Background: an optimization exercise with open tools, aiming at small area and a short achievable clock period. Do not read the settings as production practice. RTL that was checked went through simulation tests only; none was proved equivalent to the original. Not every run is shown, and edits may drop behaviour that the tests do not exercise. Function not checked in runs 4 to 10: the RTL went through the layout flow alone. Power figures rest on the tool's default switching activity, not on a simulated workload.

**Run 1: I/O pins on the die edge**

(2 px per µm) Pins as bars across the die edge, other pins in grey.
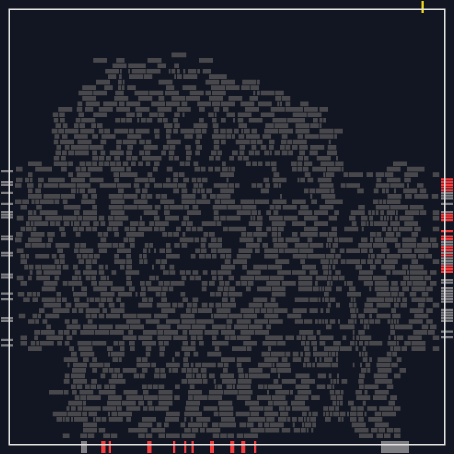
**Run 1: sizing map**

(3 px per µm)
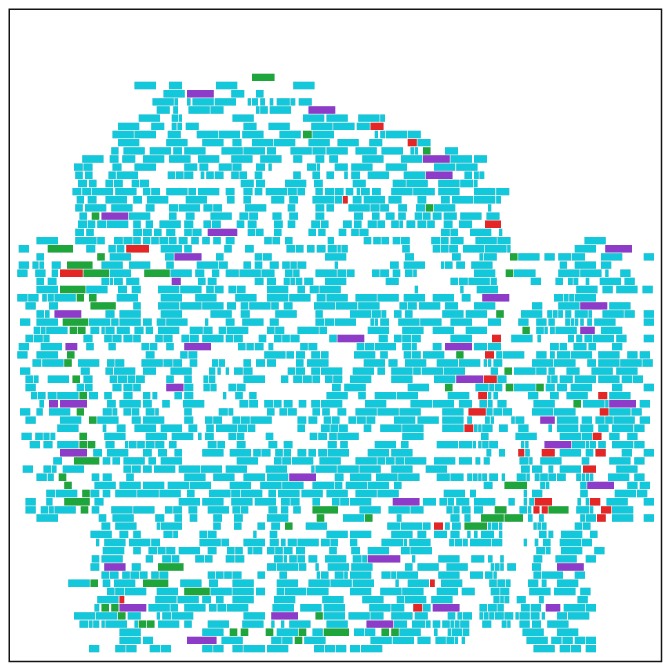
**Run 1: metal layers overlaid**

(2 px per µm)
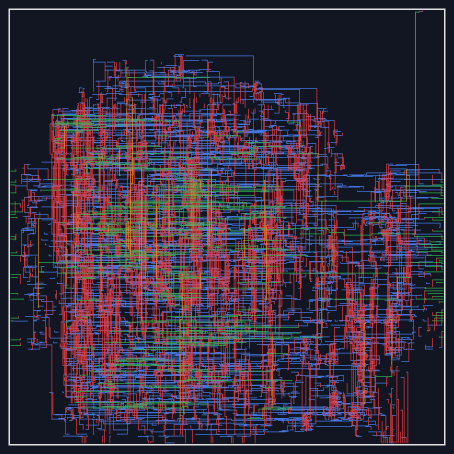
**Run 1: congestion heat map**

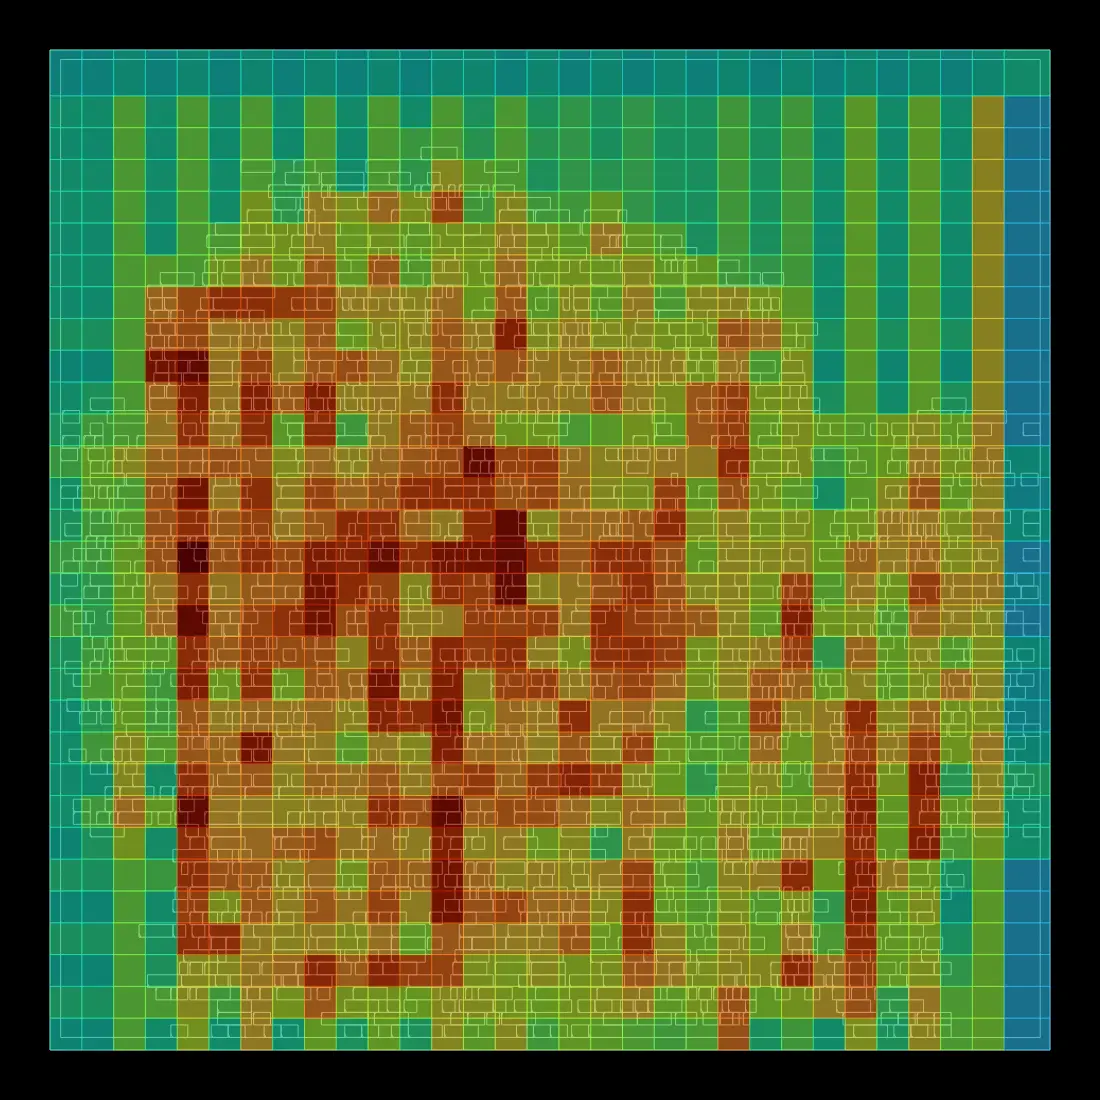
`flow/design.v`:
```
module fp_mult(
input logic [31:0]    dataA,
input logic [31:0]    dataB,
input logic clock,
output logic [31:0]   result
);
logic [22:0] ma;
logic [7:0]  ea1, eb1;
logic        sa1, sb1;
logic bo0;
logic bt0;
logic bn0;
logic bo1;
logic bt1;
logic bn1;
logic bo2;
logic bt2;
logic bn2;
logic bo3;
logic bt3;
logic bn3;
logic bo4;
logic bt4;
logic bn4;
logic bo5;
logic bt5;
logic bn5;
logic bo6;
logic bt6;
logic bn6;
logic bo7;
logic bt7;
logic bn7;
logic bo8;
logic bt8;
logic bn8;
logic bo9;
logic bt9;
logic bn9;
logic bo10;
logic bt10;
logic bn10;
logic bo11;
logic bt11;
always_ff @(posedge clock) begin
    ma  <= dataA[22:0];
    ea1 <= dataA[30:23];
    eb1 <= dataB[30:23];
    sa1 <= dataA[31];
    sb1 <= dataB[31];
    bo0 <= dataB[0];
    bt0 <= (dataB[1] & ~dataB[0]);
    bn0 <= dataB[1];
    bo1 <= (dataB[2] ^ dataB[1]);
    bt1 <= ((dataB[3] & ~dataB[2] & ~dataB[1]) | (~dataB[3] & dataB[2] & dataB[1]));
    bn1 <= dataB[3];
    bo2 <= (dataB[4] ^ dataB[3]);
    bt2 <= ((dataB[5] & ~dataB[4] & ~dataB[3]) | (~dataB[5] & dataB[4] & dataB[3]));
    bn2 <= dataB[5];
    bo3 <= (dataB[6] ^ dataB[5]);
    bt3 <= ((dataB[7] & ~dataB[6] & ~dataB[5]) | (~dataB[7] & dataB[6] & dataB[5]));
    bn3 <= dataB[7];
    bo4 <= (dataB[8] ^ dataB[7]);
    bt4 <= ((dataB[9] & ~dataB[8] & ~dataB[7]) | (~dataB[9] & dataB[8] & dataB[7]));
    bn4 <= dataB[9];
    bo5 <= (dataB[10] ^ dataB[9]);
    bt5 <= ((dataB[11] & ~dataB[10] & ~dataB[9]) | (~dataB[11] & dataB[10] & dataB[9]));
    bn5 <= dataB[11];
    bo6 <= (dataB[12] ^ dataB[11]);
    bt6 <= ((dataB[13] & ~dataB[12] & ~dataB[11]) | (~dataB[13] & dataB[12] & dataB[11]));
    bn6 <= dataB[13];
    bo7 <= (dataB[14] ^ dataB[13]);
    bt7 <= ((dataB[15] & ~dataB[14] & ~dataB[13]) | (~dataB[15] & dataB[14] & dataB[13]));
    bn7 <= dataB[15];
    bo8 <= (dataB[16] ^ dataB[15]);
    bt8 <= ((dataB[17] & ~dataB[16] & ~dataB[15]) | (~dataB[17] & dataB[16] & dataB[15]));
    bn8 <= dataB[17];
    bo9 <= (dataB[18] ^ dataB[17]);
    bt9 <= ((dataB[19] & ~dataB[18] & ~dataB[17]) | (~dataB[19] & dataB[18] & dataB[17]));
    bn9 <= dataB[19];
    bo10 <= (dataB[20] ^ dataB[19]);
    bt10 <= ((dataB[21] & ~dataB[20] & ~dataB[19]) | (~dataB[21] & dataB[20] & dataB[19]));
    bn10 <= dataB[21];
    bo11 <= (dataB[22] ^ dataB[21]);
    bt11 <= (~dataB[22] & ~dataB[21]);
end
logic a_ff, b_ff, a_zero, b_zero, a_small, b_small, a_mz, b_mz;
assign a_ff = &ea1;
assign b_ff = &eb1;
assign a_mz = ~|ma;
assign b_mz = ~|{bo0, bo1, bo2, bo3, bo4, bo5, bo6, bo7, bo8, bo9, bo10, bo11, bn0, bn1, bn2, bn3, bn4, bn5, bn6, bn7, bn8, bn9, bn10};
assign a_zero = a_mz & ~|ea1 & ~sa1;
assign b_zero = b_mz & ~|eb1 & ~sb1;
assign a_small = ~&ea1[7:1] | (~ea1[0] & a_mz);
assign b_small = ~&eb1[7:1] | (~eb1[0] & b_mz);
logic sp_any, sp_inf;
assign sp_any = a_ff | b_ff;
assign sp_inf = (a_ff & a_mz & ~b_zero & b_small) | (b_ff & b_mz & ~a_zero & a_small);
logic [8:0] ex, er;
wire g1248;
wire g1249;
wire g1250;
wire g1251;
wire g1252;
wire g1253;
wire g1254;
wire g1255;
wire p1256;
wire p1257;
wire p1258;
wire p1259;
wire p1260;
wire p1261;
wire p1262;
wire p1263;
wire g1264;
wire gg1265;
wire gg1266;
wire pp1267;
wire gg1268;
wire pp1269;
wire gg1270;
wire pp1271;
wire gg1272;
wire gg1273;
wire gg1274;
wire pp1275;
wire gg1276;
wire pp1277;
wire gg1278;
wire gg1279;
wire gg1280;
wire gg1281;
wire sum1282;
wire sum1283;
wire sum1284;
wire sum1285;
wire sum1286;
wire sum1287;
wire sum1288;
wire sum1289;
wire sum1290;
assign g1248 = (ea1[0] & eb1[0]);
assign g1249 = (ea1[1] & eb1[1]);
assign g1250 = (ea1[2] & eb1[2]);
assign g1251 = (ea1[3] & eb1[3]);
assign g1252 = (ea1[4] & eb1[4]);
assign g1253 = (ea1[5] & eb1[5]);
assign g1254 = (ea1[6] & eb1[6]);
assign g1255 = (ea1[7] & eb1[7]);
assign p1256 = (ea1[0] ^ eb1[0]);
assign p1257 = (ea1[1] ^ eb1[1]);
assign p1258 = (ea1[2] ^ eb1[2]);
assign p1259 = (ea1[3] ^ eb1[3]);
assign p1260 = (ea1[4] ^ eb1[4]);
assign p1261 = (ea1[5] ^ eb1[5]);
assign p1262 = (ea1[6] ^ eb1[6]);
assign p1263 = (ea1[7] ^ eb1[7]);
assign g1264 = (g1248 | p1256);
assign gg1265 = (g1249 | (p1257 & g1264));
assign gg1266 = (g1251 | (p1259 & g1250));
assign pp1267 = (p1259 & p1258);
assign gg1268 = (g1253 | (p1261 & g1252));
assign pp1269 = (p1261 & p1260);
assign gg1270 = (g1255 | (p1263 & g1254));
assign pp1271 = (p1263 & p1262);
assign gg1272 = (g1250 | (p1258 & gg1265));
assign gg1273 = (gg1266 | (pp1267 & gg1265));
assign gg1274 = (g1254 | (p1262 & gg1268));
assign pp1275 = (p1262 & pp1269);
assign gg1276 = (gg1270 | (pp1271 & gg1268));
assign pp1277 = (pp1271 & pp1269);
assign gg1278 = (g1252 | (p1260 & gg1273));
assign gg1279 = (gg1268 | (pp1269 & gg1273));
assign gg1280 = (gg1274 | (pp1275 & gg1273));
assign gg1281 = (gg1276 | (pp1277 & gg1273));
assign sum1282 = ~p1256;
assign sum1283 = (p1257 ^ g1264);
assign sum1284 = (p1258 ^ gg1265);
assign sum1285 = (p1259 ^ gg1272);
assign sum1286 = (p1260 ^ gg1273);
assign sum1287 = (p1261 ^ gg1278);
assign sum1288 = (p1262 ^ gg1279);
assign sum1289 = (p1263 ^ gg1280);
assign sum1290 = gg1281;
assign ex = {sum1290, sum1289, sum1288, sum1287, sum1286, sum1285, sum1284, sum1283, sum1282};
assign er = {~(ex[8] ^ ex[7]), ~ex[7], ex[6:0]};
wire pp0_0_1;
wire pp0_1_2;
wire pp0_2_3;
wire pp0_3_4;
wire pp0_4_5;
wire pp0_5_6;
wire pp0_6_7;
wire pp0_7_8;
wire pp0_8_9;
wire pp0_9_10;
wire pp0_10_11;
wire pp0_11_12;
wire pp0_12_13;
wire pp0_13_14;
wire pp0_14_15;
wire pp0_15_16;
wire pp0_16_17;
wire pp0_17_18;
wire pp0_18_19;
wire pp0_19_20;
wire pp0_20_21;
wire pp0_21_22;
wire pp0_22_23;
wire pp0_23_24;
wire pp0_24_25;
wire nn26;
wire pp1_0_27;
wire pp1_1_28;
wire pp1_2_29;
wire pp1_3_30;
wire pp1_4_31;
wire pp1_5_32;
wire pp1_6_33;
wire pp1_7_34;
wire pp1_8_35;
wire pp1_9_36;
wire pp1_10_37;
wire pp1_11_38;
wire pp1_12_39;
wire pp1_13_40;
wire pp1_14_41;
wire pp1_15_42;
wire pp1_16_43;
wire pp1_17_44;
wire pp1_18_45;
wire pp1_19_46;
wire pp1_20_47;
wire pp1_21_48;
wire pp1_22_49;
wire pp1_23_50;
wire pp1_24_51;
wire nn52;
wire pp2_0_53;
wire pp2_1_54;
wire pp2_2_55;
wire pp2_3_56;
wire pp2_4_57;
wire pp2_5_58;
wire pp2_6_59;
wire pp2_7_60;
wire pp2_8_61;
wire pp2_9_62;
wire pp2_10_63;
wire pp2_11_64;
wire pp2_12_65;
wire pp2_13_66;
wire pp2_14_67;
wire pp2_15_68;
wire pp2_16_69;
wire pp2_17_70;
wire pp2_18_71;
wire pp2_19_72;
wire pp2_20_73;
wire pp2_21_74;
wire pp2_22_75;
wire pp2_23_76;
wire pp2_24_77;
wire nn78;
wire pp3_0_79;
wire pp3_1_80;
wire pp3_2_81;
wire pp3_3_82;
wire pp3_4_83;
wire pp3_5_84;
wire pp3_6_85;
wire pp3_7_86;
wire pp3_8_87;
wire pp3_9_88;
wire pp3_10_89;
wire pp3_11_90;
wire pp3_12_91;
wire pp3_13_92;
wire pp3_14_93;
wire pp3_15_94;
wire pp3_16_95;
wire pp3_17_96;
wire pp3_18_97;
wire pp3_19_98;
wire pp3_20_99;
wire pp3_21_100;
wire pp3_22_101;
wire pp3_23_102;
wire pp3_24_103;
wire nn104;
wire pp4_0_105;
wire pp4_1_106;
wire pp4_2_107;
wire pp4_3_108;
wire pp4_4_109;
wire pp4_5_110;
wire pp4_6_111;
wire pp4_7_112;
wire pp4_8_113;
wire pp4_9_114;
wire pp4_10_115;
wire pp4_11_116;
wire pp4_12_117;
wire pp4_13_118;
wire pp4_14_119;
wire pp4_15_120;
wire pp4_16_121;
wire pp4_17_122;
wire pp4_18_123;
wire pp4_19_124;
wire pp4_20_125;
wire pp4_21_126;
wire pp4_22_127;
wire pp4_23_128;
wire pp4_24_129;
wire nn130;
wire pp5_0_131;
wire pp5_1_132;
wire pp5_2_133;
wire pp5_3_134;
wire pp5_4_135;
wire pp5_5_136;
wire pp5_6_137;
wire pp5_7_138;
wire pp5_8_139;
wire pp5_9_140;
wire pp5_10_141;
wire pp5_11_142;
wire pp5_12_143;
wire pp5_13_144;
wire pp5_14_145;
wire pp5_15_146;
wire pp5_16_147;
wire pp5_17_148;
wire pp5_18_149;
wire pp5_19_150;
wire pp5_20_151;
wire pp5_21_152;
wire pp5_22_153;
wire pp5_23_154;
wire pp5_24_155;
wire nn156;
wire pp6_0_157;
wire pp6_1_158;
wire pp6_2_159;
wire pp6_3_160;
wire pp6_4_161;
wire pp6_5_162;
wire pp6_6_163;
wire pp6_7_164;
wire pp6_8_165;
wire pp6_9_166;
wire pp6_10_167;
wire pp6_11_168;
wire pp6_12_169;
wire pp6_13_170;
wire pp6_14_171;
wire pp6_15_172;
wire pp6_16_173;
wire pp6_17_174;
wire pp6_18_175;
wire pp6_19_176;
wire pp6_20_177;
wire pp6_21_178;
wire pp6_22_179;
wire pp6_23_180;
wire pp6_24_181;
wire nn182;
wire pp7_0_183;
wire pp7_1_184;
wire pp7_2_185;
wire pp7_3_186;
wire pp7_4_187;
wire pp7_5_188;
wire pp7_6_189;
wire pp7_7_190;
wire pp7_8_191;
wire pp7_9_192;
wire pp7_10_193;
wire pp7_11_194;
wire pp7_12_195;
wire pp7_13_196;
wire pp7_14_197;
wire pp7_15_198;
wire pp7_16_199;
wire pp7_17_200;
wire pp7_18_201;
wire pp7_19_202;
wire pp7_20_203;
wire pp7_21_204;
wire pp7_22_205;
wire pp7_23_206;
wire pp7_24_207;
wire nn208;
wire pp8_0_209;
wire pp8_1_210;
wire pp8_2_211;
wire pp8_3_212;
wire pp8_4_213;
wire pp8_5_214;
wire pp8_6_215;
wire pp8_7_216;
wire pp8_8_217;
wire pp8_9_218;
wire pp8_10_219;
wire pp8_11_220;
wire pp8_12_221;
wire pp8_13_222;
wire pp8_14_223;
wire pp8_15_224;
wire pp8_16_225;
wire pp8_17_226;
wire pp8_18_227;
wire pp8_19_228;
wire pp8_20_229;
wire pp8_21_230;
wire pp8_22_231;
wire pp8_23_232;
wire pp8_24_233;
wire nn234;
wire pp9_0_235;
wire pp9_1_236;
wire pp9_2_237;
wire pp9_3_238;
wire pp9_4_239;
wire pp9_5_240;
wire pp9_6_241;
wire pp9_7_242;
wire pp9_8_243;
wire pp9_9_244;
wire pp9_10_245;
wire pp9_11_246;
wire pp9_12_247;
wire pp9_13_248;
wire pp9_14_249;
wire pp9_15_250;
wire pp9_16_251;
wire pp9_17_252;
wire pp9_18_253;
wire pp9_19_254;
wire pp9_20_255;
wire pp9_21_256;
wire pp9_22_257;
wire pp9_23_258;
wire pp9_24_259;
wire nn260;
wire pp10_0_261;
wire pp10_1_262;
wire pp10_2_263;
wire pp10_3_264;
wire pp10_4_265;
wire pp10_5_266;
wire pp10_6_267;
wire pp10_7_268;
wire pp10_8_269;
wire pp10_9_270;
wire pp10_10_271;
wire pp10_11_272;
wire pp10_12_273;
wire pp10_13_274;
wire pp10_14_275;
wire pp10_15_276;
wire pp10_16_277;
wire pp10_17_278;
wire pp10_18_279;
wire pp10_19_280;
wire pp10_20_281;
wire pp10_21_282;
wire pp10_22_283;
wire pp10_23_284;
wire pp10_24_285;
wire nn286;
wire pp11_0_287;
wire pp11_1_288;
wire pp11_2_289;
wire pp11_3_290;
wire pp11_4_291;
wire pp11_5_292;
wire pp11_6_293;
wire pp11_7_294;
wire pp11_8_295;
wire pp11_9_296;
wire pp11_10_297;
wire pp11_11_298;
wire pp11_12_299;
wire pp11_13_300;
wire pp11_14_301;
wire pp11_15_302;
wire pp11_16_303;
wire pp11_17_304;
wire pp11_18_305;
wire pp11_19_306;
wire pp11_20_307;
wire pp11_21_308;
wire pp11_22_309;
wire pp11_23_310;
wire pp11_24_311;
wire pp12_0_312;
wire pp12_1_313;
wire pp12_2_314;
wire pp12_3_315;
wire pp12_4_316;
wire pp12_5_317;
wire pp12_6_318;
wire pp12_7_319;
wire pp12_8_320;
wire pp12_9_321;
wire pp12_10_322;
wire pp12_11_323;
wire pp12_12_324;
wire pp12_13_325;
wire pp12_14_326;
wire pp12_15_327;
wire pp12_16_328;
wire pp12_17_329;
wire pp12_18_330;
wire pp12_19_331;
wire pp12_20_332;
wire pp12_21_333;
wire pp12_22_334;
wire k335;
wire k336;
wire k337;
wire k338;
wire k339;
wire k340;
wire k341;
wire k342;
wire k343;
wire k344;
wire k345;
wire k346;
wire k347;
wire k348;
wire s349;
wire c350;
wire s351;
wire c352;
wire s353;
wire c354;
wire s355;
wire c356;
wire s357;
wire c358;
wire s359;
wire c360;
wire s361;
wire c362;
wire s363;
wire c364;
wire s365;
wire c366;
wire s367;
wire c368;
wire s369;
wire c370;
wire s371;
wire c372;
wire s373;
wire c374;
wire s375;
wire c376;
wire s377;
wire c378;
wire s379;
wire c380;
wire s381;
wire c382;
wire s383;
wire c384;
wire s385;
wire c386;
wire s387;
wire c388;
wire s389;
wire c390;
wire s391;
wire c392;
wire s393;
wire c394;
wire s395;
wire c396;
wire s397;
wire c398;
wire s399;
wire c400;
wire s401;
wire c402;
wire s403;
wire c404;
wire s405;
wire c406;
wire s407;
wire c408;
wire s409;
wire c410;
wire s411;
wire c412;
wire s413;
wire c414;
wire s415;
wire c416;
wire s417;
wire c418;
wire s419;
wire c420;
wire s421;
wire c422;
wire s423;
wire c424;
wire s425;
wire c426;
wire s427;
wire c428;
wire s429;
wire c430;
wire s431;
wire c432;
wire s433;
wire c434;
wire s435;
wire c436;
wire s437;
wire c438;
wire s439;
wire c440;
wire s441;
wire c442;
wire s443;
wire c444;
wire s445;
wire c446;
wire s447;
wire c448;
wire s449;
wire c450;
wire s451;
wire c452;
wire s453;
wire c454;
wire s455;
wire c456;
wire s457;
wire c458;
wire s459;
wire c460;
wire s461;
wire c462;
wire s463;
wire c464;
wire s465;
wire c466;
wire s467;
wire c468;
wire s469;
wire c470;
wire s471;
wire c472;
wire s473;
wire c474;
wire s475;
wire c476;
wire s477;
wire c478;
wire s479;
wire c480;
wire s481;
wire c482;
wire s483;
wire c484;
wire s485;
wire c486;
wire s487;
wire c488;
wire s489;
wire c490;
wire s491;
wire c492;
wire s493;
wire c494;
wire s495;
wire c496;
wire s497;
wire c498;
wire s499;
wire c500;
wire s501;
wire c502;
wire s503;
wire c504;
wire s505;
wire c506;
wire s507;
wire c508;
wire s509;
wire c510;
wire s511;
wire c512;
wire s513;
wire c514;
wire s515;
wire c516;
wire s517;
wire c518;
wire s519;
wire c520;
wire s521;
wire c522;
wire s523;
wire c524;
wire s525;
wire c526;
wire s527;
wire c528;
wire s529;
wire c530;
wire s531;
wire c532;
wire s533;
wire c534;
wire s535;
wire c536;
wire s537;
wire c538;
wire s539;
wire c540;
wire s541;
wire c542;
wire s543;
wire c544;
wire s545;
wire c546;
wire s547;
wire c548;
wire s549;
wire c550;
wire s551;
wire c552;
wire s553;
wire c554;
wire s555;
wire c556;
wire s557;
wire c558;
wire s559;
wire c560;
wire s561;
wire c562;
wire s563;
wire c564;
wire s565;
wire c566;
wire s567;
wire c568;
wire s569;
wire c570;
wire s571;
wire c572;
wire s573;
wire c574;
wire s575;
wire c576;
wire s577;
wire c578;
wire s579;
wire c580;
wire s581;
wire c582;
wire s583;
wire c584;
wire s585;
wire c586;
wire s587;
wire c588;
wire s589;
wire c590;
wire s591;
wire c592;
wire s593;
wire c594;
wire s595;
wire c596;
wire s597;
wire c598;
wire s599;
wire c600;
wire s601;
wire c602;
wire s603;
wire c604;
wire s605;
wire c606;
wire s607;
wire c608;
wire s609;
wire c610;
wire s611;
wire c612;
wire s613;
wire c614;
wire s615;
wire c616;
wire s617;
wire c618;
wire s619;
wire c620;
wire s621;
wire c622;
wire s623;
wire c624;
wire s625;
wire c626;
wire s627;
wire c628;
wire s629;
wire c630;
wire s631;
wire c632;
wire s633;
wire c634;
wire s635;
wire c636;
wire s637;
wire c638;
wire s639;
wire c640;
wire s641;
wire c642;
wire s643;
wire c644;
wire s645;
wire c646;
wire s647;
wire c648;
wire s649;
wire c650;
wire s651;
wire c652;
wire s653;
wire c654;
wire s655;
wire c656;
wire s657;
wire c658;
wire s659;
wire c660;
wire s661;
wire c662;
wire s663;
wire c664;
wire s665;
wire c666;
wire s667;
wire c668;
wire s669;
wire c670;
wire s671;
wire c672;
wire s673;
wire c674;
wire s675;
wire c676;
wire s677;
wire c678;
wire s679;
wire c680;
wire s681;
wire c682;
wire s683;
wire c684;
wire s685;
wire c686;
wire s687;
wire c688;
wire s689;
wire c690;
wire s691;
wire c692;
wire s693;
wire c694;
wire s695;
wire c696;
wire s697;
wire c698;
wire s699;
wire c700;
wire s701;
wire c702;
wire s703;
wire c704;
wire s705;
wire c706;
wire s707;
wire c708;
wire s709;
wire c710;
wire s711;
wire c712;
wire s713;
wire c714;
wire s715;
wire c716;
wire s717;
wire c718;
wire s719;
wire c720;
wire s721;
wire c722;
wire s723;
wire c724;
wire s725;
wire c726;
wire s727;
wire c728;
wire s729;
wire c730;
wire s731;
wire c732;
wire s733;
wire c734;
wire s735;
wire c736;
wire s737;
wire c738;
wire s739;
wire c740;
wire s741;
wire c742;
wire s743;
wire c744;
wire s745;
wire c746;
wire s747;
wire c748;
wire s749;
wire c750;
wire s751;
wire c752;
wire s753;
wire c754;
wire s755;
wire c756;
wire s757;
wire c758;
wire s759;
wire c760;
wire s761;
wire c762;
wire s763;
wire c764;
wire s765;
wire c766;
wire s767;
wire c768;
wire s769;
wire c770;
wire s771;
wire c772;
wire s773;
wire c774;
wire s775;
wire c776;
wire s777;
wire c778;
wire s779;
wire c780;
wire s781;
wire c782;
wire s783;
wire c784;
wire s785;
wire c786;
wire s787;
wire c788;
wire s789;
wire c790;
wire s791;
wire c792;
wire s793;
wire c794;
wire s795;
wire c796;
wire s797;
wire c798;
wire s799;
wire c800;
wire s801;
wire c802;
wire s803;
wire c804;
wire s805;
wire c806;
wire s807;
wire c808;
wire s809;
wire c810;
wire s811;
wire c812;
wire s813;
wire c814;
wire s815;
wire c816;
wire s817;
wire c818;
wire s819;
wire c820;
wire s821;
wire c822;
wire s823;
wire c824;
wire s825;
wire c826;
wire s827;
wire c828;
wire s829;
wire c830;
wire s831;
wire c832;
wire s833;
wire c834;
wire s835;
wire c836;
wire s837;
wire c838;
wire s839;
wire c840;
wire s841;
wire c842;
wire s843;
wire c844;
wire s845;
wire c846;
wire s847;
wire c848;
wire s849;
wire c850;
wire s851;
wire c852;
wire s853;
wire c854;
wire s855;
wire c856;
wire s857;
wire c858;
wire s859;
wire c860;
wire s861;
wire c862;
wire s863;
wire c864;
wire s865;
wire c866;
wire s867;
wire c868;
wire s869;
wire c870;
wire s871;
wire c872;
wire s873;
wire c874;
wire s875;
wire c876;
wire s877;
wire c878;
wire s879;
wire c880;
wire s881;
wire c882;
wire s883;
wire c884;
wire s885;
wire c886;
wire s887;
wire c888;
wire s889;
wire c890;
wire s891;
wire c892;
wire s893;
wire c894;
wire s895;
wire c896;
wire s897;
wire c898;
wire s899;
wire c900;
wire s901;
wire c902;
wire s903;
wire c904;
wire s905;
wire c906;
wire s907;
wire c908;
wire s909;
wire c910;
wire s911;
wire c912;
wire s913;
wire c914;
wire s915;
wire c916;
wire g917;
wire g918;
wire g919;
wire g920;
wire g921;
wire g922;
wire g923;
wire g924;
wire g925;
wire g926;
wire g927;
wire g928;
wire g929;
wire g930;
wire g931;
wire g932;
wire g933;
wire g934;
wire g935;
wire g936;
wire g937;
wire g938;
wire g939;
wire g940;
wire g941;
wire g942;
wire g943;
wire g944;
wire g945;
wire g946;
wire g947;
wire g948;
wire g949;
wire g950;
wire g951;
wire g952;
wire g953;
wire g954;
wire g955;
wire g956;
wire g957;
wire g958;
wire g959;
wire g960;
wire g961;
wire g962;
wire g963;
wire p964;
wire p965;
wire p966;
wire p967;
wire p968;
wire p969;
wire p970;
wire p971;
wire p972;
wire p973;
wire p974;
wire p975;
wire p976;
wire p977;
wire p978;
wire p979;
wire p980;
wire p981;
wire p982;
wire p983;
wire p984;
wire p985;
wire p986;
wire p987;
wire p988;
wire p989;
wire p990;
wire p991;
wire p992;
wire p993;
wire p994;
wire p995;
wire p996;
wire p997;
wire p998;
wire p999;
wire p1000;
wire p1001;
wire p1002;
wire p1003;
wire p1004;
wire p1005;
wire p1006;
wire p1007;
wire p1008;
wire p1009;
wire p1010;
wire p1011;
wire g1012;
wire gg1013;
wire gg1014;
wire pp1015;
wire gg1016;
wire pp1017;
wire gg1018;
wire pp1019;
wire gg1020;
wire pp1021;
wire gg1022;
wire pp1023;
wire gg1024;
wire pp1025;
wire gg1026;
wire pp1027;
wire gg1028;
wire pp1029;
wire gg1030;
wire pp1031;
wire gg1032;
wire pp1033;
wire gg1034;
wire pp1035;
wire gg1036;
wire pp1037;
wire gg1038;
wire pp1039;
wire gg1040;
wire pp1041;
wire gg1042;
wire pp1043;
wire gg1044;
wire pp1045;
wire gg1046;
wire pp1047;
wire gg1048;
wire pp1049;
wire gg1050;
wire pp1051;
wire gg1052;
wire pp1053;
wire gg1054;
wire pp1055;
wire gg1056;
wire pp1057;
wire gg1058;
wire pp1059;
wire gg1060;
wire gg1061;
wire gg1062;
wire pp1063;
wire gg1064;
wire pp1065;
wire gg1066;
wire pp1067;
wire gg1068;
wire pp1069;
wire gg1070;
wire pp1071;
wire gg1072;
wire pp1073;
wire gg1074;
wire pp1075;
wire gg1076;
wire pp1077;
wire gg1078;
wire pp1079;
wire gg1080;
wire pp1081;
wire gg1082;
wire pp1083;
wire gg1084;
wire pp1085;
wire gg1086;
wire pp1087;
wire gg1088;
wire pp1089;
wire gg1090;
wire pp1091;
wire gg1092;
wire pp1093;
wire gg1094;
wire pp1095;
wire gg1096;
wire pp1097;
wire gg1098;
wire pp1099;
wire gg1100;
wire pp1101;
wire gg1102;
wire pp1103;
wire gg1104;
wire pp1105;
wire gg1106;
wire gg1107;
wire gg1108;
wire gg1109;
wire gg1110;
wire pp1111;
wire gg1112;
wire pp1113;
wire gg1114;
wire pp1115;
wire gg1116;
wire pp1117;
wire gg1118;
wire pp1119;
wire gg1120;
wire pp1121;
wire gg1122;
wire pp1123;
wire gg1124;
wire pp1125;
wire gg1126;
wire pp1127;
wire gg1128;
wire pp1129;
wire gg1130;
wire pp1131;
wire gg1132;
wire pp1133;
wire gg1134;
wire pp1135;
wire gg1136;
wire pp1137;
wire gg1138;
wire pp1139;
wire gg1140;
wire pp1141;
wire gg1142;
wire pp1143;
wire gg1144;
wire pp1145;
wire gg1146;
wire pp1147;
wire gg1148;
wire pp1149;
wire gg1150;
wire gg1151;
wire gg1152;
wire gg1153;
wire gg1154;
wire gg1155;
wire gg1156;
wire gg1157;
wire gg1158;
wire pp1159;
wire gg1160;
wire pp1161;
wire gg1162;
wire pp1163;
wire gg1164;
wire pp1165;
wire gg1166;
wire pp1167;
wire gg1168;
wire pp1169;
wire gg1170;
wire pp1171;
wire gg1172;
wire pp1173;
wire gg1174;
wire pp1175;
wire gg1176;
wire pp1177;
wire gg1178;
wire pp1179;
wire gg1180;
wire pp1181;
wire gg1182;
wire pp1183;
wire gg1184;
wire pp1185;
wire gg1186;
wire pp1187;
wire gg1188;
wire pp1189;
wire gg1190;
wire gg1191;
wire gg1192;
wire gg1193;
wire gg1194;
wire gg1195;
wire gg1196;
wire gg1197;
wire gg1198;
wire gg1199;
wire gg1200;
wire gg1201;
wire gg1202;
wire gg1203;
wire gg1204;
wire gg1205;
wire gg1206;
wire gg1207;
wire gg1208;
wire gg1209;
wire gg1210;
wire gg1211;
wire gg1212;
wire gg1213;
wire gg1214;
wire gg1215;
wire gg1216;
wire gg1217;
wire gg1218;
wire gg1219;
wire gg1220;
wire gg1221;
wire sum1222;
wire sum1223;
wire sum1224;
wire sum1225;
wire sum1226;
wire sum1227;
wire sum1228;
wire sum1229;
wire sum1230;
wire sum1231;
wire sum1232;
wire sum1233;
wire sum1234;
wire sum1235;
wire sum1236;
wire sum1237;
wire sum1238;
wire sum1239;
wire sum1240;
wire sum1241;
wire sum1242;
wire sum1243;
wire sum1244;
wire sum1245;
wire sum1246;
wire sum1247;
logic r2_0_0;
logic r2_0_1;
logic r2_1_0;
logic r2_2_0;
logic r2_2_1;
logic r2_3_0;
logic r2_3_1;
logic r2_4_0;
logic r2_4_1;
logic r2_5_0;
logic r2_5_1;
logic r2_6_0;
logic r2_6_1;
logic r2_7_0;
logic r2_7_1;
logic r2_8_0;
logic r2_8_1;
logic r2_9_0;
logic r2_9_1;
logic r2_10_0;
logic r2_10_1;
logic r2_11_0;
logic r2_11_1;
logic r2_12_0;
logic r2_12_1;
logic r2_13_0;
logic r2_13_1;
logic r2_14_0;
logic r2_14_1;
logic r2_15_0;
logic r2_15_1;
logic r2_16_0;
logic r2_16_1;
logic r2_17_0;
logic r2_17_1;
logic r2_18_0;
logic r2_18_1;
logic r2_19_0;
logic r2_19_1;
logic r2_20_0;
logic r2_20_1;
logic r2_21_0;
logic r2_21_1;
logic r2_22_0;
logic r2_22_1;
logic r2_23_0;
logic r2_23_1;
logic r2_24_0;
logic r2_24_1;
logic r2_25_0;
logic r2_25_1;
logic r2_26_0;
logic r2_26_1;
logic r2_27_0;
logic r2_27_1;
logic r2_28_0;
logic r2_28_1;
logic r2_29_0;
logic r2_29_1;
logic r2_30_0;
logic r2_30_1;
logic r2_31_0;
logic r2_31_1;
logic r2_32_0;
logic r2_32_1;
logic r2_33_0;
logic r2_33_1;
logic r2_34_0;
logic r2_34_1;
logic r2_35_0;
logic r2_35_1;
logic r2_36_0;
logic r2_36_1;
logic r2_37_0;
logic r2_37_1;
logic r2_38_0;
logic r2_38_1;
logic r2_39_0;
logic r2_39_1;
logic r2_40_0;
logic r2_40_1;
logic r2_41_0;
logic r2_41_1;
logic r2_42_0;
logic r2_42_1;
logic r2_43_0;
logic r2_43_1;
logic r2_44_0;
logic r2_44_1;
logic r2_45_0;
logic r2_45_1;
logic r2_46_0;
logic r2_46_1;
logic r2_47_0;
logic r2_47_1;
assign pp0_0_1 = ((bo0 & ma[0]) ^ bn0);
assign pp0_1_2 = (((bo0 & ma[1]) | (bt0 & ma[0])) ^ bn0);
assign pp0_2_3 = (((bo0 & ma[2]) | (bt0 & ma[1])) ^ bn0);
assign pp0_3_4 = (((bo0 & ma[3]) | (bt0 & ma[2])) ^ bn0);
assign pp0_4_5 = (((bo0 & ma[4]) | (bt0 & ma[3])) ^ bn0);
assign pp0_5_6 = (((bo0 & ma[5]) | (bt0 & ma[4])) ^ bn0);
assign pp0_6_7 = (((bo0 & ma[6]) | (bt0 & ma[5])) ^ bn0);
assign pp0_7_8 = (((bo0 & ma[7]) | (bt0 & ma[6])) ^ bn0);
assign pp0_8_9 = (((bo0 & ma[8]) | (bt0 & ma[7])) ^ bn0);
assign pp0_9_10 = (((bo0 & ma[9]) | (bt0 & ma[8])) ^ bn0);
assign pp0_10_11 = (((bo0 & ma[10]) | (bt0 & ma[9])) ^ bn0);
assign pp0_11_12 = (((bo0 & ma[11]) | (bt0 & ma[10])) ^ bn0);
assign pp0_12_13 = (((bo0 & ma[12]) | (bt0 & ma[11])) ^ bn0);
assign pp0_13_14 = (((bo0 & ma[13]) | (bt0 & ma[12])) ^ bn0);
assign pp0_14_15 = (((bo0 & ma[14]) | (bt0 & ma[13])) ^ bn0);
assign pp0_15_16 = (((bo0 & ma[15]) | (bt0 & ma[14])) ^ bn0);
assign pp0_16_17 = (((bo0 & ma[16]) | (bt0 & ma[15])) ^ bn0);
assign pp0_17_18 = (((bo0 & ma[17]) | (bt0 & ma[16])) ^ bn0);
assign pp0_18_19 = (((bo0 & ma[18]) | (bt0 & ma[17])) ^ bn0);
assign pp0_19_20 = (((bo0 & ma[19]) | (bt0 & ma[18])) ^ bn0);
assign pp0_20_21 = (((bo0 & ma[20]) | (bt0 & ma[19])) ^ bn0);
assign pp0_21_22 = (((bo0 & ma[21]) | (bt0 & ma[20])) ^ bn0);
assign pp0_22_23 = (((bo0 & ma[22]) | (bt0 & ma[21])) ^ bn0);
assign pp0_23_24 = ((bo0 | (bt0 & ma[22])) ^ bn0);
assign pp0_24_25 = (bt0 ^ bn0);
assign nn26 = ~bn0;
assign pp1_0_27 = ((bo1 & ma[0]) ^ bn1);
assign pp1_1_28 = (((bo1 & ma[1]) | (bt1 & ma[0])) ^ bn1);
assign pp1_2_29 = (((bo1 & ma[2]) | (bt1 & ma[1])) ^ bn1);
assign pp1_3_30 = (((bo1 & ma[3]) | (bt1 & ma[2])) ^ bn1);
assign pp1_4_31 = (((bo1 & ma[4]) | (bt1 & ma[3])) ^ bn1);
assign pp1_5_32 = (((bo1 & ma[5]) | (bt1 & ma[4])) ^ bn1);
assign pp1_6_33 = (((bo1 & ma[6]) | (bt1 & ma[5])) ^ bn1);
assign pp1_7_34 = (((bo1 & ma[7]) | (bt1 & ma[6])) ^ bn1);
assign pp1_8_35 = (((bo1 & ma[8]) | (bt1 & ma[7])) ^ bn1);
assign pp1_9_36 = (((bo1 & ma[9]) | (bt1 & ma[8])) ^ bn1);
assign pp1_10_37 = (((bo1 & ma[10]) | (bt1 & ma[9])) ^ bn1);
assign pp1_11_38 = (((bo1 & ma[11]) | (bt1 & ma[10])) ^ bn1);
assign pp1_12_39 = (((bo1 & ma[12]) | (bt1 & ma[11])) ^ bn1);
assign pp1_13_40 = (((bo1 & ma[13]) | (bt1 & ma[12])) ^ bn1);
assign pp1_14_41 = (((bo1 & ma[14]) | (bt1 & ma[13])) ^ bn1);
assign pp1_15_42 = (((bo1 & ma[15]) | (bt1 & ma[14])) ^ bn1);
assign pp1_16_43 = (((bo1 & ma[16]) | (bt1 & ma[15])) ^ bn1);
assign pp1_17_44 = (((bo1 & ma[17]) | (bt1 & ma[16])) ^ bn1);
assign pp1_18_45 = (((bo1 & ma[18]) | (bt1 & ma[17])) ^ bn1);
assign pp1_19_46 = (((bo1 & ma[19]) | (bt1 & ma[18])) ^ bn1);
assign pp1_20_47 = (((bo1 & ma[20]) | (bt1 & ma[19])) ^ bn1);
assign pp1_21_48 = (((bo1 & ma[21]) | (bt1 & ma[20])) ^ bn1);
assign pp1_22_49 = (((bo1 & ma[22]) | (bt1 & ma[21])) ^ bn1);
assign pp1_23_50 = ((bo1 | (bt1 & ma[22])) ^ bn1);
assign pp1_24_51 = (bt1 ^ bn1);
assign nn52 = ~bn1;
assign pp2_0_53 = ((bo2 & ma[0]) ^ bn2);
assign pp2_1_54 = (((bo2 & ma[1]) | (bt2 & ma[0])) ^ bn2);
assign pp2_2_55 = (((bo2 & ma[2]) | (bt2 & ma[1])) ^ bn2);
assign pp2_3_56 = (((bo2 & ma[3]) | (bt2 & ma[2])) ^ bn2);
assign pp2_4_57 = (((bo2 & ma[4]) | (bt2 & ma[3])) ^ bn2);
assign pp2_5_58 = (((bo2 & ma[5]) | (bt2 & ma[4])) ^ bn2);
assign pp2_6_59 = (((bo2 & ma[6]) | (bt2 & ma[5])) ^ bn2);
assign pp2_7_60 = (((bo2 & ma[7]) | (bt2 & ma[6])) ^ bn2);
assign pp2_8_61 = (((bo2 & ma[8]) | (bt2 & ma[7])) ^ bn2);
assign pp2_9_62 = (((bo2 & ma[9]) | (bt2 & ma[8])) ^ bn2);
assign pp2_10_63 = (((bo2 & ma[10]) | (bt2 & ma[9])) ^ bn2);
assign pp2_11_64 = (((bo2 & ma[11]) | (bt2 & ma[10])) ^ bn2);
assign pp2_12_65 = (((bo2 & ma[12]) | (bt2 & ma[11])) ^ bn2);
assign pp2_13_66 = (((bo2 & ma[13]) | (bt2 & ma[12])) ^ bn2);
assign pp2_14_67 = (((bo2 & ma[14]) | (bt2 & ma[13])) ^ bn2);
assign pp2_15_68 = (((bo2 & ma[15]) | (bt2 & ma[14])) ^ bn2);
assign pp2_16_69 = (((bo2 & ma[16]) | (bt2 & ma[15])) ^ bn2);
assign pp2_17_70 = (((bo2 & ma[17]) | (bt2 & ma[16])) ^ bn2);
assign pp2_18_71 = (((bo2 & ma[18]) | (bt2 & ma[17])) ^ bn2);
assign pp2_19_72 = (((bo2 & ma[19]) | (bt2 & ma[18])) ^ bn2);
assign pp2_20_73 = (((bo2 & ma[20]) | (bt2 & ma[19])) ^ bn2);
assign pp2_21_74 = (((bo2 & ma[21]) | (bt2 & ma[20])) ^ bn2);
assign pp2_22_75 = (((bo2 & ma[22]) | (bt2 & ma[21])) ^ bn2);
assign pp2_23_76 = ((bo2 | (bt2 & ma[22])) ^ bn2);
assign pp2_24_77 = (bt2 ^ bn2);
assign nn78 = ~bn2;
assign pp3_0_79 = ((bo3 & ma[0]) ^ bn3);
assign pp3_1_80 = (((bo3 & ma[1]) | (bt3 & ma[0])) ^ bn3);
assign pp3_2_81 = (((bo3 & ma[2]) | (bt3 & ma[1])) ^ bn3);
assign pp3_3_82 = (((bo3 & ma[3]) | (bt3 & ma[2])) ^ bn3);
assign pp3_4_83 = (((bo3 & ma[4]) | (bt3 & ma[3])) ^ bn3);
assign pp3_5_84 = (((bo3 & ma[5]) | (bt3 & ma[4])) ^ bn3);
assign pp3_6_85 = (((bo3 & ma[6]) | (bt3 & ma[5])) ^ bn3);
assign pp3_7_86 = (((bo3 & ma[7]) | (bt3 & ma[6])) ^ bn3);
assign pp3_8_87 = (((bo3 & ma[8]) | (bt3 & ma[7])) ^ bn3);
assign pp3_9_88 = (((bo3 & ma[9]) | (bt3 & ma[8])) ^ bn3);
assign pp3_10_89 = (((bo3 & ma[10]) | (bt3 & ma[9])) ^ bn3);
assign pp3_11_90 = (((bo3 & ma[11]) | (bt3 & ma[10])) ^ bn3);
assign pp3_12_91 = (((bo3 & ma[12]) | (bt3 & ma[11])) ^ bn3);
assign pp3_13_92 = (((bo3 & ma[13]) | (bt3 & ma[12])) ^ bn3);
assign pp3_14_93 = (((bo3 & ma[14]) | (bt3 & ma[13])) ^ bn3);
assign pp3_15_94 = (((bo3 & ma[15]) | (bt3 & ma[14])) ^ bn3);
assign pp3_16_95 = (((bo3 & ma[16]) | (bt3 & ma[15])) ^ bn3);
assign pp3_17_96 = (((bo3 & ma[17]) | (bt3 & ma[16])) ^ bn3);
assign pp3_18_97 = (((bo3 & ma[18]) | (bt3 & ma[17])) ^ bn3);
assign pp3_19_98 = (((bo3 & ma[19]) | (bt3 & ma[18])) ^ bn3);
assign pp3_20_99 = (((bo3 & ma[20]) | (bt3 & ma[19])) ^ bn3);
assign pp3_21_100 = (((bo3 & ma[21]) | (bt3 & ma[20])) ^ bn3);
assign pp3_22_101 = (((bo3 & ma[22]) | (bt3 & ma[21])) ^ bn3);
assign pp3_23_102 = ((bo3 | (bt3 & ma[22])) ^ bn3);
assign pp3_24_103 = (bt3 ^ bn3);
assign nn104 = ~bn3;
assign pp4_0_105 = ((bo4 & ma[0]) ^ bn4);
assign pp4_1_106 = (((bo4 & ma[1]) | (bt4 & ma[0])) ^ bn4);
assign pp4_2_107 = (((bo4 & ma[2]) | (bt4 & ma[1])) ^ bn4);
assign pp4_3_108 = (((bo4 & ma[3]) | (bt4 & ma[2])) ^ bn4);
assign pp4_4_109 = (((bo4 & ma[4]) | (bt4 & ma[3])) ^ bn4);
assign pp4_5_110 = (((bo4 & ma[5]) | (bt4 & ma[4])) ^ bn4);
assign pp4_6_111 = (((bo4 & ma[6]) | (bt4 & ma[5])) ^ bn4);
assign pp4_7_112 = (((bo4 & ma[7]) | (bt4 & ma[6])) ^ bn4);
assign pp4_8_113 = (((bo4 & ma[8]) | (bt4 & ma[7])) ^ bn4);
assign pp4_9_114 = (((bo4 & ma[9]) | (bt4 & ma[8])) ^ bn4);
assign pp4_10_115 = (((bo4 & ma[10]) | (bt4 & ma[9])) ^ bn4);
assign pp4_11_116 = (((bo4 & ma[11]) | (bt4 & ma[10])) ^ bn4);
assign pp4_12_117 = (((bo4 & ma[12]) | (bt4 & ma[11])) ^ bn4);
assign pp4_13_118 = (((bo4 & ma[13]) | (bt4 & ma[12])) ^ bn4);
assign pp4_14_119 = (((bo4 & ma[14]) | (bt4 & ma[13])) ^ bn4);
assign pp4_15_120 = (((bo4 & ma[15]) | (bt4 & ma[14])) ^ bn4);
assign pp4_16_121 = (((bo4 & ma[16]) | (bt4 & ma[15])) ^ bn4);
assign pp4_17_122 = (((bo4 & ma[17]) | (bt4 & ma[16])) ^ bn4);
assign pp4_18_123 = (((bo4 & ma[18]) | (bt4 & ma[17])) ^ bn4);
assign pp4_19_124 = (((bo4 & ma[19]) | (bt4 & ma[18])) ^ bn4);
assign pp4_20_125 = (((bo4 & ma[20]) | (bt4 & ma[19])) ^ bn4);
assign pp4_21_126 = (((bo4 & ma[21]) | (bt4 & ma[20])) ^ bn4);
assign pp4_22_127 = (((bo4 & ma[22]) | (bt4 & ma[21])) ^ bn4);
assign pp4_23_128 = ((bo4 | (bt4 & ma[22])) ^ bn4);
assign pp4_24_129 = (bt4 ^ bn4);
assign nn130 = ~bn4;
assign pp5_0_131 = ((bo5 & ma[0]) ^ bn5);
assign pp5_1_132 = (((bo5 & ma[1]) | (bt5 & ma[0])) ^ bn5);
assign pp5_2_133 = (((bo5 & ma[2]) | (bt5 & ma[1])) ^ bn5);
assign pp5_3_134 = (((bo5 & ma[3]) | (bt5 & ma[2])) ^ bn5);
assign pp5_4_135 = (((bo5 & ma[4]) | (bt5 & ma[3])) ^ bn5);
assign pp5_5_136 = (((bo5 & ma[5]) | (bt5 & ma[4])) ^ bn5);
assign pp5_6_137 = (((bo5 & ma[6]) | (bt5 & ma[5])) ^ bn5);
assign pp5_7_138 = (((bo5 & ma[7]) | (bt5 & ma[6])) ^ bn5);
assign pp5_8_139 = (((bo5 & ma[8]) | (bt5 & ma[7])) ^ bn5);
assign pp5_9_140 = (((bo5 & ma[9]) | (bt5 & ma[8])) ^ bn5);
assign pp5_10_141 = (((bo5 & ma[10]) | (bt5 & ma[9])) ^ bn5);
assign pp5_11_142 = (((bo5 & ma[11]) | (bt5 & ma[10])) ^ bn5);
assign pp5_12_143 = (((bo5 & ma[12]) | (bt5 & ma[11])) ^ bn5);
assign pp5_13_144 = (((bo5 & ma[13]) | (bt5 & ma[12])) ^ bn5);
assign pp5_14_145 = (((bo5 & ma[14]) | (bt5 & ma[13])) ^ bn5);
assign pp5_15_146 = (((bo5 & ma[15]) | (bt5 & ma[14])) ^ bn5);
assign pp5_16_147 = (((bo5 & ma[16]) | (bt5 & ma[15])) ^ bn5);
assign pp5_17_148 = (((bo5 & ma[17]) | (bt5 & ma[16])) ^ bn5);
assign pp5_18_149 = (((bo5 & ma[18]) | (bt5 & ma[17])) ^ bn5);
assign pp5_19_150 = (((bo5 & ma[19]) | (bt5 & ma[18])) ^ bn5);
assign pp5_20_151 = (((bo5 & ma[20]) | (bt5 & ma[19])) ^ bn5);
assign pp5_21_152 = (((bo5 & ma[21]) | (bt5 & ma[20])) ^ bn5);
assign pp5_22_153 = (((bo5 & ma[22]) | (bt5 & ma[21])) ^ bn5);
assign pp5_23_154 = ((bo5 | (bt5 & ma[22])) ^ bn5);
assign pp5_24_155 = (bt5 ^ bn5);
assign nn156 = ~bn5;
assign pp6_0_157 = ((bo6 & ma[0]) ^ bn6);
assign pp6_1_158 = (((bo6 & ma[1]) | (bt6 & ma[0])) ^ bn6);
assign pp6_2_159 = (((bo6 & ma[2]) | (bt6 & ma[1])) ^ bn6);
assign pp6_3_160 = (((bo6 & ma[3]) | (bt6 & ma[2])) ^ bn6);
assign pp6_4_161 = (((bo6 & ma[4]) | (bt6 & ma[3])) ^ bn6);
assign pp6_5_162 = (((bo6 & ma[5]) | (bt6 & ma[4])) ^ bn6);
assign pp6_6_163 = (((bo6 & ma[6]) | (bt6 & ma[5])) ^ bn6);
assign pp6_7_164 = (((bo6 & ma[7]) | (bt6 & ma[6])) ^ bn6);
assign pp6_8_165 = (((bo6 & ma[8]) | (bt6 & ma[7])) ^ bn6);
assign pp6_9_166 = (((bo6 & ma[9]) | (bt6 & ma[8])) ^ bn6);
assign pp6_10_167 = (((bo6 & ma[10]) | (bt6 & ma[9])) ^ bn6);
assign pp6_11_168 = (((bo6 & ma[11]) | (bt6 & ma[10])) ^ bn6);
assign pp6_12_169 = (((bo6 & ma[12]) | (bt6 & ma[11])) ^ bn6);
assign pp6_13_170 = (((bo6 & ma[13]) | (bt6 & ma[12])) ^ bn6);
assign pp6_14_171 = (((bo6 & ma[14]) | (bt6 & ma[13])) ^ bn6);
assign pp6_15_172 = (((bo6 & ma[15]) | (bt6 & ma[14])) ^ bn6);
assign pp6_16_173 = (((bo6 & ma[16]) | (bt6 & ma[15])) ^ bn6);
assign pp6_17_174 = (((bo6 & ma[17]) | (bt6 & ma[16])) ^ bn6);
assign pp6_18_175 = (((bo6 & ma[18]) | (bt6 & ma[17])) ^ bn6);
assign pp6_19_176 = (((bo6 & ma[19]) | (bt6 & ma[18])) ^ bn6);
assign pp6_20_177 = (((bo6 & ma[20]) | (bt6 & ma[19])) ^ bn6);
assign pp6_21_178 = (((bo6 & ma[21]) | (bt6 & ma[20])) ^ bn6);
assign pp6_22_179 = (((bo6 & ma[22]) | (bt6 & ma[21])) ^ bn6);
assign pp6_23_180 = ((bo6 | (bt6 & ma[22])) ^ bn6);
assign pp6_24_181 = (bt6 ^ bn6);
assign nn182 = ~bn6;
assign pp7_0_183 = ((bo7 & ma[0]) ^ bn7);
assign pp7_1_184 = (((bo7 & ma[1]) | (bt7 & ma[0])) ^ bn7);
assign pp7_2_185 = (((bo7 & ma[2]) | (bt7 & ma[1])) ^ bn7);
assign pp7_3_186 = (((bo7 & ma[3]) | (bt7 & ma[2])) ^ bn7);
assign pp7_4_187 = (((bo7 & ma[4]) | (bt7 & ma[3])) ^ bn7);
assign pp7_5_188 = (((bo7 & ma[5]) | (bt7 & ma[4])) ^ bn7);
assign pp7_6_189 = (((bo7 & ma[6]) | (bt7 & ma[5])) ^ bn7);
assign pp7_7_190 = (((bo7 & ma[7]) | (bt7 & ma[6])) ^ bn7);
assign pp7_8_191 = (((bo7 & ma[8]) | (bt7 & ma[7])) ^ bn7);
assign pp7_9_192 = (((bo7 & ma[9]) | (bt7 & ma[8])) ^ bn7);
assign pp7_10_193 = (((bo7 & ma[10]) | (bt7 & ma[9])) ^ bn7);
assign pp7_11_194 = (((bo7 & ma[11]) | (bt7 & ma[10])) ^ bn7);
assign pp7_12_195 = (((bo7 & ma[12]) | (bt7 & ma[11])) ^ bn7);
assign pp7_13_196 = (((bo7 & ma[13]) | (bt7 & ma[12])) ^ bn7);
assign pp7_14_197 = (((bo7 & ma[14]) | (bt7 & ma[13])) ^ bn7);
assign pp7_15_198 = (((bo7 & ma[15]) | (bt7 & ma[14])) ^ bn7);
assign pp7_16_199 = (((bo7 & ma[16]) | (bt7 & ma[15])) ^ bn7);
assign pp7_17_200 = (((bo7 & ma[17]) | (bt7 & ma[16])) ^ bn7);
assign pp7_18_201 = (((bo7 & ma[18]) | (bt7 & ma[17])) ^ bn7);
assign pp7_19_202 = (((bo7 & ma[19]) | (bt7 & ma[18])) ^ bn7);
assign pp7_20_203 = (((bo7 & ma[20]) | (bt7 & ma[19])) ^ bn7);
assign pp7_21_204 = (((bo7 & ma[21]) | (bt7 & ma[20])) ^ bn7);
assign pp7_22_205 = (((bo7 & ma[22]) | (bt7 & ma[21])) ^ bn7);
assign pp7_23_206 = ((bo7 | (bt7 & ma[22])) ^ bn7);
assign pp7_24_207 = (bt7 ^ bn7);
assign nn208 = ~bn7;
assign pp8_0_209 = ((bo8 & ma[0]) ^ bn8);
assign pp8_1_210 = (((bo8 & ma[1]) | (bt8 & ma[0])) ^ bn8);
assign pp8_2_211 = (((bo8 & ma[2]) | (bt8 & ma[1])) ^ bn8);
assign pp8_3_212 = (((bo8 & ma[3]) | (bt8 & ma[2])) ^ bn8);
assign pp8_4_213 = (((bo8 & ma[4]) | (bt8 & ma[3])) ^ bn8);
assign pp8_5_214 = (((bo8 & ma[5]) | (bt8 & ma[4])) ^ bn8);
assign pp8_6_215 = (((bo8 & ma[6]) | (bt8 & ma[5])) ^ bn8);
assign pp8_7_216 = (((bo8 & ma[7]) | (bt8 & ma[6])) ^ bn8);
assign pp8_8_217 = (((bo8 & ma[8]) | (bt8 & ma[7])) ^ bn8);
assign pp8_9_218 = (((bo8 & ma[9]) | (bt8 & ma[8])) ^ bn8);
assign pp8_10_219 = (((bo8 & ma[10]) | (bt8 & ma[9])) ^ bn8);
assign pp8_11_220 = (((bo8 & ma[11]) | (bt8 & ma[10])) ^ bn8);
assign pp8_12_221 = (((bo8 & ma[12]) | (bt8 & ma[11])) ^ bn8);
assign pp8_13_222 = (((bo8 & ma[13]) | (bt8 & ma[12])) ^ bn8);
assign pp8_14_223 = (((bo8 & ma[14]) | (bt8 & ma[13])) ^ bn8);
assign pp8_15_224 = (((bo8 & ma[15]) | (bt8 & ma[14])) ^ bn8);
assign pp8_16_225 = (((bo8 & ma[16]) | (bt8 & ma[15])) ^ bn8);
assign pp8_17_226 = (((bo8 & ma[17]) | (bt8 & ma[16])) ^ bn8);
assign pp8_18_227 = (((bo8 & ma[18]) | (bt8 & ma[17])) ^ bn8);
assign pp8_19_228 = (((bo8 & ma[19]) | (bt8 & ma[18])) ^ bn8);
assign pp8_20_229 = (((bo8 & ma[20]) | (bt8 & ma[19])) ^ bn8);
assign pp8_21_230 = (((bo8 & ma[21]) | (bt8 & ma[20])) ^ bn8);
assign pp8_22_231 = (((bo8 & ma[22]) | (bt8 & ma[21])) ^ bn8);
assign pp8_23_232 = ((bo8 | (bt8 & ma[22])) ^ bn8);
assign pp8_24_233 = (bt8 ^ bn8);
assign nn234 = ~bn8;
assign pp9_0_235 = ((bo9 & ma[0]) ^ bn9);
assign pp9_1_236 = (((bo9 & ma[1]) | (bt9 & ma[0])) ^ bn9);
assign pp9_2_237 = (((bo9 & ma[2]) | (bt9 & ma[1])) ^ bn9);
assign pp9_3_238 = (((bo9 & ma[3]) | (bt9 & ma[2])) ^ bn9);
assign pp9_4_239 = (((bo9 & ma[4]) | (bt9 & ma[3])) ^ bn9);
assign pp9_5_240 = (((bo9 & ma[5]) | (bt9 & ma[4])) ^ bn9);
assign pp9_6_241 = (((bo9 & ma[6]) | (bt9 & ma[5])) ^ bn9);
assign pp9_7_242 = (((bo9 & ma[7]) | (bt9 & ma[6])) ^ bn9);
assign pp9_8_243 = (((bo9 & ma[8]) | (bt9 & ma[7])) ^ bn9);
assign pp9_9_244 = (((bo9 & ma[9]) | (bt9 & ma[8])) ^ bn9);
assign pp9_10_245 = (((bo9 & ma[10]) | (bt9 & ma[9])) ^ bn9);
assign pp9_11_246 = (((bo9 & ma[11]) | (bt9 & ma[10])) ^ bn9);
assign pp9_12_247 = (((bo9 & ma[12]) | (bt9 & ma[11])) ^ bn9);
assign pp9_13_248 = (((bo9 & ma[13]) | (bt9 & ma[12])) ^ bn9);
assign pp9_14_249 = (((bo9 & ma[14]) | (bt9 & ma[13])) ^ bn9);
assign pp9_15_250 = (((bo9 & ma[15]) | (bt9 & ma[14])) ^ bn9);
assign pp9_16_251 = (((bo9 & ma[16]) | (bt9 & ma[15])) ^ bn9);
assign pp9_17_252 = (((bo9 & ma[17]) | (bt9 & ma[16])) ^ bn9);
assign pp9_18_253 = (((bo9 & ma[18]) | (bt9 & ma[17])) ^ bn9);
assign pp9_19_254 = (((bo9 & ma[19]) | (bt9 & ma[18])) ^ bn9);
assign pp9_20_255 = (((bo9 & ma[20]) | (bt9 & ma[19])) ^ bn9);
assign pp9_21_256 = (((bo9 & ma[21]) | (bt9 & ma[20])) ^ bn9);
assign pp9_22_257 = (((bo9 & ma[22]) | (bt9 & ma[21])) ^ bn9);
assign pp9_23_258 = ((bo9 | (bt9 & ma[22])) ^ bn9);
assign pp9_24_259 = (bt9 ^ bn9);
assign nn260 = ~bn9;
assign pp10_0_261 = ((bo10 & ma[0]) ^ bn10);
assign pp10_1_262 = (((bo10 & ma[1]) | (bt10 & ma[0])) ^ bn10);
assign pp10_2_263 = (((bo10 & ma[2]) | (bt10 & ma[1])) ^ bn10);
assign pp10_3_264 = (((bo10 & ma[3]) | (bt10 & ma[2])) ^ bn10);
assign pp10_4_265 = (((bo10 & ma[4]) | (bt10 & ma[3])) ^ bn10);
assign pp10_5_266 = (((bo10 & ma[5]) | (bt10 & ma[4])) ^ bn10);
assign pp10_6_267 = (((bo10 & ma[6]) | (bt10 & ma[5])) ^ bn10);
assign pp10_7_268 = (((bo10 & ma[7]) | (bt10 & ma[6])) ^ bn10);
assign pp10_8_269 = (((bo10 & ma[8]) | (bt10 & ma[7])) ^ bn10);
assign pp10_9_270 = (((bo10 & ma[9]) | (bt10 & ma[8])) ^ bn10);
assign pp10_10_271 = (((bo10 & ma[10]) | (bt10 & ma[9])) ^ bn10);
assign pp10_11_272 = (((bo10 & ma[11]) | (bt10 & ma[10])) ^ bn10);
assign pp10_12_273 = (((bo10 & ma[12]) | (bt10 & ma[11])) ^ bn10);
assign pp10_13_274 = (((bo10 & ma[13]) | (bt10 & ma[12])) ^ bn10);
assign pp10_14_275 = (((bo10 & ma[14]) | (bt10 & ma[13])) ^ bn10);
assign pp10_15_276 = (((bo10 & ma[15]) | (bt10 & ma[14])) ^ bn10);
assign pp10_16_277 = (((bo10 & ma[16]) | (bt10 & ma[15])) ^ bn10);
assign pp10_17_278 = (((bo10 & ma[17]) | (bt10 & ma[16])) ^ bn10);
assign pp10_18_279 = (((bo10 & ma[18]) | (bt10 & ma[17])) ^ bn10);
assign pp10_19_280 = (((bo10 & ma[19]) | (bt10 & ma[18])) ^ bn10);
assign pp10_20_281 = (((bo10 & ma[20]) | (bt10 & ma[19])) ^ bn10);
assign pp10_21_282 = (((bo10 & ma[21]) | (bt10 & ma[20])) ^ bn10);
assign pp10_22_283 = (((bo10 & ma[22]) | (bt10 & ma[21])) ^ bn10);
assign pp10_23_284 = ((bo10 | (bt10 & ma[22])) ^ bn10);
assign pp10_24_285 = (bt10 ^ bn10);
assign nn286 = ~bn10;
assign pp11_0_287 = ~(bo11 & ma[0]);
assign pp11_1_288 = ~((bo11 & ma[1]) | (bt11 & ma[0]));
assign pp11_2_289 = ~((bo11 & ma[2]) | (bt11 & ma[1]));
assign pp11_3_290 = ~((bo11 & ma[3]) | (bt11 & ma[2]));
assign pp11_4_291 = ~((bo11 & ma[4]) | (bt11 & ma[3]));
assign pp11_5_292 = ~((bo11 & ma[5]) | (bt11 & ma[4]));
assign pp11_6_293 = ~((bo11 & ma[6]) | (bt11 & ma[5]));
assign pp11_7_294 = ~((bo11 & ma[7]) | (bt11 & ma[6]));
assign pp11_8_295 = ~((bo11 & ma[8]) | (bt11 & ma[7]));
assign pp11_9_296 = ~((bo11 & ma[9]) | (bt11 & ma[8]));
assign pp11_10_297 = ~((bo11 & ma[10]) | (bt11 & ma[9]));
assign pp11_11_298 = ~((bo11 & ma[11]) | (bt11 & ma[10]));
assign pp11_12_299 = ~((bo11 & ma[12]) | (bt11 & ma[11]));
assign pp11_13_300 = ~((bo11 & ma[13]) | (bt11 & ma[12]));
assign pp11_14_301 = ~((bo11 & ma[14]) | (bt11 & ma[13]));
assign pp11_15_302 = ~((bo11 & ma[15]) | (bt11 & ma[14]));
assign pp11_16_303 = ~((bo11 & ma[16]) | (bt11 & ma[15]));
assign pp11_17_304 = ~((bo11 & ma[17]) | (bt11 & ma[16]));
assign pp11_18_305 = ~((bo11 & ma[18]) | (bt11 & ma[17]));
assign pp11_19_306 = ~((bo11 & ma[19]) | (bt11 & ma[18]));
assign pp11_20_307 = ~((bo11 & ma[20]) | (bt11 & ma[19]));
assign pp11_21_308 = ~((bo11 & ma[21]) | (bt11 & ma[20]));
assign pp11_22_309 = ~((bo11 & ma[22]) | (bt11 & ma[21]));
assign pp11_23_310 = ~(bo11 | (bt11 & ma[22]));
assign pp11_24_311 = ~bt11;
assign pp12_0_312 = ma[0];
assign pp12_1_313 = ma[1];
assign pp12_2_314 = ma[2];
assign pp12_3_315 = ma[3];
assign pp12_4_316 = ma[4];
assign pp12_5_317 = ma[5];
assign pp12_6_318 = ma[6];
assign pp12_7_319 = ma[7];
assign pp12_8_320 = ma[8];
assign pp12_9_321 = ma[9];
assign pp12_10_322 = ma[10];
assign pp12_11_323 = ma[11];
assign pp12_12_324 = ma[12];
assign pp12_13_325 = ma[13];
assign pp12_14_326 = ma[14];
assign pp12_15_327 = ma[15];
assign pp12_16_328 = ma[16];
assign pp12_17_329 = ma[17];
assign pp12_18_330 = ma[18];
assign pp12_19_331 = ma[19];
assign pp12_20_332 = ma[20];
assign pp12_21_333 = ma[21];
assign pp12_22_334 = ma[22];
assign k335 = ~pp0_22_23;
assign k336 = ~nn26;
assign k337 = ~nn26;
assign k338 = ~pp2_24_77;
assign k339 = ~pp3_24_103;
assign k340 = ~pp4_24_129;
assign k341 = ~pp5_24_155;
assign k342 = ~pp6_24_181;
assign k343 = ~pp7_24_207;
assign k344 = ~pp8_24_233;
assign k345 = ~pp9_24_259;
assign k346 = ~pp10_24_285;
assign k347 = ~pp11_24_311;
assign k348 = ~pp11_24_311;
fp_mult_ha u_s349 (.a(bn8), .b(pp0_16_17), .s(s349), .co(c350));
fp_mult_ha u_s351 (.a(pp0_17_18), .b(pp1_15_42), .s(s351), .co(c352));
fp_mult_fa u_s353 (.a(bn9), .b(pp0_18_19), .c(pp1_16_43), .s(s353), .co(c354));
fp_mult_ha u_s355 (.a(pp2_14_67), .b(pp3_12_91), .s(s355), .co(c356));
fp_mult_fa u_s357 (.a(pp0_19_20), .b(pp1_17_44), .c(pp2_15_68), .s(s357), .co(c358));
fp_mult_ha u_s359 (.a(pp3_13_92), .b(pp4_11_116), .s(s359), .co(c360));
fp_mult_fa u_s361 (.a(bn10), .b(pp0_20_21), .c(pp1_18_45), .s(s361), .co(c362));
fp_mult_fa u_s363 (.a(pp2_16_69), .b(pp3_14_93), .c(pp4_12_117), .s(s363), .co(c364));
fp_mult_ha u_s365 (.a(pp5_10_141), .b(pp6_8_165), .s(s365), .co(c366));
fp_mult_fa u_s367 (.a(pp0_21_22), .b(pp1_19_46), .c(pp2_17_70), .s(s367), .co(c368));
fp_mult_fa u_s369 (.a(pp3_15_94), .b(pp4_13_118), .c(pp5_11_142), .s(s369), .co(c370));
fp_mult_ha u_s371 (.a(pp6_9_166), .b(pp7_7_190), .s(s371), .co(c372));
fp_mult_fa u_s373 (.a(pp1_20_47), .b(pp2_18_71), .c(pp3_16_95), .s(s373), .co(c374));
fp_mult_fa u_s375 (.a(pp4_14_119), .b(pp5_12_143), .c(pp6_10_167), .s(s375), .co(c376));
fp_mult_fa u_s377 (.a(pp7_8_191), .b(pp8_6_215), .c(pp9_4_239), .s(s377), .co(c378));
fp_mult_fa u_s379 (.a(pp0_23_24), .b(pp1_21_48), .c(pp2_19_72), .s(s379), .co(c380));
fp_mult_fa u_s381 (.a(pp3_17_96), .b(pp4_15_120), .c(pp5_13_144), .s(s381), .co(c382));
fp_mult_fa u_s383 (.a(pp6_11_168), .b(pp7_9_192), .c(pp8_7_216), .s(s383), .co(c384));
fp_mult_ha u_s385 (.a(pp9_5_240), .b(pp10_3_264), .s(s385), .co(c386));
fp_mult_fa u_s387 (.a(pp0_24_25), .b(pp1_22_49), .c(pp2_20_73), .s(s387), .co(c388));
fp_mult_fa u_s389 (.a(pp3_18_97), .b(pp4_16_121), .c(pp5_14_145), .s(s389), .co(c390));
fp_mult_fa u_s391 (.a(pp6_12_169), .b(pp7_10_193), .c(pp8_8_217), .s(s391), .co(c392));
fp_mult_fa u_s393 (.a(pp9_6_241), .b(pp10_4_265), .c(pp11_2_289), .s(s393), .co(c394));
fp_mult_fa u_s395 (.a(k336), .b(pp1_23_50), .c(pp2_21_74), .s(s395), .co(c396));
fp_mult_fa u_s397 (.a(pp3_19_98), .b(pp4_17_122), .c(pp5_15_146), .s(s397), .co(c398));
fp_mult_fa u_s399 (.a(pp6_13_170), .b(pp7_11_194), .c(pp8_9_218), .s(s399), .co(c400));
fp_mult_fa u_s401 (.a(pp9_7_242), .b(pp10_5_266), .c(pp11_3_290), .s(s401), .co(c402));
fp_mult_fa u_s403 (.a(k337), .b(pp1_24_51), .c(pp2_22_75), .s(s403), .co(c404));
fp_mult_fa u_s405 (.a(pp3_20_99), .b(pp4_18_123), .c(pp5_16_147), .s(s405), .co(c406));
fp_mult_fa u_s407 (.a(pp6_14_171), .b(pp7_12_195), .c(pp8_10_219), .s(s407), .co(c408));
fp_mult_fa u_s409 (.a(pp9_8_243), .b(pp10_6_267), .c(pp11_4_291), .s(s409), .co(c410));
fp_mult_fa u_s411 (.a(nn52), .b(nn26), .c(pp2_23_76), .s(s411), .co(c412));
fp_mult_fa u_s413 (.a(pp3_21_100), .b(pp4_19_124), .c(pp5_17_148), .s(s413), .co(c414));
fp_mult_fa u_s415 (.a(pp6_15_172), .b(pp7_13_196), .c(pp8_11_220), .s(s415), .co(c416));
fp_mult_fa u_s417 (.a(pp9_9_244), .b(pp10_7_268), .c(pp11_5_292), .s(s417), .co(c418));
fp_mult_fa u_s419 (.a(pp3_22_101), .b(pp4_20_125), .c(pp5_18_149), .s(s419), .co(c420));
fp_mult_fa u_s421 (.a(pp6_16_173), .b(pp7_14_197), .c(pp8_12_221), .s(s421), .co(c422));
fp_mult_fa u_s423 (.a(pp9_10_245), .b(pp10_8_269), .c(pp11_6_293), .s(s423), .co(c424));
fp_mult_fa u_s425 (.a(nn78), .b(pp3_23_102), .c(pp4_21_126), .s(s425), .co(c426));
fp_mult_fa u_s427 (.a(pp5_19_150), .b(pp6_17_174), .c(pp7_15_198), .s(s427), .co(c428));
fp_mult_fa u_s429 (.a(pp8_13_222), .b(pp9_11_246), .c(pp10_9_270), .s(s429), .co(c430));
fp_mult_fa u_s431 (.a(pp4_22_127), .b(pp5_20_151), .c(pp6_18_175), .s(s431), .co(c432));
fp_mult_fa u_s433 (.a(pp7_16_199), .b(pp8_14_223), .c(pp9_12_247), .s(s433), .co(c434));
fp_mult_fa u_s435 (.a(nn104), .b(pp4_23_128), .c(pp5_21_152), .s(s435), .co(c436));
fp_mult_fa u_s437 (.a(pp6_19_176), .b(pp7_17_200), .c(pp8_15_224), .s(s437), .co(c438));
fp_mult_fa u_s439 (.a(pp5_22_153), .b(pp6_20_177), .c(pp7_18_201), .s(s439), .co(c440));
fp_mult_fa u_s441 (.a(nn130), .b(pp5_23_154), .c(pp6_21_178), .s(s441), .co(c442));
fp_mult_ha u_s443 (.a(bn5), .b(pp0_10_11), .s(s443), .co(c444));
fp_mult_ha u_s445 (.a(pp0_11_12), .b(pp1_9_36), .s(s445), .co(c446));
fp_mult_fa u_s447 (.a(bn6), .b(pp0_12_13), .c(pp1_10_37), .s(s447), .co(c448));
fp_mult_ha u_s449 (.a(pp2_8_61), .b(pp3_6_85), .s(s449), .co(c450));
fp_mult_fa u_s451 (.a(pp0_13_14), .b(pp1_11_38), .c(pp2_9_62), .s(s451), .co(c452));
fp_mult_ha u_s453 (.a(pp3_7_86), .b(pp4_5_110), .s(s453), .co(c454));
fp_mult_fa u_s455 (.a(bn7), .b(pp0_14_15), .c(pp1_12_39), .s(s455), .co(c456));
fp_mult_fa u_s457 (.a(pp2_10_63), .b(pp3_8_87), .c(pp4_6_111), .s(s457), .co(c458));
fp_mult_ha u_s459 (.a(pp5_4_135), .b(pp6_2_159), .s(s459), .co(c460));
fp_mult_fa u_s461 (.a(pp0_15_16), .b(pp1_13_40), .c(pp2_11_64), .s(s461), .co(c462));
fp_mult_fa u_s463 (.a(pp3_9_88), .b(pp4_7_112), .c(pp5_5_136), .s(s463), .co(c464));
fp_mult_ha u_s465 (.a(pp6_3_160), .b(pp7_1_184), .s(s465), .co(c466));
fp_mult_fa u_s467 (.a(pp1_14_41), .b(pp2_12_65), .c(pp3_10_89), .s(s467), .co(c468));
fp_mult_fa u_s469 (.a(pp4_8_113), .b(pp5_6_137), .c(pp6_4_161), .s(s469), .co(c470));
fp_mult_fa u_s471 (.a(pp7_2_185), .b(pp8_0_209), .c(s349), .s(s471), .co(c472));
fp_mult_fa u_s473 (.a(pp2_13_66), .b(pp3_11_90), .c(pp4_9_114), .s(s473), .co(c474));
fp_mult_fa u_s475 (.a(pp5_7_138), .b(pp6_5_162), .c(pp7_3_186), .s(s475), .co(c476));
fp_mult_fa u_s477 (.a(pp8_1_210), .b(c350), .c(s351), .s(s477), .co(c478));
fp_mult_fa u_s479 (.a(pp4_10_115), .b(pp5_8_139), .c(pp6_6_163), .s(s479), .co(c480));
fp_mult_fa u_s481 (.a(pp7_4_187), .b(pp8_2_211), .c(pp9_0_235), .s(s481), .co(c482));
fp_mult_fa u_s483 (.a(c352), .b(s355), .c(s353), .s(s483), .co(c484));
fp_mult_fa u_s485 (.a(pp5_9_140), .b(pp6_7_164), .c(pp7_5_188), .s(s485), .co(c486));
fp_mult_fa u_s487 (.a(pp8_3_212), .b(pp9_1_236), .c(c356), .s(s487), .co(c488));
fp_mult_fa u_s489 (.a(s359), .b(c354), .c(s357), .s(s489), .co(c490));
fp_mult_fa u_s491 (.a(pp7_6_189), .b(pp8_4_213), .c(pp9_2_237), .s(s491), .co(c492));
fp_mult_fa u_s493 (.a(pp10_0_261), .b(c360), .c(s365), .s(s493), .co(c494));
fp_mult_fa u_s495 (.a(c358), .b(s361), .c(s363), .s(s495), .co(c496));
fp_mult_fa u_s497 (.a(pp8_5_214), .b(pp9_3_238), .c(pp10_1_262), .s(s497), .co(c498));
fp_mult_fa u_s499 (.a(c366), .b(s371), .c(c362), .s(s499), .co(c500));
fp_mult_fa u_s501 (.a(c364), .b(s367), .c(s369), .s(s501), .co(c502));
fp_mult_fa u_s503 (.a(pp10_2_263), .b(pp11_0_287), .c(k335), .s(s503), .co(c504));
fp_mult_fa u_s505 (.a(c372), .b(c368), .c(c370), .s(s505), .co(c506));
fp_mult_fa u_s507 (.a(s373), .b(s375), .c(s377), .s(s507), .co(c508));
fp_mult_fa u_s509 (.a(pp11_1_288), .b(pp0_22_23), .c(s385), .s(s509), .co(c510));
fp_mult_fa u_s511 (.a(c374), .b(c376), .c(c378), .s(s511), .co(c512));
fp_mult_fa u_s513 (.a(s379), .b(s381), .c(s383), .s(s513), .co(c514));
fp_mult_fa u_s515 (.a(pp12_0_312), .b(c386), .c(c380), .s(s515), .co(c516));
fp_mult_fa u_s517 (.a(c382), .b(c384), .c(s387), .s(s517), .co(c518));
fp_mult_fa u_s519 (.a(s389), .b(s391), .c(s393), .s(s519), .co(c520));
fp_mult_fa u_s521 (.a(pp12_1_313), .b(c388), .c(c390), .s(s521), .co(c522));
fp_mult_fa u_s523 (.a(c392), .b(c394), .c(s395), .s(s523), .co(c524));
fp_mult_fa u_s525 (.a(s397), .b(s399), .c(s401), .s(s525), .co(c526));
fp_mult_fa u_s527 (.a(pp12_2_314), .b(c396), .c(c398), .s(s527), .co(c528));
fp_mult_fa u_s529 (.a(c400), .b(c402), .c(s403), .s(s529), .co(c530));
fp_mult_fa u_s531 (.a(s405), .b(s407), .c(s409), .s(s531), .co(c532));
fp_mult_fa u_s533 (.a(pp12_3_315), .b(c404), .c(c406), .s(s533), .co(c534));
fp_mult_fa u_s535 (.a(c408), .b(c410), .c(s411), .s(s535), .co(c536));
fp_mult_fa u_s537 (.a(s413), .b(s415), .c(s417), .s(s537), .co(c538));
fp_mult_fa u_s539 (.a(pp12_4_316), .b(k338), .c(c412), .s(s539), .co(c540));
fp_mult_fa u_s541 (.a(c414), .b(c416), .c(c418), .s(s541), .co(c542));
fp_mult_fa u_s543 (.a(s419), .b(s421), .c(s423), .s(s543), .co(c544));
fp_mult_fa u_s545 (.a(pp11_7_294), .b(pp12_5_317), .c(pp2_24_77), .s(s545), .co(c546));
fp_mult_fa u_s547 (.a(c420), .b(c422), .c(c424), .s(s547), .co(c548));
fp_mult_fa u_s549 (.a(s425), .b(s427), .c(s429), .s(s549), .co(c550));
fp_mult_fa u_s551 (.a(pp10_10_271), .b(pp11_8_295), .c(pp12_6_318), .s(s551), .co(c552));
fp_mult_fa u_s553 (.a(k339), .b(c426), .c(c428), .s(s553), .co(c554));
fp_mult_fa u_s555 (.a(c430), .b(s431), .c(s433), .s(s555), .co(c556));
fp_mult_fa u_s557 (.a(pp9_13_248), .b(pp10_11_272), .c(pp11_9_296), .s(s557), .co(c558));
fp_mult_fa u_s559 (.a(pp12_7_319), .b(pp3_24_103), .c(c432), .s(s559), .co(c560));
fp_mult_fa u_s561 (.a(c434), .b(s435), .c(s437), .s(s561), .co(c562));
fp_mult_fa u_s563 (.a(pp8_16_225), .b(pp9_14_249), .c(pp10_12_273), .s(s563), .co(c564));
fp_mult_fa u_s565 (.a(pp11_10_297), .b(pp12_8_320), .c(k340), .s(s565), .co(c566));
fp_mult_fa u_s567 (.a(c436), .b(c438), .c(s439), .s(s567), .co(c568));
fp_mult_fa u_s569 (.a(pp7_19_202), .b(pp8_17_226), .c(pp9_15_250), .s(s569), .co(c570));
fp_mult_fa u_s571 (.a(pp10_13_274), .b(pp11_11_298), .c(pp12_9_321), .s(s571), .co(c572));
fp_mult_fa u_s573 (.a(pp4_24_129), .b(c440), .c(s441), .s(s573), .co(c574));
fp_mult_fa u_s575 (.a(pp6_22_179), .b(pp7_20_203), .c(pp8_18_227), .s(s575), .co(c576));
fp_mult_fa u_s577 (.a(pp9_16_251), .b(pp10_14_275), .c(pp11_12_299), .s(s577), .co(c578));
fp_mult_fa u_s579 (.a(pp12_10_322), .b(k341), .c(c442), .s(s579), .co(c580));
fp_mult_fa u_s581 (.a(nn156), .b(pp6_23_180), .c(pp7_21_204), .s(s581), .co(c582));
fp_mult_fa u_s583 (.a(pp8_19_228), .b(pp9_17_252), .c(pp10_15_276), .s(s583), .co(c584));
fp_mult_fa u_s585 (.a(pp11_13_300), .b(pp12_11_323), .c(pp5_24_155), .s(s585), .co(c586));
fp_mult_fa u_s587 (.a(pp7_22_205), .b(pp8_20_229), .c(pp9_18_253), .s(s587), .co(c588));
fp_mult_fa u_s589 (.a(pp10_16_277), .b(pp11_14_301), .c(pp12_12_324), .s(s589), .co(c590));
fp_mult_fa u_s591 (.a(nn182), .b(pp7_23_206), .c(pp8_21_230), .s(s591), .co(c592));
fp_mult_fa u_s593 (.a(pp9_19_254), .b(pp10_17_278), .c(pp11_15_302), .s(s593), .co(c594));
fp_mult_fa u_s595 (.a(pp8_22_231), .b(pp9_20_255), .c(pp10_18_279), .s(s595), .co(c596));
fp_mult_fa u_s597 (.a(nn208), .b(pp8_23_232), .c(pp9_21_256), .s(s597), .co(c598));
fp_mult_ha u_s599 (.a(bn3), .b(pp0_6_7), .s(s599), .co(c600));
fp_mult_ha u_s601 (.a(pp0_7_8), .b(pp1_5_32), .s(s601), .co(c602));
fp_mult_fa u_s603 (.a(bn4), .b(pp0_8_9), .c(pp1_6_33), .s(s603), .co(c604));
fp_mult_ha u_s605 (.a(pp2_4_57), .b(pp3_2_81), .s(s605), .co(c606));
fp_mult_fa u_s607 (.a(pp0_9_10), .b(pp1_7_34), .c(pp2_5_58), .s(s607), .co(c608));
fp_mult_ha u_s609 (.a(pp3_3_82), .b(pp4_1_106), .s(s609), .co(c610));
fp_mult_fa u_s611 (.a(pp1_8_35), .b(pp2_6_59), .c(pp3_4_83), .s(s611), .co(c612));
fp_mult_fa u_s613 (.a(pp4_2_107), .b(pp5_0_131), .c(s443), .s(s613), .co(c614));
fp_mult_fa u_s615 (.a(pp2_7_60), .b(pp3_5_84), .c(pp4_3_108), .s(s615), .co(c616));
fp_mult_fa u_s617 (.a(pp5_1_132), .b(c444), .c(s445), .s(s617), .co(c618));
fp_mult_fa u_s619 (.a(pp4_4_109), .b(pp5_2_133), .c(pp6_0_157), .s(s619), .co(c620));
fp_mult_fa u_s621 (.a(c446), .b(s449), .c(s447), .s(s621), .co(c622));
fp_mult_fa u_s623 (.a(pp5_3_134), .b(pp6_1_158), .c(c450), .s(s623), .co(c624));
fp_mult_fa u_s625 (.a(s453), .b(c448), .c(s451), .s(s625), .co(c626));
fp_mult_fa u_s627 (.a(pp7_0_183), .b(c454), .c(s459), .s(s627), .co(c628));
fp_mult_fa u_s629 (.a(c452), .b(s455), .c(s457), .s(s629), .co(c630));
fp_mult_fa u_s631 (.a(c460), .b(s465), .c(c456), .s(s631), .co(c632));
fp_mult_fa u_s633 (.a(c458), .b(s461), .c(s463), .s(s633), .co(c634));
fp_mult_fa u_s635 (.a(c466), .b(c462), .c(c464), .s(s635), .co(c636));
fp_mult_fa u_s637 (.a(s467), .b(s469), .c(s471), .s(s637), .co(c638));
fp_mult_fa u_s639 (.a(c468), .b(c470), .c(s473), .s(s639), .co(c640));
fp_mult_fa u_s641 (.a(s475), .b(c472), .c(s477), .s(s641), .co(c642));
fp_mult_fa u_s643 (.a(c474), .b(c476), .c(s479), .s(s643), .co(c644));
fp_mult_fa u_s645 (.a(s481), .b(c478), .c(s483), .s(s645), .co(c646));
fp_mult_fa u_s647 (.a(c480), .b(c482), .c(s485), .s(s647), .co(c648));
fp_mult_fa u_s649 (.a(s487), .b(c484), .c(s489), .s(s649), .co(c650));
fp_mult_fa u_s651 (.a(c486), .b(s491), .c(c488), .s(s651), .co(c652));
fp_mult_fa u_s653 (.a(s493), .b(c490), .c(s495), .s(s653), .co(c654));
fp_mult_fa u_s655 (.a(c492), .b(s497), .c(c494), .s(s655), .co(c656));
fp_mult_fa u_s657 (.a(c496), .b(s499), .c(s501), .s(s657), .co(c658));
fp_mult_fa u_s659 (.a(c498), .b(s503), .c(c500), .s(s659), .co(c660));
fp_mult_fa u_s661 (.a(c502), .b(s505), .c(s507), .s(s661), .co(c662));
fp_mult_fa u_s663 (.a(c504), .b(c506), .c(s509), .s(s663), .co(c664));
fp_mult_fa u_s665 (.a(c508), .b(s511), .c(s513), .s(s665), .co(c666));
fp_mult_fa u_s667 (.a(c510), .b(c512), .c(c514), .s(s667), .co(c668));
fp_mult_fa u_s669 (.a(s515), .b(s517), .c(s519), .s(s669), .co(c670));
fp_mult_fa u_s671 (.a(c516), .b(c518), .c(c520), .s(s671), .co(c672));
fp_mult_fa u_s673 (.a(s521), .b(s523), .c(s525), .s(s673), .co(c674));
fp_mult_fa u_s675 (.a(c522), .b(c524), .c(c526), .s(s675), .co(c676));
fp_mult_fa u_s677 (.a(s527), .b(s529), .c(s531), .s(s677), .co(c678));
fp_mult_fa u_s679 (.a(c528), .b(c530), .c(c532), .s(s679), .co(c680));
fp_mult_fa u_s681 (.a(s533), .b(s535), .c(s537), .s(s681), .co(c682));
fp_mult_fa u_s683 (.a(c534), .b(c536), .c(c538), .s(s683), .co(c684));
fp_mult_fa u_s685 (.a(s539), .b(s541), .c(s543), .s(s685), .co(c686));
fp_mult_fa u_s687 (.a(s545), .b(c540), .c(c542), .s(s687), .co(c688));
fp_mult_fa u_s689 (.a(c544), .b(s547), .c(s549), .s(s689), .co(c690));
fp_mult_fa u_s691 (.a(c546), .b(s551), .c(c548), .s(s691), .co(c692));
fp_mult_fa u_s693 (.a(c550), .b(s553), .c(s555), .s(s693), .co(c694));
fp_mult_fa u_s695 (.a(c552), .b(s557), .c(c554), .s(s695), .co(c696));
fp_mult_fa u_s697 (.a(c556), .b(s559), .c(s561), .s(s697), .co(c698));
fp_mult_fa u_s699 (.a(c558), .b(s563), .c(s565), .s(s699), .co(c700));
fp_mult_fa u_s701 (.a(c560), .b(c562), .c(s567), .s(s701), .co(c702));
fp_mult_fa u_s703 (.a(c564), .b(c566), .c(s569), .s(s703), .co(c704));
fp_mult_fa u_s705 (.a(s571), .b(c568), .c(s573), .s(s705), .co(c706));
fp_mult_fa u_s707 (.a(c570), .b(c572), .c(s575), .s(s707), .co(c708));
fp_mult_fa u_s709 (.a(s577), .b(c574), .c(s579), .s(s709), .co(c710));
fp_mult_fa u_s711 (.a(c576), .b(c578), .c(s581), .s(s711), .co(c712));
fp_mult_fa u_s713 (.a(s583), .b(s585), .c(c580), .s(s713), .co(c714));
fp_mult_fa u_s715 (.a(k342), .b(c582), .c(c584), .s(s715), .co(c716));
fp_mult_fa u_s717 (.a(c586), .b(s587), .c(s589), .s(s717), .co(c718));
fp_mult_fa u_s719 (.a(pp12_13_325), .b(pp6_24_181), .c(c588), .s(s719), .co(c720));
fp_mult_fa u_s721 (.a(c590), .b(s591), .c(s593), .s(s721), .co(c722));
fp_mult_fa u_s723 (.a(pp11_16_303), .b(pp12_14_326), .c(k343), .s(s723), .co(c724));
fp_mult_fa u_s725 (.a(c592), .b(c594), .c(s595), .s(s725), .co(c726));
fp_mult_fa u_s727 (.a(pp10_19_280), .b(pp11_17_304), .c(pp12_15_327), .s(s727), .co(c728));
fp_mult_fa u_s729 (.a(pp7_24_207), .b(c596), .c(s597), .s(s729), .co(c730));
fp_mult_fa u_s731 (.a(pp9_22_257), .b(pp10_20_281), .c(pp11_18_305), .s(s731), .co(c732));
fp_mult_fa u_s733 (.a(pp12_16_328), .b(k344), .c(c598), .s(s733), .co(c734));
fp_mult_fa u_s735 (.a(nn234), .b(pp9_23_258), .c(pp10_21_282), .s(s735), .co(c736));
fp_mult_fa u_s737 (.a(pp11_19_306), .b(pp12_17_329), .c(pp8_24_233), .s(s737), .co(c738));
fp_mult_fa u_s739 (.a(pp10_22_283), .b(pp11_20_307), .c(pp12_18_330), .s(s739), .co(c740));
fp_mult_fa u_s741 (.a(nn260), .b(pp10_23_284), .c(pp11_21_308), .s(s741), .co(c742));
fp_mult_ha u_s743 (.a(bn2), .b(pp0_4_5), .s(s743), .co(c744));
fp_mult_ha u_s745 (.a(pp0_5_6), .b(pp1_3_30), .s(s745), .co(c746));
fp_mult_fa u_s747 (.a(pp1_4_31), .b(pp2_2_55), .c(pp3_0_79), .s(s747), .co(c748));
fp_mult_fa u_s749 (.a(pp2_3_56), .b(pp3_1_80), .c(c600), .s(s749), .co(c750));
fp_mult_fa u_s751 (.a(pp4_0_105), .b(c602), .c(s605), .s(s751), .co(c752));
fp_mult_fa u_s753 (.a(c606), .b(s609), .c(c604), .s(s753), .co(c754));
fp_mult_fa u_s755 (.a(c610), .b(c608), .c(s611), .s(s755), .co(c756));
fp_mult_fa u_s757 (.a(c612), .b(s615), .c(c614), .s(s757), .co(c758));
fp_mult_fa u_s759 (.a(c616), .b(s619), .c(c618), .s(s759), .co(c760));
fp_mult_fa u_s761 (.a(c620), .b(s623), .c(c622), .s(s761), .co(c762));
fp_mult_fa u_s763 (.a(c624), .b(s627), .c(c626), .s(s763), .co(c764));
fp_mult_fa u_s765 (.a(c628), .b(c630), .c(s631), .s(s765), .co(c766));
fp_mult_fa u_s767 (.a(c632), .b(c634), .c(s635), .s(s767), .co(c768));
fp_mult_fa u_s769 (.a(c636), .b(s639), .c(c638), .s(s769), .co(c770));
fp_mult_fa u_s771 (.a(c640), .b(s643), .c(c642), .s(s771), .co(c772));
fp_mult_fa u_s773 (.a(c644), .b(s647), .c(c646), .s(s773), .co(c774));
fp_mult_fa u_s775 (.a(c648), .b(s651), .c(c650), .s(s775), .co(c776));
fp_mult_fa u_s777 (.a(c652), .b(s655), .c(c654), .s(s777), .co(c778));
fp_mult_fa u_s779 (.a(c656), .b(s659), .c(c658), .s(s779), .co(c780));
fp_mult_fa u_s781 (.a(c660), .b(s663), .c(c662), .s(s781), .co(c782));
fp_mult_fa u_s783 (.a(c664), .b(c666), .c(s667), .s(s783), .co(c784));
fp_mult_fa u_s785 (.a(c668), .b(c670), .c(s671), .s(s785), .co(c786));
fp_mult_fa u_s787 (.a(c672), .b(c674), .c(s675), .s(s787), .co(c788));
fp_mult_fa u_s789 (.a(c676), .b(c678), .c(s679), .s(s789), .co(c790));
fp_mult_fa u_s791 (.a(c680), .b(c682), .c(s683), .s(s791), .co(c792));
fp_mult_fa u_s793 (.a(c684), .b(s687), .c(c686), .s(s793), .co(c794));
fp_mult_fa u_s795 (.a(c688), .b(s691), .c(c690), .s(s795), .co(c796));
fp_mult_fa u_s797 (.a(c692), .b(s695), .c(c694), .s(s797), .co(c798));
fp_mult_fa u_s799 (.a(s699), .b(c696), .c(c698), .s(s799), .co(c800));
fp_mult_fa u_s801 (.a(c700), .b(s703), .c(c702), .s(s801), .co(c802));
fp_mult_fa u_s803 (.a(c704), .b(s707), .c(c706), .s(s803), .co(c804));
fp_mult_fa u_s805 (.a(c708), .b(s711), .c(c710), .s(s805), .co(c806));
fp_mult_fa u_s807 (.a(c712), .b(s715), .c(s717), .s(s807), .co(c808));
fp_mult_fa u_s809 (.a(c716), .b(c718), .c(s719), .s(s809), .co(c810));
fp_mult_fa u_s811 (.a(s723), .b(c720), .c(c722), .s(s811), .co(c812));
fp_mult_fa u_s813 (.a(c724), .b(s727), .c(c726), .s(s813), .co(c814));
fp_mult_fa u_s815 (.a(c728), .b(s731), .c(c730), .s(s815), .co(c816));
fp_mult_fa u_s817 (.a(c732), .b(s735), .c(s737), .s(s817), .co(c818));
fp_mult_fa u_s819 (.a(k345), .b(c736), .c(c738), .s(s819), .co(c820));
fp_mult_fa u_s821 (.a(pp12_19_331), .b(pp9_24_259), .c(c740), .s(s821), .co(c822));
fp_mult_fa u_s823 (.a(pp11_22_309), .b(pp12_20_332), .c(k346), .s(s823), .co(c824));
fp_mult_fa u_s825 (.a(nn286), .b(pp11_23_310), .c(pp12_21_333), .s(s825), .co(c826));
fp_mult_ha u_s827 (.a(bn1), .b(pp0_2_3), .s(s827), .co(c828));
fp_mult_ha u_s829 (.a(pp0_3_4), .b(pp1_1_28), .s(s829), .co(c830));
fp_mult_fa u_s831 (.a(pp1_2_29), .b(pp2_0_53), .c(s743), .s(s831), .co(c832));
fp_mult_fa u_s833 (.a(pp2_1_54), .b(c744), .c(s745), .s(s833), .co(c834));
fp_mult_fa u_s835 (.a(c746), .b(s599), .c(s747), .s(s835), .co(c836));
fp_mult_fa u_s837 (.a(s601), .b(c748), .c(s749), .s(s837), .co(c838));
fp_mult_fa u_s839 (.a(s603), .b(c750), .c(s751), .s(s839), .co(c840));
fp_mult_fa u_s841 (.a(s607), .b(c752), .c(s753), .s(s841), .co(c842));
fp_mult_fa u_s843 (.a(c754), .b(s613), .c(s755), .s(s843), .co(c844));
fp_mult_fa u_s845 (.a(s617), .b(c756), .c(s757), .s(s845), .co(c846));
fp_mult_fa u_s847 (.a(s621), .b(c758), .c(s759), .s(s847), .co(c848));
fp_mult_fa u_s849 (.a(s625), .b(c760), .c(s761), .s(s849), .co(c850));
fp_mult_fa u_s851 (.a(s629), .b(c762), .c(s763), .s(s851), .co(c852));
fp_mult_fa u_s853 (.a(s633), .b(c764), .c(s765), .s(s853), .co(c854));
fp_mult_fa u_s855 (.a(c766), .b(s637), .c(s767), .s(s855), .co(c856));
fp_mult_fa u_s857 (.a(c768), .b(s641), .c(s769), .s(s857), .co(c858));
fp_mult_fa u_s859 (.a(s645), .b(c770), .c(s771), .s(s859), .co(c860));
fp_mult_fa u_s861 (.a(s649), .b(c772), .c(s773), .s(s861), .co(c862));
fp_mult_fa u_s863 (.a(s653), .b(c774), .c(s775), .s(s863), .co(c864));
fp_mult_fa u_s865 (.a(s657), .b(c776), .c(s777), .s(s865), .co(c866));
fp_mult_fa u_s867 (.a(s661), .b(c778), .c(s779), .s(s867), .co(c868));
fp_mult_fa u_s869 (.a(s665), .b(c780), .c(s781), .s(s869), .co(c870));
fp_mult_fa u_s871 (.a(s669), .b(c782), .c(s783), .s(s871), .co(c872));
fp_mult_fa u_s873 (.a(s673), .b(c784), .c(s785), .s(s873), .co(c874));
fp_mult_fa u_s875 (.a(s677), .b(c786), .c(s787), .s(s875), .co(c876));
fp_mult_fa u_s877 (.a(s681), .b(c788), .c(s789), .s(s877), .co(c878));
fp_mult_fa u_s879 (.a(s685), .b(c790), .c(s791), .s(s879), .co(c880));
fp_mult_fa u_s881 (.a(s689), .b(c792), .c(s793), .s(s881), .co(c882));
fp_mult_fa u_s883 (.a(s693), .b(c794), .c(s795), .s(s883), .co(c884));
fp_mult_fa u_s885 (.a(s697), .b(c796), .c(s797), .s(s885), .co(c886));
fp_mult_fa u_s887 (.a(s701), .b(c798), .c(s799), .s(s887), .co(c888));
fp_mult_fa u_s889 (.a(s705), .b(c800), .c(s801), .s(s889), .co(c890));
fp_mult_fa u_s891 (.a(s709), .b(c802), .c(s803), .s(s891), .co(c892));
fp_mult_fa u_s893 (.a(s713), .b(c804), .c(s805), .s(s893), .co(c894));
fp_mult_fa u_s895 (.a(c714), .b(s807), .c(c806), .s(s895), .co(c896));
fp_mult_fa u_s897 (.a(s721), .b(c808), .c(s809), .s(s897), .co(c898));
fp_mult_fa u_s899 (.a(s725), .b(c810), .c(s811), .s(s899), .co(c900));
fp_mult_fa u_s901 (.a(s729), .b(c812), .c(s813), .s(s901), .co(c902));
fp_mult_fa u_s903 (.a(s733), .b(c814), .c(s815), .s(s903), .co(c904));
fp_mult_fa u_s905 (.a(c734), .b(s817), .c(c816), .s(s905), .co(c906));
fp_mult_fa u_s907 (.a(s739), .b(c818), .c(s819), .s(s907), .co(c908));
fp_mult_fa u_s909 (.a(s741), .b(c820), .c(s821), .s(s909), .co(c910));
fp_mult_fa u_s911 (.a(c742), .b(s823), .c(c822), .s(s911), .co(c912));
fp_mult_fa u_s913 (.a(pp10_24_285), .b(c824), .c(s825), .s(s913), .co(c914));
fp_mult_fa u_s915 (.a(pp12_22_334), .b(k347), .c(c826), .s(s915), .co(c916));
assign g917 = (r2_0_0 & r2_0_1);
assign g918 = (r2_2_0 & r2_2_1);
assign g919 = (r2_3_0 & r2_3_1);
assign g920 = (r2_4_0 & r2_4_1);
assign g921 = (r2_5_0 & r2_5_1);
assign g922 = (r2_6_0 & r2_6_1);
assign g923 = (r2_7_0 & r2_7_1);
assign g924 = (r2_8_0 & r2_8_1);
assign g925 = (r2_9_0 & r2_9_1);
assign g926 = (r2_10_0 & r2_10_1);
assign g927 = (r2_11_0 & r2_11_1);
assign g928 = (r2_12_0 & r2_12_1);
assign g929 = (r2_13_0 & r2_13_1);
assign g930 = (r2_14_0 & r2_14_1);
assign g931 = (r2_15_0 & r2_15_1);
assign g932 = (r2_16_0 & r2_16_1);
assign g933 = (r2_17_0 & r2_17_1);
assign g934 = (r2_18_0 & r2_18_1);
assign g935 = (r2_19_0 & r2_19_1);
assign g936 = (r2_20_0 & r2_20_1);
assign g937 = (r2_21_0 & r2_21_1);
assign g938 = (r2_22_0 & r2_22_1);
assign g939 = (r2_23_0 & r2_23_1);
assign g940 = (r2_24_0 & r2_24_1);
assign g941 = (r2_25_0 & r2_25_1);
assign g942 = (r2_26_0 & r2_26_1);
assign g943 = (r2_27_0 & r2_27_1);
assign g944 = (r2_28_0 & r2_28_1);
assign g945 = (r2_29_0 & r2_29_1);
assign g946 = (r2_30_0 & r2_30_1);
assign g947 = (r2_31_0 & r2_31_1);
assign g948 = (r2_32_0 & r2_32_1);
assign g949 = (r2_33_0 & r2_33_1);
assign g950 = (r2_34_0 & r2_34_1);
assign g951 = (r2_35_0 & r2_35_1);
assign g952 = (r2_36_0 & r2_36_1);
assign g953 = (r2_37_0 & r2_37_1);
assign g954 = (r2_38_0 & r2_38_1);
assign g955 = (r2_39_0 & r2_39_1);
assign g956 = (r2_40_0 & r2_40_1);
assign g957 = (r2_41_0 & r2_41_1);
assign g958 = (r2_42_0 & r2_42_1);
assign g959 = (r2_43_0 & r2_43_1);
assign g960 = (r2_44_0 & r2_44_1);
assign g961 = (r2_45_0 & r2_45_1);
assign g962 = (r2_46_0 & r2_46_1);
assign g963 = (r2_47_0 & r2_47_1);
assign p964 = (r2_0_0 ^ r2_0_1);
assign p965 = r2_1_0;
assign p966 = (r2_2_0 ^ r2_2_1);
assign p967 = (r2_3_0 ^ r2_3_1);
assign p968 = (r2_4_0 ^ r2_4_1);
assign p969 = (r2_5_0 ^ r2_5_1);
assign p970 = (r2_6_0 ^ r2_6_1);
assign p971 = (r2_7_0 ^ r2_7_1);
assign p972 = (r2_8_0 ^ r2_8_1);
assign p973 = (r2_9_0 ^ r2_9_1);
assign p974 = (r2_10_0 ^ r2_10_1);
assign p975 = (r2_11_0 ^ r2_11_1);
assign p976 = (r2_12_0 ^ r2_12_1);
assign p977 = (r2_13_0 ^ r2_13_1);
assign p978 = (r2_14_0 ^ r2_14_1);
assign p979 = (r2_15_0 ^ r2_15_1);
assign p980 = (r2_16_0 ^ r2_16_1);
assign p981 = (r2_17_0 ^ r2_17_1);
assign p982 = (r2_18_0 ^ r2_18_1);
assign p983 = (r2_19_0 ^ r2_19_1);
assign p984 = (r2_20_0 ^ r2_20_1);
assign p985 = (r2_21_0 ^ r2_21_1);
assign p986 = (r2_22_0 ^ r2_22_1);
assign p987 = (r2_23_0 ^ r2_23_1);
assign p988 = (r2_24_0 ^ r2_24_1);
assign p989 = (r2_25_0 ^ r2_25_1);
assign p990 = (r2_26_0 ^ r2_26_1);
assign p991 = (r2_27_0 ^ r2_27_1);
assign p992 = (r2_28_0 ^ r2_28_1);
assign p993 = (r2_29_0 ^ r2_29_1);
assign p994 = (r2_30_0 ^ r2_30_1);
assign p995 = (r2_31_0 ^ r2_31_1);
assign p996 = (r2_32_0 ^ r2_32_1);
assign p997 = (r2_33_0 ^ r2_33_1);
assign p998 = (r2_34_0 ^ r2_34_1);
assign p999 = (r2_35_0 ^ r2_35_1);
assign p1000 = (r2_36_0 ^ r2_36_1);
assign p1001 = (r2_37_0 ^ r2_37_1);
assign p1002 = (r2_38_0 ^ r2_38_1);
assign p1003 = (r2_39_0 ^ r2_39_1);
assign p1004 = (r2_40_0 ^ r2_40_1);
assign p1005 = (r2_41_0 ^ r2_41_1);
assign p1006 = (r2_42_0 ^ r2_42_1);
assign p1007 = (r2_43_0 ^ r2_43_1);
assign p1008 = (r2_44_0 ^ r2_44_1);
assign p1009 = (r2_45_0 ^ r2_45_1);
assign p1010 = (r2_46_0 ^ r2_46_1);
assign p1011 = (r2_47_0 ^ r2_47_1);
assign g1012 = g917;
assign gg1013 = (p965 & g1012);
assign gg1014 = (g919 | (p967 & g918));
assign pp1015 = (p967 & p966);
assign gg1016 = (g921 | (p969 & g920));
assign pp1017 = (p969 & p968);
assign gg1018 = (g923 | (p971 & g922));
assign pp1019 = (p971 & p970);
assign gg1020 = (g925 | (p973 & g924));
assign pp1021 = (p973 & p972);
assign gg1022 = (g927 | (p975 & g926));
assign pp1023 = (p975 & p974);
assign gg1024 = (g929 | (p977 & g928));
assign pp1025 = (p977 & p976);
assign gg1026 = (g931 | (p979 & g930));
assign pp1027 = (p979 & p978);
assign gg1028 = (g933 | (p981 & g932));
assign pp1029 = (p981 & p980);
assign gg1030 = (g935 | (p983 & g934));
assign pp1031 = (p983 & p982);
assign gg1032 = (g937 | (p985 & g936));
assign pp1033 = (p985 & p984);
assign gg1034 = (g939 | (p987 & g938));
assign pp1035 = (p987 & p986);
assign gg1036 = (g941 | (p989 & g940));
assign pp1037 = (p989 & p988);
assign gg1038 = (g943 | (p991 & g942));
assign pp1039 = (p991 & p990);
assign gg1040 = (g945 | (p993 & g944));
assign pp1041 = (p993 & p992);
assign gg1042 = (g947 | (p995 & g946));
assign pp1043 = (p995 & p994);
assign gg1044 = (g949 | (p997 & g948));
assign pp1045 = (p997 & p996);
assign gg1046 = (g951 | (p999 & g950));
assign pp1047 = (p999 & p998);
assign gg1048 = (g953 | (p1001 & g952));
assign pp1049 = (p1001 & p1000);
assign gg1050 = (g955 | (p1003 & g954));
assign pp1051 = (p1003 & p1002);
assign gg1052 = (g957 | (p1005 & g956));
assign pp1053 = (p1005 & p1004);
assign gg1054 = (g959 | (p1007 & g958));
assign pp1055 = (p1007 & p1006);
assign gg1056 = (g961 | (p1009 & g960));
assign pp1057 = (p1009 & p1008);
assign gg1058 = (g963 | (p1011 & g962));
assign pp1059 = (p1011 & p1010);
assign gg1060 = (g918 | (p966 & gg1013));
assign gg1061 = (gg1014 | (pp1015 & gg1013));
assign gg1062 = (g922 | (p970 & gg1016));
assign pp1063 = (p970 & pp1017);
assign gg1064 = (gg1018 | (pp1019 & gg1016));
assign pp1065 = (pp1019 & pp1017);
assign gg1066 = (g926 | (p974 & gg1020));
assign pp1067 = (p974 & pp1021);
assign gg1068 = (gg1022 | (pp1023 & gg1020));
assign pp1069 = (pp1023 & pp1021);
assign gg1070 = (g930 | (p978 & gg1024));
assign pp1071 = (p978 & pp1025);
assign gg1072 = (gg1026 | (pp1027 & gg1024));
assign pp1073 = (pp1027 & pp1025);
assign gg1074 = (g934 | (p982 & gg1028));
assign pp1075 = (p982 & pp1029);
assign gg1076 = (gg1030 | (pp1031 & gg1028));
assign pp1077 = (pp1031 & pp1029);
assign gg1078 = (g938 | (p986 & gg1032));
assign pp1079 = (p986 & pp1033);
assign gg1080 = (gg1034 | (pp1035 & gg1032));
assign pp1081 = (pp1035 & pp1033);
assign gg1082 = (g942 | (p990 & gg1036));
assign pp1083 = (p990 & pp1037);
assign gg1084 = (gg1038 | (pp1039 & gg1036));
assign pp1085 = (pp1039 & pp1037);
assign gg1086 = (g946 | (p994 & gg1040));
assign pp1087 = (p994 & pp1041);
assign gg1088 = (gg1042 | (pp1043 & gg1040));
assign pp1089 = (pp1043 & pp1041);
assign gg1090 = (g950 | (p998 & gg1044));
assign pp1091 = (p998 & pp1045);
assign gg1092 = (gg1046 | (pp1047 & gg1044));
assign pp1093 = (pp1047 & pp1045);
assign gg1094 = (g954 | (p1002 & gg1048));
assign pp1095 = (p1002 & pp1049);
assign gg1096 = (gg1050 | (pp1051 & gg1048));
assign pp1097 = (pp1051 & pp1049);
assign gg1098 = (g958 | (p1006 & gg1052));
assign pp1099 = (p1006 & pp1053);
assign gg1100 = (gg1054 | (pp1055 & gg1052));
assign pp1101 = (pp1055 & pp1053);
assign gg1102 = (g962 | (p1010 & gg1056));
assign pp1103 = (p1010 & pp1057);
assign gg1104 = (gg1058 | (pp1059 & gg1056));
assign pp1105 = (pp1059 & pp1057);
assign gg1106 = (g920 | (p968 & gg1061));
assign gg1107 = (gg1016 | (pp1017 & gg1061));
assign gg1108 = (gg1062 | (pp1063 & gg1061));
assign gg1109 = (gg1064 | (pp1065 & gg1061));
assign gg1110 = (g928 | (p976 & gg1068));
assign pp1111 = (p976 & pp1069);
assign gg1112 = (gg1024 | (pp1025 & gg1068));
assign pp1113 = (pp1025 & pp1069);
assign gg1114 = (gg1070 | (pp1071 & gg1068));
assign pp1115 = (pp1071 & pp1069);
assign gg1116 = (gg1072 | (pp1073 & gg1068));
assign pp1117 = (pp1073 & pp1069);
assign gg1118 = (g936 | (p984 & gg1076));
assign pp1119 = (p984 & pp1077);
assign gg1120 = (gg1032 | (pp1033 & gg1076));
assign pp1121 = (pp1033 & pp1077);
assign gg1122 = (gg1078 | (pp1079 & gg1076));
assign pp1123 = (pp1079 & pp1077);
assign gg1124 = (gg1080 | (pp1081 & gg1076));
assign pp1125 = (pp1081 & pp1077);
assign gg1126 = (g944 | (p992 & gg1084));
assign pp1127 = (p992 & pp1085);
assign gg1128 = (gg1040 | (pp1041 & gg1084));
assign pp1129 = (pp1041 & pp1085);
assign gg1130 = (gg1086 | (pp1087 & gg1084));
assign pp1131 = (pp1087 & pp1085);
assign gg1132 = (gg1088 | (pp1089 & gg1084));
assign pp1133 = (pp1089 & pp1085);
assign gg1134 = (g952 | (p1000 & gg1092));
assign pp1135 = (p1000 & pp1093);
assign gg1136 = (gg1048 | (pp1049 & gg1092));
assign pp1137 = (pp1049 & pp1093);
assign gg1138 = (gg1094 | (pp1095 & gg1092));
assign pp1139 = (pp1095 & pp1093);
assign gg1140 = (gg1096 | (pp1097 & gg1092));
assign pp1141 = (pp1097 & pp1093);
assign gg1142 = (g960 | (p1008 & gg1100));
assign pp1143 = (p1008 & pp1101);
assign gg1144 = (gg1056 | (pp1057 & gg1100));
assign pp1145 = (pp1057 & pp1101);
assign gg1146 = (gg1102 | (pp1103 & gg1100));
assign pp1147 = (pp1103 & pp1101);
assign gg1148 = (gg1104 | (pp1105 & gg1100));
assign pp1149 = (pp1105 & pp1101);
assign gg1150 = (g924 | (p972 & gg1109));
assign gg1151 = (gg1020 | (pp1021 & gg1109));
assign gg1152 = (gg1066 | (pp1067 & gg1109));
assign gg1153 = (gg1068 | (pp1069 & gg1109));
assign gg1154 = (gg1110 | (pp1111 & gg1109));
assign gg1155 = (gg1112 | (pp1113 & gg1109));
assign gg1156 = (gg1114 | (pp1115 & gg1109));
assign gg1157 = (gg1116 | (pp1117 & gg1109));
assign gg1158 = (g940 | (p988 & gg1124));
assign pp1159 = (p988 & pp1125);
assign gg1160 = (gg1036 | (pp1037 & gg1124));
assign pp1161 = (pp1037 & pp1125);
assign gg1162 = (gg1082 | (pp1083 & gg1124));
assign pp1163 = (pp1083 & pp1125);
assign gg1164 = (gg1084 | (pp1085 & gg1124));
assign pp1165 = (pp1085 & pp1125);
assign gg1166 = (gg1126 | (pp1127 & gg1124));
assign pp1167 = (pp1127 & pp1125);
assign gg1168 = (gg1128 | (pp1129 & gg1124));
assign pp1169 = (pp1129 & pp1125);
assign gg1170 = (gg1130 | (pp1131 & gg1124));
assign pp1171 = (pp1131 & pp1125);
assign gg1172 = (gg1132 | (pp1133 & gg1124));
assign pp1173 = (pp1133 & pp1125);
assign gg1174 = (g956 | (p1004 & gg1140));
assign pp1175 = (p1004 & pp1141);
assign gg1176 = (gg1052 | (pp1053 & gg1140));
assign pp1177 = (pp1053 & pp1141);
assign gg1178 = (gg1098 | (pp1099 & gg1140));
assign pp1179 = (pp1099 & pp1141);
assign gg1180 = (gg1100 | (pp1101 & gg1140));
assign pp1181 = (pp1101 & pp1141);
assign gg1182 = (gg1142 | (pp1143 & gg1140));
assign pp1183 = (pp1143 & pp1141);
assign gg1184 = (gg1144 | (pp1145 & gg1140));
assign pp1185 = (pp1145 & pp1141);
assign gg1186 = (gg1146 | (pp1147 & gg1140));
assign pp1187 = (pp1147 & pp1141);
assign gg1188 = (gg1148 | (pp1149 & gg1140));
assign pp1189 = (pp1149 & pp1141);
assign gg1190 = (g932 | (p980 & gg1157));
assign gg1191 = (gg1028 | (pp1029 & gg1157));
assign gg1192 = (gg1074 | (pp1075 & gg1157));
assign gg1193 = (gg1076 | (pp1077 & gg1157));
assign gg1194 = (gg1118 | (pp1119 & gg1157));
assign gg1195 = (gg1120 | (pp1121 & gg1157));
assign gg1196 = (gg1122 | (pp1123 & gg1157));
assign gg1197 = (gg1124 | (pp1125 & gg1157));
assign gg1198 = (gg1158 | (pp1159 & gg1157));
assign gg1199 = (gg1160 | (pp1161 & gg1157));
assign gg1200 = (gg1162 | (pp1163 & gg1157));
assign gg1201 = (gg1164 | (pp1165 & gg1157));
assign gg1202 = (gg1166 | (pp1167 & gg1157));
assign gg1203 = (gg1168 | (pp1169 & gg1157));
assign gg1204 = (gg1170 | (pp1171 & gg1157));
assign gg1205 = (gg1172 | (pp1173 & gg1157));
assign gg1206 = (g948 | (p996 & gg1205));
assign gg1207 = (gg1044 | (pp1045 & gg1205));
assign gg1208 = (gg1090 | (pp1091 & gg1205));
assign gg1209 = (gg1092 | (pp1093 & gg1205));
assign gg1210 = (gg1134 | (pp1135 & gg1205));
assign gg1211 = (gg1136 | (pp1137 & gg1205));
assign gg1212 = (gg1138 | (pp1139 & gg1205));
assign gg1213 = (gg1140 | (pp1141 & gg1205));
assign gg1214 = (gg1174 | (pp1175 & gg1205));
assign gg1215 = (gg1176 | (pp1177 & gg1205));
assign gg1216 = (gg1178 | (pp1179 & gg1205));
assign gg1217 = (gg1180 | (pp1181 & gg1205));
assign gg1218 = (gg1182 | (pp1183 & gg1205));
assign gg1219 = (gg1184 | (pp1185 & gg1205));
assign gg1220 = (gg1186 | (pp1187 & gg1205));
assign gg1221 = (gg1188 | (pp1189 & gg1205));
assign sum1222 = (p986 ^ gg1195);
assign sum1223 = (p987 ^ gg1196);
assign sum1224 = (p988 ^ gg1197);
assign sum1225 = (p989 ^ gg1198);
assign sum1226 = (p990 ^ gg1199);
assign sum1227 = (p991 ^ gg1200);
assign sum1228 = (p992 ^ gg1201);
assign sum1229 = (p993 ^ gg1202);
assign sum1230 = (p994 ^ gg1203);
assign sum1231 = (p995 ^ gg1204);
assign sum1232 = (p996 ^ gg1205);
assign sum1233 = (p997 ^ gg1206);
assign sum1234 = (p998 ^ gg1207);
assign sum1235 = (p999 ^ gg1208);
assign sum1236 = (p1000 ^ gg1209);
assign sum1237 = (p1001 ^ gg1210);
assign sum1238 = (p1002 ^ gg1211);
assign sum1239 = (p1003 ^ gg1212);
assign sum1240 = (p1004 ^ gg1213);
assign sum1241 = (p1005 ^ gg1214);
assign sum1242 = (p1006 ^ gg1215);
assign sum1243 = (p1007 ^ gg1216);
assign sum1244 = (p1008 ^ gg1217);
assign sum1245 = (p1009 ^ gg1218);
assign sum1246 = (p1010 ^ gg1219);
assign sum1247 = (p1011 ^ gg1220);
logic s2, nan2, inf2, zero2;
logic [8:0] er2;
always_ff @(posedge clock) begin
    s2    <= sa1 ^ sb1;
    nan2  <= sp_any & ~sp_inf;
    inf2  <= sp_any & sp_inf;
    zero2 <= ~sp_any & (a_zero | b_zero);    
    er2   <= er;
    r2_0_0 <= bn0;
    r2_0_1 <= pp0_0_1;
    r2_1_0 <= pp0_1_2;
    r2_2_0 <= s827;
    r2_2_1 <= pp1_0_27;
    r2_3_0 <= c828;
    r2_3_1 <= s829;
    r2_4_0 <= c830;
    r2_4_1 <= s831;
    r2_5_0 <= c832;
    r2_5_1 <= s833;
    r2_6_0 <= c834;
    r2_6_1 <= s835;
    r2_7_0 <= c836;
    r2_7_1 <= s837;
    r2_8_0 <= c838;
    r2_8_1 <= s839;
    r2_9_0 <= c840;
    r2_9_1 <= s841;
    r2_10_0 <= c842;
    r2_10_1 <= s843;
    r2_11_0 <= c844;
    r2_11_1 <= s845;
    r2_12_0 <= c846;
    r2_12_1 <= s847;
    r2_13_0 <= c848;
    r2_13_1 <= s849;
    r2_14_0 <= c850;
    r2_14_1 <= s851;
    r2_15_0 <= c852;
    r2_15_1 <= s853;
    r2_16_0 <= c854;
    r2_16_1 <= s855;
    r2_17_0 <= c856;
    r2_17_1 <= s857;
    r2_18_0 <= c858;
    r2_18_1 <= s859;
    r2_19_0 <= c860;
    r2_19_1 <= s861;
    r2_20_0 <= c862;
    r2_20_1 <= s863;
    r2_21_0 <= c864;
    r2_21_1 <= s865;
    r2_22_0 <= c866;
    r2_22_1 <= s867;
    r2_23_0 <= c868;
    r2_23_1 <= s869;
    r2_24_0 <= c870;
    r2_24_1 <= s871;
    r2_25_0 <= c872;
    r2_25_1 <= s873;
    r2_26_0 <= c874;
    r2_26_1 <= s875;
    r2_27_0 <= c876;
    r2_27_1 <= s877;
    r2_28_0 <= c878;
    r2_28_1 <= s879;
    r2_29_0 <= c880;
    r2_29_1 <= s881;
    r2_30_0 <= c882;
    r2_30_1 <= s883;
    r2_31_0 <= c884;
    r2_31_1 <= s885;
    r2_32_0 <= c886;
    r2_32_1 <= s887;
    r2_33_0 <= c888;
    r2_33_1 <= s889;
    r2_34_0 <= c890;
    r2_34_1 <= s891;
    r2_35_0 <= c892;
    r2_35_1 <= s893;
    r2_36_0 <= c894;
    r2_36_1 <= s895;
    r2_37_0 <= c896;
    r2_37_1 <= s897;
    r2_38_0 <= c898;
    r2_38_1 <= s899;
    r2_39_0 <= c900;
    r2_39_1 <= s901;
    r2_40_0 <= c902;
    r2_40_1 <= s903;
    r2_41_0 <= c904;
    r2_41_1 <= s905;
    r2_42_0 <= c906;
    r2_42_1 <= s907;
    r2_43_0 <= c908;
    r2_43_1 <= s909;
    r2_44_0 <= c910;
    r2_44_1 <= s911;
    r2_45_0 <= c912;
    r2_45_1 <= s913;
    r2_46_0 <= c914;
    r2_46_1 <= s915;
    r2_47_0 <= c916;
    r2_47_1 <= k348;
end
logic [47:22] p;
assign p = {sum1247, sum1246, sum1245, sum1244, sum1243, sum1242, sum1241, sum1240, sum1239, sum1238, sum1237, sum1236, sum1235, sum1234, sum1233, sum1232, sum1231, sum1230, sum1229, sum1228, sum1227, sum1226, sum1225, sum1224, sum1223, sum1222};
logic [8:0] er2i;
assign er2i[0] = ~er2[0];
genvar k;
generate for (k = 1; k < 9; k = k + 1) begin : inc
    assign er2i[k] = er2[k] ^ (&er2[k-1:0]);
end endgenerate
logic [31:0] r0, r1;
always_comb begin
    if (nan2)
        r0 = {s2, 8'hff, 23'h1};
    else if (inf2 | (~zero2 & er2[8]))
        r0 = {s2, 8'hff, 23'h0};
    else if (zero2)
        r0 = 32'h0;
    else
        r0 = {s2, er2[7:0], p[44:22]};
    if (nan2)
        r1 = {s2, 8'hff, 23'h1};
    else if (inf2 | (~zero2 & er2i[8]))
        r1 = {s2, 8'hff, 23'h0};
    else if (zero2)
        r1 = 32'h0;
    else
        r1 = {s2, er2i[7:0], p[45:23]};
end
always_ff @(posedge clock)
    result <= p[47] ? r1 : r0;
endmodule
module fp_mult_fa(input logic a, input logic b, input logic c, output logic s, output logic co);
assign s = a ^ b ^ c;
assign co = (a & b) | (a & c) | (b & c);
endmodule
module fp_mult_ha(input logic a, input logic b, output logic s, output logic co);
assign s = a ^ b;
assign co = a & b;
endmodule
```
`flow/run.sh`:
```
#!/bin/bash
# synth_recipe.tcl (not shown) runs the flow's synth.tcl, then flattens the netlist and writes it again
# the make line also repeats each setting of config.mk as NAME=value (left out here)
make -C /OpenROAD-flow-scripts/flow DESIGN_CONFIG=/design/flow/config.mk WORK_HOME=/design/flow/orfs CLKGATE_MAP_FILE= SYNTH_SCRIPT=/design/flow/synth_recipe.tcl finish
```
`flow/config.mk`:
```
export PLATFORM = sky130hd
export DESIGN_NAME = fp_mult
export DESIGN_NICKNAME = fp_mult
export VERILOG_FILES = /design/flow/design.v
export SDC_FILE = /design/flow/constraint.sdc
export NUM_CORES = 4
export LEC_CHECK = 0
export CAP_MARGIN = 50
export CORE_MARGIN = 2
export CORE_UTILIZATION = 40
export SETUP_SLACK_MARGIN = 5
export SLEW_MARGIN = 60
export SYNTH_HIERARCHICAL = 1
```
`flow/constraint.sdc`:
```
create_clock -name core_clock -period 9.0 [get_ports {clock}]
set_input_delay 1.8000 -clock core_clock [delete_from_list [all_inputs] [get_ports {clock}]]
set_output_delay 1.8000 -clock core_clock [all_outputs]
set_load 0.01 [all_outputs]
```
==> results.cfg, run 1 <==
[run_status]
status = timing/DRC/antenna clean

[floorplan]
fp.dieH_um = 217
die_w_um = 217
start_util_pct = 40.2

[worst_setup_path]
worstPathMaxFanout = 26
reg2regPathDepth = 8
worst_ep_arrival_time_ps = 4080
endpoint_kind = flip-flop

[clocking]
clock-sinks = 216
postCtsHoldBufs = 0
clkLatencyLatePin_ps = 570
cts_tree = yes
ctsResizeCount = 0

[finish]
fillers = 4219
final_common_cell = xnor2_1

[routing]
antenna_left = 0
drt_wl_total_um = 52600
routed_via_density = 5.77

[sta]
rsz0062_at_grt = false
finalSetupViolCount = 0
finClkSkew_ps = 19.0
period_share_pct = 40.6
fin_crit_ps = 3650

[power]
p_switching_mw = 3.12
power_frac_seq_pct = 21.3
powerDensity_nw_per_um2 = 349
clockPowerShare_pct = 14.3

[synthesis]
yosysMostFrequentCell = xnor2_1
synth_area_um2 = 18100
ys_types = 68
yosys.area.top_type_share_pct = 29.5
synth_cells = 1654
yosysWarnings = 7
postSynthAreaPerCell_um2 = 11.0
synthFlopType = dfxtp_1

[flow_run]
maxCapViolations = 0

[placed_design]
dp_hpwl_um = 34300
placed_area_um2 = 19600
gp_congestion = 0.913

[grt]
grt_max_degree = 34
grt_pass1_wl_um = 82400

[min_path]
hold_path_depth = 1
hold_class = flip-flop to flip-flop
Notes on 'I/O pins on the die edge' above:
Key: red = dataA [pins 32, direction input, edge 17 east, 15 south]; yellow = clock [pins 1, direction input, edge north]

Notes on 'sizing map' above:
Key: purple = _6 and larger [cells 37, share 2.2%, most used clkbuf_16]; cyan = _0 and _1 cells [cells 1541, share 92%, most used xnor2_1]; green = _3 and _4 cells [cells 70, share 4.2%, most used buf_4]; red = _2 cells [cells 29, share 1.7%, most used a21oi_2]

Notes on 'metal layers overlaid' above:
Key: orange = metal 4 [wire length 1410 µm]; red = metal 2 [wire length 23.1 mm]; green = metal 3 [wire length 5050 µm]; blue = metal 1 [wire length 23.0 mm]

Notes on 'congestion heat map' above:
routed len/inst: 23.1 µm
met2 usage: 35.2%
GR Util met3: 5.12%
most used routing layer: met2

## run 1: layer usage
metal  vias to the layer above  part of all wire, %  global-route usage [%]
met5                         -                    0                       0
met4                         0                  2.7                    6.05
met3                       118                  9.6                    5.12
met2                       708                   44                    35.2
met1                      6592                   44                    31.9
li1                       5725                    -                       -
## run 1: cell type report
cell class / instances / area share [%]
tap: 600 / 3.66
clock inverter: 14 / 0.640
clock buffer: 34 / 3.46
sequential: 216 / 21.3
multi-input combinational: 1232 / 63.5
timing repair buffer: 144 / 6.68
inverter: 37 / 0.677
## run 1: power groups by stage
stage | combinational (mW) | clock, mW | sequential [mW]
after floorplan | 3.19 | 0 | 1.49
after global placement | 4.44 | 0 | 1.55
after detailed placement | 4.57 | 0 | 1.55
after CTS | 4.59 | 1.04 | 1.53
after global routing | 5.20 | 1.08 | 1.56
final | 4.61 | 1.02 | 1.53
## run 1: modules after synthesis (local to each module, per instance)
| module | cell area [µm²] | flip-flops and latches | times used |
|---|---|---|---|
| fp_mult | 12600 | 216 | 1 |
| fp_mult_ha | 12.5 | 0 | 21 |
| fp_mult_fa | 20.0 | 0 | 263 |
## run 1: critical path, stage by stage, from the launching register on
cell     delay, ps
dfxtp_1        310
buf_4          380
a22oi_1        180
xnor2_1        180
fa_1           640
fa_1           450
fa_1           410
fa_1           540
fa_1           400
## run 1: path summary, 6_finish.rpt
check,from,end
worst min-delay path,s2$_DFF_P_,result[31]$_DFF_P_
worst max-delay path,ma[14]$_DFF_P_,r2_27_1$_DFF_P_
worst max register to register,ma[14]$_DFF_P_,r2_27_1$_DFF_P_
worst min register to register,s2$_DFF_P_,result[31]$_DFF_P_
## run 1: flip-flops by register name, summed over array words and instances (netlist names), 8 cells and up
signal and cells:
ea1 8, er2 9, ma 23, eb1 8, result 32
## run 1: per-stage QoR
step	hold WS, ps	setup slack (ps)	cells
global route	484	5170	2277
detailed placement	439	5250	2226
finish	462	5350	2277
floorplan	408	5210	1654
global placement	456	4890	2224
CTS	462	5250	2274
## run 1: logic make-up after synthesis
family / Yosys count / share of synthesized area (%)
XOR/XNOR: 313 / 15.1
buffers and inverters: 206 / 4.41
AO/OA/AOI/OAI: 392 / 16.2
flip-flops: 216 / 23.8
multiplexers: 5 / 0.276
AND/OR/NAND/NOR: 178 / 5.36
adder cells (fa/ha/maj): 344 / 34.8
**Run 1: I/O nets highlighted**

(1.5 px per µm)
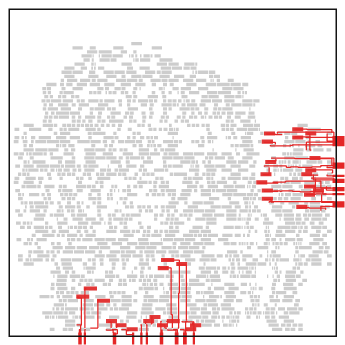

==> run 1 -> run 2 <==
--- a/flow/config.mk
+++ b/flow/config.mk
@@ -5,9 +5,9 @@
 export SDC_FILE = /design/flow/constraint.sdc
 export NUM_CORES = 4
 export LEC_CHECK = 0
-export CAP_MARGIN = 50
+export CAP_MARGIN = 20
 export CORE_MARGIN = 2
 export CORE_UTILIZATION = 40
 export SETUP_SLACK_MARGIN = 5
-export SLEW_MARGIN = 60
+export SLEW_MARGIN = 20
 export SYNTH_HIERARCHICAL = 1
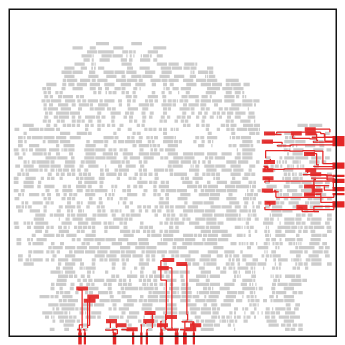
**Above:** run 2 (I/O nets highlighted).
(1.5 px per µm)
Key: red = dataA [bits 32, direction input, end cells 32, buffers 32, wire 1060 µm]

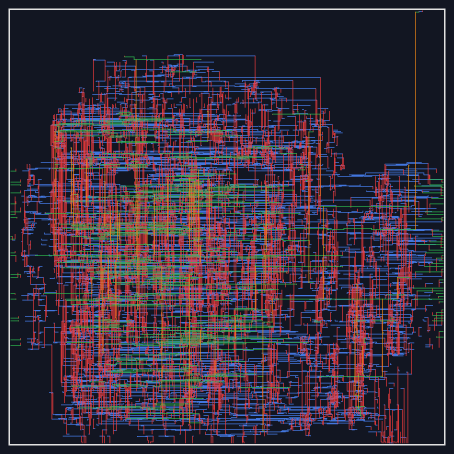
**Above:** run 2 (metal layers overlaid).
(2 px per µm)
Key: blue = metal 1 [wire length 22.7 mm]; red = metal 2 [wire length 23.1 mm]; green = metal 3 [wire length 5860 µm]; orange = metal 4 [wire length 1620 µm]

==> run 2 against run 1 <==
  * Sequential share of layout area decreased by 0.11 points
  * Global-route usage up 0.29 points
  * Critical path type unchanged
  * Critical endpoint is now r2_22_1$_DFF_P_
  * Still clean
  * Total power is 1.4% higher
  * Clock skew is 23 ps higher
  * First-iteration DRC count is 1.2% higher
==> results.cfg, run 2 <==
[sta]
drv_slew = 0
fin_ws_ps = 5160
final_hold_viol_count = 0
finClkSkew_ps = 42.3
finalSetupViolCount = 0
whs_ps = 462
fmax_ghz = 0.261
rsz0062_at_grt = false
period_share_pct = 42.6

[clocking]
cts.clk_slew.worst_paths_ps = 60
clkLatencyLatePin_ps = 590
cts_tree = yes
clockBufferDepth = 3
clock-sinks = 216

[placed_design]
dp_slack_ps = 4860
gp_congestion = 0.913
dp_hpwl_um = 34300

[finish]
largest_register = result
largestRegisters = result (32), ma (23), er2 (9)
final_common_cell = xnor2_1
largest_register_ffs = 32
fillers = 4173

[min_path]
hold_class = flip-flop to flip-flop
hold_path_depth = 1

[floorplan]
start_util_pct = 40.2
die_w_um = 217
fp.dieH_um = 217
num_rows = 78

[synthesis]
yosysMostFrequentCell = xnor2_1
async_flop_share_pct = 0
ys_types = 68
postSynthAreaPerCell_um2 = 11.0
yosysWarnings = 7
synth_common_cells = xnor2_1, fa_1, a22oi_1
synth_area_um2 = 18100
synth_cells = 1654
synthFlopType = dfxtp_1
yosys.area.top_type_share_pct = 29.5

[run_status]
status = timing/DRC/antenna clean

[worst_setup_path]
path_cells = xnor2_1, fa_1, fa_1, fa_1, fa_1, fa_1
cpMostUsedCell = fa_1
crit_slowest_cell = dfxtp_2
worstPathMaxFanout = 30
endpoint_kind = flip-flop
reg2regPathDepth = 6
critical_path_buf_inv_count = 0
worst_ep_arrival_time_ps = 4270
max_stage_delay_ps = 1000
worst-path-stages = 6
cp_top_family = adder cells

[routing]
antenna_left = 0
routed_via_density = 5.85
wl_per_cell_um = 23.5
dr_total_vias = 13284
drt_wl_total_um = 53300

[grt]
grt_pass1_wl_um = 83100
gr-total-overflow = 0
grt_max_degree = 34

[power]
powerDensity_nw_per_um2 = 355

[flow_run]
maxCapViolations = 0
run 2: cell types whose count changed in the layout (fill, tap and decap cells not counted), sizes merged:
cell	before	now
buf	48	43
clkinvlp	6	1
bufinv	1	4
clkbuf	34	32
clkinv	5	7
inv	39	38
run 2: stage by stage:
step           cells  cell area, µm²  util [%]
2_1_floorplan   1654           18100         -
3_3_place_gp    2224           19500      43.3
3_5_place_dp    2224           19500      43.3
4_1_cts         2269           20400      45.3
5_1_grt         2269           20500      45.4
6_report        2269           20500      45.4
run 2: final cells by class:
class                           instances  area share, %
Inverter                               37          0.679
Clock inverter                         13          0.985
Multi-Input combinational cell       1232           63.7
Clock buffer                           32           3.44
Sequential cell                       216           21.2
Tap cell                              600           3.67
Timing Repair Buffer                  139           6.28
run 2: cell families (layout without fill, tap and decap cells):
kind of cell	Yosys count	after routing	synth area share, %
buffers and inverters	206	221	4.41
AND/OR/NAND/NOR	178	178	5.36
flip-flops	216	216	23.8
AO/OA/AOI/OAI	392	392	16.2
adder cells (fa/ha/maj)	344	344	34.8
multiplexers	5	5	0.276
XOR/XNOR	313	313	15.1
run 2: modules after synthesis, one instance, submodules excluded:
module / cells inside / cell area, µm²
fp_mult: 1370 / 12600
fp_mult_fa: 1 / 20.0
fp_mult_ha: 1 / 12.5
run 2: report_power, final:
part | leakage [nW] | total (mW) | switching [mW] | internal (mW)
sequential | 1.82 | 1.54 | 0.175 | 1.36
clock | 0.438 | 1.12 | 0.445 | 0.672
combinational | 5.29 | 4.61 | 2.52 | 2.09
total | 7.55 | 7.27 | 3.14 | 4.13
run 2: path summary, 6_finish.rpt:
path | start | to
setup / recovery | bn0$_DFF_P_ | r2_22_1$_DFF_P_
hold / removal | s2$_DFF_P_ | result[31]$_DFF_P_
setup reg to reg | bn0$_DFF_P_ | r2_22_1$_DFF_P_
hold reg to reg | s2$_DFF_P_ | result[31]$_DFF_P_
run 2: timing repair:
| item | in CTS | in global routing |
|---|---|---|
| gates cloned | 0 | 0 |
| gates resized for setup | 10 | 5 |
| buffers inserted | 0 | 0 |
| endpoints found under the setup margin | 29 | 25 |
| hold buffers | 0 | 0 |
| pin swaps | 0 | 0 |
run 2: per-layer routing:
layer / global-route usage, % / routed length, µm / vias up
met5: 0 / 0 / -
met4: 6.89 / 1620 / 0
met3: 6.32 / 5860 / 119
met2: 34.8 / 23100 / 782
met1: 32.0 / 22700 / 6678
li1: - / - / 5705
**Run 2: congestion heat map**

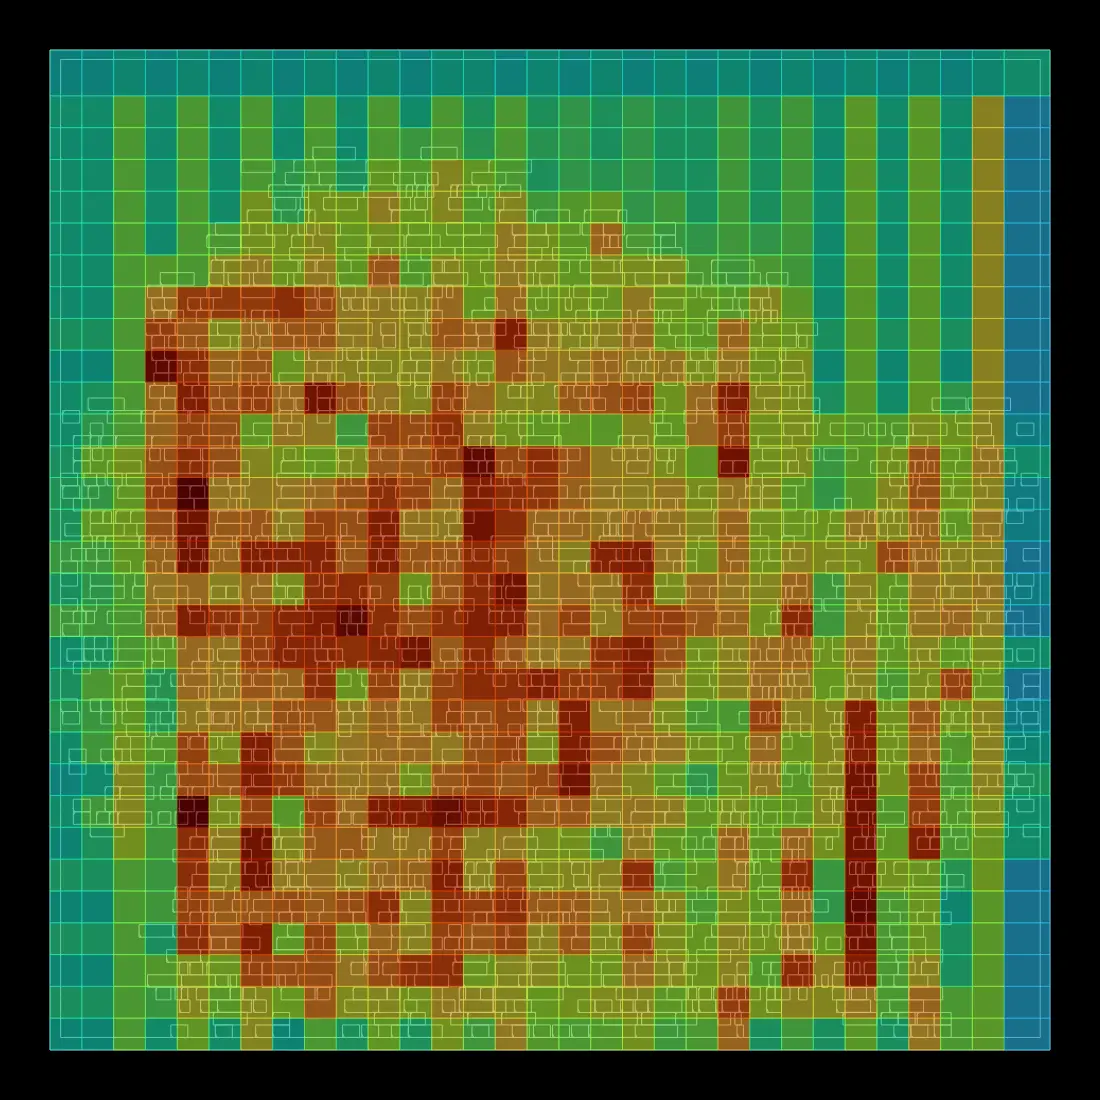

==> run 2 -> run 3 <==
--- a/flow/config.mk
+++ b/flow/config.mk
@@ -5,9 +5,9 @@
 export SDC_FILE = /design/flow/constraint.sdc
 export NUM_CORES = 4
 export LEC_CHECK = 0
-export CAP_MARGIN = 20
+export CAP_MARGIN = 80
 export CORE_MARGIN = 2
 export CORE_UTILIZATION = 40
 export SETUP_SLACK_MARGIN = 5
-export SLEW_MARGIN = 20
+export SLEW_MARGIN = 80
 export SYNTH_HIERARCHICAL = 1
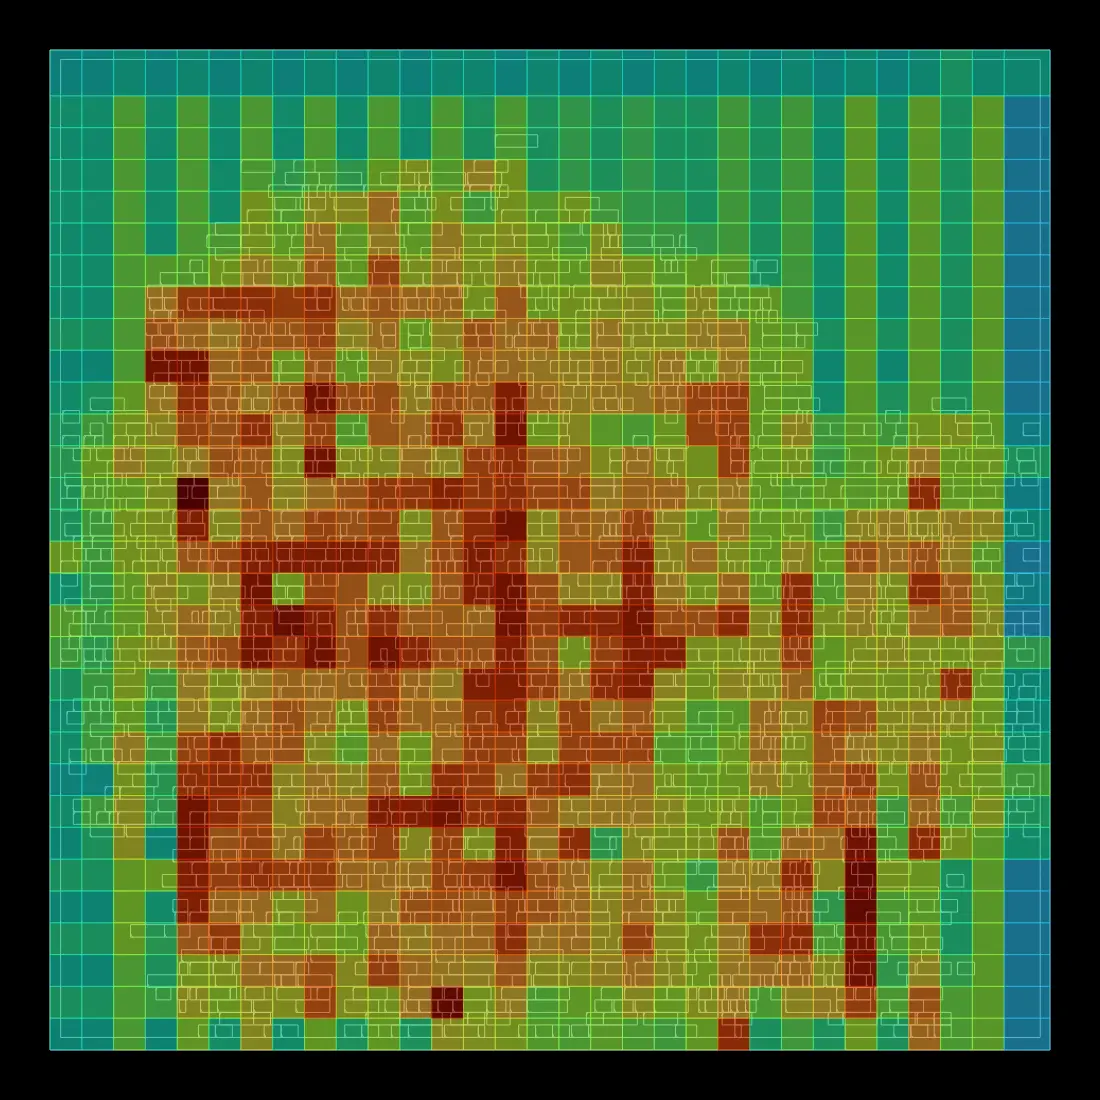
**Above:** run 3 (congestion heat map).
met1 Usage GRT: 31.6%
met2 usage: 35.8%
Final Util: 48.3%
GR Util met3: 5.42%

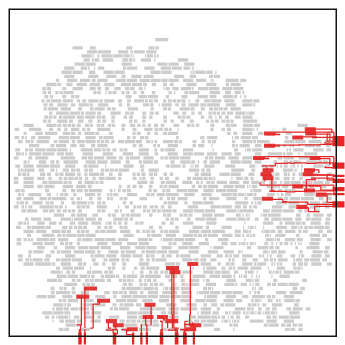
**Above:** run 3 (I/O nets highlighted).
(1.5 px per µm)
PortBufs: 96
I/O pins: 97

==> run 3 against run 2 <==
  * Final area is 6.5% higher
  * Critical path type unchanged
  * Non-clock buffer count is 61 higher
  * Largest power group unchanged
  * Area after synthesis did not move
  * First-iteration DRC count up 0.78%
  * Still clean on timing, DRC and antenna
  * Register-to-register slack improved by 20 ps
==> results.cfg, run 3 <==
[worst_setup_path]
crit_required_ps = 9450
path_class = flip-flop to flip-flop
start_kind = flip-flop
worstPathMaxFanout = 7
endpoint_kind = flip-flop
worst_ep_arrival_time_ps = 4260

[clocking]
ctsRootBufferMaster = clkbuf_16
cts.clk_slew.worst_paths_ps = 50
clock-sinks = 216
clockBufferDepth = 3
postCtsHoldBufs = 0
htree_levels = 1
cts_tree = yes
clkLatencyLatePin_ps = 570

[sta]
drv_slew = 0
finClkSkew_ps = 15.2
fin_crit_ps = 3810
final_hold_viol_count = 0
finalSetupViolCount = 0
fmax_ghz = 0.262
whs_ps = 464
period_share_pct = 42.4
rsz0062_at_grt = false

[power]
total_power_mw = 7.50
p_leak_nw = 8.09
powerDensity_nw_per_um2 = 344

[synthesis]
synth_common_cells = xnor2_1, fa_1, a22oi_1
yosysWarnings = 7
synth_cells = 1654
postSynthAreaPerCell_um2 = 11.0
yosys.area.top_type_share_pct = 29.5
synthTopCellsByArea = fa_1, dfxtp_1, xnor2_1
synth_area_um2 = 18100
ys_types = 68
synthFlopType = dfxtp_1
synth_seq_cells = 216
yosysMostFrequentCell = xnor2_1
yosysSeqAreaShare_pct = 23.8
async_flop_share_pct = 0

[grt]
top_usage_layer = met2
grt_max_degree = 31
gr-total-overflow = 0
grt_pass1_wl_um = 83100

[floorplan]
num_rows = 78
die_w_um = 217
fp.dieH_um = 217
start_util_pct = 40.2

[finish]
areaGrowthSynthToFinish_pct = 20.1
n_antenna_cell = 0
layout_common_cells = xnor2_1, fa_1, a22oi_1, dfxtp_1, clkdlybuf4s50_1
final_common_cell = xnor2_1
largestRegisters = result (32), ma (23), er2 (9)
largest_register = result
largest_register_ffs = 32
fin_nets = 2123

[routing]
top_layer = met4
wl_met3_um = 5210
wl_per_cell_um = 23.0
drc_errors = 0
drt_wl_total_um = 53600
wl_met2_um = 24100
wl_met1_um = 22800
routed_via_density = 5.75
dr_total_vias = 13390
antenna_left = 0

[flow_run]
maxCapViolations = 0

[placed_design]
dp_hpwl_um = 37200
gp_congestion = 0.913

[min_path]
hold_class = flip-flop to flip-flop

[run_status]
status = timing/DRC/antenna clean
==> run 3: cell counts after synthesis <==
Identical to the previous run, type by type.
==> run 3: cell type report <==
class                           instances  area, µm²
Clock buffer                           34        722
Clock inverter                         11        138
Fill cell                            4082      23300
Inverter                               37        139
Multi-Input combinational cell       1232      13300
Sequential cell                       216       4390
Tap cell                              600        751
Timing Repair Buffer                  200       2310
==> run 3: repair_timing <==
item,4_1_cts,5_1_grt
gates resized for setup,3,2
buffers inserted,0,1
pin swaps,0,1
endpoints found under the setup margin,6,8
==> run 3: metrics by stage <==
stage               cells  utilization [%]  setup WS, ps  area [µm²]
detailed placement   2277             45.7          4860       20600
floorplan            1654                -          5210       18100
finish               2330             48.3          5190       21800
global placement     2224             43.3          4890       19500
CTS                  2322             47.7          5060       21500
global route         2330             48.3          5010       21800
==> run 3: worst max-delay path: stages (launching register included) <==
cell	delay (ps)
dfxtp_1	320
ha_1	310
nand3_2	160
nor4_4	280
buf_2	190
buf_1	120
o211ai_1	110
buf_2	170
clkdlybuf4s25_1	280
a21oi_4	200
o31ai_4	80
clkbuf_2	160
or3_4	420
a31oi_4	190
buf_2	220
o21bai_4	170
clkbuf_4	220
o211ai_2	80
==> run 3: worst paths after layout <==
kind,from,end,depth (start not counted)
hold reg to reg,s2$_DFF_P_,result[31]$_DFF_P_,1
hold / removal,s2$_DFF_P_,result[31]$_DFF_P_,1
setup reg to reg,r2_20_1$_DFF_P_,result[30]$_DFF_P_,17
setup / recovery,r2_20_1$_DFF_P_,result[30]$_DFF_P_,17
==> run 3: cells by family (layout without fill, tap and decap cells) <==
group,count (synthesis),in the layout,synth area share (%)
AOI/OAI and AO/OA,392,392,16.2
xor gates and xnor gates,313,313,15.1
adders and majority gates,344,344,34.8
buffers and inverters,206,282,4.41
DFF,216,216,23.8
muxes,5,5,0.276
and+or+nand+nor,178,178,5.36
==> run 3: per-module statistics from Yosys (local to each module, per instance) <==
module | flip-flops and latches | cells
fp_mult_ha | 0 | 1
fp_mult | 216 | 1370
fp_mult_fa | 0 | 1
==> run 3: power by group <==
group / total [mW] / leakage, nW / internal (mW) / switching, mW
combinational: 4.94 / 5.86 / 2.26 / 2.67
clock: 1.06 / 0.409 / 0.626 / 0.432
sequential: 1.51 / 1.83 / 1.36 / 0.146
**Run 3: I/O pins on the die edge**

(2 px per µm) Pins as bars across the die edge, other pins in grey.
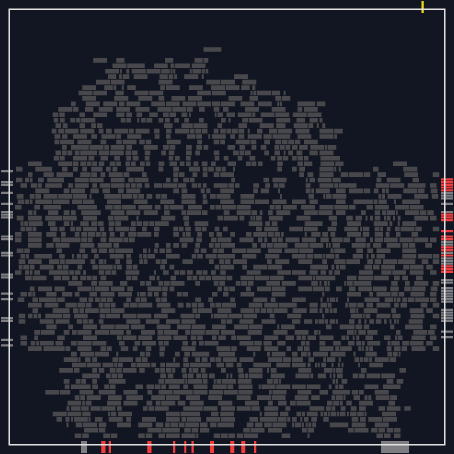

==> run 3 -> run 4 <==
--- a/flow/design.v
+++ b/flow/design.v
@@ -4,98 +4,19 @@
 input logic clock,
 output logic [31:0]   result
 );
-logic [22:0] ma;
-logic [7:0]  ea1, eb1;
-logic        sa1, sb1;
-logic bo0;
-logic bt0;
-logic bn0;
-logic bo1;
-logic bt1;
-logic bn1;
-logic bo2;
-logic bt2;
-logic bn2;
-logic bo3;
-logic bt3;
-logic bn3;
-logic bo4;
-logic bt4;
-logic bn4;
-logic bo5;
-logic bt5;
-logic bn5;
-logic bo6;
-logic bt6;
-logic bn6;
-logic bo7;
-logic bt7;
-logic bn7;
-logic bo8;
-logic bt8;
-logic bn8;
-logic bo9;
-logic bt9;
-logic bn9;
-logic bo10;
-logic bt10;
-logic bn10;
-logic bo11;
-logic bt11;
-always_ff @(posedge clock) begin
-    ma  <= dataA[22:0];
-    ea1 <= dataA[30:23];
-    eb1 <= dataB[30:23];
-    sa1 <= dataA[31];
-    sb1 <= dataB[31];
-    bo0 <= dataB[0];
-    bt0 <= (dataB[1] & ~dataB[0]);
-    bn0 <= dataB[1];
-    bo1 <= (dataB[2] ^ dataB[1]);
-    bt1 <= ((dataB[3] & ~dataB[2] & ~dataB[1]) | (~dataB[3] & dataB[2] & dataB[1]));
-    bn1 <= dataB[3];
-    bo2 <= (dataB[4] ^ dataB[3]);
-    bt2 <= ((dataB[5] & ~dataB[4] & ~dataB[3]) | (~dataB[5] & dataB[4] & dataB[3]));
-    bn2 <= dataB[5];
-    bo3 <= (dataB[6] ^ dataB[5]);
-    bt3 <= ((dataB[7] & ~dataB[6] & ~dataB[5]) | (~dataB[7] & dataB[6] & dataB[5]));
-    bn3 <= dataB[7];
-    bo4 <= (dataB[8] ^ dataB[7]);
-    bt4 <= ((dataB[9] & ~dataB[8] & ~dataB[7]) | (~dataB[9] & dataB[8] & dataB[7]));
-    bn4 <= dataB[9];
-    bo5 <= (dataB[10] ^ dataB[9]);
-    bt5 <= ((dataB[11] & ~dataB[10] & ~dataB[9]) | (~dataB[11] & dataB[10] & dataB[9]));
-    bn5 <= dataB[11];
-    bo6 <= (dataB[12] ^ dataB[11]);
-    bt6 <= ((dataB[13] & ~dataB[12] & ~dataB[11]) | (~dataB[13] & dataB[12] & dataB[11]));
-    bn6 <= dataB[13];
-    bo7 <= (dataB[14] ^ dataB[13]);
-    bt7 <= ((dataB[15] & ~dataB[14] & ~dataB[13]) | (~dataB[15] & dataB[14] & dataB[13]));
-    bn7 <= dataB[15];
-    bo8 <= (dataB[16] ^ dataB[15]);
-    bt8 <= ((dataB[17] & ~dataB[16] & ~dataB[15]) | (~dataB[17] & dataB[16] & dataB[15]));
-    bn8 <= dataB[17];
-    bo9 <= (dataB[18] ^ dataB[17]);
-    bt9 <= ((dataB[19] & ~dataB[18] & ~dataB[17]) | (~dataB[19] & dataB[18] & dataB[17]));
-    bn9 <= dataB[19];
-    bo10 <= (dataB[20] ^ dataB[19]);
-    bt10 <= ((dataB[21] & ~dataB[20] & ~dataB[19]) | (~dataB[21] & dataB[20] & dataB[19]));
-    bn10 <= dataB[21];
-    bo11 <= (dataB[22] ^ dataB[21]);
-    bt11 <= (~dataB[22] & ~dataB[21]);
-end
 logic a_ff, b_ff, a_zero, b_zero, a_small, b_small, a_mz, b_mz;
-assign a_ff = &ea1;
-assign b_ff = &eb1;
-assign a_mz = ~|ma;
-assign b_mz = ~|{bo0, bo1, bo2, bo3, bo4, bo5, bo6, bo7, bo8, bo9, bo10, bo11, bn0, bn1, bn2, bn3, bn4, bn5, bn6, bn7, bn8, bn9, bn10};
-assign a_zero = a_mz & ~|ea1 & ~sa1;
-assign b_zero = b_mz & ~|eb1 & ~sb1;
-assign a_small = ~&ea1[7:1] | (~ea1[0] & a_mz);
-assign b_small = ~&eb1[7:1] | (~eb1[0] & b_mz);
+assign a_ff = &dataA[30:23];
+assign b_ff = &dataB[30:23];
+assign a_mz = ~|dataA[22:0];
+assign b_mz = ~|dataB[22:0];
+assign a_zero = a_mz & ~|dataA[31:23];
+assign b_zero = b_mz & ~|dataB[31:23];
+assign a_small = ~&dataA[30:24] | ~|dataA[23:0];
+assign b_small = ~&dataB[30:24] | ~|dataB[23:0];
 logic sp_any, sp_inf;
 assign sp_any = a_ff | b_ff;
 assign sp_inf = (a_ff & a_mz & ~b_zero & b_small) | (b_ff & b_mz & ~a_zero & a_small);
+logic [7:0] ea1, eb1;
 logic [8:0] ex, er;
 wire g1248;
 wire g1249;
@@ -185,6 +106,87 @@
 assign sum1290 = gg1281;
 assign ex = {sum1290, sum1289, sum1288, sum1287, sum1286, sum1285, sum1284, sum1283, sum1282};
 assign er = {~(ex[8] ^ ex[7]), ~ex[7], ex[6:0]};
+logic [22:0] ma;
+logic        s1, nan1, inf1, zero1;
+logic bo0;
+logic bt0;
+logic bn0;
+logic bo1;
+logic bt1;
+logic bn1;
+logic bo2;
+logic bt2;
+logic bn2;
+logic bo3;
+logic bt3;
+logic bn3;
+logic bo4;
+logic bt4;
+logic bn4;
+logic bo5;
+logic bt5;
+logic bn5;
+logic bo6;
+logic bt6;
+logic bn6;
+logic bo7;
+logic bt7;
+logic bn7;
+logic bo8;
+logic bt8;
+logic bn8;
+logic bo9;
+logic bt9;
+logic bn9;
+logic bo10;
+logic bt10;
+logic bn10;
+logic bo11;
+logic bt11;
+always_ff @(posedge clock) begin
+    ma    <= dataA[22:0];
+    s1    <= dataA[31] ^ dataB[31];
+    nan1  <= sp_any & ~sp_inf;
+    inf1  <= sp_any & sp_inf;
+    zero1 <= ~sp_any & (a_zero | b_zero);    
+    ea1   <= dataA[30:23];
+    eb1   <= dataB[30:23];
+    bo0 <= dataB[0];
+    bt0 <= (dataB[1] & ~dataB[0]);
+    bn0 <= dataB[1];
+    bo1 <= (dataB[2] ^ dataB[1]);
+    bt1 <= ((dataB[3] & ~dataB[2] & ~dataB[1]) | (~dataB[3] & dataB[2] & dataB[1]));
+    bn1 <= dataB[3];
+    bo2 <= (dataB[4] ^ dataB[3]);
+    bt2 <= ((dataB[5] & ~dataB[4] & ~dataB[3]) | (~dataB[5] & dataB[4] & dataB[3]));
+    bn2 <= dataB[5];
+    bo3 <= (dataB[6] ^ dataB[5]);
+    bt3 <= ((dataB[7] & ~dataB[6] & ~dataB[5]) | (~dataB[7] & dataB[6] & dataB[5]));
+    bn3 <= dataB[7];
+    bo4 <= (dataB[8] ^ dataB[7]);
+    bt4 <= ((dataB[9] & ~dataB[8] & ~dataB[7]) | (~dataB[9] & dataB[8] & dataB[7]));
+    bn4 <= dataB[9];
+    bo5 <= (dataB[10] ^ dataB[9]);
+    bt5 <= ((dataB[11] & ~dataB[10] & ~dataB[9]) | (~dataB[11] & dataB[10] & dataB[9]));
+    bn5 <= dataB[11];
+    bo6 <= (dataB[12] ^ dataB[11]);
+    bt6 <= ((dataB[13] & ~dataB[12] & ~dataB[11]) | (~dataB[13] & dataB[12] & dataB[11]));
+    bn6 <= dataB[13];
+    bo7 <= (dataB[14] ^ dataB[13]);
+    bt7 <= ((dataB[15] & ~dataB[14] & ~dataB[13]) | (~dataB[15] & dataB[14] & dataB[13]));
+    bn7 <= dataB[15];
+    bo8 <= (dataB[16] ^ dataB[15]);
+    bt8 <= ((dataB[17] & ~dataB[16] & ~dataB[15]) | (~dataB[17] & dataB[16] & dataB[15]));
+    bn8 <= dataB[17];
+    bo9 <= (dataB[18] ^ dataB[17]);
+    bt9 <= ((dataB[19] & ~dataB[18] & ~dataB[17]) | (~dataB[19] & dataB[18] & dataB[17]));
+    bn9 <= dataB[19];
+    bo10 <= (dataB[20] ^ dataB[19]);
+    bt10 <= ((dataB[21] & ~dataB[20] & ~dataB[19]) | (~dataB[21] & dataB[20] & dataB[19]));
+    bn10 <= dataB[21];
+    bo11 <= (dataB[22] ^ dataB[21]);
+    bt11 <= (~dataB[22] & ~dataB[21]);
+end
 wire pp0_0_1;
 wire pp0_1_2;
 wire pp0_2_3;
@@ -1437,96 +1439,139 @@
 logic r2_1_0;
 logic r2_2_0;
 logic r2_2_1;
+logic r2_2_2;
 logic r2_3_0;
 logic r2_3_1;
 logic r2_4_0;
 logic r2_4_1;
+logic r2_4_2;
 logic r2_5_0;
 logic r2_5_1;
+logic r2_5_2;
 logic r2_6_0;
 logic r2_6_1;
+logic r2_6_2;
 logic r2_7_0;
 logic r2_7_1;
+logic r2_7_2;
 logic r2_8_0;
 logic r2_8_1;
+logic r2_8_2;
 logic r2_9_0;
 logic r2_9_1;
+logic r2_9_2;
 logic r2_10_0;
 logic r2_10_1;
+logic r2_10_2;
 logic r2_11_0;
 logic r2_11_1;
+logic r2_11_2;
 logic r2_12_0;
 logic r2_12_1;
+logic r2_12_2;
 logic r2_13_0;
 logic r2_13_1;
+logic r2_13_2;
 logic r2_14_0;
 logic r2_14_1;
+logic r2_14_2;
 logic r2_15_0;
 logic r2_15_1;
+logic r2_15_2;
 logic r2_16_0;
 logic r2_16_1;
+logic r2_16_2;
 logic r2_17_0;
 logic r2_17_1;
+logic r2_17_2;
 logic r2_18_0;
 logic r2_18_1;
+logic r2_18_2;
 logic r2_19_0;
 logic r2_19_1;
+logic r2_19_2;
 logic r2_20_0;
 logic r2_20_1;
+logic r2_20_2;
 logic r2_21_0;
 logic r2_21_1;
+logic r2_21_2;
 logic r2_22_0;
 logic r2_22_1;
+logic r2_22_2;
 logic r2_23_0;
 logic r2_23_1;
+logic r2_23_2;
 logic r2_24_0;
 logic r2_24_1;
+logic r2_24_2;
 logic r2_25_0;
 logic r2_25_1;
+logic r2_25_2;
 logic r2_26_0;
 logic r2_26_1;
+logic r2_26_2;
 logic r2_27_0;
 logic r2_27_1;
+logic r2_27_2;
 logic r2_28_0;
 logic r2_28_1;
+logic r2_28_2;
 logic r2_29_0;
 logic r2_29_1;
+logic r2_29_2;
 logic r2_30_0;
 logic r2_30_1;
+logic r2_30_2;
 logic r2_31_0;
 logic r2_31_1;
+logic r2_31_2;
 logic r2_32_0;
 logic r2_32_1;
+logic r2_32_2;
 logic r2_33_0;
 logic r2_33_1;
+logic r2_33_2;
 logic r2_34_0;
 logic r2_34_1;
+logic r2_34_2;
 logic r2_35_0;
 logic r2_35_1;
+logic r2_35_2;
 logic r2_36_0;
 logic r2_36_1;
+logic r2_36_2;
 logic r2_37_0;
 logic r2_37_1;
+logic r2_37_2;
 logic r2_38_0;
 logic r2_38_1;
+logic r2_38_2;
 logic r2_39_0;
 logic r2_39_1;
+logic r2_39_2;
 logic r2_40_0;
 logic r2_40_1;
+logic r2_40_2;
 logic r2_41_0;
 logic r2_41_1;
+logic r2_41_2;
 logic r2_42_0;
 logic r2_42_1;
+logic r2_42_2;
 logic r2_43_0;
 logic r2_43_1;
+logic r2_43_2;
 logic r2_44_0;
 logic r2_44_1;
+logic r2_44_2;
 logic r2_45_0;
 logic r2_45_1;
+logic r2_45_2;
 logic r2_46_0;
 logic r2_46_1;
+logic r2_46_2;
 logic r2_47_0;
-logic r2_47_1;
 assign pp0_0_1 = ((bo0 & ma[0]) ^ bn0);
 assign pp0_1_2 = (((bo0 & ma[1]) | (bt0 & ma[0])) ^ bn0);
 assign pp0_2_3 = (((bo0 & ma[2]) | (bt0 & ma[1])) ^ bn0);
@@ -2114,146 +2159,146 @@
 fp_mult_fa u_s821 (.a(pp12_19_331), .b(pp9_24_259), .c(c740), .s(s821), .co(c822));
 fp_mult_fa u_s823 (.a(pp11_22_309), .b(pp12_20_332), .c(k346), .s(s823), .co(c824));
 fp_mult_fa u_s825 (.a(nn286), .b(pp11_23_310), .c(pp12_21_333), .s(s825), .co(c826));
-fp_mult_ha u_s827 (.a(bn1), .b(pp0_2_3), .s(s827), .co(c828));
-fp_mult_ha u_s829 (.a(pp0_3_4), .b(pp1_1_28), .s(s829), .co(c830));
-fp_mult_fa u_s831 (.a(pp1_2_29), .b(pp2_0_53), .c(s743), .s(s831), .co(c832));
-fp_mult_fa u_s833 (.a(pp2_1_54), .b(c744), .c(s745), .s(s833), .co(c834));
-fp_mult_fa u_s835 (.a(c746), .b(s599), .c(s747), .s(s835), .co(c836));
-fp_mult_fa u_s837 (.a(s601), .b(c748), .c(s749), .s(s837), .co(c838));
-fp_mult_fa u_s839 (.a(s603), .b(c750), .c(s751), .s(s839), .co(c840));
-fp_mult_fa u_s841 (.a(s607), .b(c752), .c(s753), .s(s841), .co(c842));
-fp_mult_fa u_s843 (.a(c754), .b(s613), .c(s755), .s(s843), .co(c844));
-fp_mult_fa u_s845 (.a(s617), .b(c756), .c(s757), .s(s845), .co(c846));
-fp_mult_fa u_s847 (.a(s621), .b(c758), .c(s759), .s(s847), .co(c848));
-fp_mult_fa u_s849 (.a(s625), .b(c760), .c(s761), .s(s849), .co(c850));
-fp_mult_fa u_s851 (.a(s629), .b(c762), .c(s763), .s(s851), .co(c852));
-fp_mult_fa u_s853 (.a(s633), .b(c764), .c(s765), .s(s853), .co(c854));
-fp_mult_fa u_s855 (.a(c766), .b(s637), .c(s767), .s(s855), .co(c856));
-fp_mult_fa u_s857 (.a(c768), .b(s641), .c(s769), .s(s857), .co(c858));
-fp_mult_fa u_s859 (.a(s645), .b(c770), .c(s771), .s(s859), .co(c860));
-fp_mult_fa u_s861 (.a(s649), .b(c772), .c(s773), .s(s861), .co(c862));
-fp_mult_fa u_s863 (.a(s653), .b(c774), .c(s775), .s(s863), .co(c864));
-fp_mult_fa u_s865 (.a(s657), .b(c776), .c(s777), .s(s865), .co(c866));
-fp_mult_fa u_s867 (.a(s661), .b(c778), .c(s779), .s(s867), .co(c868));
-fp_mult_fa u_s869 (.a(s665), .b(c780), .c(s781), .s(s869), .co(c870));
-fp_mult_fa u_s871 (.a(s669), .b(c782), .c(s783), .s(s871), .co(c872));
-fp_mult_fa u_s873 (.a(s673), .b(c784), .c(s785), .s(s873), .co(c874));
-fp_mult_fa u_s875 (.a(s677), .b(c786), .c(s787), .s(s875), .co(c876));
-fp_mult_fa u_s877 (.a(s681), .b(c788), .c(s789), .s(s877), .co(c878));
-fp_mult_fa u_s879 (.a(s685), .b(c790), .c(s791), .s(s879), .co(c880));
-fp_mult_fa u_s881 (.a(s689), .b(c792), .c(s793), .s(s881), .co(c882));
-fp_mult_fa u_s883 (.a(s693), .b(c794), .c(s795), .s(s883), .co(c884));
-fp_mult_fa u_s885 (.a(s697), .b(c796), .c(s797), .s(s885), .co(c886));
-fp_mult_fa u_s887 (.a(s701), .b(c798), .c(s799), .s(s887), .co(c888));
-fp_mult_fa u_s889 (.a(s705), .b(c800), .c(s801), .s(s889), .co(c890));
-fp_mult_fa u_s891 (.a(s709), .b(c802), .c(s803), .s(s891), .co(c892));
-fp_mult_fa u_s893 (.a(s713), .b(c804), .c(s805), .s(s893), .co(c894));
-fp_mult_fa u_s895 (.a(c714), .b(s807), .c(c806), .s(s895), .co(c896));
-fp_mult_fa u_s897 (.a(s721), .b(c808), .c(s809), .s(s897), .co(c898));
-fp_mult_fa u_s899 (.a(s725), .b(c810), .c(s811), .s(s899), .co(c900));
-fp_mult_fa u_s901 (.a(s729), .b(c812), .c(s813), .s(s901), .co(c902));
-fp_mult_fa u_s903 (.a(s733), .b(c814), .c(s815), .s(s903), .co(c904));
-fp_mult_fa u_s905 (.a(c734), .b(s817), .c(c816), .s(s905), .co(c906));
-fp_mult_fa u_s907 (.a(s739), .b(c818), .c(s819), .s(s907), .co(c908));
-fp_mult_fa u_s909 (.a(s741), .b(c820), .c(s821), .s(s909), .co(c910));
-fp_mult_fa u_s911 (.a(c742), .b(s823), .c(c822), .s(s911), .co(c912));
-fp_mult_fa u_s913 (.a(pp10_24_285), .b(c824), .c(s825), .s(s913), .co(c914));
-fp_mult_fa u_s915 (.a(pp12_22_334), .b(k347), .c(c826), .s(s915), .co(c916));
+fp_mult_ha u_s827 (.a(r2_2_0), .b(r2_2_1), .s(s827), .co(c828));
+fp_mult_ha u_s829 (.a(r2_3_0), .b(r2_3_1), .s(s829), .co(c830));
+fp_mult_fa u_s831 (.a(r2_4_0), .b(r2_4_1), .c(r2_4_2), .s(s831), .co(c832));
+fp_mult_fa u_s833 (.a(r2_5_0), .b(r2_5_1), .c(r2_5_2), .s(s833), .co(c834));
+fp_mult_fa u_s835 (.a(r2_6_0), .b(r2_6_1), .c(r2_6_2), .s(s835), .co(c836));
+fp_mult_fa u_s837 (.a(r2_7_0), .b(r2_7_1), .c(r2_7_2), .s(s837), .co(c838));
+fp_mult_fa u_s839 (.a(r2_8_0), .b(r2_8_1), .c(r2_8_2), .s(s839), .co(c840));
+fp_mult_fa u_s841 (.a(r2_9_0), .b(r2_9_1), .c(r2_9_2), .s(s841), .co(c842));
+fp_mult_fa u_s843 (.a(r2_10_0), .b(r2_10_1), .c(r2_10_2), .s(s843), .co(c844));
+fp_mult_fa u_s845 (.a(r2_11_0), .b(r2_11_1), .c(r2_11_2), .s(s845), .co(c846));
+fp_mult_fa u_s847 (.a(r2_12_0), .b(r2_12_1), .c(r2_12_2), .s(s847), .co(c848));
+fp_mult_fa u_s849 (.a(r2_13_0), .b(r2_13_1), .c(r2_13_2), .s(s849), .co(c850));
+fp_mult_fa u_s851 (.a(r2_14_0), .b(r2_14_1), .c(r2_14_2), .s(s851), .co(c852));
+fp_mult_fa u_s853 (.a(r2_15_0), .b(r2_15_1), .c(r2_15_2), .s(s853), .co(c854));
+fp_mult_fa u_s855 (.a(r2_16_0), .b(r2_16_1), .c(r2_16_2), .s(s855), .co(c856));
+fp_mult_fa u_s857 (.a(r2_17_0), .b(r2_17_1), .c(r2_17_2), .s(s857), .co(c858));
+fp_mult_fa u_s859 (.a(r2_18_0), .b(r2_18_1), .c(r2_18_2), .s(s859), .co(c860));
+fp_mult_fa u_s861 (.a(r2_19_0), .b(r2_19_1), .c(r2_19_2), .s(s861), .co(c862));
+fp_mult_fa u_s863 (.a(r2_20_0), .b(r2_20_1), .c(r2_20_2), .s(s863), .co(c864));
+fp_mult_fa u_s865 (.a(r2_21_0), .b(r2_21_1), .c(r2_21_2), .s(s865), .co(c866));
+fp_mult_fa u_s867 (.a(r2_22_0), .b(r2_22_1), .c(r2_22_2), .s(s867), .co(c868));
+fp_mult_fa u_s869 (.a(r2_23_0), .b(r2_23_1), .c(r2_23_2), .s(s869), .co(c870));
+fp_mult_fa u_s871 (.a(r2_24_0), .b(r2_24_1), .c(r2_24_2), .s(s871), .co(c872));
+fp_mult_fa u_s873 (.a(r2_25_0), .b(r2_25_1), .c(r2_25_2), .s(s873), .co(c874));
+fp_mult_fa u_s875 (.a(r2_26_0), .b(r2_26_1), .c(r2_26_2), .s(s875), .co(c876));
+fp_mult_fa u_s877 (.a(r2_27_0), .b(r2_27_1), .c(r2_27_2), .s(s877), .co(c878));
+fp_mult_fa u_s879 (.a(r2_28_0), .b(r2_28_1), .c(r2_28_2), .s(s879), .co(c880));
+fp_mult_fa u_s881 (.a(r2_29_0), .b(r2_29_1), .c(r2_29_2), .s(s881), .co(c882));
+fp_mult_fa u_s883 (.a(r2_30_0), .b(r2_30_1), .c(r2_30_2), .s(s883), .co(c884));
+fp_mult_fa u_s885 (.a(r2_31_0), .b(r2_31_1), .c(r2_31_2), .s(s885), .co(c886));
+fp_mult_fa u_s887 (.a(r2_32_0), .b(r2_32_1), .c(r2_32_2), .s(s887), .co(c888));
+fp_mult_fa u_s889 (.a(r2_33_0), .b(r2_33_1), .c(r2_33_2), .s(s889), .co(c890));
+fp_mult_fa u_s891 (.a(r2_34_0), .b(r2_34_1), .c(r2_34_2), .s(s891), .co(c892));
+fp_mult_fa u_s893 (.a(r2_35_0), .b(r2_35_1), .c(r2_35_2), .s(s893), .co(c894));
+fp_mult_fa u_s895 (.a(r2_36_0), .b(r2_36_1), .c(r2_36_2), .s(s895), .co(c896));
+fp_mult_fa u_s897 (.a(r2_37_0), .b(r2_37_1), .c(r2_37_2), .s(s897), .co(c898));
+fp_mult_fa u_s899 (.a(r2_38_0), .b(r2_38_1), .c(r2_38_2), .s(s899), .co(c900));
+fp_mult_fa u_s901 (.a(r2_39_0), .b(r2_39_1), .c(r2_39_2), .s(s901), .co(c902));
+fp_mult_fa u_s903 (.a(r2_40_0), .b(r2_40_1), .c(r2_40_2), .s(s903), .co(c904));
+fp_mult_fa u_s905 (.a(r2_41_0), .b(r2_41_1), .c(r2_41_2), .s(s905), .co(c906));
+fp_mult_fa u_s907 (.a(r2_42_0), .b(r2_42_1), .c(r2_42_2), .s(s907), .co(c908));
+fp_mult_fa u_s909 (.a(r2_43_0), .b(r2_43_1), .c(r2_43_2), .s(s909), .co(c910));
+fp_mult_fa u_s911 (.a(r2_44_0), .b(r2_44_1), .c(r2_44_2), .s(s911), .co(c912));
+fp_mult_fa u_s913 (.a(r2_45_0), .b(r2_45_1), .c(r2_45_2), .s(s913), .co(c914));
+fp_mult_fa u_s915 (.a(r2_46_0), .b(r2_46_1), .c(r2_46_2), .s(s915), .co(c916));
 assign g917 = (r2_0_0 & r2_0_1);
-assign g918 = (r2_2_0 & r2_2_1);
-assign g919 = (r2_3_0 & r2_3_1);
-assign g920 = (r2_4_0 & r2_4_1);
-assign g921 = (r2_5_0 & r2_5_1);
-assign g922 = (r2_6_0 & r2_6_1);
-assign g923 = (r2_7_0 & r2_7_1);
-assign g924 = (r2_8_0 & r2_8_1);
-assign g925 = (r2_9_0 & r2_9_1);
-assign g926 = (r2_10_0 & r2_10_1);
-assign g927 = (r2_11_0 & r2_11_1);
-assign g928 = (r2_12_0 & r2_12_1);
-assign g929 = (r2_13_0 & r2_13_1);
-assign g930 = (r2_14_0 & r2_14_1);
-assign g931 = (r2_15_0 & r2_15_1);
-assign g932 = (r2_16_0 & r2_16_1);
-assign g933 = (r2_17_0 & r2_17_1);
-assign g934 = (r2_18_0 & r2_18_1);
-assign g935 = (r2_19_0 & r2_19_1);
-assign g936 = (r2_20_0 & r2_20_1);
-assign g937 = (r2_21_0 & r2_21_1);
-assign g938 = (r2_22_0 & r2_22_1);
-assign g939 = (r2_23_0 & r2_23_1);
-assign g940 = (r2_24_0 & r2_24_1);
-assign g941 = (r2_25_0 & r2_25_1);
-assign g942 = (r2_26_0 & r2_26_1);
-assign g943 = (r2_27_0 & r2_27_1);
-assign g944 = (r2_28_0 & r2_28_1);
-assign g945 = (r2_29_0 & r2_29_1);
-assign g946 = (r2_30_0 & r2_30_1);
-assign g947 = (r2_31_0 & r2_31_1);
-assign g948 = (r2_32_0 & r2_32_1);
-assign g949 = (r2_33_0 & r2_33_1);
-assign g950 = (r2_34_0 & r2_34_1);
-assign g951 = (r2_35_0 & r2_35_1);
-assign g952 = (r2_36_0 & r2_36_1);
-assign g953 = (r2_37_0 & r2_37_1);
-assign g954 = (r2_38_0 & r2_38_1);
-assign g955 = (r2_39_0 & r2_39_1);
-assign g956 = (r2_40_0 & r2_40_1);
-assign g957 = (r2_41_0 & r2_41_1);
-assign g958 = (r2_42_0 & r2_42_1);
-assign g959 = (r2_43_0 & r2_43_1);
-assign g960 = (r2_44_0 & r2_44_1);
-assign g961 = (r2_45_0 & r2_45_1);
-assign g962 = (r2_46_0 & r2_46_1);
-assign g963 = (r2_47_0 & r2_47_1);
+assign g918 = (s827 & r2_2_2);
+assign g919 = (c828 & s829);
+assign g920 = (c830 & s831);
+assign g921 = (c832 & s833);
+assign g922 = (c834 & s835);
+assign g923 = (c836 & s837);
+assign g924 = (c838 & s839);
+assign g925 = (c840 & s841);
+assign g926 = (c842 & s843);
+assign g927 = (c844 & s845);
+assign g928 = (c846 & s847);
+assign g929 = (c848 & s849);
+assign g930 = (c850 & s851);
+assign g931 = (c852 & s853);
+assign g932 = (c854 & s855);
+assign g933 = (c856 & s857);
+assign g934 = (c858 & s859);
+assign g935 = (c860 & s861);
+assign g936 = (c862 & s863);
+assign g937 = (c864 & s865);
+assign g938 = (c866 & s867);
+assign g939 = (c868 & s869);
+assign g940 = (c870 & s871);
+assign g941 = (c872 & s873);
+assign g942 = (c874 & s875);
+assign g943 = (c876 & s877);
+assign g944 = (c878 & s879);
+assign g945 = (c880 & s881);
+assign g946 = (c882 & s883);
+assign g947 = (c884 & s885);
+assign g948 = (c886 & s887);
+assign g949 = (c888 & s889);
+assign g950 = (c890 & s891);
+assign g951 = (c892 & s893);
+assign g952 = (c894 & s895);
+assign g953 = (c896 & s897);
+assign g954 = (c898 & s899);
+assign g955 = (c900 & s901);
+assign g956 = (c902 & s903);
+assign g957 = (c904 & s905);
+assign g958 = (c906 & s907);
+assign g959 = (c908 & s909);
+assign g960 = (c910 & s911);
+assign g961 = (c912 & s913);
+assign g962 = (c914 & s915);
+assign g963 = (c916 & r2_47_0);
 assign p964 = (r2_0_0 ^ r2_0_1);
 assign p965 = r2_1_0;
-assign p966 = (r2_2_0 ^ r2_2_1);
-assign p967 = (r2_3_0 ^ r2_3_1);
-assign p968 = (r2_4_0 ^ r2_4_1);
-assign p969 = (r2_5_0 ^ r2_5_1);
-assign p970 = (r2_6_0 ^ r2_6_1);
-assign p971 = (r2_7_0 ^ r2_7_1);
-assign p972 = (r2_8_0 ^ r2_8_1);
-assign p973 = (r2_9_0 ^ r2_9_1);
-assign p974 = (r2_10_0 ^ r2_10_1);
-assign p975 = (r2_11_0 ^ r2_11_1);
-assign p976 = (r2_12_0 ^ r2_12_1);
-assign p977 = (r2_13_0 ^ r2_13_1);
-assign p978 = (r2_14_0 ^ r2_14_1);
-assign p979 = (r2_15_0 ^ r2_15_1);
-assign p980 = (r2_16_0 ^ r2_16_1);
-assign p981 = (r2_17_0 ^ r2_17_1);
-assign p982 = (r2_18_0 ^ r2_18_1);
-assign p983 = (r2_19_0 ^ r2_19_1);
-assign p984 = (r2_20_0 ^ r2_20_1);
-assign p985 = (r2_21_0 ^ r2_21_1);
-assign p986 = (r2_22_0 ^ r2_22_1);
-assign p987 = (r2_23_0 ^ r2_23_1);
-assign p988 = (r2_24_0 ^ r2_24_1);
-assign p989 = (r2_25_0 ^ r2_25_1);
-assign p990 = (r2_26_0 ^ r2_26_1);
-assign p991 = (r2_27_0 ^ r2_27_1);
-assign p992 = (r2_28_0 ^ r2_28_1);
-assign p993 = (r2_29_0 ^ r2_29_1);
-assign p994 = (r2_30_0 ^ r2_30_1);
-assign p995 = (r2_31_0 ^ r2_31_1);
-assign p996 = (r2_32_0 ^ r2_32_1);
-assign p997 = (r2_33_0 ^ r2_33_1);
-assign p998 = (r2_34_0 ^ r2_34_1);
-assign p999 = (r2_35_0 ^ r2_35_1);
-assign p1000 = (r2_36_0 ^ r2_36_1);
-assign p1001 = (r2_37_0 ^ r2_37_1);
-assign p1002 = (r2_38_0 ^ r2_38_1);
-assign p1003 = (r2_39_0 ^ r2_39_1);
-assign p1004 = (r2_40_0 ^ r2_40_1);
-assign p1005 = (r2_41_0 ^ r2_41_1);
-assign p1006 = (r2_42_0 ^ r2_42_1);
-assign p1007 = (r2_43_0 ^ r2_43_1);
-assign p1008 = (r2_44_0 ^ r2_44_1);
-assign p1009 = (r2_45_0 ^ r2_45_1);
-assign p1010 = (r2_46_0 ^ r2_46_1);
-assign p1011 = (r2_47_0 ^ r2_47_1);
+assign p966 = (s827 ^ r2_2_2);
+assign p967 = (c828 ^ s829);
+assign p968 = (c830 ^ s831);
+assign p969 = (c832 ^ s833);
+assign p970 = (c834 ^ s835);
+assign p971 = (c836 ^ s837);
+assign p972 = (c838 ^ s839);
+assign p973 = (c840 ^ s841);
+assign p974 = (c842 ^ s843);
+assign p975 = (c844 ^ s845);
+assign p976 = (c846 ^ s847);
+assign p977 = (c848 ^ s849);
+assign p978 = (c850 ^ s851);
+assign p979 = (c852 ^ s853);
+assign p980 = (c854 ^ s855);
+assign p981 = (c856 ^ s857);
+assign p982 = (c858 ^ s859);
+assign p983 = (c860 ^ s861);
+assign p984 = (c862 ^ s863);
+assign p985 = (c864 ^ s865);
+assign p986 = (c866 ^ s867);
+assign p987 = (c868 ^ s869);
+assign p988 = (c870 ^ s871);
+assign p989 = (c872 ^ s873);
+assign p990 = (c874 ^ s875);
+assign p991 = (c876 ^ s877);
+assign p992 = (c878 ^ s879);
+assign p993 = (c880 ^ s881);
+assign p994 = (c882 ^ s883);
+assign p995 = (c884 ^ s885);
+assign p996 = (c886 ^ s887);
+assign p997 = (c888 ^ s889);
+assign p998 = (c890 ^ s891);
+assign p999 = (c892 ^ s893);
+assign p1000 = (c894 ^ s895);
+assign p1001 = (c896 ^ s897);
+assign p1002 = (c898 ^ s899);
+assign p1003 = (c900 ^ s901);
+assign p1004 = (c902 ^ s903);
+assign p1005 = (c904 ^ s905);
+assign p1006 = (c906 ^ s907);
+assign p1007 = (c908 ^ s909);
+assign p1008 = (c910 ^ s911);
+assign p1009 = (c912 ^ s913);
+assign p1010 = (c914 ^ s915);
+assign p1011 = (c916 ^ r2_47_0);
 assign g1012 = g917;
 assign gg1013 = (p965 & g1012);
 assign gg1014 = (g919 | (p967 & g918));
@@ -2493,106 +2538,149 @@
 logic s2, nan2, inf2, zero2;
 logic [8:0] er2;
 always_ff @(posedge clock) begin
-    s2    <= sa1 ^ sb1;
-    nan2  <= sp_any & ~sp_inf;
-    inf2  <= sp_any & sp_inf;
-    zero2 <= ~sp_any & (a_zero | b_zero);    
+    s2    <= s1;
+    nan2  <= nan1;
+    inf2  <= inf1;
+    zero2 <= zero1;
     er2   <= er;
     r2_0_0 <= bn0;
     r2_0_1 <= pp0_0_1;
     r2_1_0 <= pp0_1_2;
-    r2_2_0 <= s827;
-    r2_2_1 <= pp1_0_27;
-    r2_3_0 <= c828;
-    r2_3_1 <= s829;
-    r2_4_0 <= c830;
-    r2_4_1 <= s831;
-    r2_5_0 <= c832;
-    r2_5_1 <= s833;
-    r2_6_0 <= c834;
-    r2_6_1 <= s835;
-    r2_7_0 <= c836;
-    r2_7_1 <= s837;
-    r2_8_0 <= c838;
-    r2_8_1 <= s839;
-    r2_9_0 <= c840;
-    r2_9_1 <= s841;
-    r2_10_0 <= c842;
-    r2_10_1 <= s843;
-    r2_11_0 <= c844;
-    r2_11_1 <= s845;
-    r2_12_0 <= c846;
-    r2_12_1 <= s847;
-    r2_13_0 <= c848;
-    r2_13_1 <= s849;
-    r2_14_0 <= c850;
-    r2_14_1 <= s851;
-    r2_15_0 <= c852;
-    r2_15_1 <= s853;
-    r2_16_0 <= c854;
-    r2_16_1 <= s855;
-    r2_17_0 <= c856;
-    r2_17_1 <= s857;
-    r2_18_0 <= c858;
-    r2_18_1 <= s859;
-    r2_19_0 <= c860;
-    r2_19_1 <= s861;
-    r2_20_0 <= c862;
-    r2_20_1 <= s863;
-    r2_21_0 <= c864;
-    r2_21_1 <= s865;
-    r2_22_0 <= c866;
-    r2_22_1 <= s867;
-    r2_23_0 <= c868;
-    r2_23_1 <= s869;
-    r2_24_0 <= c870;
-    r2_24_1 <= s871;
-    r2_25_0 <= c872;
-    r2_25_1 <= s873;
-    r2_26_0 <= c874;
-    r2_26_1 <= s875;
-    r2_27_0 <= c876;
-    r2_27_1 <= s877;
-    r2_28_0 <= c878;
-    r2_28_1 <= s879;
-    r2_29_0 <= c880;
-    r2_29_1 <= s881;
-    r2_30_0 <= c882;
-    r2_30_1 <= s883;
-    r2_31_0 <= c884;
-    r2_31_1 <= s885;
-    r2_32_0 <= c886;
-    r2_32_1 <= s887;
-    r2_33_0 <= c888;
-    r2_33_1 <= s889;
-    r2_34_0 <= c890;
-    r2_34_1 <= s891;
-    r2_35_0 <= c892;
-    r2_35_1 <= s893;
-    r2_36_0 <= c894;
-    r2_36_1 <= s895;
-    r2_37_0 <= c896;
-    r2_37_1 <= s897;
-    r2_38_0 <= c898;
-    r2_38_1 <= s899;
-    r2_39_0 <= c900;
-    r2_39_1 <= s901;
-    r2_40_0 <= c902;
-    r2_40_1 <= s903;
-    r2_41_0 <= c904;
-    r2_41_1 <= s905;
-    r2_42_0 <= c906;
-    r2_42_1 <= s907;
-    r2_43_0 <= c908;
-    r2_43_1 <= s909;
-    r2_44_0 <= c910;
-    r2_44_1 <= s911;
-    r2_45_0 <= c912;
-    r2_45_1 <= s913;
-    r2_46_0 <= c914;
-    r2_46_1 <= s915;
-    r2_47_0 <= c916;
-    r2_47_1 <= k348;
+    r2_2_0 <= bn1;
+    r2_2_1 <= pp0_2_3;
+    r2_2_2 <= pp1_0_27;
+    r2_3_0 <= pp0_3_4;
+    r2_3_1 <= pp1_1_28;
+    r2_4_0 <= s743;
+    r2_4_1 <= pp1_2_29;
+    r2_4_2 <= pp2_0_53;
+    r2_5_0 <= c744;
+    r2_5_1 <= s745;
+    r2_5_2 <= pp2_1_54;
+    r2_6_0 <= c746;
+    r2_6_1 <= s747;
+    r2_6_2 <= s599;
+    r2_7_0 <= c748;
+    r2_7_1 <= s749;
+    r2_7_2 <= s601;
+    r2_8_0 <= c750;
+    r2_8_1 <= s751;
+    r2_8_2 <= s603;
+    r2_9_0 <= c752;
+    r2_9_1 <= s753;
+    r2_9_2 <= s607;
+    r2_10_0 <= c754;
+    r2_10_1 <= s755;
+    r2_10_2 <= s613;
+    r2_11_0 <= c756;
+    r2_11_1 <= s757;
+    r2_11_2 <= s617;
+    r2_12_0 <= c758;
+    r2_12_1 <= s759;
+    r2_12_2 <= s621;
+    r2_13_0 <= c760;
+    r2_13_1 <= s761;
+    r2_13_2 <= s625;
+    r2_14_0 <= c762;
+    r2_14_1 <= s763;
+    r2_14_2 <= s629;
+    r2_15_0 <= c764;
+    r2_15_1 <= s765;
+    r2_15_2 <= s633;
+    r2_16_0 <= c766;
+    r2_16_1 <= s767;
+    r2_16_2 <= s637;
+    r2_17_0 <= c768;
+    r2_17_1 <= s769;
+    r2_17_2 <= s641;
+    r2_18_0 <= c770;
+    r2_18_1 <= s771;
+    r2_18_2 <= s645;
+    r2_19_0 <= c772;
+    r2_19_1 <= s773;
+    r2_19_2 <= s649;
+    r2_20_0 <= c774;
+    r2_20_1 <= s775;
+    r2_20_2 <= s653;
+    r2_21_0 <= c776;
+    r2_21_1 <= s777;
+    r2_21_2 <= s657;
+    r2_22_0 <= c778;
+    r2_22_1 <= s779;
+    r2_22_2 <= s661;
+    r2_23_0 <= c780;
+    r2_23_1 <= s781;
+    r2_23_2 <= s665;
+    r2_24_0 <= c782;
+    r2_24_1 <= s783;
+    r2_24_2 <= s669;
+    r2_25_0 <= c784;
+    r2_25_1 <= s785;
+    r2_25_2 <= s673;
+    r2_26_0 <= c786;
+    r2_26_1 <= s787;
+    r2_26_2 <= s677;
+    r2_27_0 <= c788;
+    r2_27_1 <= s789;
+    r2_27_2 <= s681;
+    r2_28_0 <= c790;
+    r2_28_1 <= s791;
+    r2_28_2 <= s685;
+    r2_29_0 <= c792;
+    r2_29_1 <= s793;
+    r2_29_2 <= s689;
+    r2_30_0 <= c794;
+    r2_30_1 <= s795;
+    r2_30_2 <= s693;
+    r2_31_0 <= c796;
+    r2_31_1 <= s797;
+    r2_31_2 <= s697;
+    r2_32_0 <= c798;
+    r2_32_1 <= s799;
+    r2_32_2 <= s701;
+    r2_33_0 <= c800;
+    r2_33_1 <= s801;
+    r2_33_2 <= s705;
+    r2_34_0 <= c802;
+    r2_34_1 <= s803;
+    r2_34_2 <= s709;
+    r2_35_0 <= c804;
+    r2_35_1 <= s805;
+    r2_35_2 <= s713;
+    r2_36_0 <= c806;
+    r2_36_1 <= s807;
+    r2_36_2 <= c714;
+    r2_37_0 <= c808;
+    r2_37_1 <= s809;
+    r2_37_2 <= s721;
+    r2_38_0 <= c810;
+    r2_38_1 <= s811;
+    r2_38_2 <= s725;
+    r2_39_0 <= c812;
+    r2_39_1 <= s813;
+    r2_39_2 <= s729;
+    r2_40_0 <= c814;
+    r2_40_1 <= s815;
+    r2_40_2 <= s733;
+    r2_41_0 <= c816;
+    r2_41_1 <= s817;
+    r2_41_2 <= c734;
+    r2_42_0 <= c818;
+    r2_42_1 <= s819;
+    r2_42_2 <= s739;
+    r2_43_0 <= c820;
+    r2_43_1 <= s821;
+    r2_43_2 <= s741;
+    r2_44_0 <= c822;
+    r2_44_1 <= s823;
+    r2_44_2 <= c742;
+    r2_45_0 <= c824;
+    r2_45_1 <= s825;
+    r2_45_2 <= pp10_24_285;
+    r2_46_0 <= c826;
+    r2_46_1 <= pp12_22_334;
+    r2_46_2 <= k347;
+    r2_47_0 <= k348;
 end
 logic [47:22] p;
 assign p = {sum1247, sum1246, sum1245, sum1244, sum1243, sum1242, sum1241, sum1240, sum1239, sum1238, sum1237, sum1236, sum1235, sum1234, sum1233, sum1232, sum1231, sum1230, sum1229, sum1228, sum1227, sum1226, sum1225, sum1224, sum1223, sum1222};
--- a/flow/config.mk
+++ b/flow/config.mk
@@ -5,9 +5,9 @@
 export SDC_FILE = /design/flow/constraint.sdc
 export NUM_CORES = 4
 export LEC_CHECK = 0
-export CAP_MARGIN = 80
+export CAP_MARGIN = 20
 export CORE_MARGIN = 2
 export CORE_UTILIZATION = 40
 export SETUP_SLACK_MARGIN = 5
-export SLEW_MARGIN = 80
+export SLEW_MARGIN = 20
 export SYNTH_HIERARCHICAL = 1
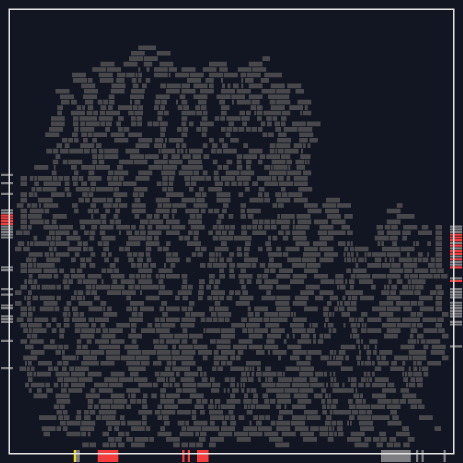
**Above:** run 4 (I/O pins on the die edge).
(2 px per µm) Pins as bars across the die edge, other pins in grey.
Key: red = dataA [pins 32, direction input, edge 19 south, 9 east, 4 west]; yellow = clock [pins 1, direction input, edge south]
All pins by edge: 41 south, 31 east, 25 west.
Die Y: 222 µm
die width: 222 µm

==> run 4 against run 3 <==
  * Sequential share of layout area is 3.9 points higher
  * Area after synthesis grew 4.3%
  * Non-clock buffer count fell by 50
  * Final area is 0.41% lower
  * Register-to-register slack got worse by 40 ps
  * Clock skew rose by 14 ps
  * Die area rose by 4.3%
  * Count of clock-buffer cells in the layout increased by 7
  * Wire length increased by 4.3%
  * Clock power grew 29%
  * Utilization fell by 1.8 points
  * Synthesized cell count grew 1.0%
==> results.cfg, run 4 <==
[grt]
gr-total-overflow = 0
grt_max_degree = 31
grt_pass1_wl_um = 86700

[min_path]
hold_class = flip-flop to flip-flop
hold_path_depth = 0
hold_start = s1$_DFF_P_
min_to = s2$_DFF_P_

[sta]
finalSetupViolCount = 0
final_hold_viol_count = 0
drv_slew = 0
whs_ps = 330
fmax_ghz = 0.260
period_share_pct = 42.7

[routing]
antenna_left = 0
drc_errors = 0
wl_per_cell_um = 23.8

[synthesis]
synth_cells = 1671
synth_seq_cells = 260
yosysWarnings = 7
yosys.area.top_type_share_pct = 28.2
synthFlopType = dfxtp_1
async_flop_share_pct = 0
synthTopCellsByArea = fa_1, dfxtp_1, xnor2_1
synth_common_cells = xnor2_1, fa_1, a22oi_1

[finish]
final_common_cell = xnor2_1
layout_common_cells = xnor2_1, fa_1, a22oi_1, dfxtp_1, clkdlybuf4s50_1
design_area_um2 = 21700
fin_nets = 2130
post-route-util_pct = 46.5
largest_register_ffs = 32
largestRegisters = result (32), ma (23), er2 (9)
n_antenna_cell = 0
largest_register = result
areaGrowthSynthToFinish_pct = 14.6

[worst_setup_path]
cp_top_family = adder cells
crit_required_ps = 9500
path_class = flip-flop to flip-flop
max_stage_delay_ps = 520
start_kind = flip-flop
reg2regPathDepth = 11
worstPathMaxFanout = 4
path_cells = fa_1, ha_1, nand4_1, nor4_4, a211oi_2, a21oi_2, or3_1, fa_1, xnor2_1, or4_1, a21oi_1
worst_ep_arrival_time_ps = 4340
r2r-end = result[10]$_DFF_P_
endpoint_kind = flip-flop
cpMostUsedCell = fa_1

[placed_design]
placed_area_um2 = 20500
placedCellCount = 2293
gp_congestion = 0.835
io_buffer_count = 96
dp_hpwl_um = 35700

[floorplan]
ios = 97
num_rows = 79

[clocking]
clockBufferDepth = 3
cts_tree = yes
cts.clk_slew.worst_paths_ps = 60
postCtsHoldBufs = 0
htree_levels = 1
ctsRootBufferMaster = clkbuf_16
clock-sinks = 260

[power]
powerDensity_nw_per_um2 = 398

[run_status]
status = timing/DRC/antenna clean

[flow_run]
maxCapViolations = 0
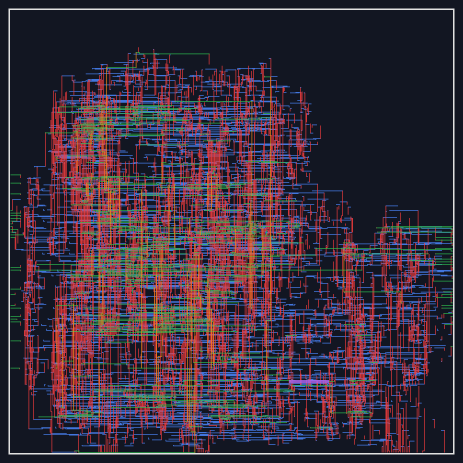
**Above:** run 4 (metal layers overlaid).
(2 px per µm)
Key: purple = metal 5 [wire length 18.4 µm]; green = metal 3 [wire length 5500 µm]; blue = metal 1 [wire length 22.7 mm]; orange = metal 4 [wire length 1800 µm]; red = metal 2 [wire length 25.8 mm]
vias: 13795
gr usage total: 22.7%

-- run 4: changes by cell type in the layout (fill, tap and decap cells not counted), moves of 7 or more --
cell	change
buf_8	-21
buf_6	-42
dfxtp_4	-16
buf_16	-10
buf_4	+53
xnor2_1	+8
xnor2_2	-7
dfxtp_1	+57
clkdlybuf4s50_1	-7
-- run 4: metal layers --
metal / wire length [µm] / up-vias / GRT usage (%)
met5: 18 / - / 0
met1: 22700 / 6924 / 29.5
li1: - / 5900 / -
met4: 1800 / 2 / 8.52
met2: 25800 / 824 / 37.0
met3: 5500 / 145 / 5.19
-- run 4: where the power goes --
group	total (mW)	switching, mW	leakage, nW	internal [mW]
combinational	5.47	3.11	5.47	2.36
clock	1.37	0.513	0.548	0.861
sequential	1.79	0.197	2.19	1.60
-- run 4: area by class of cell --
class                      count  area [µm²]
fill                        4287       25000
multi-input combinational   1239       13100
sequential                   260        5210
timing repair buffer         150        1370
clock buffer                  41         883
tap                          607         759
clock inverter                15         250
inverter                      39         146
-- run 4: metrics by stage --
step	power [mW]	setup WS, ps
2_1_floorplan	5.57	5710
3_3_place_gp	7.11	4570
3_5_place_dp	7.22	4560
4_1_cts	8.66	5110
5_1_grt	9.36	5060
6_report	8.64	5150
-- run 4: timing repair --
item                                    CTS  global route
pin swaps                                 2             0
gates resized for setup                   1             2
setup buffers                             1             0
gates cloned                              1             0
endpoints found under the hold margin     0             0
endpoints found under the setup margin   15             3
-- run 4: cells by family (layout without fill, tap and decap cells) --
family	count (synthesis)	after routing	share of synthesized area, %
and+or+nand+nor	180	181	5.18
buffers and inverters	173	245	3.57
AOI/OAI and AO/OA	395	395	15.6
DFF	260	260	27.5
adders and majority gates	344	344	33.3
xor gates and xnor gates	314	314	14.5
muxes	5	5	0.271
-- run 4: how the worst max path moves through the flow --
| stage | start | endpoint | cells after the start |
|---|---|---|---|
| 5_1_grt | r2_21_0$_DFF_P_ | result[14]$_DFF_P_ | 11 |
| 2_1_floorplan | bn6$_DFF_P_ | r2_25_1$_DFF_P_ | 7 |
| 6_report | r2_16_0$_DFF_P_ | result[10]$_DFF_P_ | 11 |
| 4_1_cts | r2_21_0$_DFF_P_ | result[14]$_DFF_P_ | 11 |
| 3_5_place_dp | dataA[16] | nan1$_DFF_P_ | 8 |
| 3_3_place_gp | dataA[16] | nan1$_DFF_P_ | 8 |
**Run 4: I/O nets highlighted**

(1.5 px per µm)
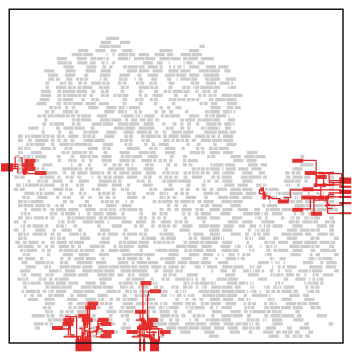

==> run 4 -> run 5 <==
--- a/flow/config.mk
+++ b/flow/config.mk
@@ -8,6 +8,5 @@
 export CAP_MARGIN = 20
 export CORE_MARGIN = 2
 export CORE_UTILIZATION = 40
-export SETUP_SLACK_MARGIN = 5
 export SLEW_MARGIN = 20
 export SYNTH_HIERARCHICAL = 1
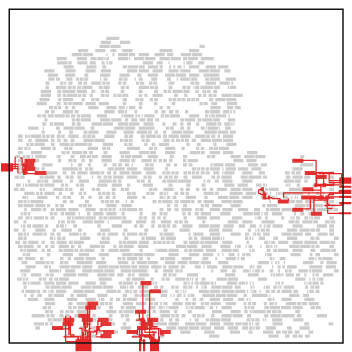
**Above:** run 5 (I/O nets highlighted).
(1.5 px per µm)
Key: red = dataA [bits 32, direction input, end cells 46, buffers 32, wire 972 µm]

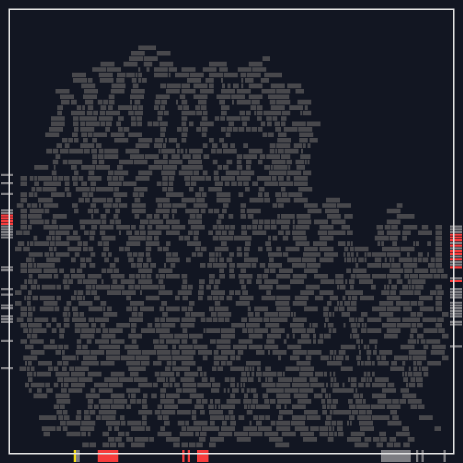
**Above:** run 5 (I/O pins on the die edge).
(2 px per µm) Pins as bars across the die edge, other pins in grey.
Key: yellow = clock [pins 1, direction input, edge south]; red = dataA [pins 32, direction input, edge 19 south, 9 east, 4 west]
All pins by edge: 41 south, 31 east, 25 west.

==> run 5 against run 4 <==
  * Clock skew grew 2.1 ps
  * Area after synthesis unchanged
  * Total power down 0.22%
  * Largest power group unchanged
  * Still clean on timing, DRC and antenna
==> results.cfg, run 5 <==
[grt]
gr-total-overflow = 0
grt_max_degree = 34
grt_pass1_wl_um = 86400
grt_util_met3_pct = 5.18
use_met2_pct = 36.9
met1_usage_pct = 29.4
grtUsageTotal_pct = 22.6

[sta]
final_hold_viol_count = 0
finClkSkew_ps = 31.2
whs_ps = 330
fin_crit_ps = 4190
fmax_ghz = 0.239
rsz0062_at_grt = false
period_share_pct = 46.6
drv_slew = 0

[clocking]
ctsRootBufferMaster = clkbuf_16
clockBufferDepth = 3
htree_levels = 1
cts_setup_buffers = 0
ctsResizeCount = 0
cts_tree = yes
clkLatencyLatePin_ps = 590
clock-sinks = 260
cts.clk_slew.worst_paths_ps = 60
postCtsHoldBufs = 0

[worst_setup_path]
path_class = flip-flop to flip-flop
path_cells = fa_1, ha_1, nand4_1, nor4_2, a211oi_1, a21oi_2, o31ai_4, or3_4, nand3_4, or4_1, a21oi_1
worst_ep_arrival_time_ps = 4690
worstPathMaxFanout = 33
max_stage_delay_ps = 640
critical_path_buf_inv_count = 0
crit_slowest_cell = a211oi_1
cp_top_family = compound AO/OA/AOI/OAI gates
crit_required_ps = 9500

[synthesis]
yosys.area.top_type_share_pct = 28.2
synth_seq_cells = 260
yosysMostFrequentCell = xnor2_1
synth_cells = 1671
yosysWarnings = 7
ys_types = 68
synth_common_cells = xnor2_1, fa_1, a22oi_1
synthFlopType = dfxtp_1
synthTopCellsByArea = fa_1, dfxtp_1, xnor2_1
postSynthAreaPerCell_um2 = 11.3

[routing]
drc_errors = 0
antenna_left = 0
drt_wl_total_um = 55800
routed_via_density = 5.88

[finish]
final_common_cell = xnor2_1
n_antenna_cell = 0
post-route-util_pct = 46.4
largest_register_ffs = 32
largestRegisters = result (32), ma (23), er2 (9)
layout_common_cells = xnor2_1, fa_1, a22oi_1, dfxtp_1, clkdlybuf4s50_1
fin_nets = 2128
areaGrowthSynthToFinish_pct = 14.5
largest_register = result

[placed_design]
io_buffer_count = 96
gp_congestion = 0.835

[floorplan]
num_rows = 79
die_w_um = 222
start_util_pct = 40.6
fp.dieH_um = 222
ios = 97

[min_path]
hold_class = flip-flop to flip-flop

[power]
p_switching_mw = 3.81
p_int_mw = 4.81
switching_share_pct = 44.3
power_frac_seq_pct = 20.8
p_leak_nw = 8.18
powerDensity_nw_per_um2 = 398

[flow_run]
maxCapViolations = 0

[run_status]
status = timing/DRC/antenna clean
## run 5: cell type report
| class | instances | area (µm²) |
|---|---|---|
| well taps | 607 | 759 |
| multi-input cells | 1238 | 13100 |
| clock buffers | 41 | 883 |
| inverters | 39 | 146 |
| repair buffers | 149 | 1360 |
| clock inverters | 15 | 250 |
| fillers | 4291 | 25000 |
| flip-flops and latches | 260 | 5210 |
## run 5: stage by stage
step	std cells	setup slack (ps)	area, µm²	power (mW)
finish	2349	4810	21700	8.62
global route	2349	4700	21700	9.33
CTS	2349	4820	21700	8.64
detailed placement	2293	4560	20500	7.22
global placement	2293	4570	20500	7.11
floorplan	1671	5710	18900	5.57
## run 5: per-module statistics from Yosys, one instance, submodules excluded
module      times used  flops+latches  area (µm²)  cells inside
fp_mult              1            260       13400          1387
fp_mult_fa         263              0        20.0             1
fp_mult_ha          21              0        12.5             1
## run 5: cell families (layout without fill, tap and decap cells)
| kind of cell | count (synthesis) | count (layout) | synth area share, % |
|---|---|---|---|
| buffers and inverters | 173 | 244 | 3.57 |
| and+or+nand+nor | 180 | 180 | 5.18 |
| adders and majority gates | 344 | 344 | 33.3 |
| xor gates and xnor gates | 314 | 314 | 14.5 |
| AOI/OAI and AO/OA | 395 | 395 | 15.6 |
| DFF | 260 | 260 | 27.5 |
| muxes | 5 | 5 | 0.271 |
## run 5: power groups by stage
stage                     clock [mW]  sequential (mW)  combinational, mW
after floorplan                    0             1.81               3.76
after global routing            1.44             1.83               6.06
after CTS                       1.40             1.80               5.44
final                           1.37             1.79               5.45
after global placement             0             1.81               5.30
after detailed placement           0             1.82               5.39
## run 5: routing by layer
layer | wire, µm | vias up
met5 | 18 | -
met4 | 2000 | 2
met3 | 5410 | 170
met2 | 25700 | 817
met1 | 22700 | 6926
li1 | - | 5892
## run 5: path summary, 6_finish.rpt
| check | from | to | slack [ps] | depth (start not counted) |
|---|---|---|---|---|
| setup reg to reg | r2_16_0$_DFF_P_ | result[14]$_DFF_P_ | 4810 | 11 |
| hold / removal | s1$_DFF_P_ | s2$_DFF_P_ | 330 | 0 |
| hold reg to reg | s1$_DFF_P_ | s2$_DFF_P_ | 330 | 0 |
| setup / recovery | r2_16_0$_DFF_P_ | result[14]$_DFF_P_ | 4810 | 11 |
**Run 5: metal layers overlaid**

(2 px per µm)
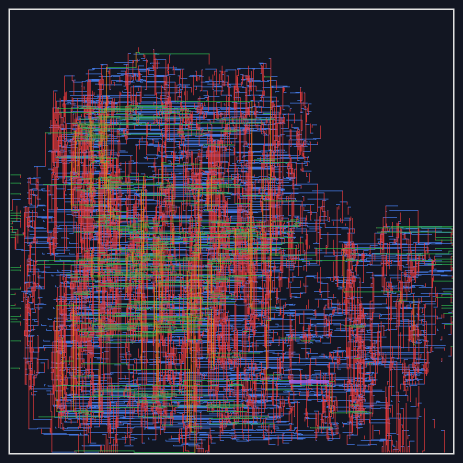

==> run 5 -> run 6 <==
--- a/flow/design.v
+++ b/flow/design.v
@@ -4,19 +4,98 @@
 input logic clock,
 output logic [31:0]   result
 );
+logic [22:0] ma;
+logic [7:0]  ea1, eb1;
+logic        sa1, sb1;
+logic bo0;
+logic bt0;
+logic bn0;
+logic bo1;
+logic bt1;
+logic bn1;
+logic bo2;
+logic bt2;
+logic bn2;
+logic bo3;
+logic bt3;
+logic bn3;
+logic bo4;
+logic bt4;
+logic bn4;
+logic bo5;
+logic bt5;
+logic bn5;
+logic bo6;
+logic bt6;
+logic bn6;
+logic bo7;
+logic bt7;
+logic bn7;
+logic bo8;
+logic bt8;
+logic bn8;
+logic bo9;
+logic bt9;
+logic bn9;
+logic bo10;
+logic bt10;
+logic bn10;
+logic bo11;
+logic bt11;
+always_ff @(posedge clock) begin
+    ma  <= dataA[22:0];
+    ea1 <= dataA[30:23];
+    eb1 <= dataB[30:23];
+    sa1 <= dataA[31];
+    sb1 <= dataB[31];
+    bo0 <= dataB[0];
+    bt0 <= (dataB[1] & ~dataB[0]);
+    bn0 <= dataB[1];
+    bo1 <= (dataB[2] ^ dataB[1]);
+    bt1 <= ((dataB[3] & ~dataB[2] & ~dataB[1]) | (~dataB[3] & dataB[2] & dataB[1]));
+    bn1 <= dataB[3];
+    bo2 <= (dataB[4] ^ dataB[3]);
+    bt2 <= ((dataB[5] & ~dataB[4] & ~dataB[3]) | (~dataB[5] & dataB[4] & dataB[3]));
+    bn2 <= dataB[5];
+    bo3 <= (dataB[6] ^ dataB[5]);
+    bt3 <= ((dataB[7] & ~dataB[6] & ~dataB[5]) | (~dataB[7] & dataB[6] & dataB[5]));
+    bn3 <= dataB[7];
+    bo4 <= (dataB[8] ^ dataB[7]);
+    bt4 <= ((dataB[9] & ~dataB[8] & ~dataB[7]) | (~dataB[9] & dataB[8] & dataB[7]));
+    bn4 <= dataB[9];
+    bo5 <= (dataB[10] ^ dataB[9]);
+    bt5 <= ((dataB[11] & ~dataB[10] & ~dataB[9]) | (~dataB[11] & dataB[10] & dataB[9]));
+    bn5 <= dataB[11];
+    bo6 <= (dataB[12] ^ dataB[11]);
+    bt6 <= ((dataB[13] & ~dataB[12] & ~dataB[11]) | (~dataB[13] & dataB[12] & dataB[11]));
+    bn6 <= dataB[13];
+    bo7 <= (dataB[14] ^ dataB[13]);
+    bt7 <= ((dataB[15] & ~dataB[14] & ~dataB[13]) | (~dataB[15] & dataB[14] & dataB[13]));
+    bn7 <= dataB[15];
+    bo8 <= (dataB[16] ^ dataB[15]);
+    bt8 <= ((dataB[17] & ~dataB[16] & ~dataB[15]) | (~dataB[17] & dataB[16] & dataB[15]));
+    bn8 <= dataB[17];
+    bo9 <= (dataB[18] ^ dataB[17]);
+    bt9 <= ((dataB[19] & ~dataB[18] & ~dataB[17]) | (~dataB[19] & dataB[18] & dataB[17]));
+    bn9 <= dataB[19];
+    bo10 <= (dataB[20] ^ dataB[19]);
+    bt10 <= ((dataB[21] & ~dataB[20] & ~dataB[19]) | (~dataB[21] & dataB[20] & dataB[19]));
+    bn10 <= dataB[21];
+    bo11 <= (dataB[22] ^ dataB[21]);
+    bt11 <= (~dataB[22] & ~dataB[21]);
+end
 logic a_ff, b_ff, a_zero, b_zero, a_small, b_small, a_mz, b_mz;
-assign a_ff = &dataA[30:23];
-assign b_ff = &dataB[30:23];
-assign a_mz = ~|dataA[22:0];
-assign b_mz = ~|dataB[22:0];
-assign a_zero = a_mz & ~|dataA[31:23];
-assign b_zero = b_mz & ~|dataB[31:23];
-assign a_small = ~&dataA[30:24] | ~|dataA[23:0];
-assign b_small = ~&dataB[30:24] | ~|dataB[23:0];
+assign a_ff = &ea1;
+assign b_ff = &eb1;
+assign a_mz = ~|ma;
+assign b_mz = ~|{bo0, bo1, bo2, bo3, bo4, bo5, bo6, bo7, bo8, bo9, bo10, bo11, bn0, bn1, bn2, bn3, bn4, bn5, bn6, bn7, bn8, bn9, bn10};
+assign a_zero = a_mz & ~|ea1 & ~sa1;
+assign b_zero = b_mz & ~|eb1 & ~sb1;
+assign a_small = ~&ea1[7:1] | (~ea1[0] & a_mz);
+assign b_small = ~&eb1[7:1] | (~eb1[0] & b_mz);
 logic sp_any, sp_inf;
 assign sp_any = a_ff | b_ff;
 assign sp_inf = (a_ff & a_mz & ~b_zero & b_small) | (b_ff & b_mz & ~a_zero & a_small);
-logic [7:0] ea1, eb1;
 logic [8:0] ex, er;
 wire g1248;
 wire g1249;
@@ -106,87 +185,6 @@
 assign sum1290 = gg1281;
 assign ex = {sum1290, sum1289, sum1288, sum1287, sum1286, sum1285, sum1284, sum1283, sum1282};
 assign er = {~(ex[8] ^ ex[7]), ~ex[7], ex[6:0]};
-logic [22:0] ma;
-logic        s1, nan1, inf1, zero1;
-logic bo0;
-logic bt0;
-logic bn0;
-logic bo1;
-logic bt1;
-logic bn1;
-logic bo2;
-logic bt2;
-logic bn2;
-logic bo3;
-logic bt3;
-logic bn3;
-logic bo4;
-logic bt4;
-logic bn4;
-logic bo5;
-logic bt5;
-logic bn5;
-logic bo6;
-logic bt6;
-logic bn6;
-logic bo7;
-logic bt7;
-logic bn7;
-logic bo8;
-logic bt8;
-logic bn8;
-logic bo9;
-logic bt9;
-logic bn9;
-logic bo10;
-logic bt10;
-logic bn10;
-logic bo11;
-logic bt11;
-always_ff @(posedge clock) begin
-    ma    <= dataA[22:0];
-    s1    <= dataA[31] ^ dataB[31];
-    nan1  <= sp_any & ~sp_inf;
-    inf1  <= sp_any & sp_inf;
-    zero1 <= ~sp_any & (a_zero | b_zero);    
-    ea1   <= dataA[30:23];
-    eb1   <= dataB[30:23];
-    bo0 <= dataB[0];
-    bt0 <= (dataB[1] & ~dataB[0]);
-    bn0 <= dataB[1];
-    bo1 <= (dataB[2] ^ dataB[1]);
-    bt1 <= ((dataB[3] & ~dataB[2] & ~dataB[1]) | (~dataB[3] & dataB[2] & dataB[1]));
-    bn1 <= dataB[3];
-    bo2 <= (dataB[4] ^ dataB[3]);
-    bt2 <= ((dataB[5] & ~dataB[4] & ~dataB[3]) | (~dataB[5] & dataB[4] & dataB[3]));
-    bn2 <= dataB[5];
-    bo3 <= (dataB[6] ^ dataB[5]);
-    bt3 <= ((dataB[7] & ~dataB[6] & ~dataB[5]) | (~dataB[7] & dataB[6] & dataB[5]));
-    bn3 <= dataB[7];
-    bo4 <= (dataB[8] ^ dataB[7]);
-    bt4 <= ((dataB[9] & ~dataB[8] & ~dataB[7]) | (~dataB[9] & dataB[8] & dataB[7]));
-    bn4 <= dataB[9];
-    bo5 <= (dataB[10] ^ dataB[9]);
-    bt5 <= ((dataB[11] & ~dataB[10] & ~dataB[9]) | (~dataB[11] & dataB[10] & dataB[9]));
-    bn5 <= dataB[11];
-    bo6 <= (dataB[12] ^ dataB[11]);
-    bt6 <= ((dataB[13] & ~dataB[12] & ~dataB[11]) | (~dataB[13] & dataB[12] & dataB[11]));
-    bn6 <= dataB[13];
-    bo7 <= (dataB[14] ^ dataB[13]);
-    bt7 <= ((dataB[15] & ~dataB[14] & ~dataB[13]) | (~dataB[15] & dataB[14] & dataB[13]));
-    bn7 <= dataB[15];
-    bo8 <= (dataB[16] ^ dataB[15]);
-    bt8 <= ((dataB[17] & ~dataB[16] & ~dataB[15]) | (~dataB[17] & dataB[16] & dataB[15]));
-    bn8 <= dataB[17];
-    bo9 <= (dataB[18] ^ dataB[17]);
-    bt9 <= ((dataB[19] & ~dataB[18] & ~dataB[17]) | (~dataB[19] & dataB[18] & dataB[17]));
-    bn9 <= dataB[19];
-    bo10 <= (dataB[20] ^ dataB[19]);
-    bt10 <= ((dataB[21] & ~dataB[20] & ~dataB[19]) | (~dataB[21] & dataB[20] & dataB[19]));
-    bn10 <= dataB[21];
-    bo11 <= (dataB[22] ^ dataB[21]);
-    bt11 <= (~dataB[22] & ~dataB[21]);
-end
 wire pp0_0_1;
 wire pp0_1_2;
 wire pp0_2_3;
@@ -2538,10 +2536,10 @@
 logic s2, nan2, inf2, zero2;
 logic [8:0] er2;
 always_ff @(posedge clock) begin
-    s2    <= s1;
-    nan2  <= nan1;
-    inf2  <= inf1;
-    zero2 <= zero1;
+    s2    <= sa1 ^ sb1;
+    nan2  <= sp_any & ~sp_inf;
+    inf2  <= sp_any & sp_inf;
+    zero2 <= ~sp_any & (a_zero | b_zero);    
     er2   <= er;
     r2_0_0 <= bn0;
     r2_0_1 <= pp0_0_1;
--- a/flow/config.mk
+++ b/flow/config.mk
@@ -8,5 +8,6 @@
 export CAP_MARGIN = 20
 export CORE_MARGIN = 2
 export CORE_UTILIZATION = 40
+export SETUP_SLACK_MARGIN = 5
 export SLEW_MARGIN = 20
 export SYNTH_HIERARCHICAL = 1
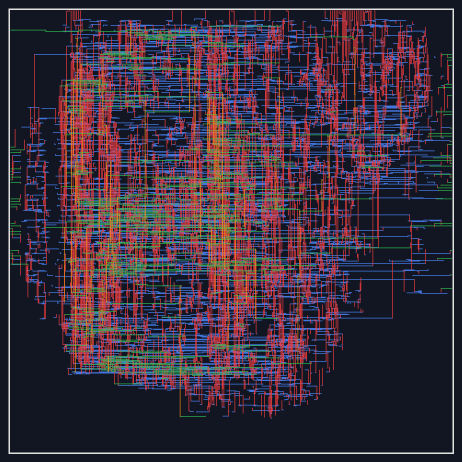
**Above:** run 6 (metal layers overlaid).
(2 px per µm)
vias: 13942
gr usage total: 23.3%

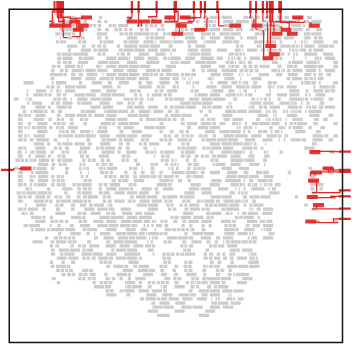
**Above:** run 6 (I/O nets highlighted).
(1.5 px per µm)
Key: red = dataA [bits 32, direction input, end cells 32, buffers 32, wire 661 µm]

==> run 6 against run 5 <==
  * Maximum frequency grew 9.6%
  * Total power shrank 0.58%
  * Count of clock-buffer cells in the layout shrank 3
  * Still clean
  * Register-to-register slack gained 370 ps
  * Largest cell class unchanged
  * Highest routed layer is now met4
==> results.cfg, run 6 <==
[floorplan]
start_util_pct = 40.5
die_w_um = 221
fp.dieH_um = 221

[finish]
layout_common_cells = xnor2_1, fa_1, a22oi_1, dfxtp_1, clkdlybuf4s50_1
largestRegisters = result (32), ma (23), er2 (9)
largest_register = result
areaGrowthSynthToFinish_pct = 14.0

[sta]
rsz0062_at_grt = true
drv_slew = 0
fin_ws_ps = 5170
period_share_pct = 42.5
fmax_ghz = 0.261
finClkSkew_ps = 15.5
final_hold_viol_count = 0
fin_crit_ps = 3830

[power]
clk-power_mw = 1.33
clockPowerShare_pct = 15.6
powerSeq_mw = 1.78
switching_share_pct = 44.1
p_comb_share_pct = 63.7
p_int_mw = 4.79
total_power_mw = 8.57
maxPowerGroup = combinational logic
power_frac_seq_pct = 20.8
p_leak_nw = 8.05

[worst_setup_path]
worst_ep_arrival_time_ps = 4320
ff2ff_setup_slack_ps = 5170
reg2regPathDepth = 11
path_class = flip-flop to flip-flop
max_stage_delay_ps = 520
start_kind = flip-flop
crit_slowest_cell = or4_1
path_cells = fa_1, ha_1, nand3_1, nor4_4, o211ai_1, a21oi_2, o31ai_4, o211a_4, or3_4, or4_1, a21oi_1

[synthesis]
yosysMostFrequentCell = xnor2_1
synthFlopType = dfxtp_1
yosysSeqAreaShare_pct = 27.4
synth_common_cells = xnor2_1, fa_1, a22oi_1
yosysWarnings = 7
yosys.area.top_type_share_pct = 28.3

[routing]
routed_via_density = 5.94
drc_errors = 0
antenna_left = 0

[clocking]
htree_levels = 1
cts.clk_slew.worst_paths_ps = 60
clock-sinks = 258
postCtsHoldBufs = 0
clkLatencyLatePin_ps = 580
cts_tree = yes
clockBufferDepth = 3

[min_path]
min_to = s2$_DFF_P_
hold_path_depth = 1
hold_start = sb1$_DFF_P_

[placed_design]
dp_slack_ps = 4840
gp_congestion = 0.826

[flow_run]
maxCapViolations = 0

[run_status]
status = timing/DRC/antenna clean

[grt]
gr-total-overflow = 0
grt_max_degree = 34
[run 6: worst max path at each step]
stage / cells after the start / end / start / slack, ps
global route: 11 / result[10]$_DFF_P_ / r2_15_0$_DFF_P_ / 4980
CTS: 11 / result[25]$_DFF_P_ / r2_21_0$_DFF_P_ / 5010
global placement: 11 / result[20]$_DFF_P_ / r2_21_0$_DFF_P_ / 4930
detailed placement: 11 / result[16]$_DFF_P_ / r2_21_0$_DFF_P_ / 4840
finish: 11 / result[10]$_DFF_P_ / r2_21_0$_DFF_P_ / 5170
floorplan: 12 / result[10]$_DFF_P_ / r2_9_0$_DFF_P_ / 5570
[run 6: routing by layer]
layer / share of wire [%] / up-vias / global-route usage [%]
met2: 45 / 873 / 36.0
met1: 42 / 7013 / 31.8
met3: 9.9 / 172 / 5.54
met5: 0 / - / 0
met4: 3.4 / 0 / 8.62
li1: - / 5884 / -
[run 6: through the flow]
stage / utilization (%) / hold WS, ps
2_1_floorplan: - / 329
3_3_place_gp: 43.8 / 462
3_5_place_dp: 43.8 / 460
4_1_cts: 46.2 / 473
5_1_grt: 46.2 / 496
6_report: 46.2 / 472
[run 6: repair_timing]
action | in CTS | in global routing
endpoints found under the setup margin | 16 | 28
pin swaps | 1 | 2
buffers inserted | 0 | 1
gates resized for setup | 1 | 2
gates cloned | 0 | 0
[run 6: final cells by class]
cell class / instances / area, µm² / share of cell area [%]
multi-input combinational: 1233 / 12900 / 60.2
tap: 607 / 759 / 3.53
clock inverter: 20 / 251 / 1.17
clock buffer: 38 / 862 / 4.01
timing repair buffer: 153 / 1390 / 6.45
sequential: 258 / 5170 / 24.0
inverter: 37 / 139 / 0.645
antenna: 1 / 2.50 / 0.0116
[run 6: cell families after synthesis]
family | after synthesis | share of synthesized area, %
AO/OA/AOI/OAI | 394 | 15.1
adder cells (fa/ha/maj) | 344 | 33.4
flip-flops | 258 | 27.4
buffers and inverters | 207 | 4.14
multiplexers | 5 | 0.278
AND/OR/NAND/NOR | 175 | 5.08
XOR/XNOR | 315 | 14.6
[run 6: per-module statistics from Yosys (local to each module, per instance)]
| module | area [µm²] | cells | flops+latches | times used |
|---|---|---|---|---|
| fp_mult | 13300 | 1414 | 258 | 1 |
| fp_mult_fa | 20.0 | 1 | 0 | 263 |
| fp_mult_ha | 12.5 | 1 | 0 | 21 |
**Run 6: sizing map**

(3 px per µm)
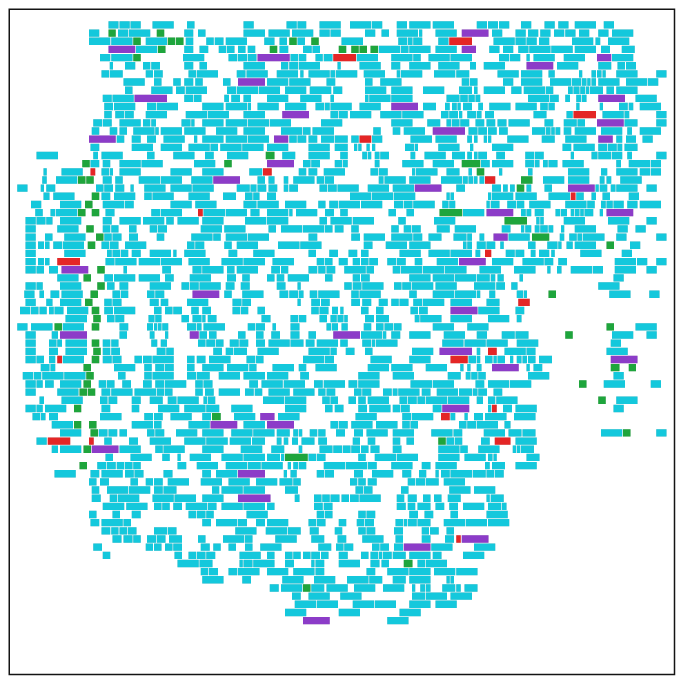

==> run 7: too many edits to list; what changed since run 6 <==
flow/design.v: 2720 -> 2506 lines; modules unchanged: 2
  fp_mult: edited, 2712 -> 2498 lines
--- a/flow/config.mk
+++ b/flow/config.mk
@@ -6,8 +6,8 @@
 export NUM_CORES = 4
 export LEC_CHECK = 0
-export CAP_MARGIN = 20
+export CAP_MARGIN = 50
 export CORE_MARGIN = 2
 export CORE_UTILIZATION = 40
 export SETUP_SLACK_MARGIN = 5
-export SLEW_MARGIN = 20
+export SLEW_MARGIN = 60
 export SYNTH_HIERARCHICAL = 1
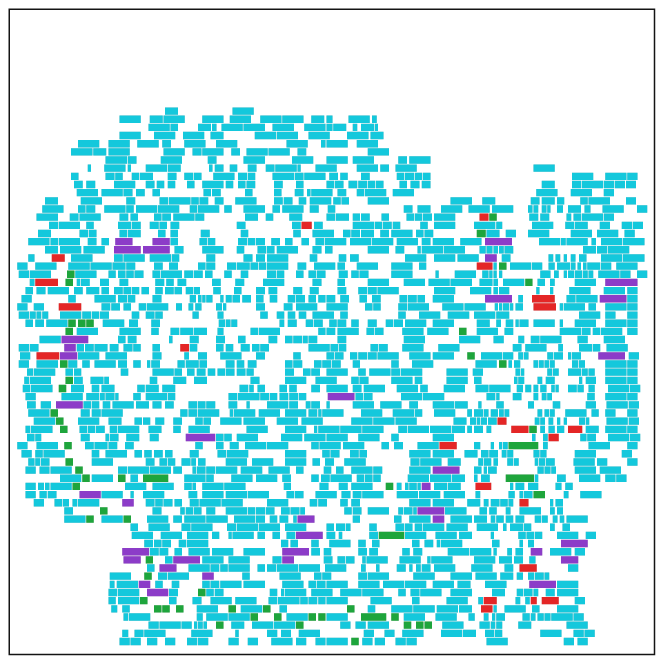
**Above:** run 7 (sizing map).
(3 px per µm)
Key: green = _3 and _4 cells [cells 57, share 3.4%, most used buf_4]; red = _2 cells [cells 22, share 1.3%, most used dfxtp_2]; cyan = _0 and _1 cells [cells 1545, share 93%, most used xnor2_1]; purple = _6 and larger [cells 37, share 2.2%, most used clkbuf_16]
Buffers, non-clock: 152
synth-to-layout area growth: 12.6%

==> run 7 against run 6 <==
  * Die area shrank 5.9%
  * Critical path depth up 2
  * Synthesized cell count shrank 3.1%
  * Sequential cell count down 62
  * Via count down 5.8%
  * Area after synthesis is 6.0% lower
  * First-iteration DRC count fell by 15%
  * Count of clock-buffer cells in the layout down 21
  * Setup slack better by 56 ps
  * Sequential power down 22%
  * Clock skew increased by 0.73 ps
  * Highest routed layer unchanged
==> results.cfg, run 7 <==
[run_status]
status = timing/DRC/antenna clean

[power]
p_leak_nw = 7.41
powerDensity_nw_per_um2 = 339

[sta]
whs_ps = 466
finalSetupViolCount = 0
final_hold_viol_count = 0
fin_crit_ps = 3770
finClkSkew_ps = 16.2
rsz0062_at_grt = false

[clocking]
cts_tree = yes
ctsRootBufferMaster = clkbuf_16
clock-sinks = 196
clkLatencyLatePin_ps = 480
clockBufferDepth = 2
cts_setup_buffers = 0
htree_levels = 4

[placed_design]
placed_area_um2 = 19200
gp_congestion = 0.872
placedCellCount = 2219
dp_slack_ps = 4990

[finish]
largest_register = result
largest_register_ffs = 32
design_area_um2 = 20000

[worst_setup_path]
endpoint_kind = flip-flop
start_kind = flip-flop
reg2regPathDepth = 13
worst_ep_arrival_time_ps = 4170
path_class = flip-flop to flip-flop

[synthesis]
synth_seq_cells = 196
postSynthAreaPerCell_um2 = 10.8
synth_area_um2 = 17700
yosys.area.top_type_share_pct = 30.3
synthTopCellsByArea = fa_1, dfxtp_1, xnor2_1

[floorplan]
num_rows = 77
die_w_um = 215

[routing]
dr_total_vias = 13128
drc_errors = 0

[grt]
grt_max_degree = 29
gr-total-overflow = 0
grt_pass1_wl_um = 81200

[flow_run]
maxCapViolations = 0

[min_path]
hold_class = flip-flop to flip-flop
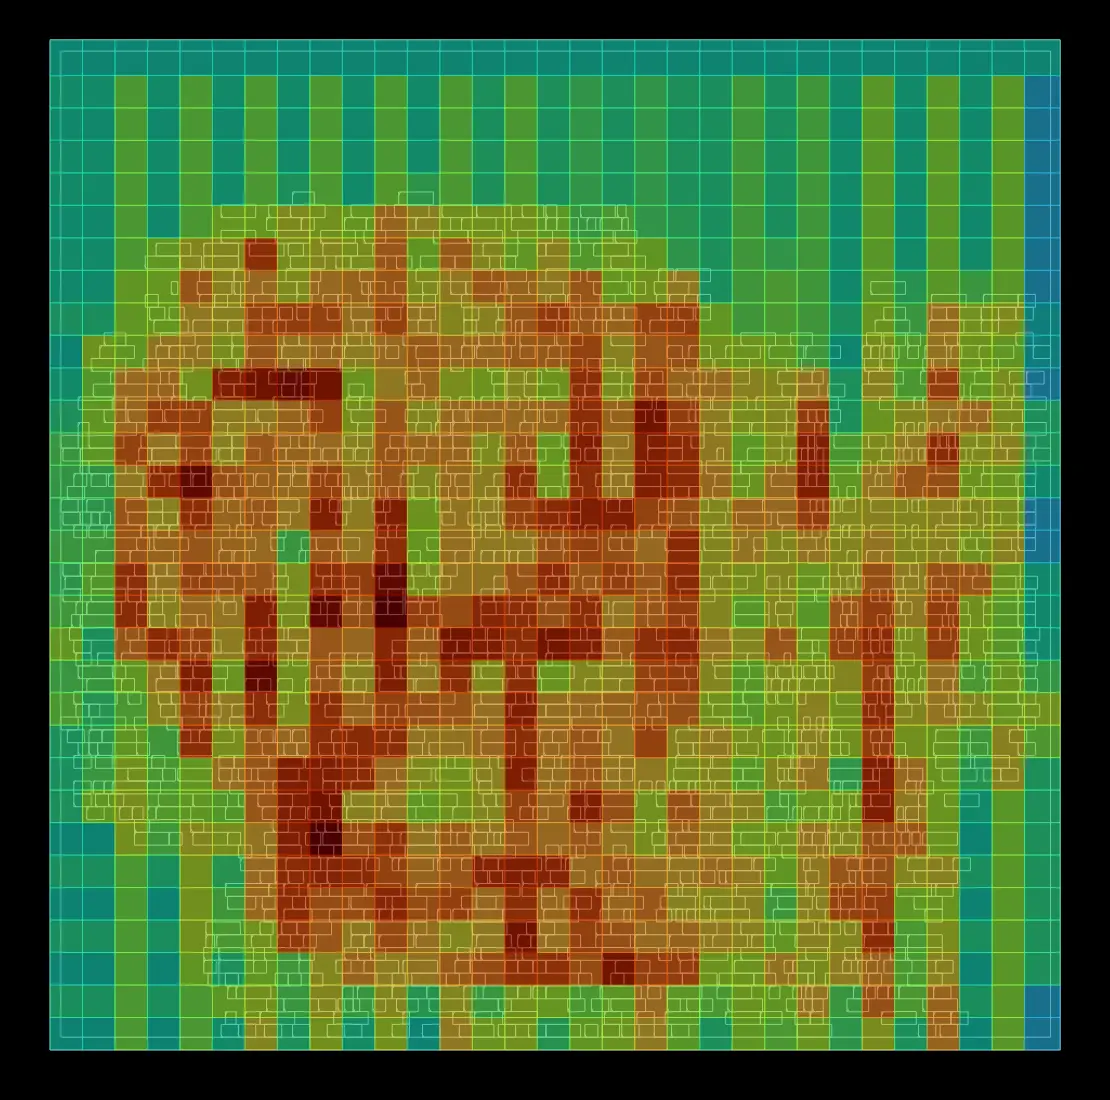
**Above:** run 7 (congestion heat map).
GR Util met3: 5.56%
gr usage total: 22.9%
met2 usage: 36.0%
routed len/inst: 23.1 µm
Final Util: 45.4%

[run 7: routing by layer]
metal / part of all wire, % / vias up / track usage [%] / wire length (µm)
met4: 2.6 / 0 / 8.19 / 1360
met3: 8.9 / 106 / 5.56 / 4650
li1: - / 5724 / - / -
met2: 46 / 672 / 36.0 / 23900
met5: 0 / - / 0 / 0
met1: 43 / 6626 / 30.8 / 22200
[run 7: power breakdown]
| part | internal, mW | switching [mW] | leakage (nW) |
|---|---|---|---|
| logic | 2.11 | 2.46 | 5.44 |
| clock network | 0.410 | 0.408 | 0.312 |
| registers | 1.24 | 0.133 | 1.65 |
[run 7: critical path, stage by stage (launching register included)]
cell      delay, ps
dfxtp_1         310
ha_1            320
a211o_1         290
a31oi_2         310
nor3_2          150
o21ai_2         310
a21o_2          280
a21boi_0        130
o31ai_1         360
nand2b_1        130
fa_1            390
xnor2_1         150
or4_1           400
o22ai_1         160
[run 7: area by class of cell]
type	instances	area, µm²	area share, %
clock buffers	17	425	2.13
repair buffers	152	1440	7.20
multi-input cells	1240	13100	65.4
flip-flops and latches	196	3940	19.7
well taps	592	741	3.71
inverters	41	154	0.770
clock inverters	15	218	1.09
[run 7: final timing paths]
| kind | to | start | slack, ps |
|---|---|---|---|
| worst max-delay path | result[22]$_DFF_P_ | r2_13_0$_DFF_P_ | 5230 |
| worst min-delay path | s2$_DFF_P_ | sb1$_DFF_P_ | 470 |
| worst max register to register | result[22]$_DFF_P_ | r2_13_0$_DFF_P_ | 5230 |
| worst min register to register | s2$_DFF_P_ | sb1$_DFF_P_ | 470 |
[run 7: cell families after synthesis]
kind of cell / Yosys count / share of synthesized area, %
XOR/XNOR: 308 / 15.3
flip-flops: 196 / 22.1
multiplexers: 5 / 0.282
buffers and inverters: 210 / 4.51
AND/OR/NAND/NOR: 175 / 5.50
adder cells (fa/ha/maj): 345 / 35.7
AO/OA/AOI/OAI: 407 / 16.6
[run 7: modules after synthesis (local to each module, per instance)]
module / times used / cells / flip-flops and latches / area, µm²
fp_mult_fa: 263 / 1 / 0 / 20.0
fp_mult: 1 / 1362 / 196 / 12200
fp_mult_ha: 21 / 1 / 0 / 12.5
[run 7: timing repair]
action                     in CTS  in global routing
hold endpoints to repair        0                  0
gates cloned                    0                  0
resized for setup               1                  2
hold buffers                    0                  0
setup endpoints to repair       2                  2
pin swaps                       0                  0
**Run 7: metal layers overlaid**

(2 px per µm)
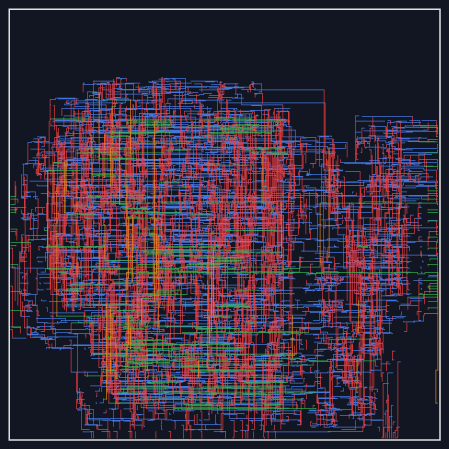

==> run 7 -> run 8 <==
--- a/flow/config.mk
+++ b/flow/config.mk
@@ -7,7 +7,7 @@
 export LEC_CHECK = 0
 export CAP_MARGIN = 50
 export CORE_MARGIN = 2
-export CORE_UTILIZATION = 40
+export CORE_UTILIZATION = 60
 export SETUP_SLACK_MARGIN = 5
 export SLEW_MARGIN = 60
 export SYNTH_HIERARCHICAL = 1
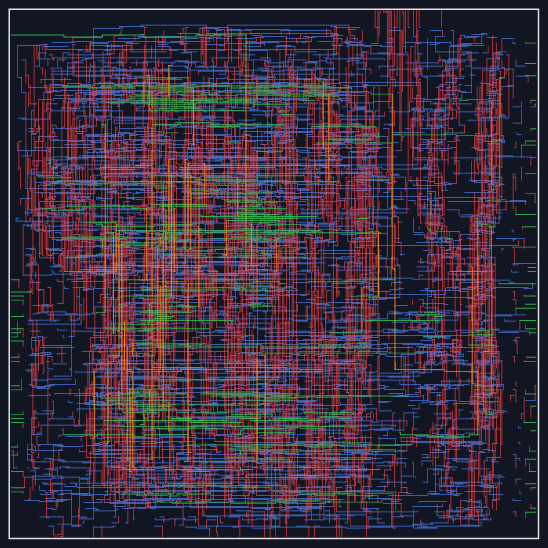
**Above:** run 8 (metal layers overlaid).
(3 px per µm)
routed len/inst: 24.5 µm
vias: 13363
Final Routed Wirelength: 49900 µm
gr usage total: 33.5%

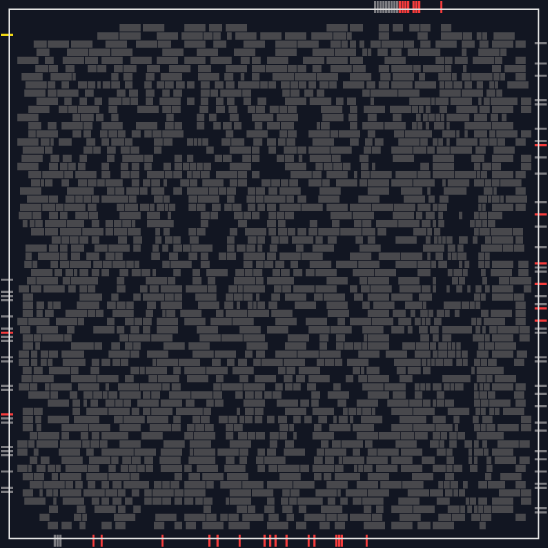
**Above:** run 8 (I/O pins on the die edge).
(3 px per µm) Pins as bars across the die edge, other pins in grey.
Key: yellow = clock [pins 1, direction input, edge west]; red = dataA [pins 32, direction input, edge 16 south, 8 north, 6 east, 2 west]
Die Y: 176 µm
die width: 176 µm

==> run 8 against run 7 <==
  * Still clean
  * Synthesized cell count unchanged
  * Sequential power about the same
  * Combinational power is 0.9% lower
  * Clock power decreased by 4.6%
  * Critical endpoint is now r2_28_1$_DFF_P_
  * Largest cell class unchanged
==> results.cfg, run 8 <==
[synthesis]
yosysMostFrequentCell = xnor2_1
yosys.area.top_type_share_pct = 30.3
yosysWarnings = 7
async_flop_share_pct = 0
synthTopCellsByArea = fa_1, dfxtp_1, xnor2_1
ys_types = 65
synthFlopType = dfxtp_1
synth_common_cells = xnor2_1, fa_1, a22oi_1
synth_seq_cells = 196
synth_cells = 1646

[placed_design]
io_buffer_count = 96
placed_area_um2 = 19000
dp_hpwl_um = 32300

[finish]
areaGrowthSynthToFinish_pct = 10.5
layout_common_cells = xnor2_1, fa_1, a22oi_1, dfxtp_1, clkdlybuf4s50_1
design_area_um2 = 19600
largestRegisters = result (32), ma (23), er2 (9)
largest_register_ffs = 32

[sta]
finClkSkew_ps = 18.2
drv_slew = 0
finalSetupViolCount = 0

[power]
powerDensity_nw_per_um2 = 342

[routing]
routed_via_density = 6.55
drc_errors = 0
antenna_left = 0

[grt]
gr-total-overflow = 0
grt_pass1_wl_um = 78800

[worst_setup_path]
worstPathMaxFanout = 23
cp_top_family = adder cells
path_class = flip-flop to flip-flop
crit_required_ps = 9330
critical_path_buf_inv_count = 1
endpoint_kind = flip-flop
crit_slowest_cell = fa_1
max_stage_delay_ps = 550

[clocking]
cts.clk_slew.worst_paths_ps = 70
postCtsHoldBufs = 0
ctsResizeCount = 1
clock-sinks = 196
clockBufferDepth = 2
htree_levels = 4

[floorplan]
start_util_pct = 61.3

[run_status]
status = timing/DRC/antenna clean
-- run 8: cell counts after synthesis --
No cell type changed its count.
-- run 8: layout make-up --
class                           instances  area (µm²)
Clock buffer                           19         433
Inverter                               41         154
Sequential cell                       196        3960
Tap cell                              384         480
Clock inverter                         13         164
Timing Repair Buffer                  148        1350
Fill cell                            2225        9340
Multi-Input combinational cell       1240       13100
-- run 8: where the power goes --
| part | switching, mW | internal [mW] |
|---|---|---|
| Sequential | 0.140 | 1.24 |
| Clock | 0.382 | 0.398 |
| Combinational | 2.44 | 2.11 |
| Total | 2.96 | 3.75 |
-- run 8: final timing paths --
check                  endpoint  depth (start not counted)  slack (ps)   startpoint
min          result[31]$_DFF_P_                          1         450   s2$_DFF_P_
min reg2reg  result[31]$_DFF_P_                          1         450   s2$_DFF_P_
max             r2_28_1$_DFF_P_                          8        5150  bo5$_DFF_P_
max reg2reg     r2_28_1$_DFF_P_                          8        5150  bo5$_DFF_P_
-- run 8: logic make-up (layout without fill, tap and decap cells) --
logic type | after synthesis | in the layout | synth area share (%)
flops | 196 | 196 | 22.1
xor+xnor | 308 | 308 | 15.3
buf+inv | 210 | 221 | 4.51
mux | 5 | 5 | 0.282
fa+ha+maj | 345 | 345 | 35.7
compound gates | 407 | 407 | 16.6
simple gates | 175 | 175 | 5.50
-- run 8: routing by layer --
metal | wire length (µm) | track usage [%]
met1 | 19700 | 42.9
met2 | 23600 | 54.2
met3 | 4970 | 9.45
met4 | 1650 | 13.3
met5 | 0 | 0
-- run 8: metrics by stage --
| step | total power, mW | hold WS [ps] | setup slack [ps] | utilization [%] | instances |
|---|---|---|---|---|---|
| CTS | 6.69 | 451 | 5040 | 67.7 | 2041 |
| floorplan | 4.58 | 416 | 5210 | - | 1646 |
| global placement | 5.70 | 435 | 4910 | 65.4 | 2008 |
| detailed placement | 5.87 | 441 | 4950 | 65.6 | 2009 |
| finish | 6.70 | 449 | 5150 | 67.7 | 2041 |
| global route | 7.35 | 469 | 5090 | 67.7 | 2041 |
-- run 8: Yosys stat by module, one instance, submodules excluded --
module      times used  flops+latches  area, µm²  cells inside
fp_mult_ha          21              0       12.5             1
fp_mult              1            196      12200          1362
fp_mult_fa         263              0       20.0             1
**Run 8: congestion heat map**

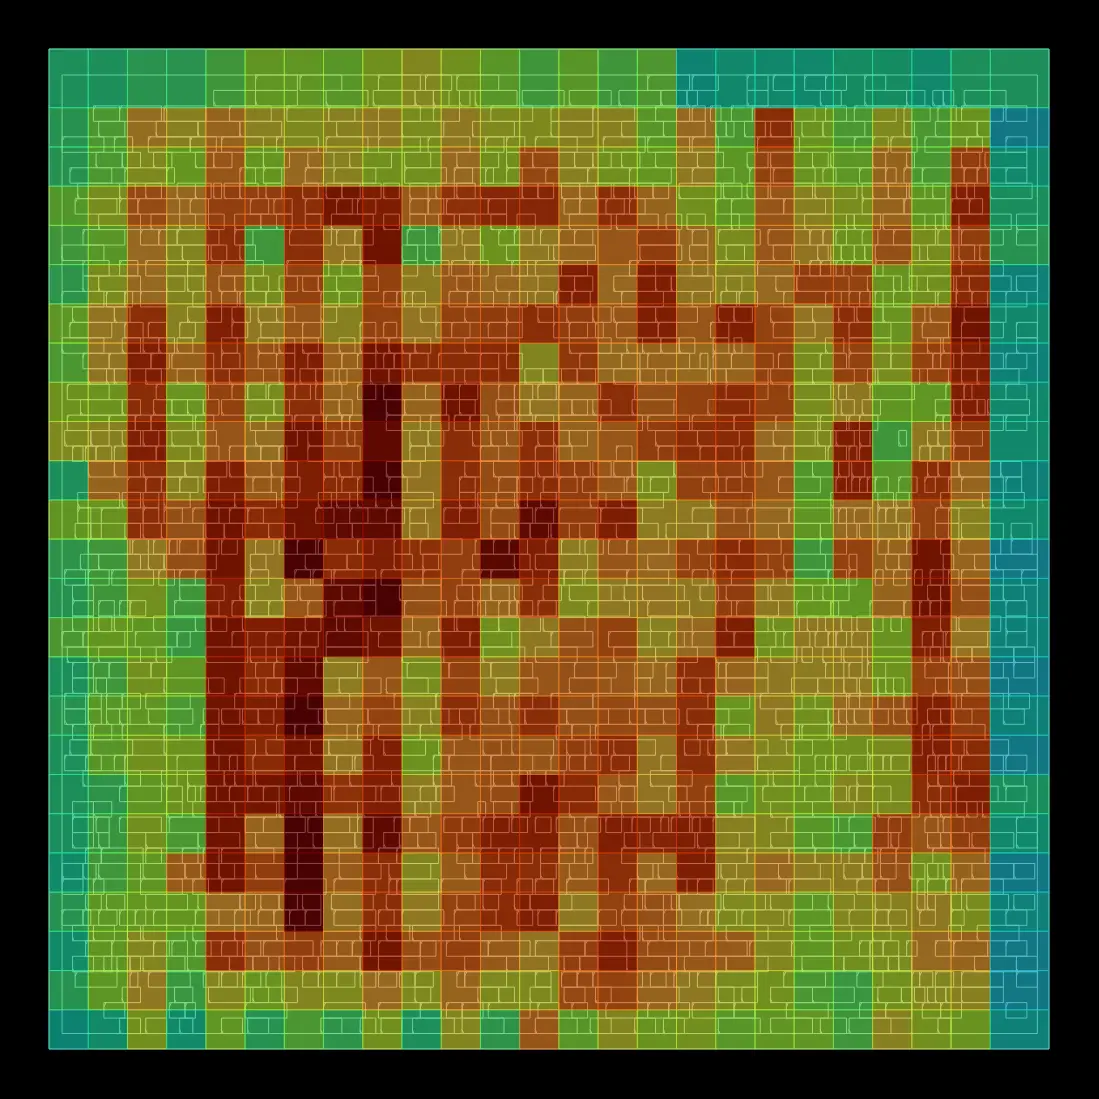

==> run 8 -> run 9 <==
==> flow/flow/run.sh (new file) <==
#!/bin/bash
set -o pipefail
export BUFFER_PORTS_ARGS="-buffer_cell sky130_fd_sc_hd__buf_2"
bash standard.sh SETUP_SLACK_MARGIN=6.3 finish > standard.log 2>&1
==> flow/standard.sh (new file) <==
#!/bin/bash
# synth_recipe.tcl (not shown) runs the flow's synth.tcl, then flattens the netlist and writes it again
# the make line also repeats each setting of config.mk as NAME=value (left out here)
make -C /OpenROAD-flow-scripts/flow DESIGN_CONFIG=/design/flow/config.mk WORK_HOME=/design/flow/orfs CLKGATE_MAP_FILE= SYNTH_SCRIPT=/design/flow/synth_recipe.tcl "${@:-finish}"
--- a/flow/config.mk
+++ b/flow/config.mk
@@ -7,7 +7,7 @@
 export LEC_CHECK = 0
 export CAP_MARGIN = 50
 export CORE_MARGIN = 2
-export CORE_UTILIZATION = 60
+export CORE_UTILIZATION = 40
 export SETUP_SLACK_MARGIN = 5
 export SLEW_MARGIN = 60
 export SYNTH_HIERARCHICAL = 1
removed: flow/run.sh
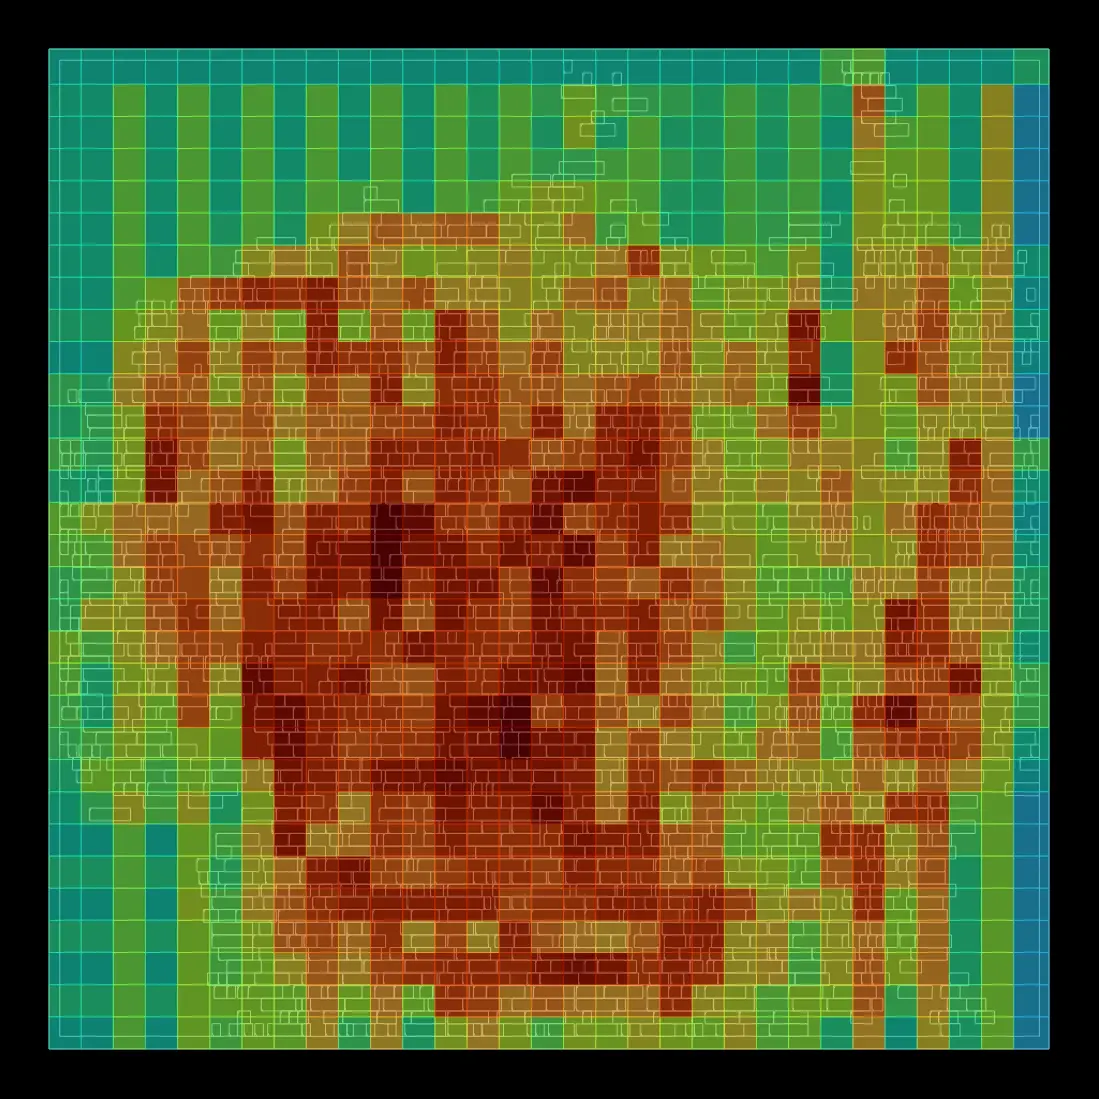
**Above:** run 9 (congestion heat map).
met2 usage: 43.6%
met1 Usage GRT: 34.2%

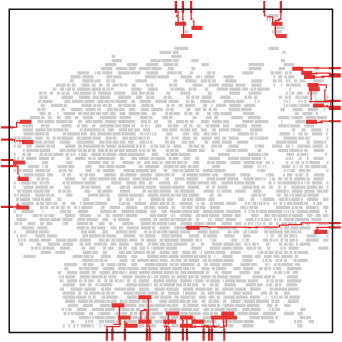
**Above:** run 9 (I/O nets highlighted).
(1.5 px per µm)

==> run 9 against run 8 <==
  * Still clean
  * Register-to-register slack better by 350 ps
  * Global-route usage down 5.5 points
  * Non-clock buffer count up 149
  * Combinational power up 43%
  * Final area up 24%
  * Total power up 29%
  * Count of clock-buffer cells in the layout unchanged
==> results.cfg, run 9 <==
[synthesis]
synth_area_um2 = 17700
ys_types = 65
synthTopCellsByArea = fa_1, dfxtp_1, xnor2_1
yosysSeqAreaShare_pct = 22.1
yosysMostFrequentCell = xnor2_1
synthFlopType = dfxtp_1
postSynthAreaPerCell_um2 = 10.8
yosys.area.top_type_share_pct = 30.3
synth_cells = 1646

[finish]
final_common_cell = xnor2_1
areaGrowthSynthToFinish_pct = 37.4
fin_nets = 2203
n_antenna_cell = 0
layout_common_cells = xnor2_1, fa_2, a22oi_2, dfxtp_1, a22oi_1

[power]
powerDensity_nw_per_um2 = 356
p_leak_nw = 9.06
total_power_mw = 8.67

[routing]
wl_met3_um = 7840
wl_met1_um = 23900
antenna_left = 0
routed_via_density = 6.12
wl_met2_um = 29700
top_layer = met4
dr_total_vias = 14675

[sta]
finalSetupViolCount = 0
final_hold_viol_count = 0
finClkSkew_ps = 25.6
fmax_ghz = 0.285
fin_crit_ps = 3500
period_share_pct = 38.9

[run_status]
status = timing/DRC/antenna clean

[worst_setup_path]
worst_ep_arrival_time_ps = 3900
crit_required_ps = 9390
path_class = flip-flop to flip-flop
worstPathMaxFanout = 10
critical_path_buf_inv_count = 1

[placed_design]
io_buffer_count = 96
gp_congestion = 0.868
dp_hpwl_um = 34700

[floorplan]
fp.dieH_um = 215
die_w_um = 215
ios = 97

[grt]
gr-total-overflow = 0
grtUsageTotal_pct = 28.0
grt_pass1_wl_um = 95800

[clocking]
cts.clk_slew.worst_paths_ps = 80
postCtsHoldBufs = 0
htree_levels = 4
cts_tree = yes
clkLatencyLatePin_ps = 520
clockBufferDepth = 2
clock-sinks = 196
ctsRootBufferMaster = clkbuf_16
run 9: cell counts after synthesis:
No cell type changed its count.
run 9: final timing paths:
check             cells past startpoint           from              end  slack [ps]
setup / recovery                      8  ma[9]$_DFF_P_  r2_30_1$_DFF_P_        5500
hold / removal                        1    sb1$_DFF_P_       s2$_DFF_P_         480
setup reg to reg                      8  ma[9]$_DFF_P_  r2_30_1$_DFF_P_        5500
hold reg to reg                       1    sb1$_DFF_P_       s2$_DFF_P_         480
run 9: where the power goes:
group	internal (mW)	leakage (nW)	switching (mW)
Sequential	1.26	1.67	0.154
Combinational	3.23	7.11	3.25
Clock	0.397	0.292	0.387
Total	4.89	9.06	3.79
run 9: logic make-up (layout without fill, tap and decap cells):
family                   count (synthesis)  in the layout  synth area share (%)
AO/OA/AOI/OAI                          407            407                  16.6
XOR/XNOR                               308            308                  15.3
adder cells (fa/ha/maj)                345            345                  35.7
buffers and inverters                  210            370                  4.51
flip-flops                             196            196                  22.1
multiplexers                             5              5                 0.282
AND/OR/NAND/NOR                        175            175                  5.50
run 9: metrics by stage:
step,instance area (µm²),instances,util (%),setup WS [ps],hold slack (ps)
2_1_floorplan,19400,1646,-,5710,416
3_3_place_gp,19300,2213,43.9,5140,468
4_1_cts,23200,2364,52.6,5590,489
3_5_place_dp,19400,2213,44.0,5170,476
6_report,24400,2398,55.3,5500,476
5_1_grt,24400,2398,55.3,5470,505
run 9: routing by layer:
layer | vias to the layer above | global-route usage (%)
met3 | 257 | 9.35
met5 | - | 0
li1 | 6041 | -
met4 | 0 | 15.9
met1 | 7370 | 34.2
met2 | 1007 | 43.6
run 9: per-module statistics from Yosys, one instance, submodules excluded:
module / cells / flip-flops and latches / times used / area [µm²]
fp_mult_ha: 1 / 0 / 21 / 12.5
fp_mult_fa: 1 / 0 / 263 / 20.0
fp_mult: 1362 / 196 / 1 / 12200
run 9: area by class of cell:
class	count	area [µm²]
repair buffers	297	3720
multi-input cells	1240	15100
clock buffers	19	433
fillers	3545	19700
well taps	592	741
clock inverters	13	163
flip-flops and latches	196	4070
inverters	41	154
run 9: what timing repair did:
item / 4_1_cts / 5_1_grt
resized for setup: 392 / 175
gates cloned: 20 / 6
buffers inserted: 99 / 28
endpoints found under the setup margin: 130 / 127
pin swaps: 138 / 99
**Run 9: sizing map**

(3 px per µm)
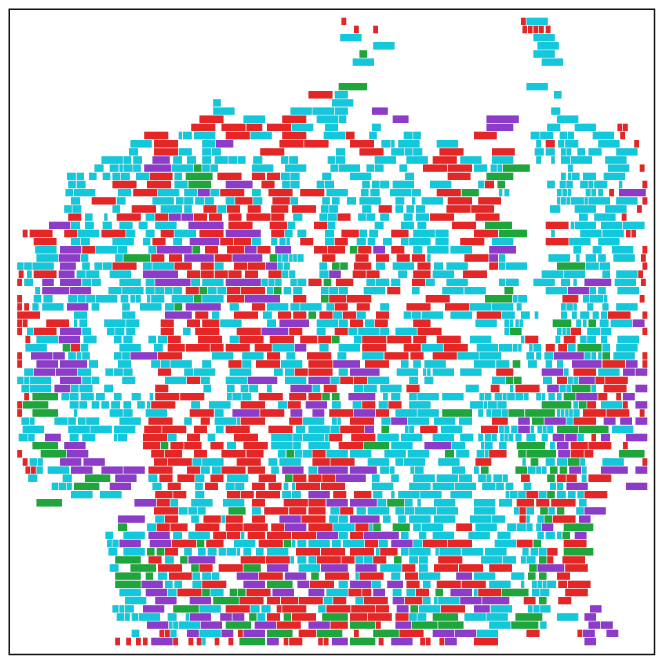

==> run 9 -> run 10 <==
==> flow/flow/run.sh (replaced) <==
#!/bin/bash
set -o pipefail
export BUFFER_PORTS_ARGS="-buffer_cell sky130_fd_sc_hd__buf_2"
echo "export BUFFER_PORTS_ARGS = -buffer_cell sky130_fd_sc_hd__buf_2" >> config.mk
bash standard.sh > standard.log 2>&1
--- a/flow/config.mk
+++ b/flow/config.mk
@@ -11,3 +11,4 @@
 export SETUP_SLACK_MARGIN = 5
 export SLEW_MARGIN = 60
 export SYNTH_HIERARCHICAL = 1
+export BUFFER_PORTS_ARGS = -buffer_cell sky130_fd_sc_hd__buf_2
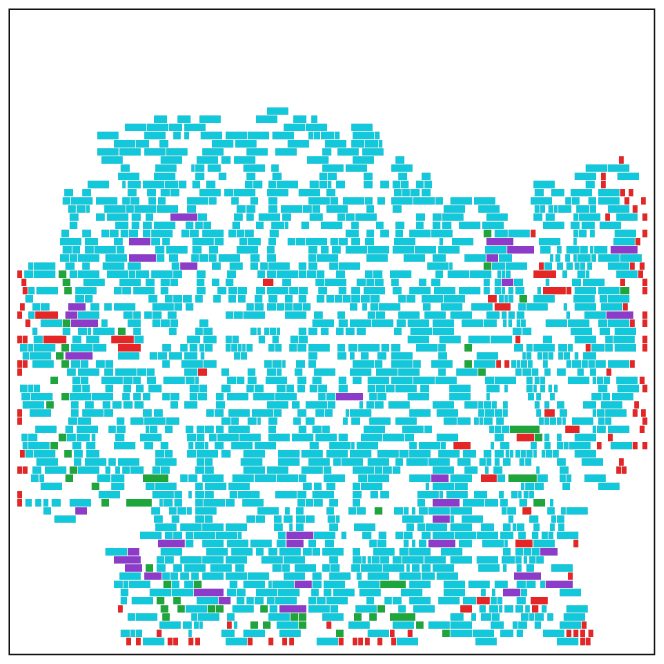
**Above:** run 10 (sizing map).
(3 px per µm)
Key: green = _3 and _4 cells [cells 56, share 3.4%, most used buf_4]; red = _2 cells [cells 117, share 7.1%, most used buf_2]; cyan = _0 and _1 cells [cells 1449, share 87%, most used xnor2_1]; purple = _6 and larger [cells 35, share 2.1%, most used clkbuf_16]

==> run 10 against run 9 <==
  * Still clean on timing, DRC and antenna
  * Wire length fell by 21%
  * Maximum frequency fell by 5.8%
  * First-iteration DRC count shrank 19%
==> results.cfg, run 10 <==
[run_status]
status = timing/DRC/antenna clean

[worst_setup_path]
r2r-end = result[22]$_DFF_P_
path_cells = ha_1, a211o_1, a31oi_1, nor3_2, o21ai_2, a21o_1, a21boi_0, o31ai_1, nand2b_1, fa_1, xnor2_1, or4_1, o22ai_1
cp_top_family = compound AO/OA/AOI/OAI gates
start_kind = flip-flop
path_class = flip-flop to flip-flop
worst_ep_arrival_time_ps = 4130
critical_path_buf_inv_count = 0
crit_required_ps = 9410
crit_start = r2_13_0$_DFF_P_
ff2ff_setup_slack_ps = 5280
crit_path_end = result[22]$_DFF_P_
max_stage_delay_ps = 390
endpoint_kind = flip-flop
crit_slowest_cell = fa_1
rr_startpoint = r2_13_0$_DFF_P_
reg2regPathDepth = 13
worst-path-stages = 13
worstPathMaxFanout = 7

[flow_run]
maxCapViolations = 0

[sta]
rsz0062_at_grt = false
drv_slew = 0
fmax_ghz = 0.269
final_hold_viol_count = 0
finalSetupViolCount = 0
finClkSkew_ps = 10.9

[synthesis]
synth_seq_cells = 196
synth_area_um2 = 17700
yosys.area.top_type_share_pct = 30.3
synth_cells = 1646
ys_types = 65
postSynthAreaPerCell_um2 = 10.8
yosysWarnings = 7
synthFlopType = dfxtp_1
synth_common_cells = xnor2_1, fa_1, a22oi_1
yosysSeqAreaShare_pct = 22.1
synthTopCellsByArea = fa_1, dfxtp_1, xnor2_1
async_flop_share_pct = 0
yosysMostFrequentCell = xnor2_1

[clocking]
clockBufferDepth = 2
clkLatencyLatePin_ps = 490
htree_levels = 4
ctsRootBufferMaster = clkbuf_16

[routing]
drt_wl_total_um = 51300
dr_total_vias = 13191
antenna_left = 0
drc_errors = 0
routed_via_density = 5.87

[finish]
fin_nets = 2054
fillers = 4186
buffer_area_share_pct = 4.64
largestRegisters = result (32), ma (23), er2 (9)
regArea_um2 = 3950
n_all_inverters = 41
multi_input_area_um2 = 13100
buffers = 148
largest_register = result
clock_cell_area_share_pct = 3.35
areaGrowthSynthToFinish_pct = 9.66
layout_common_cells = xnor2_1, fa_1, a22oi_1, dfxtp_1, buf_2
clock_buffers = 17
sh_seq_area_pct = 20.3
nMultiInputCombCells = 1240
n_antenna_cell = 0
seq_cells = 196
final_common_cell = xnor2_1
multi_input_area_share_pct = 67.1

[power]
p_leak_nw = 7.40
p_comb_share_pct = 67.0
clockPowerShare_pct = 12.4
powerDensity_nw_per_um2 = 344
p_switching_mw = 3.02
p_int_mw = 3.66
power_frac_seq_pct = 20.6
switching_share_pct = 45.2
total_power_mw = 6.69

[floorplan]
fp.dieH_um = 215
start_util_pct = 40.3
tap_cells = 592
num_rows = 77
die_w_um = 215

[placed_design]
gp_congestion = 0.816
io_buffer_count = 96
dp_slack_ps = 5180

[grt]
grt_max_degree = 29
grt_pass1_wl_um = 80900
gr-total-overflow = 0
grt_util_met3_pct = 5.93

[min_path]
hold_class = flip-flop to flip-flop
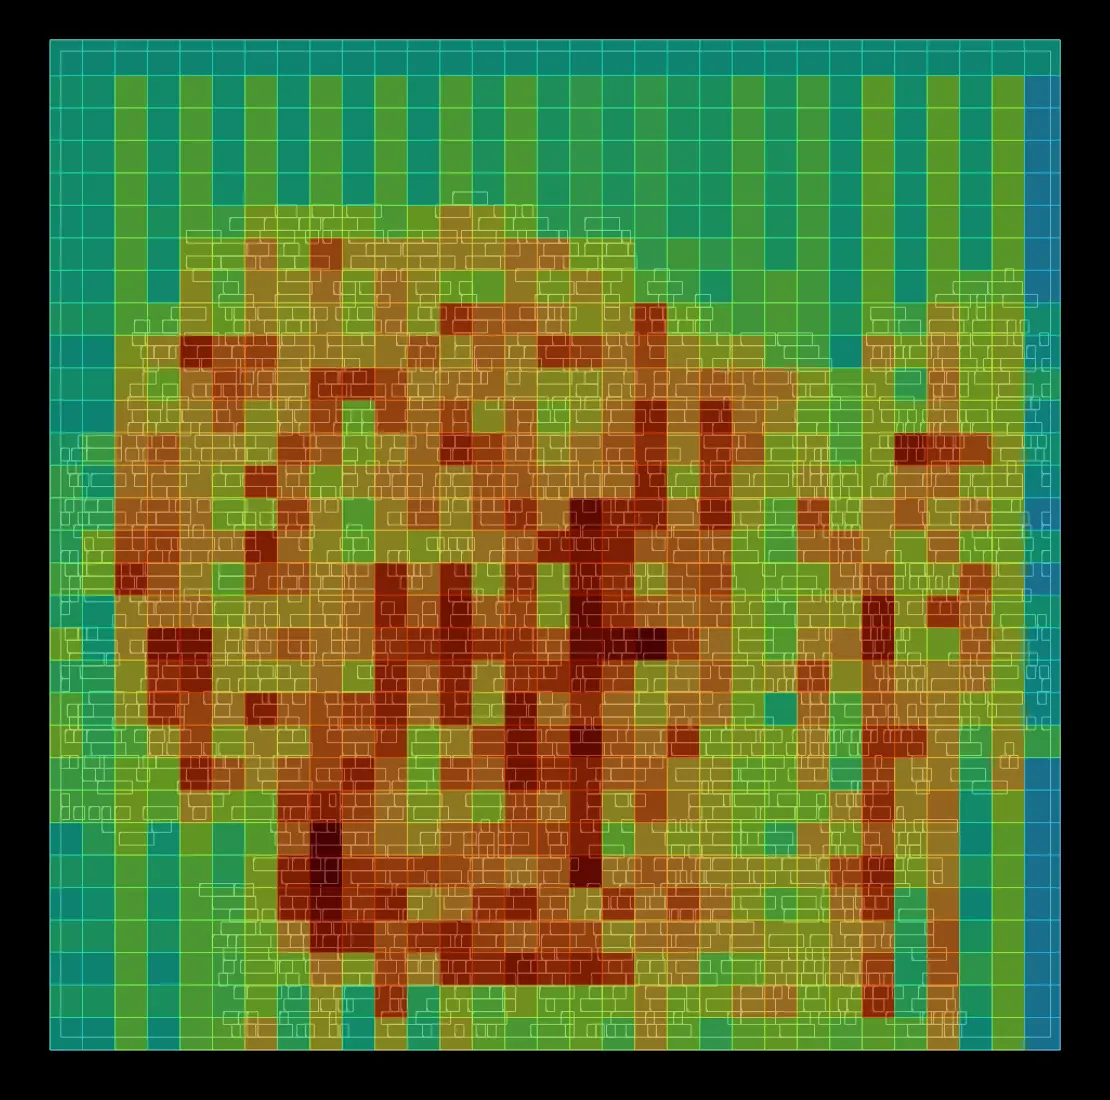
**Above:** run 10 (congestion heat map).
gr usage total: 22.7%
routed len/inst: 22.8 µm
Final Util: 44.2%
met1 Usage GRT: 29.3%
met2 usage: 36.5%

==> run 10: cell counts after synthesis <==
No cell type changed its count.
==> run 10: kinds of logic (layout without fill, tap and decap cells) <==
group / count (synthesis) / in the layout / share of synthesized area (%)
AO/OA/AOI/OAI: 407 / 407 / 16.6
XOR/XNOR: 308 / 308 / 15.3
adder cells (fa/ha/maj): 345 / 345 / 35.7
buffers and inverters: 210 / 221 / 4.51
flip-flops: 196 / 196 / 22.1
multiplexers: 5 / 5 / 0.282
AND/OR/NAND/NOR: 175 / 175 / 5.50
==> run 10: power by group through the flow <==
| stage | Clock [mW] | Combinational, mW | Sequential [mW] |
|---|---|---|---|
| 3_3_place_gp | 0 | 4.30 | 1.39 |
| 3_5_place_dp | 0 | 4.47 | 1.39 |
| 4_1_cts | 0.848 | 4.49 | 1.38 |
| 2_1_floorplan | 0 | 3.20 | 1.37 |
| 6_report | 0.828 | 4.48 | 1.38 |
| 5_1_grt | 0.882 | 5.08 | 1.40 |
==> run 10: worst min path at each step <==
stage / slack (ps) / end / cells after the start / from
2_1_floorplan: 420 / r2_47_1$_DFF_P_ / 0 / bt11$_DFF_P_
3_3_place_gp: 440 / s2$_DFF_P_ / 1 / sb1$_DFF_P_
3_5_place_dp: 450 / s2$_DFF_P_ / 1 / sb1$_DFF_P_
4_1_cts: 470 / s2$_DFF_P_ / 1 / sb1$_DFF_P_
5_1_grt: 490 / s2$_DFF_P_ / 1 / sb1$_DFF_P_
6_report: 460 / s2$_DFF_P_ / 1 / sb1$_DFF_P_
==> run 10: per-module statistics from Yosys (local to each module, per instance) <==
module      area (µm²)  copies in the design
fp_mult_ha        12.5                    21
fp_mult_fa        20.0                   263
fp_mult          12200                     1
==> run 10: through the flow <==
step                area (µm²)  hold WS (ps)  util, %  std cells
floorplan                17700           416        -       1646
global placement         18700           444     42.5       2216
detailed placement       18700           450     42.6       2216
CTS                      19400           467     44.0       2248
global route             19400           491     44.2       2249
finish                   19400           462     44.2       2249
==> run 10: per-layer routing <==
layer / part of all wire [%] / vias to the layer above
li1: - / 5720
met1: 42 / 6622
met2: 47 / 728
met3: 9.1 / 115
met4: 2.7 / 6
met5: 0.072 / -
==> run 10: what timing repair did <==
action,CTS,global route
resized for setup,0,1
hold buffers,0,0
buffers inserted,0,0
setup endpoints to repair,0,2
**Run 10: I/O pins on the die edge**

(2 px per µm) Pins as bars across the die edge, other pins in grey.
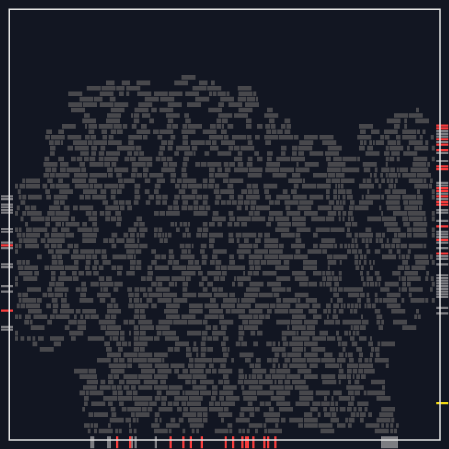

## Run 11: large edit since run 10, in outline
flow/design.v: 2506 -> 2484 lines; modules unchanged: 2
  fp_mult: edited, 2498 -> 2476 lines
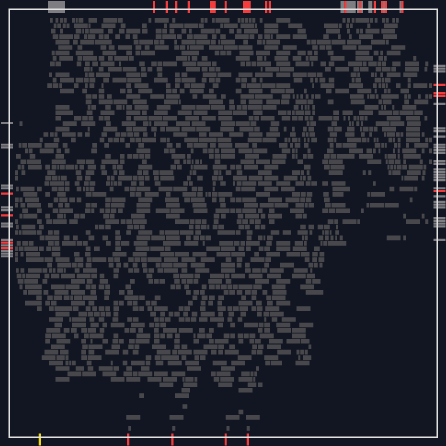
**Above:** run 11 (I/O pins on the die edge).
(2 px per µm) Pins as bars across the die edge, other pins in grey.
Key: yellow = clock [pins 1, direction input, edge south]; red = dataA [pins 32, direction input, edge 20 north, 4 south, 4 east, 4 west]
All pins by edge: 42 north, 32 east, 18 west, 5 south.

==> run 11 against run 10 <==
  * Register-to-register slack better by 60 ps
  * Critical endpoint is now r2_32_1$_DFF_P_
  * Synthesized cell count decreased by 2.2%
  * Sequential power hardly changed
  * Non-clock buffer count up 4
  * Sequential share of layout area is 0.31 points higher
  * Maximum frequency up 1.7%
  * Sequential cell count unchanged
==> results.cfg, run 11 <==
[routing]
routed_via_density = 5.89
drc_errors = 0
dr_total_vias = 13026
wl_per_cell_um = 23.6

[sta]
drv_slew = 0
finalSetupViolCount = 0
period_share_pct = 40.6
finClkSkew_ps = 18.2
whs_ps = 454

[finish]
regArea_um2 = 3940
fin_nets = 2024
n_antenna_cell = 0
fin_cells = 2212
areaGrowthSynthToFinish_pct = 9.17
largest_register_ffs = 32
layout_common_cells = xnor2_1, fa_1, a22oi_1, dfxtp_1, buf_2
largest_register = result

[clocking]
postCtsHoldBufs = 0
cts.clk_slew.worst_paths_ps = 90
clockBufferDepth = 2
ctsRootBufferMaster = clkbuf_16
cts_setup_buffers = 0
cts_tree = yes
htree_levels = 4
clkLatencyLatePin_ps = 490
clock-sinks = 196

[placed_design]
dp_hpwl_um = 33500
io_buffer_count = 96
gp_congestion = 0.885
placedCellCount = 2180

[min_path]
hold_class = flip-flop to flip-flop
hold_start = s2$_DFF_P_

[grt]
gr-total-overflow = 0
grtUsageTotal_pct = 23.5
grt_pass1_wl_um = 79200

[synthesis]
postSynthAreaPerCell_um2 = 10.9
yosys.area.top_type_share_pct = 30.6
yosysMostFrequentCell = xnor2_1
synth_cells = 1609
yosysWarnings = 7
synth_seq_cells = 196
synth_area_um2 = 17500
async_flop_share_pct = 0
ys_types = 63
synth_common_cells = xnor2_1, fa_1, a22oi_1
synthTopCellsByArea = fa_1, dfxtp_1, xnor2_1

[floorplan]
num_rows = 76
start_util_pct = 40.6
ios = 97

[flow_run]
maxCapViolations = 0

[worst_setup_path]
worst_ep_arrival_time_ps = 4030
crit_start = ma[21]$_DFF_P_
endpoint_kind = flip-flop
ff2ff_setup_slack_ps = 5340
rr_startpoint = ma[21]$_DFF_P_
path_class = flip-flop to flip-flop
start_kind = flip-flop

[power]
powerDensity_nw_per_um2 = 339
p_leak_nw = 7.30

[run_status]
status = timing/DRC/antenna clean
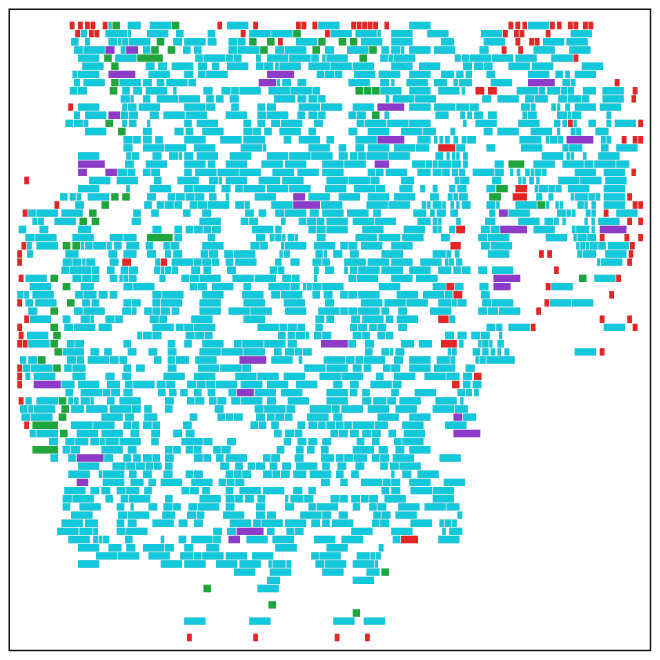
**Above:** run 11 (sizing map).
(3 px per µm)
Key: green = _3 and _4 cells [cells 60, share 3.7%, most used buf_4]; cyan = _0 and _1 cells [cells 1422, share 87%, most used xnor2_1]; purple = _6 and larger [cells 31, share 1.9%, most used clkbuf_16]; red = _2 cells [cells 114, share 7.0%, most used buf_2]

## run 11: final cells by class
type                    instances  area share, %
inverters                      33          0.648
well taps                     585           3.83
clock inverters                13          0.707
repair buffers                152           4.75
multi-input cells            1214           67.1
flip-flops and latches        196           20.6
clock buffers                  19           2.32
## run 11: cell families after synthesis
logic type,Yosys count,share of synthesized area (%)
muxes,4,0.379
DFF,196,22.4
adders and majority gates,345,36.1
AOI/OAI and AO/OA,401,16.5
and+or+nand+nor,148,4.42
buffers and inverters,199,4.38
xor gates and xnor gates,316,15.8
## run 11: path summary, 6_finish.rpt
path / to / cells past startpoint
max reg2reg: r2_32_1$_DFF_P_ / 8
min: result[31]$_DFF_P_ / 1
min reg2reg: result[31]$_DFF_P_ / 1
max: r2_32_1$_DFF_P_ / 8
## run 11: routing by layer
layer | track usage (%) | share of wire, %
met5 | 0 | 0
met4 | 10.9 | 3.5
met3 | 6.90 | 11
met2 | 36.1 | 45
met1 | 30.5 | 41
## run 11: metrics by stage
stage	total power [mW]	area [µm²]	util, %	setup WS, ps
after global placement	5.56	18500	42.8	4940
after global routing	7.12	19100	44.3	5240
after CTS	6.49	19100	44.2	5370
final	6.47	19100	44.3	5340
after floorplan	4.47	17500	-	5210
after detailed placement	5.70	18500	42.9	5390
## run 11: Yosys stat by module, one instance, submodules excluded
module      area, µm²  cells  flip-flops and latches  times used
fp_mult         12000   1325                     196           1
fp_mult_ha       12.5      1                       0          21
fp_mult_fa       20.0      1                       0         263
## run 11: report_power, final
group	switching [mW]	leakage [nW]	total, mW	internal (mW)
clock	0.383	0.283	0.758	0.375
sequential	0.123	1.65	1.37	1.24
combinational	2.38	5.37	4.35	1.97
total	2.88	7.30	6.47	3.59
## run 11: critical path, stage by stage (launching register included)
cell,delay (ps)
dfxtp_1,310
buf_4,380
a22oi_1,180
xnor2_1,340
fa_1,510
fa_1,500
fa_1,410
fa_1,520
fa_1,410
**Run 11: metal layers overlaid**

(2 px per µm)
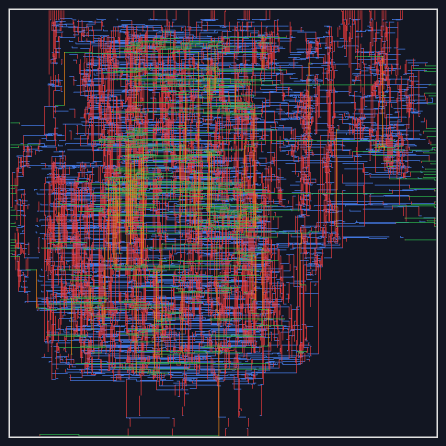

==> run 11 -> run 12 <==
--- a/flow/config.mk
+++ b/flow/config.mk
@@ -5,10 +5,10 @@
 export SDC_FILE = /design/flow/constraint.sdc
 export NUM_CORES = 4
 export LEC_CHECK = 0
-export CAP_MARGIN = 50
+export CAP_MARGIN = 40
 export CORE_MARGIN = 2
 export CORE_UTILIZATION = 40
 export SETUP_SLACK_MARGIN = 5
-export SLEW_MARGIN = 60
+export SLEW_MARGIN = 40
 export SYNTH_HIERARCHICAL = 1
 export BUFFER_PORTS_ARGS = -buffer_cell sky130_fd_sc_hd__buf_2
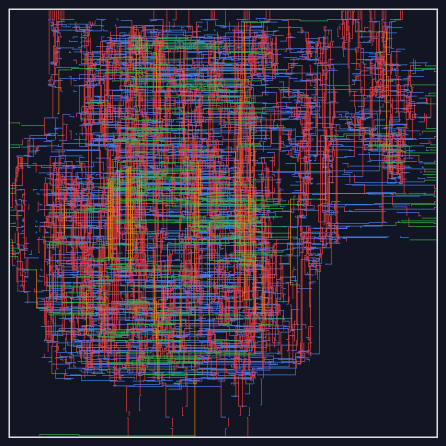
**Above:** run 12 (metal layers overlaid).
(2 px per µm)
Key: orange = metal 4 [wire length 1950 µm]; blue = metal 1 [wire length 21.4 mm]; green = metal 3 [wire length 5380 µm]; red = metal 2 [wire length 23.5 mm]

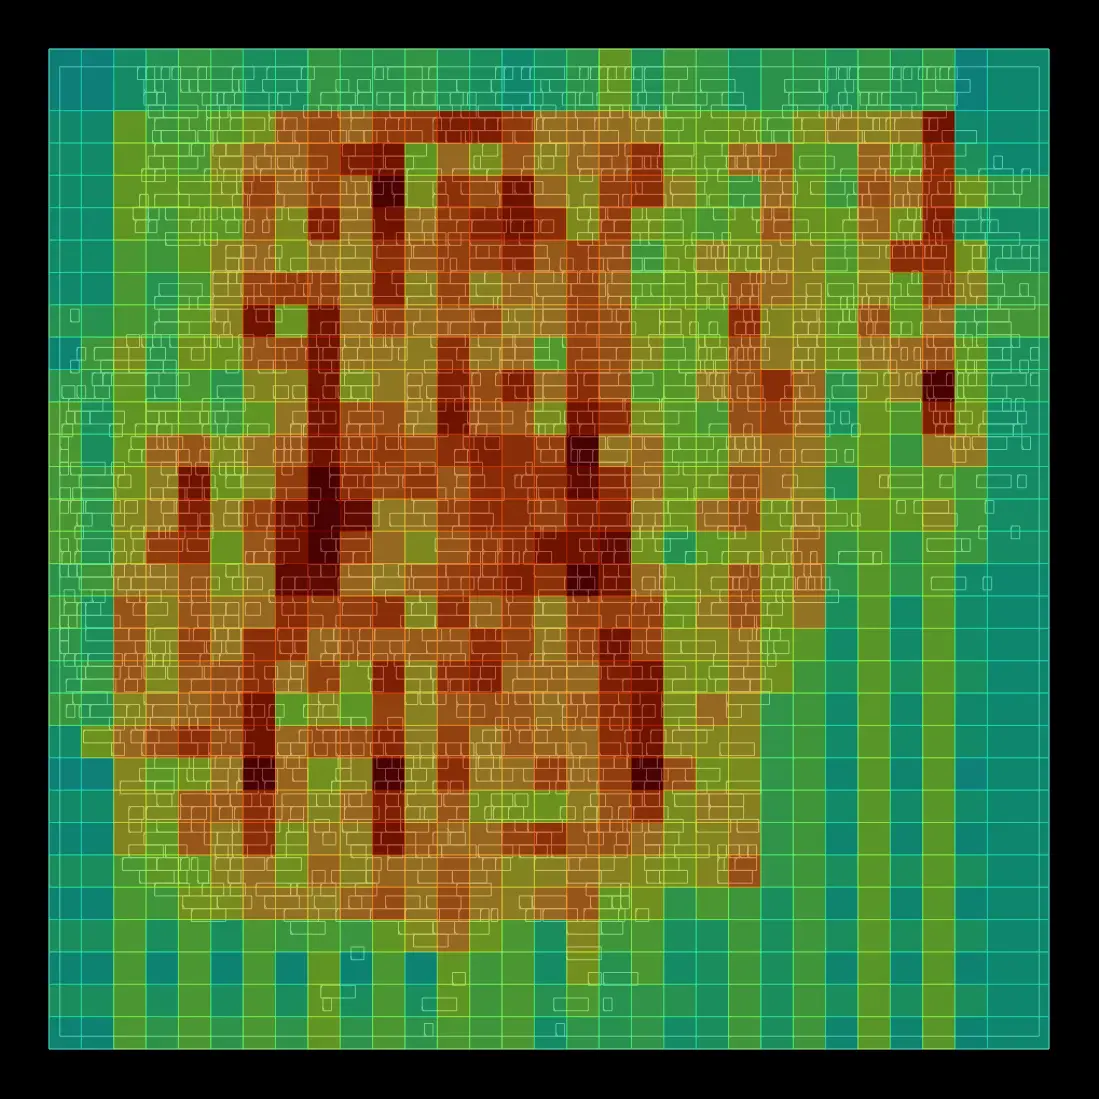
**Above:** run 12 (congestion heat map).
met2 usage: 36.3%
Final Util: 44.2%

==> run 12 against run 11 <==
  * Still clean
  * Maximum frequency decreased by 3.0%
  * Setup slack got worse by 110 ps
  * First-iteration DRC count increased by 1.5%
  * Clock power increased by 4.1%
  * Sequential cell count unchanged
  * Area after synthesis unchanged
  * Synthesized cell count unchanged
  * Combinational power about the same
  * Final area about the same
  * Clock skew decreased by 4.0 ps
  * Via count about the same
  * Critical endpoint is now r2_28_1$_DFF_P_
==> results.cfg, run 12 <==
[run_status]
status = timing/DRC/antenna clean

[sta]
fmax_ghz = 0.265
period_share_pct = 41.9
fin_crit_ps = 3770
final_hold_viol_count = 0
finClkSkew_ps = 14.2

[finish]
areaGrowthSynthToFinish_pct = 9.07
largest_register_ffs = 32
largestRegisters = result (32), ma (23), er2 (9)
n_antenna_cell = 0
final_common_cell = xnor2_1

[routing]
drt_wl_total_um = 52200
antenna_left = 0
routed_via_density = 5.90
dr_total_vias = 13036
drc_errors = 0

[placed_design]
io_buffer_count = 96
gp_congestion = 0.885

[min_path]
hold_path_depth = 1

[clocking]
ctsRootBufferMaster = clkbuf_16
ctsResizeCount = 0
cts_setup_buffers = 0
htree_levels = 4
clock-sinks = 196
postCtsHoldBufs = 0
cts_tree = yes
clkLatencyLatePin_ps = 490

[synthesis]
yosysMostFrequentCell = xnor2_1
async_flop_share_pct = 0
yosysWarnings = 7
synth_cells = 1609
synthTopCellsByArea = fa_1, dfxtp_1, xnor2_1
postSynthAreaPerCell_um2 = 10.9

[floorplan]
start_util_pct = 40.6
ios = 97
die_w_um = 213

[grt]
grtUsageTotal_pct = 23.6
grt_max_degree = 29
grt_pass1_wl_um = 79600

[power]
powerDensity_nw_per_um2 = 339
power_frac_seq_pct = 21.1
p_switching_mw = 2.88
switching_share_pct = 44.4

[worst_setup_path]
crit_required_ps = 9370
reg2regPathDepth = 7
start_kind = flip-flop
==> run 12: path summary, 6_finish.rpt <==
kind | from | endpoint | slack (ps)
worst max-delay path | bt4$_DFF_P_ | r2_28_1$_DFF_P_ | 5230
worst min-delay path | s2$_DFF_P_ | result[31]$_DFF_P_ | 450
worst max register to register | bt4$_DFF_P_ | r2_28_1$_DFF_P_ | 5230
worst min register to register | s2$_DFF_P_ | result[31]$_DFF_P_ | 450
==> run 12: metrics by stage <==
step	instance area (µm²)	hold slack (ps)	setup slack, ps	power (mW)	instances
6_report	19100	454	5230	6.48	2211
5_1_grt	19100	482	5150	7.11	2211
4_1_cts	19100	457	5320	6.50	2211
3_5_place_dp	18500	445	5330	5.68	2179
3_3_place_gp	18500	429	4940	5.56	2179
2_1_floorplan	17500	414	5210	4.47	1609
==> run 12: kinds of logic (layout without fill, tap and decap cells) <==
kind of cell	count (synthesis)	in the layout	synth area share, %
AOI/OAI and AO/OA	401	401	16.5
adders and majority gates	345	345	36.1
xor gates and xnor gates	316	316	15.8
buffers and inverters	199	216	4.38
DFF	196	196	22.4
and+or+nand+nor	148	148	4.42
muxes	4	4	0.379
==> run 12: cell type report <==
cell class | count | area, µm²
clock inverter | 13 | 169
multi-input combinational | 1214 | 12800
clock buffer | 19 | 433
fill | 4088 | 24100
sequential | 196 | 3930
timing repair buffer | 151 | 893
inverter | 33 | 124
tap | 585 | 732
==> run 12: worst max-delay path: stages, from the launching register on <==
cell and delay [ps]:
dfxtp_2 750, a22oi_1 200, xnor2_1 260, fa_1 480, fa_1 470, fa_1 500, fa_1 590, fa_1 400
==> run 12: per-module statistics from Yosys (local to each module, per instance) <==
module      times used  cells  flip-flops and latches  cell area (µm²)
fp_mult_fa         263      1                       0             20.0
fp_mult              1   1325                     196            12000
fp_mult_ha          21      1                       0             12.5
==> run 12: power by group through the flow <==
stage | Combinational [mW] | Sequential (mW) | Clock (mW)
final | 4.32 | 1.37 | 0.789
after global routing | 4.89 | 1.39 | 0.838
after CTS | 4.33 | 1.37 | 0.811
after detailed placement | 4.30 | 1.38 | 0
after global placement | 4.17 | 1.38 | 0
after floorplan | 3.09 | 1.37 | 0
==> run 12: per-layer routing <==
| layer | global-route usage [%] | routed length [µm] |
|---|---|---|
| met3 | 6.44 | 5380 |
| met4 | 10.2 | 1950 |
| met5 | 0 | 0 |
| met1 | 31.2 | 21400 |
| met2 | 36.3 | 23500 |

[what the ideal ports hide]
No port has a modelled driver above. Below, the same layouts with a new extraction and two added sets of constraints.
Step 1 sets driving cells, clkbuf_16 on the clock port and buf_2 on the other inputs (assumed; they add their load-dependent delay and slew).
Step 2 also shifts input and output timing later by t, the mid clock arrival at the registers, as if the neighbouring blocks saw the same clock.
Slacks: ideal ports / drivers / drivers and shift; pairs: ideal ports / drivers.
run | t (ns) | slack for setup (ns) | slew at the worst register clock pin (ns) | worst slew at a driven data input, ns
run 1 | 0.611 | 5.350 / 5.350 / 5.350 | 0.06 / 0.06 | 0.06
run 2 | 0.621 | 5.164 / 5.164 / 5.164 | 0.07 / 0.07 | 0.06
run 3 | 0.623 | 5.188 / 5.188 / 5.188 | 0.06 / 0.06 | 0.07
run 4 | 0.621 | 5.153 / 5.153 / 4.574 | 0.07 / 0.07 | 0.06
run 5 | 0.623 | 4.808 / 4.808 / 4.577 | 0.07 / 0.07 | 0.06
run 6 | 0.632 | 5.174 / 5.174 / 5.174 | 0.06 / 0.06 | 0.04
run 7 | 0.525 | 5.231 / 5.231 / 5.231 | 0.08 / 0.08 | 0.07
run 8 | 0.515 | 5.146 / 5.146 / 5.146 | 0.09 / 0.09 | 0.05
run 9 | 0.560 | 5.495 / 5.495 / 5.495 | 0.08 / 0.08 | 0.04
run 10 | 0.534 | 5.280 / 5.280 / 5.280 | 0.09 / 0.09 | 0.07
run 11 | 0.531 | 5.343 / 5.343 / 5.343 | 0.09 / 0.09 | 0.04
run 12 | 0.536 | 5.229 / 5.229 / 5.229 | 0.08 / 0.08 | 0.04
After both steps setup and hold are still met in every run listed. For run 4, which loses most, drivers alone change the setup slack by 0.000 ns; drivers and shift together by -0.579 ns.
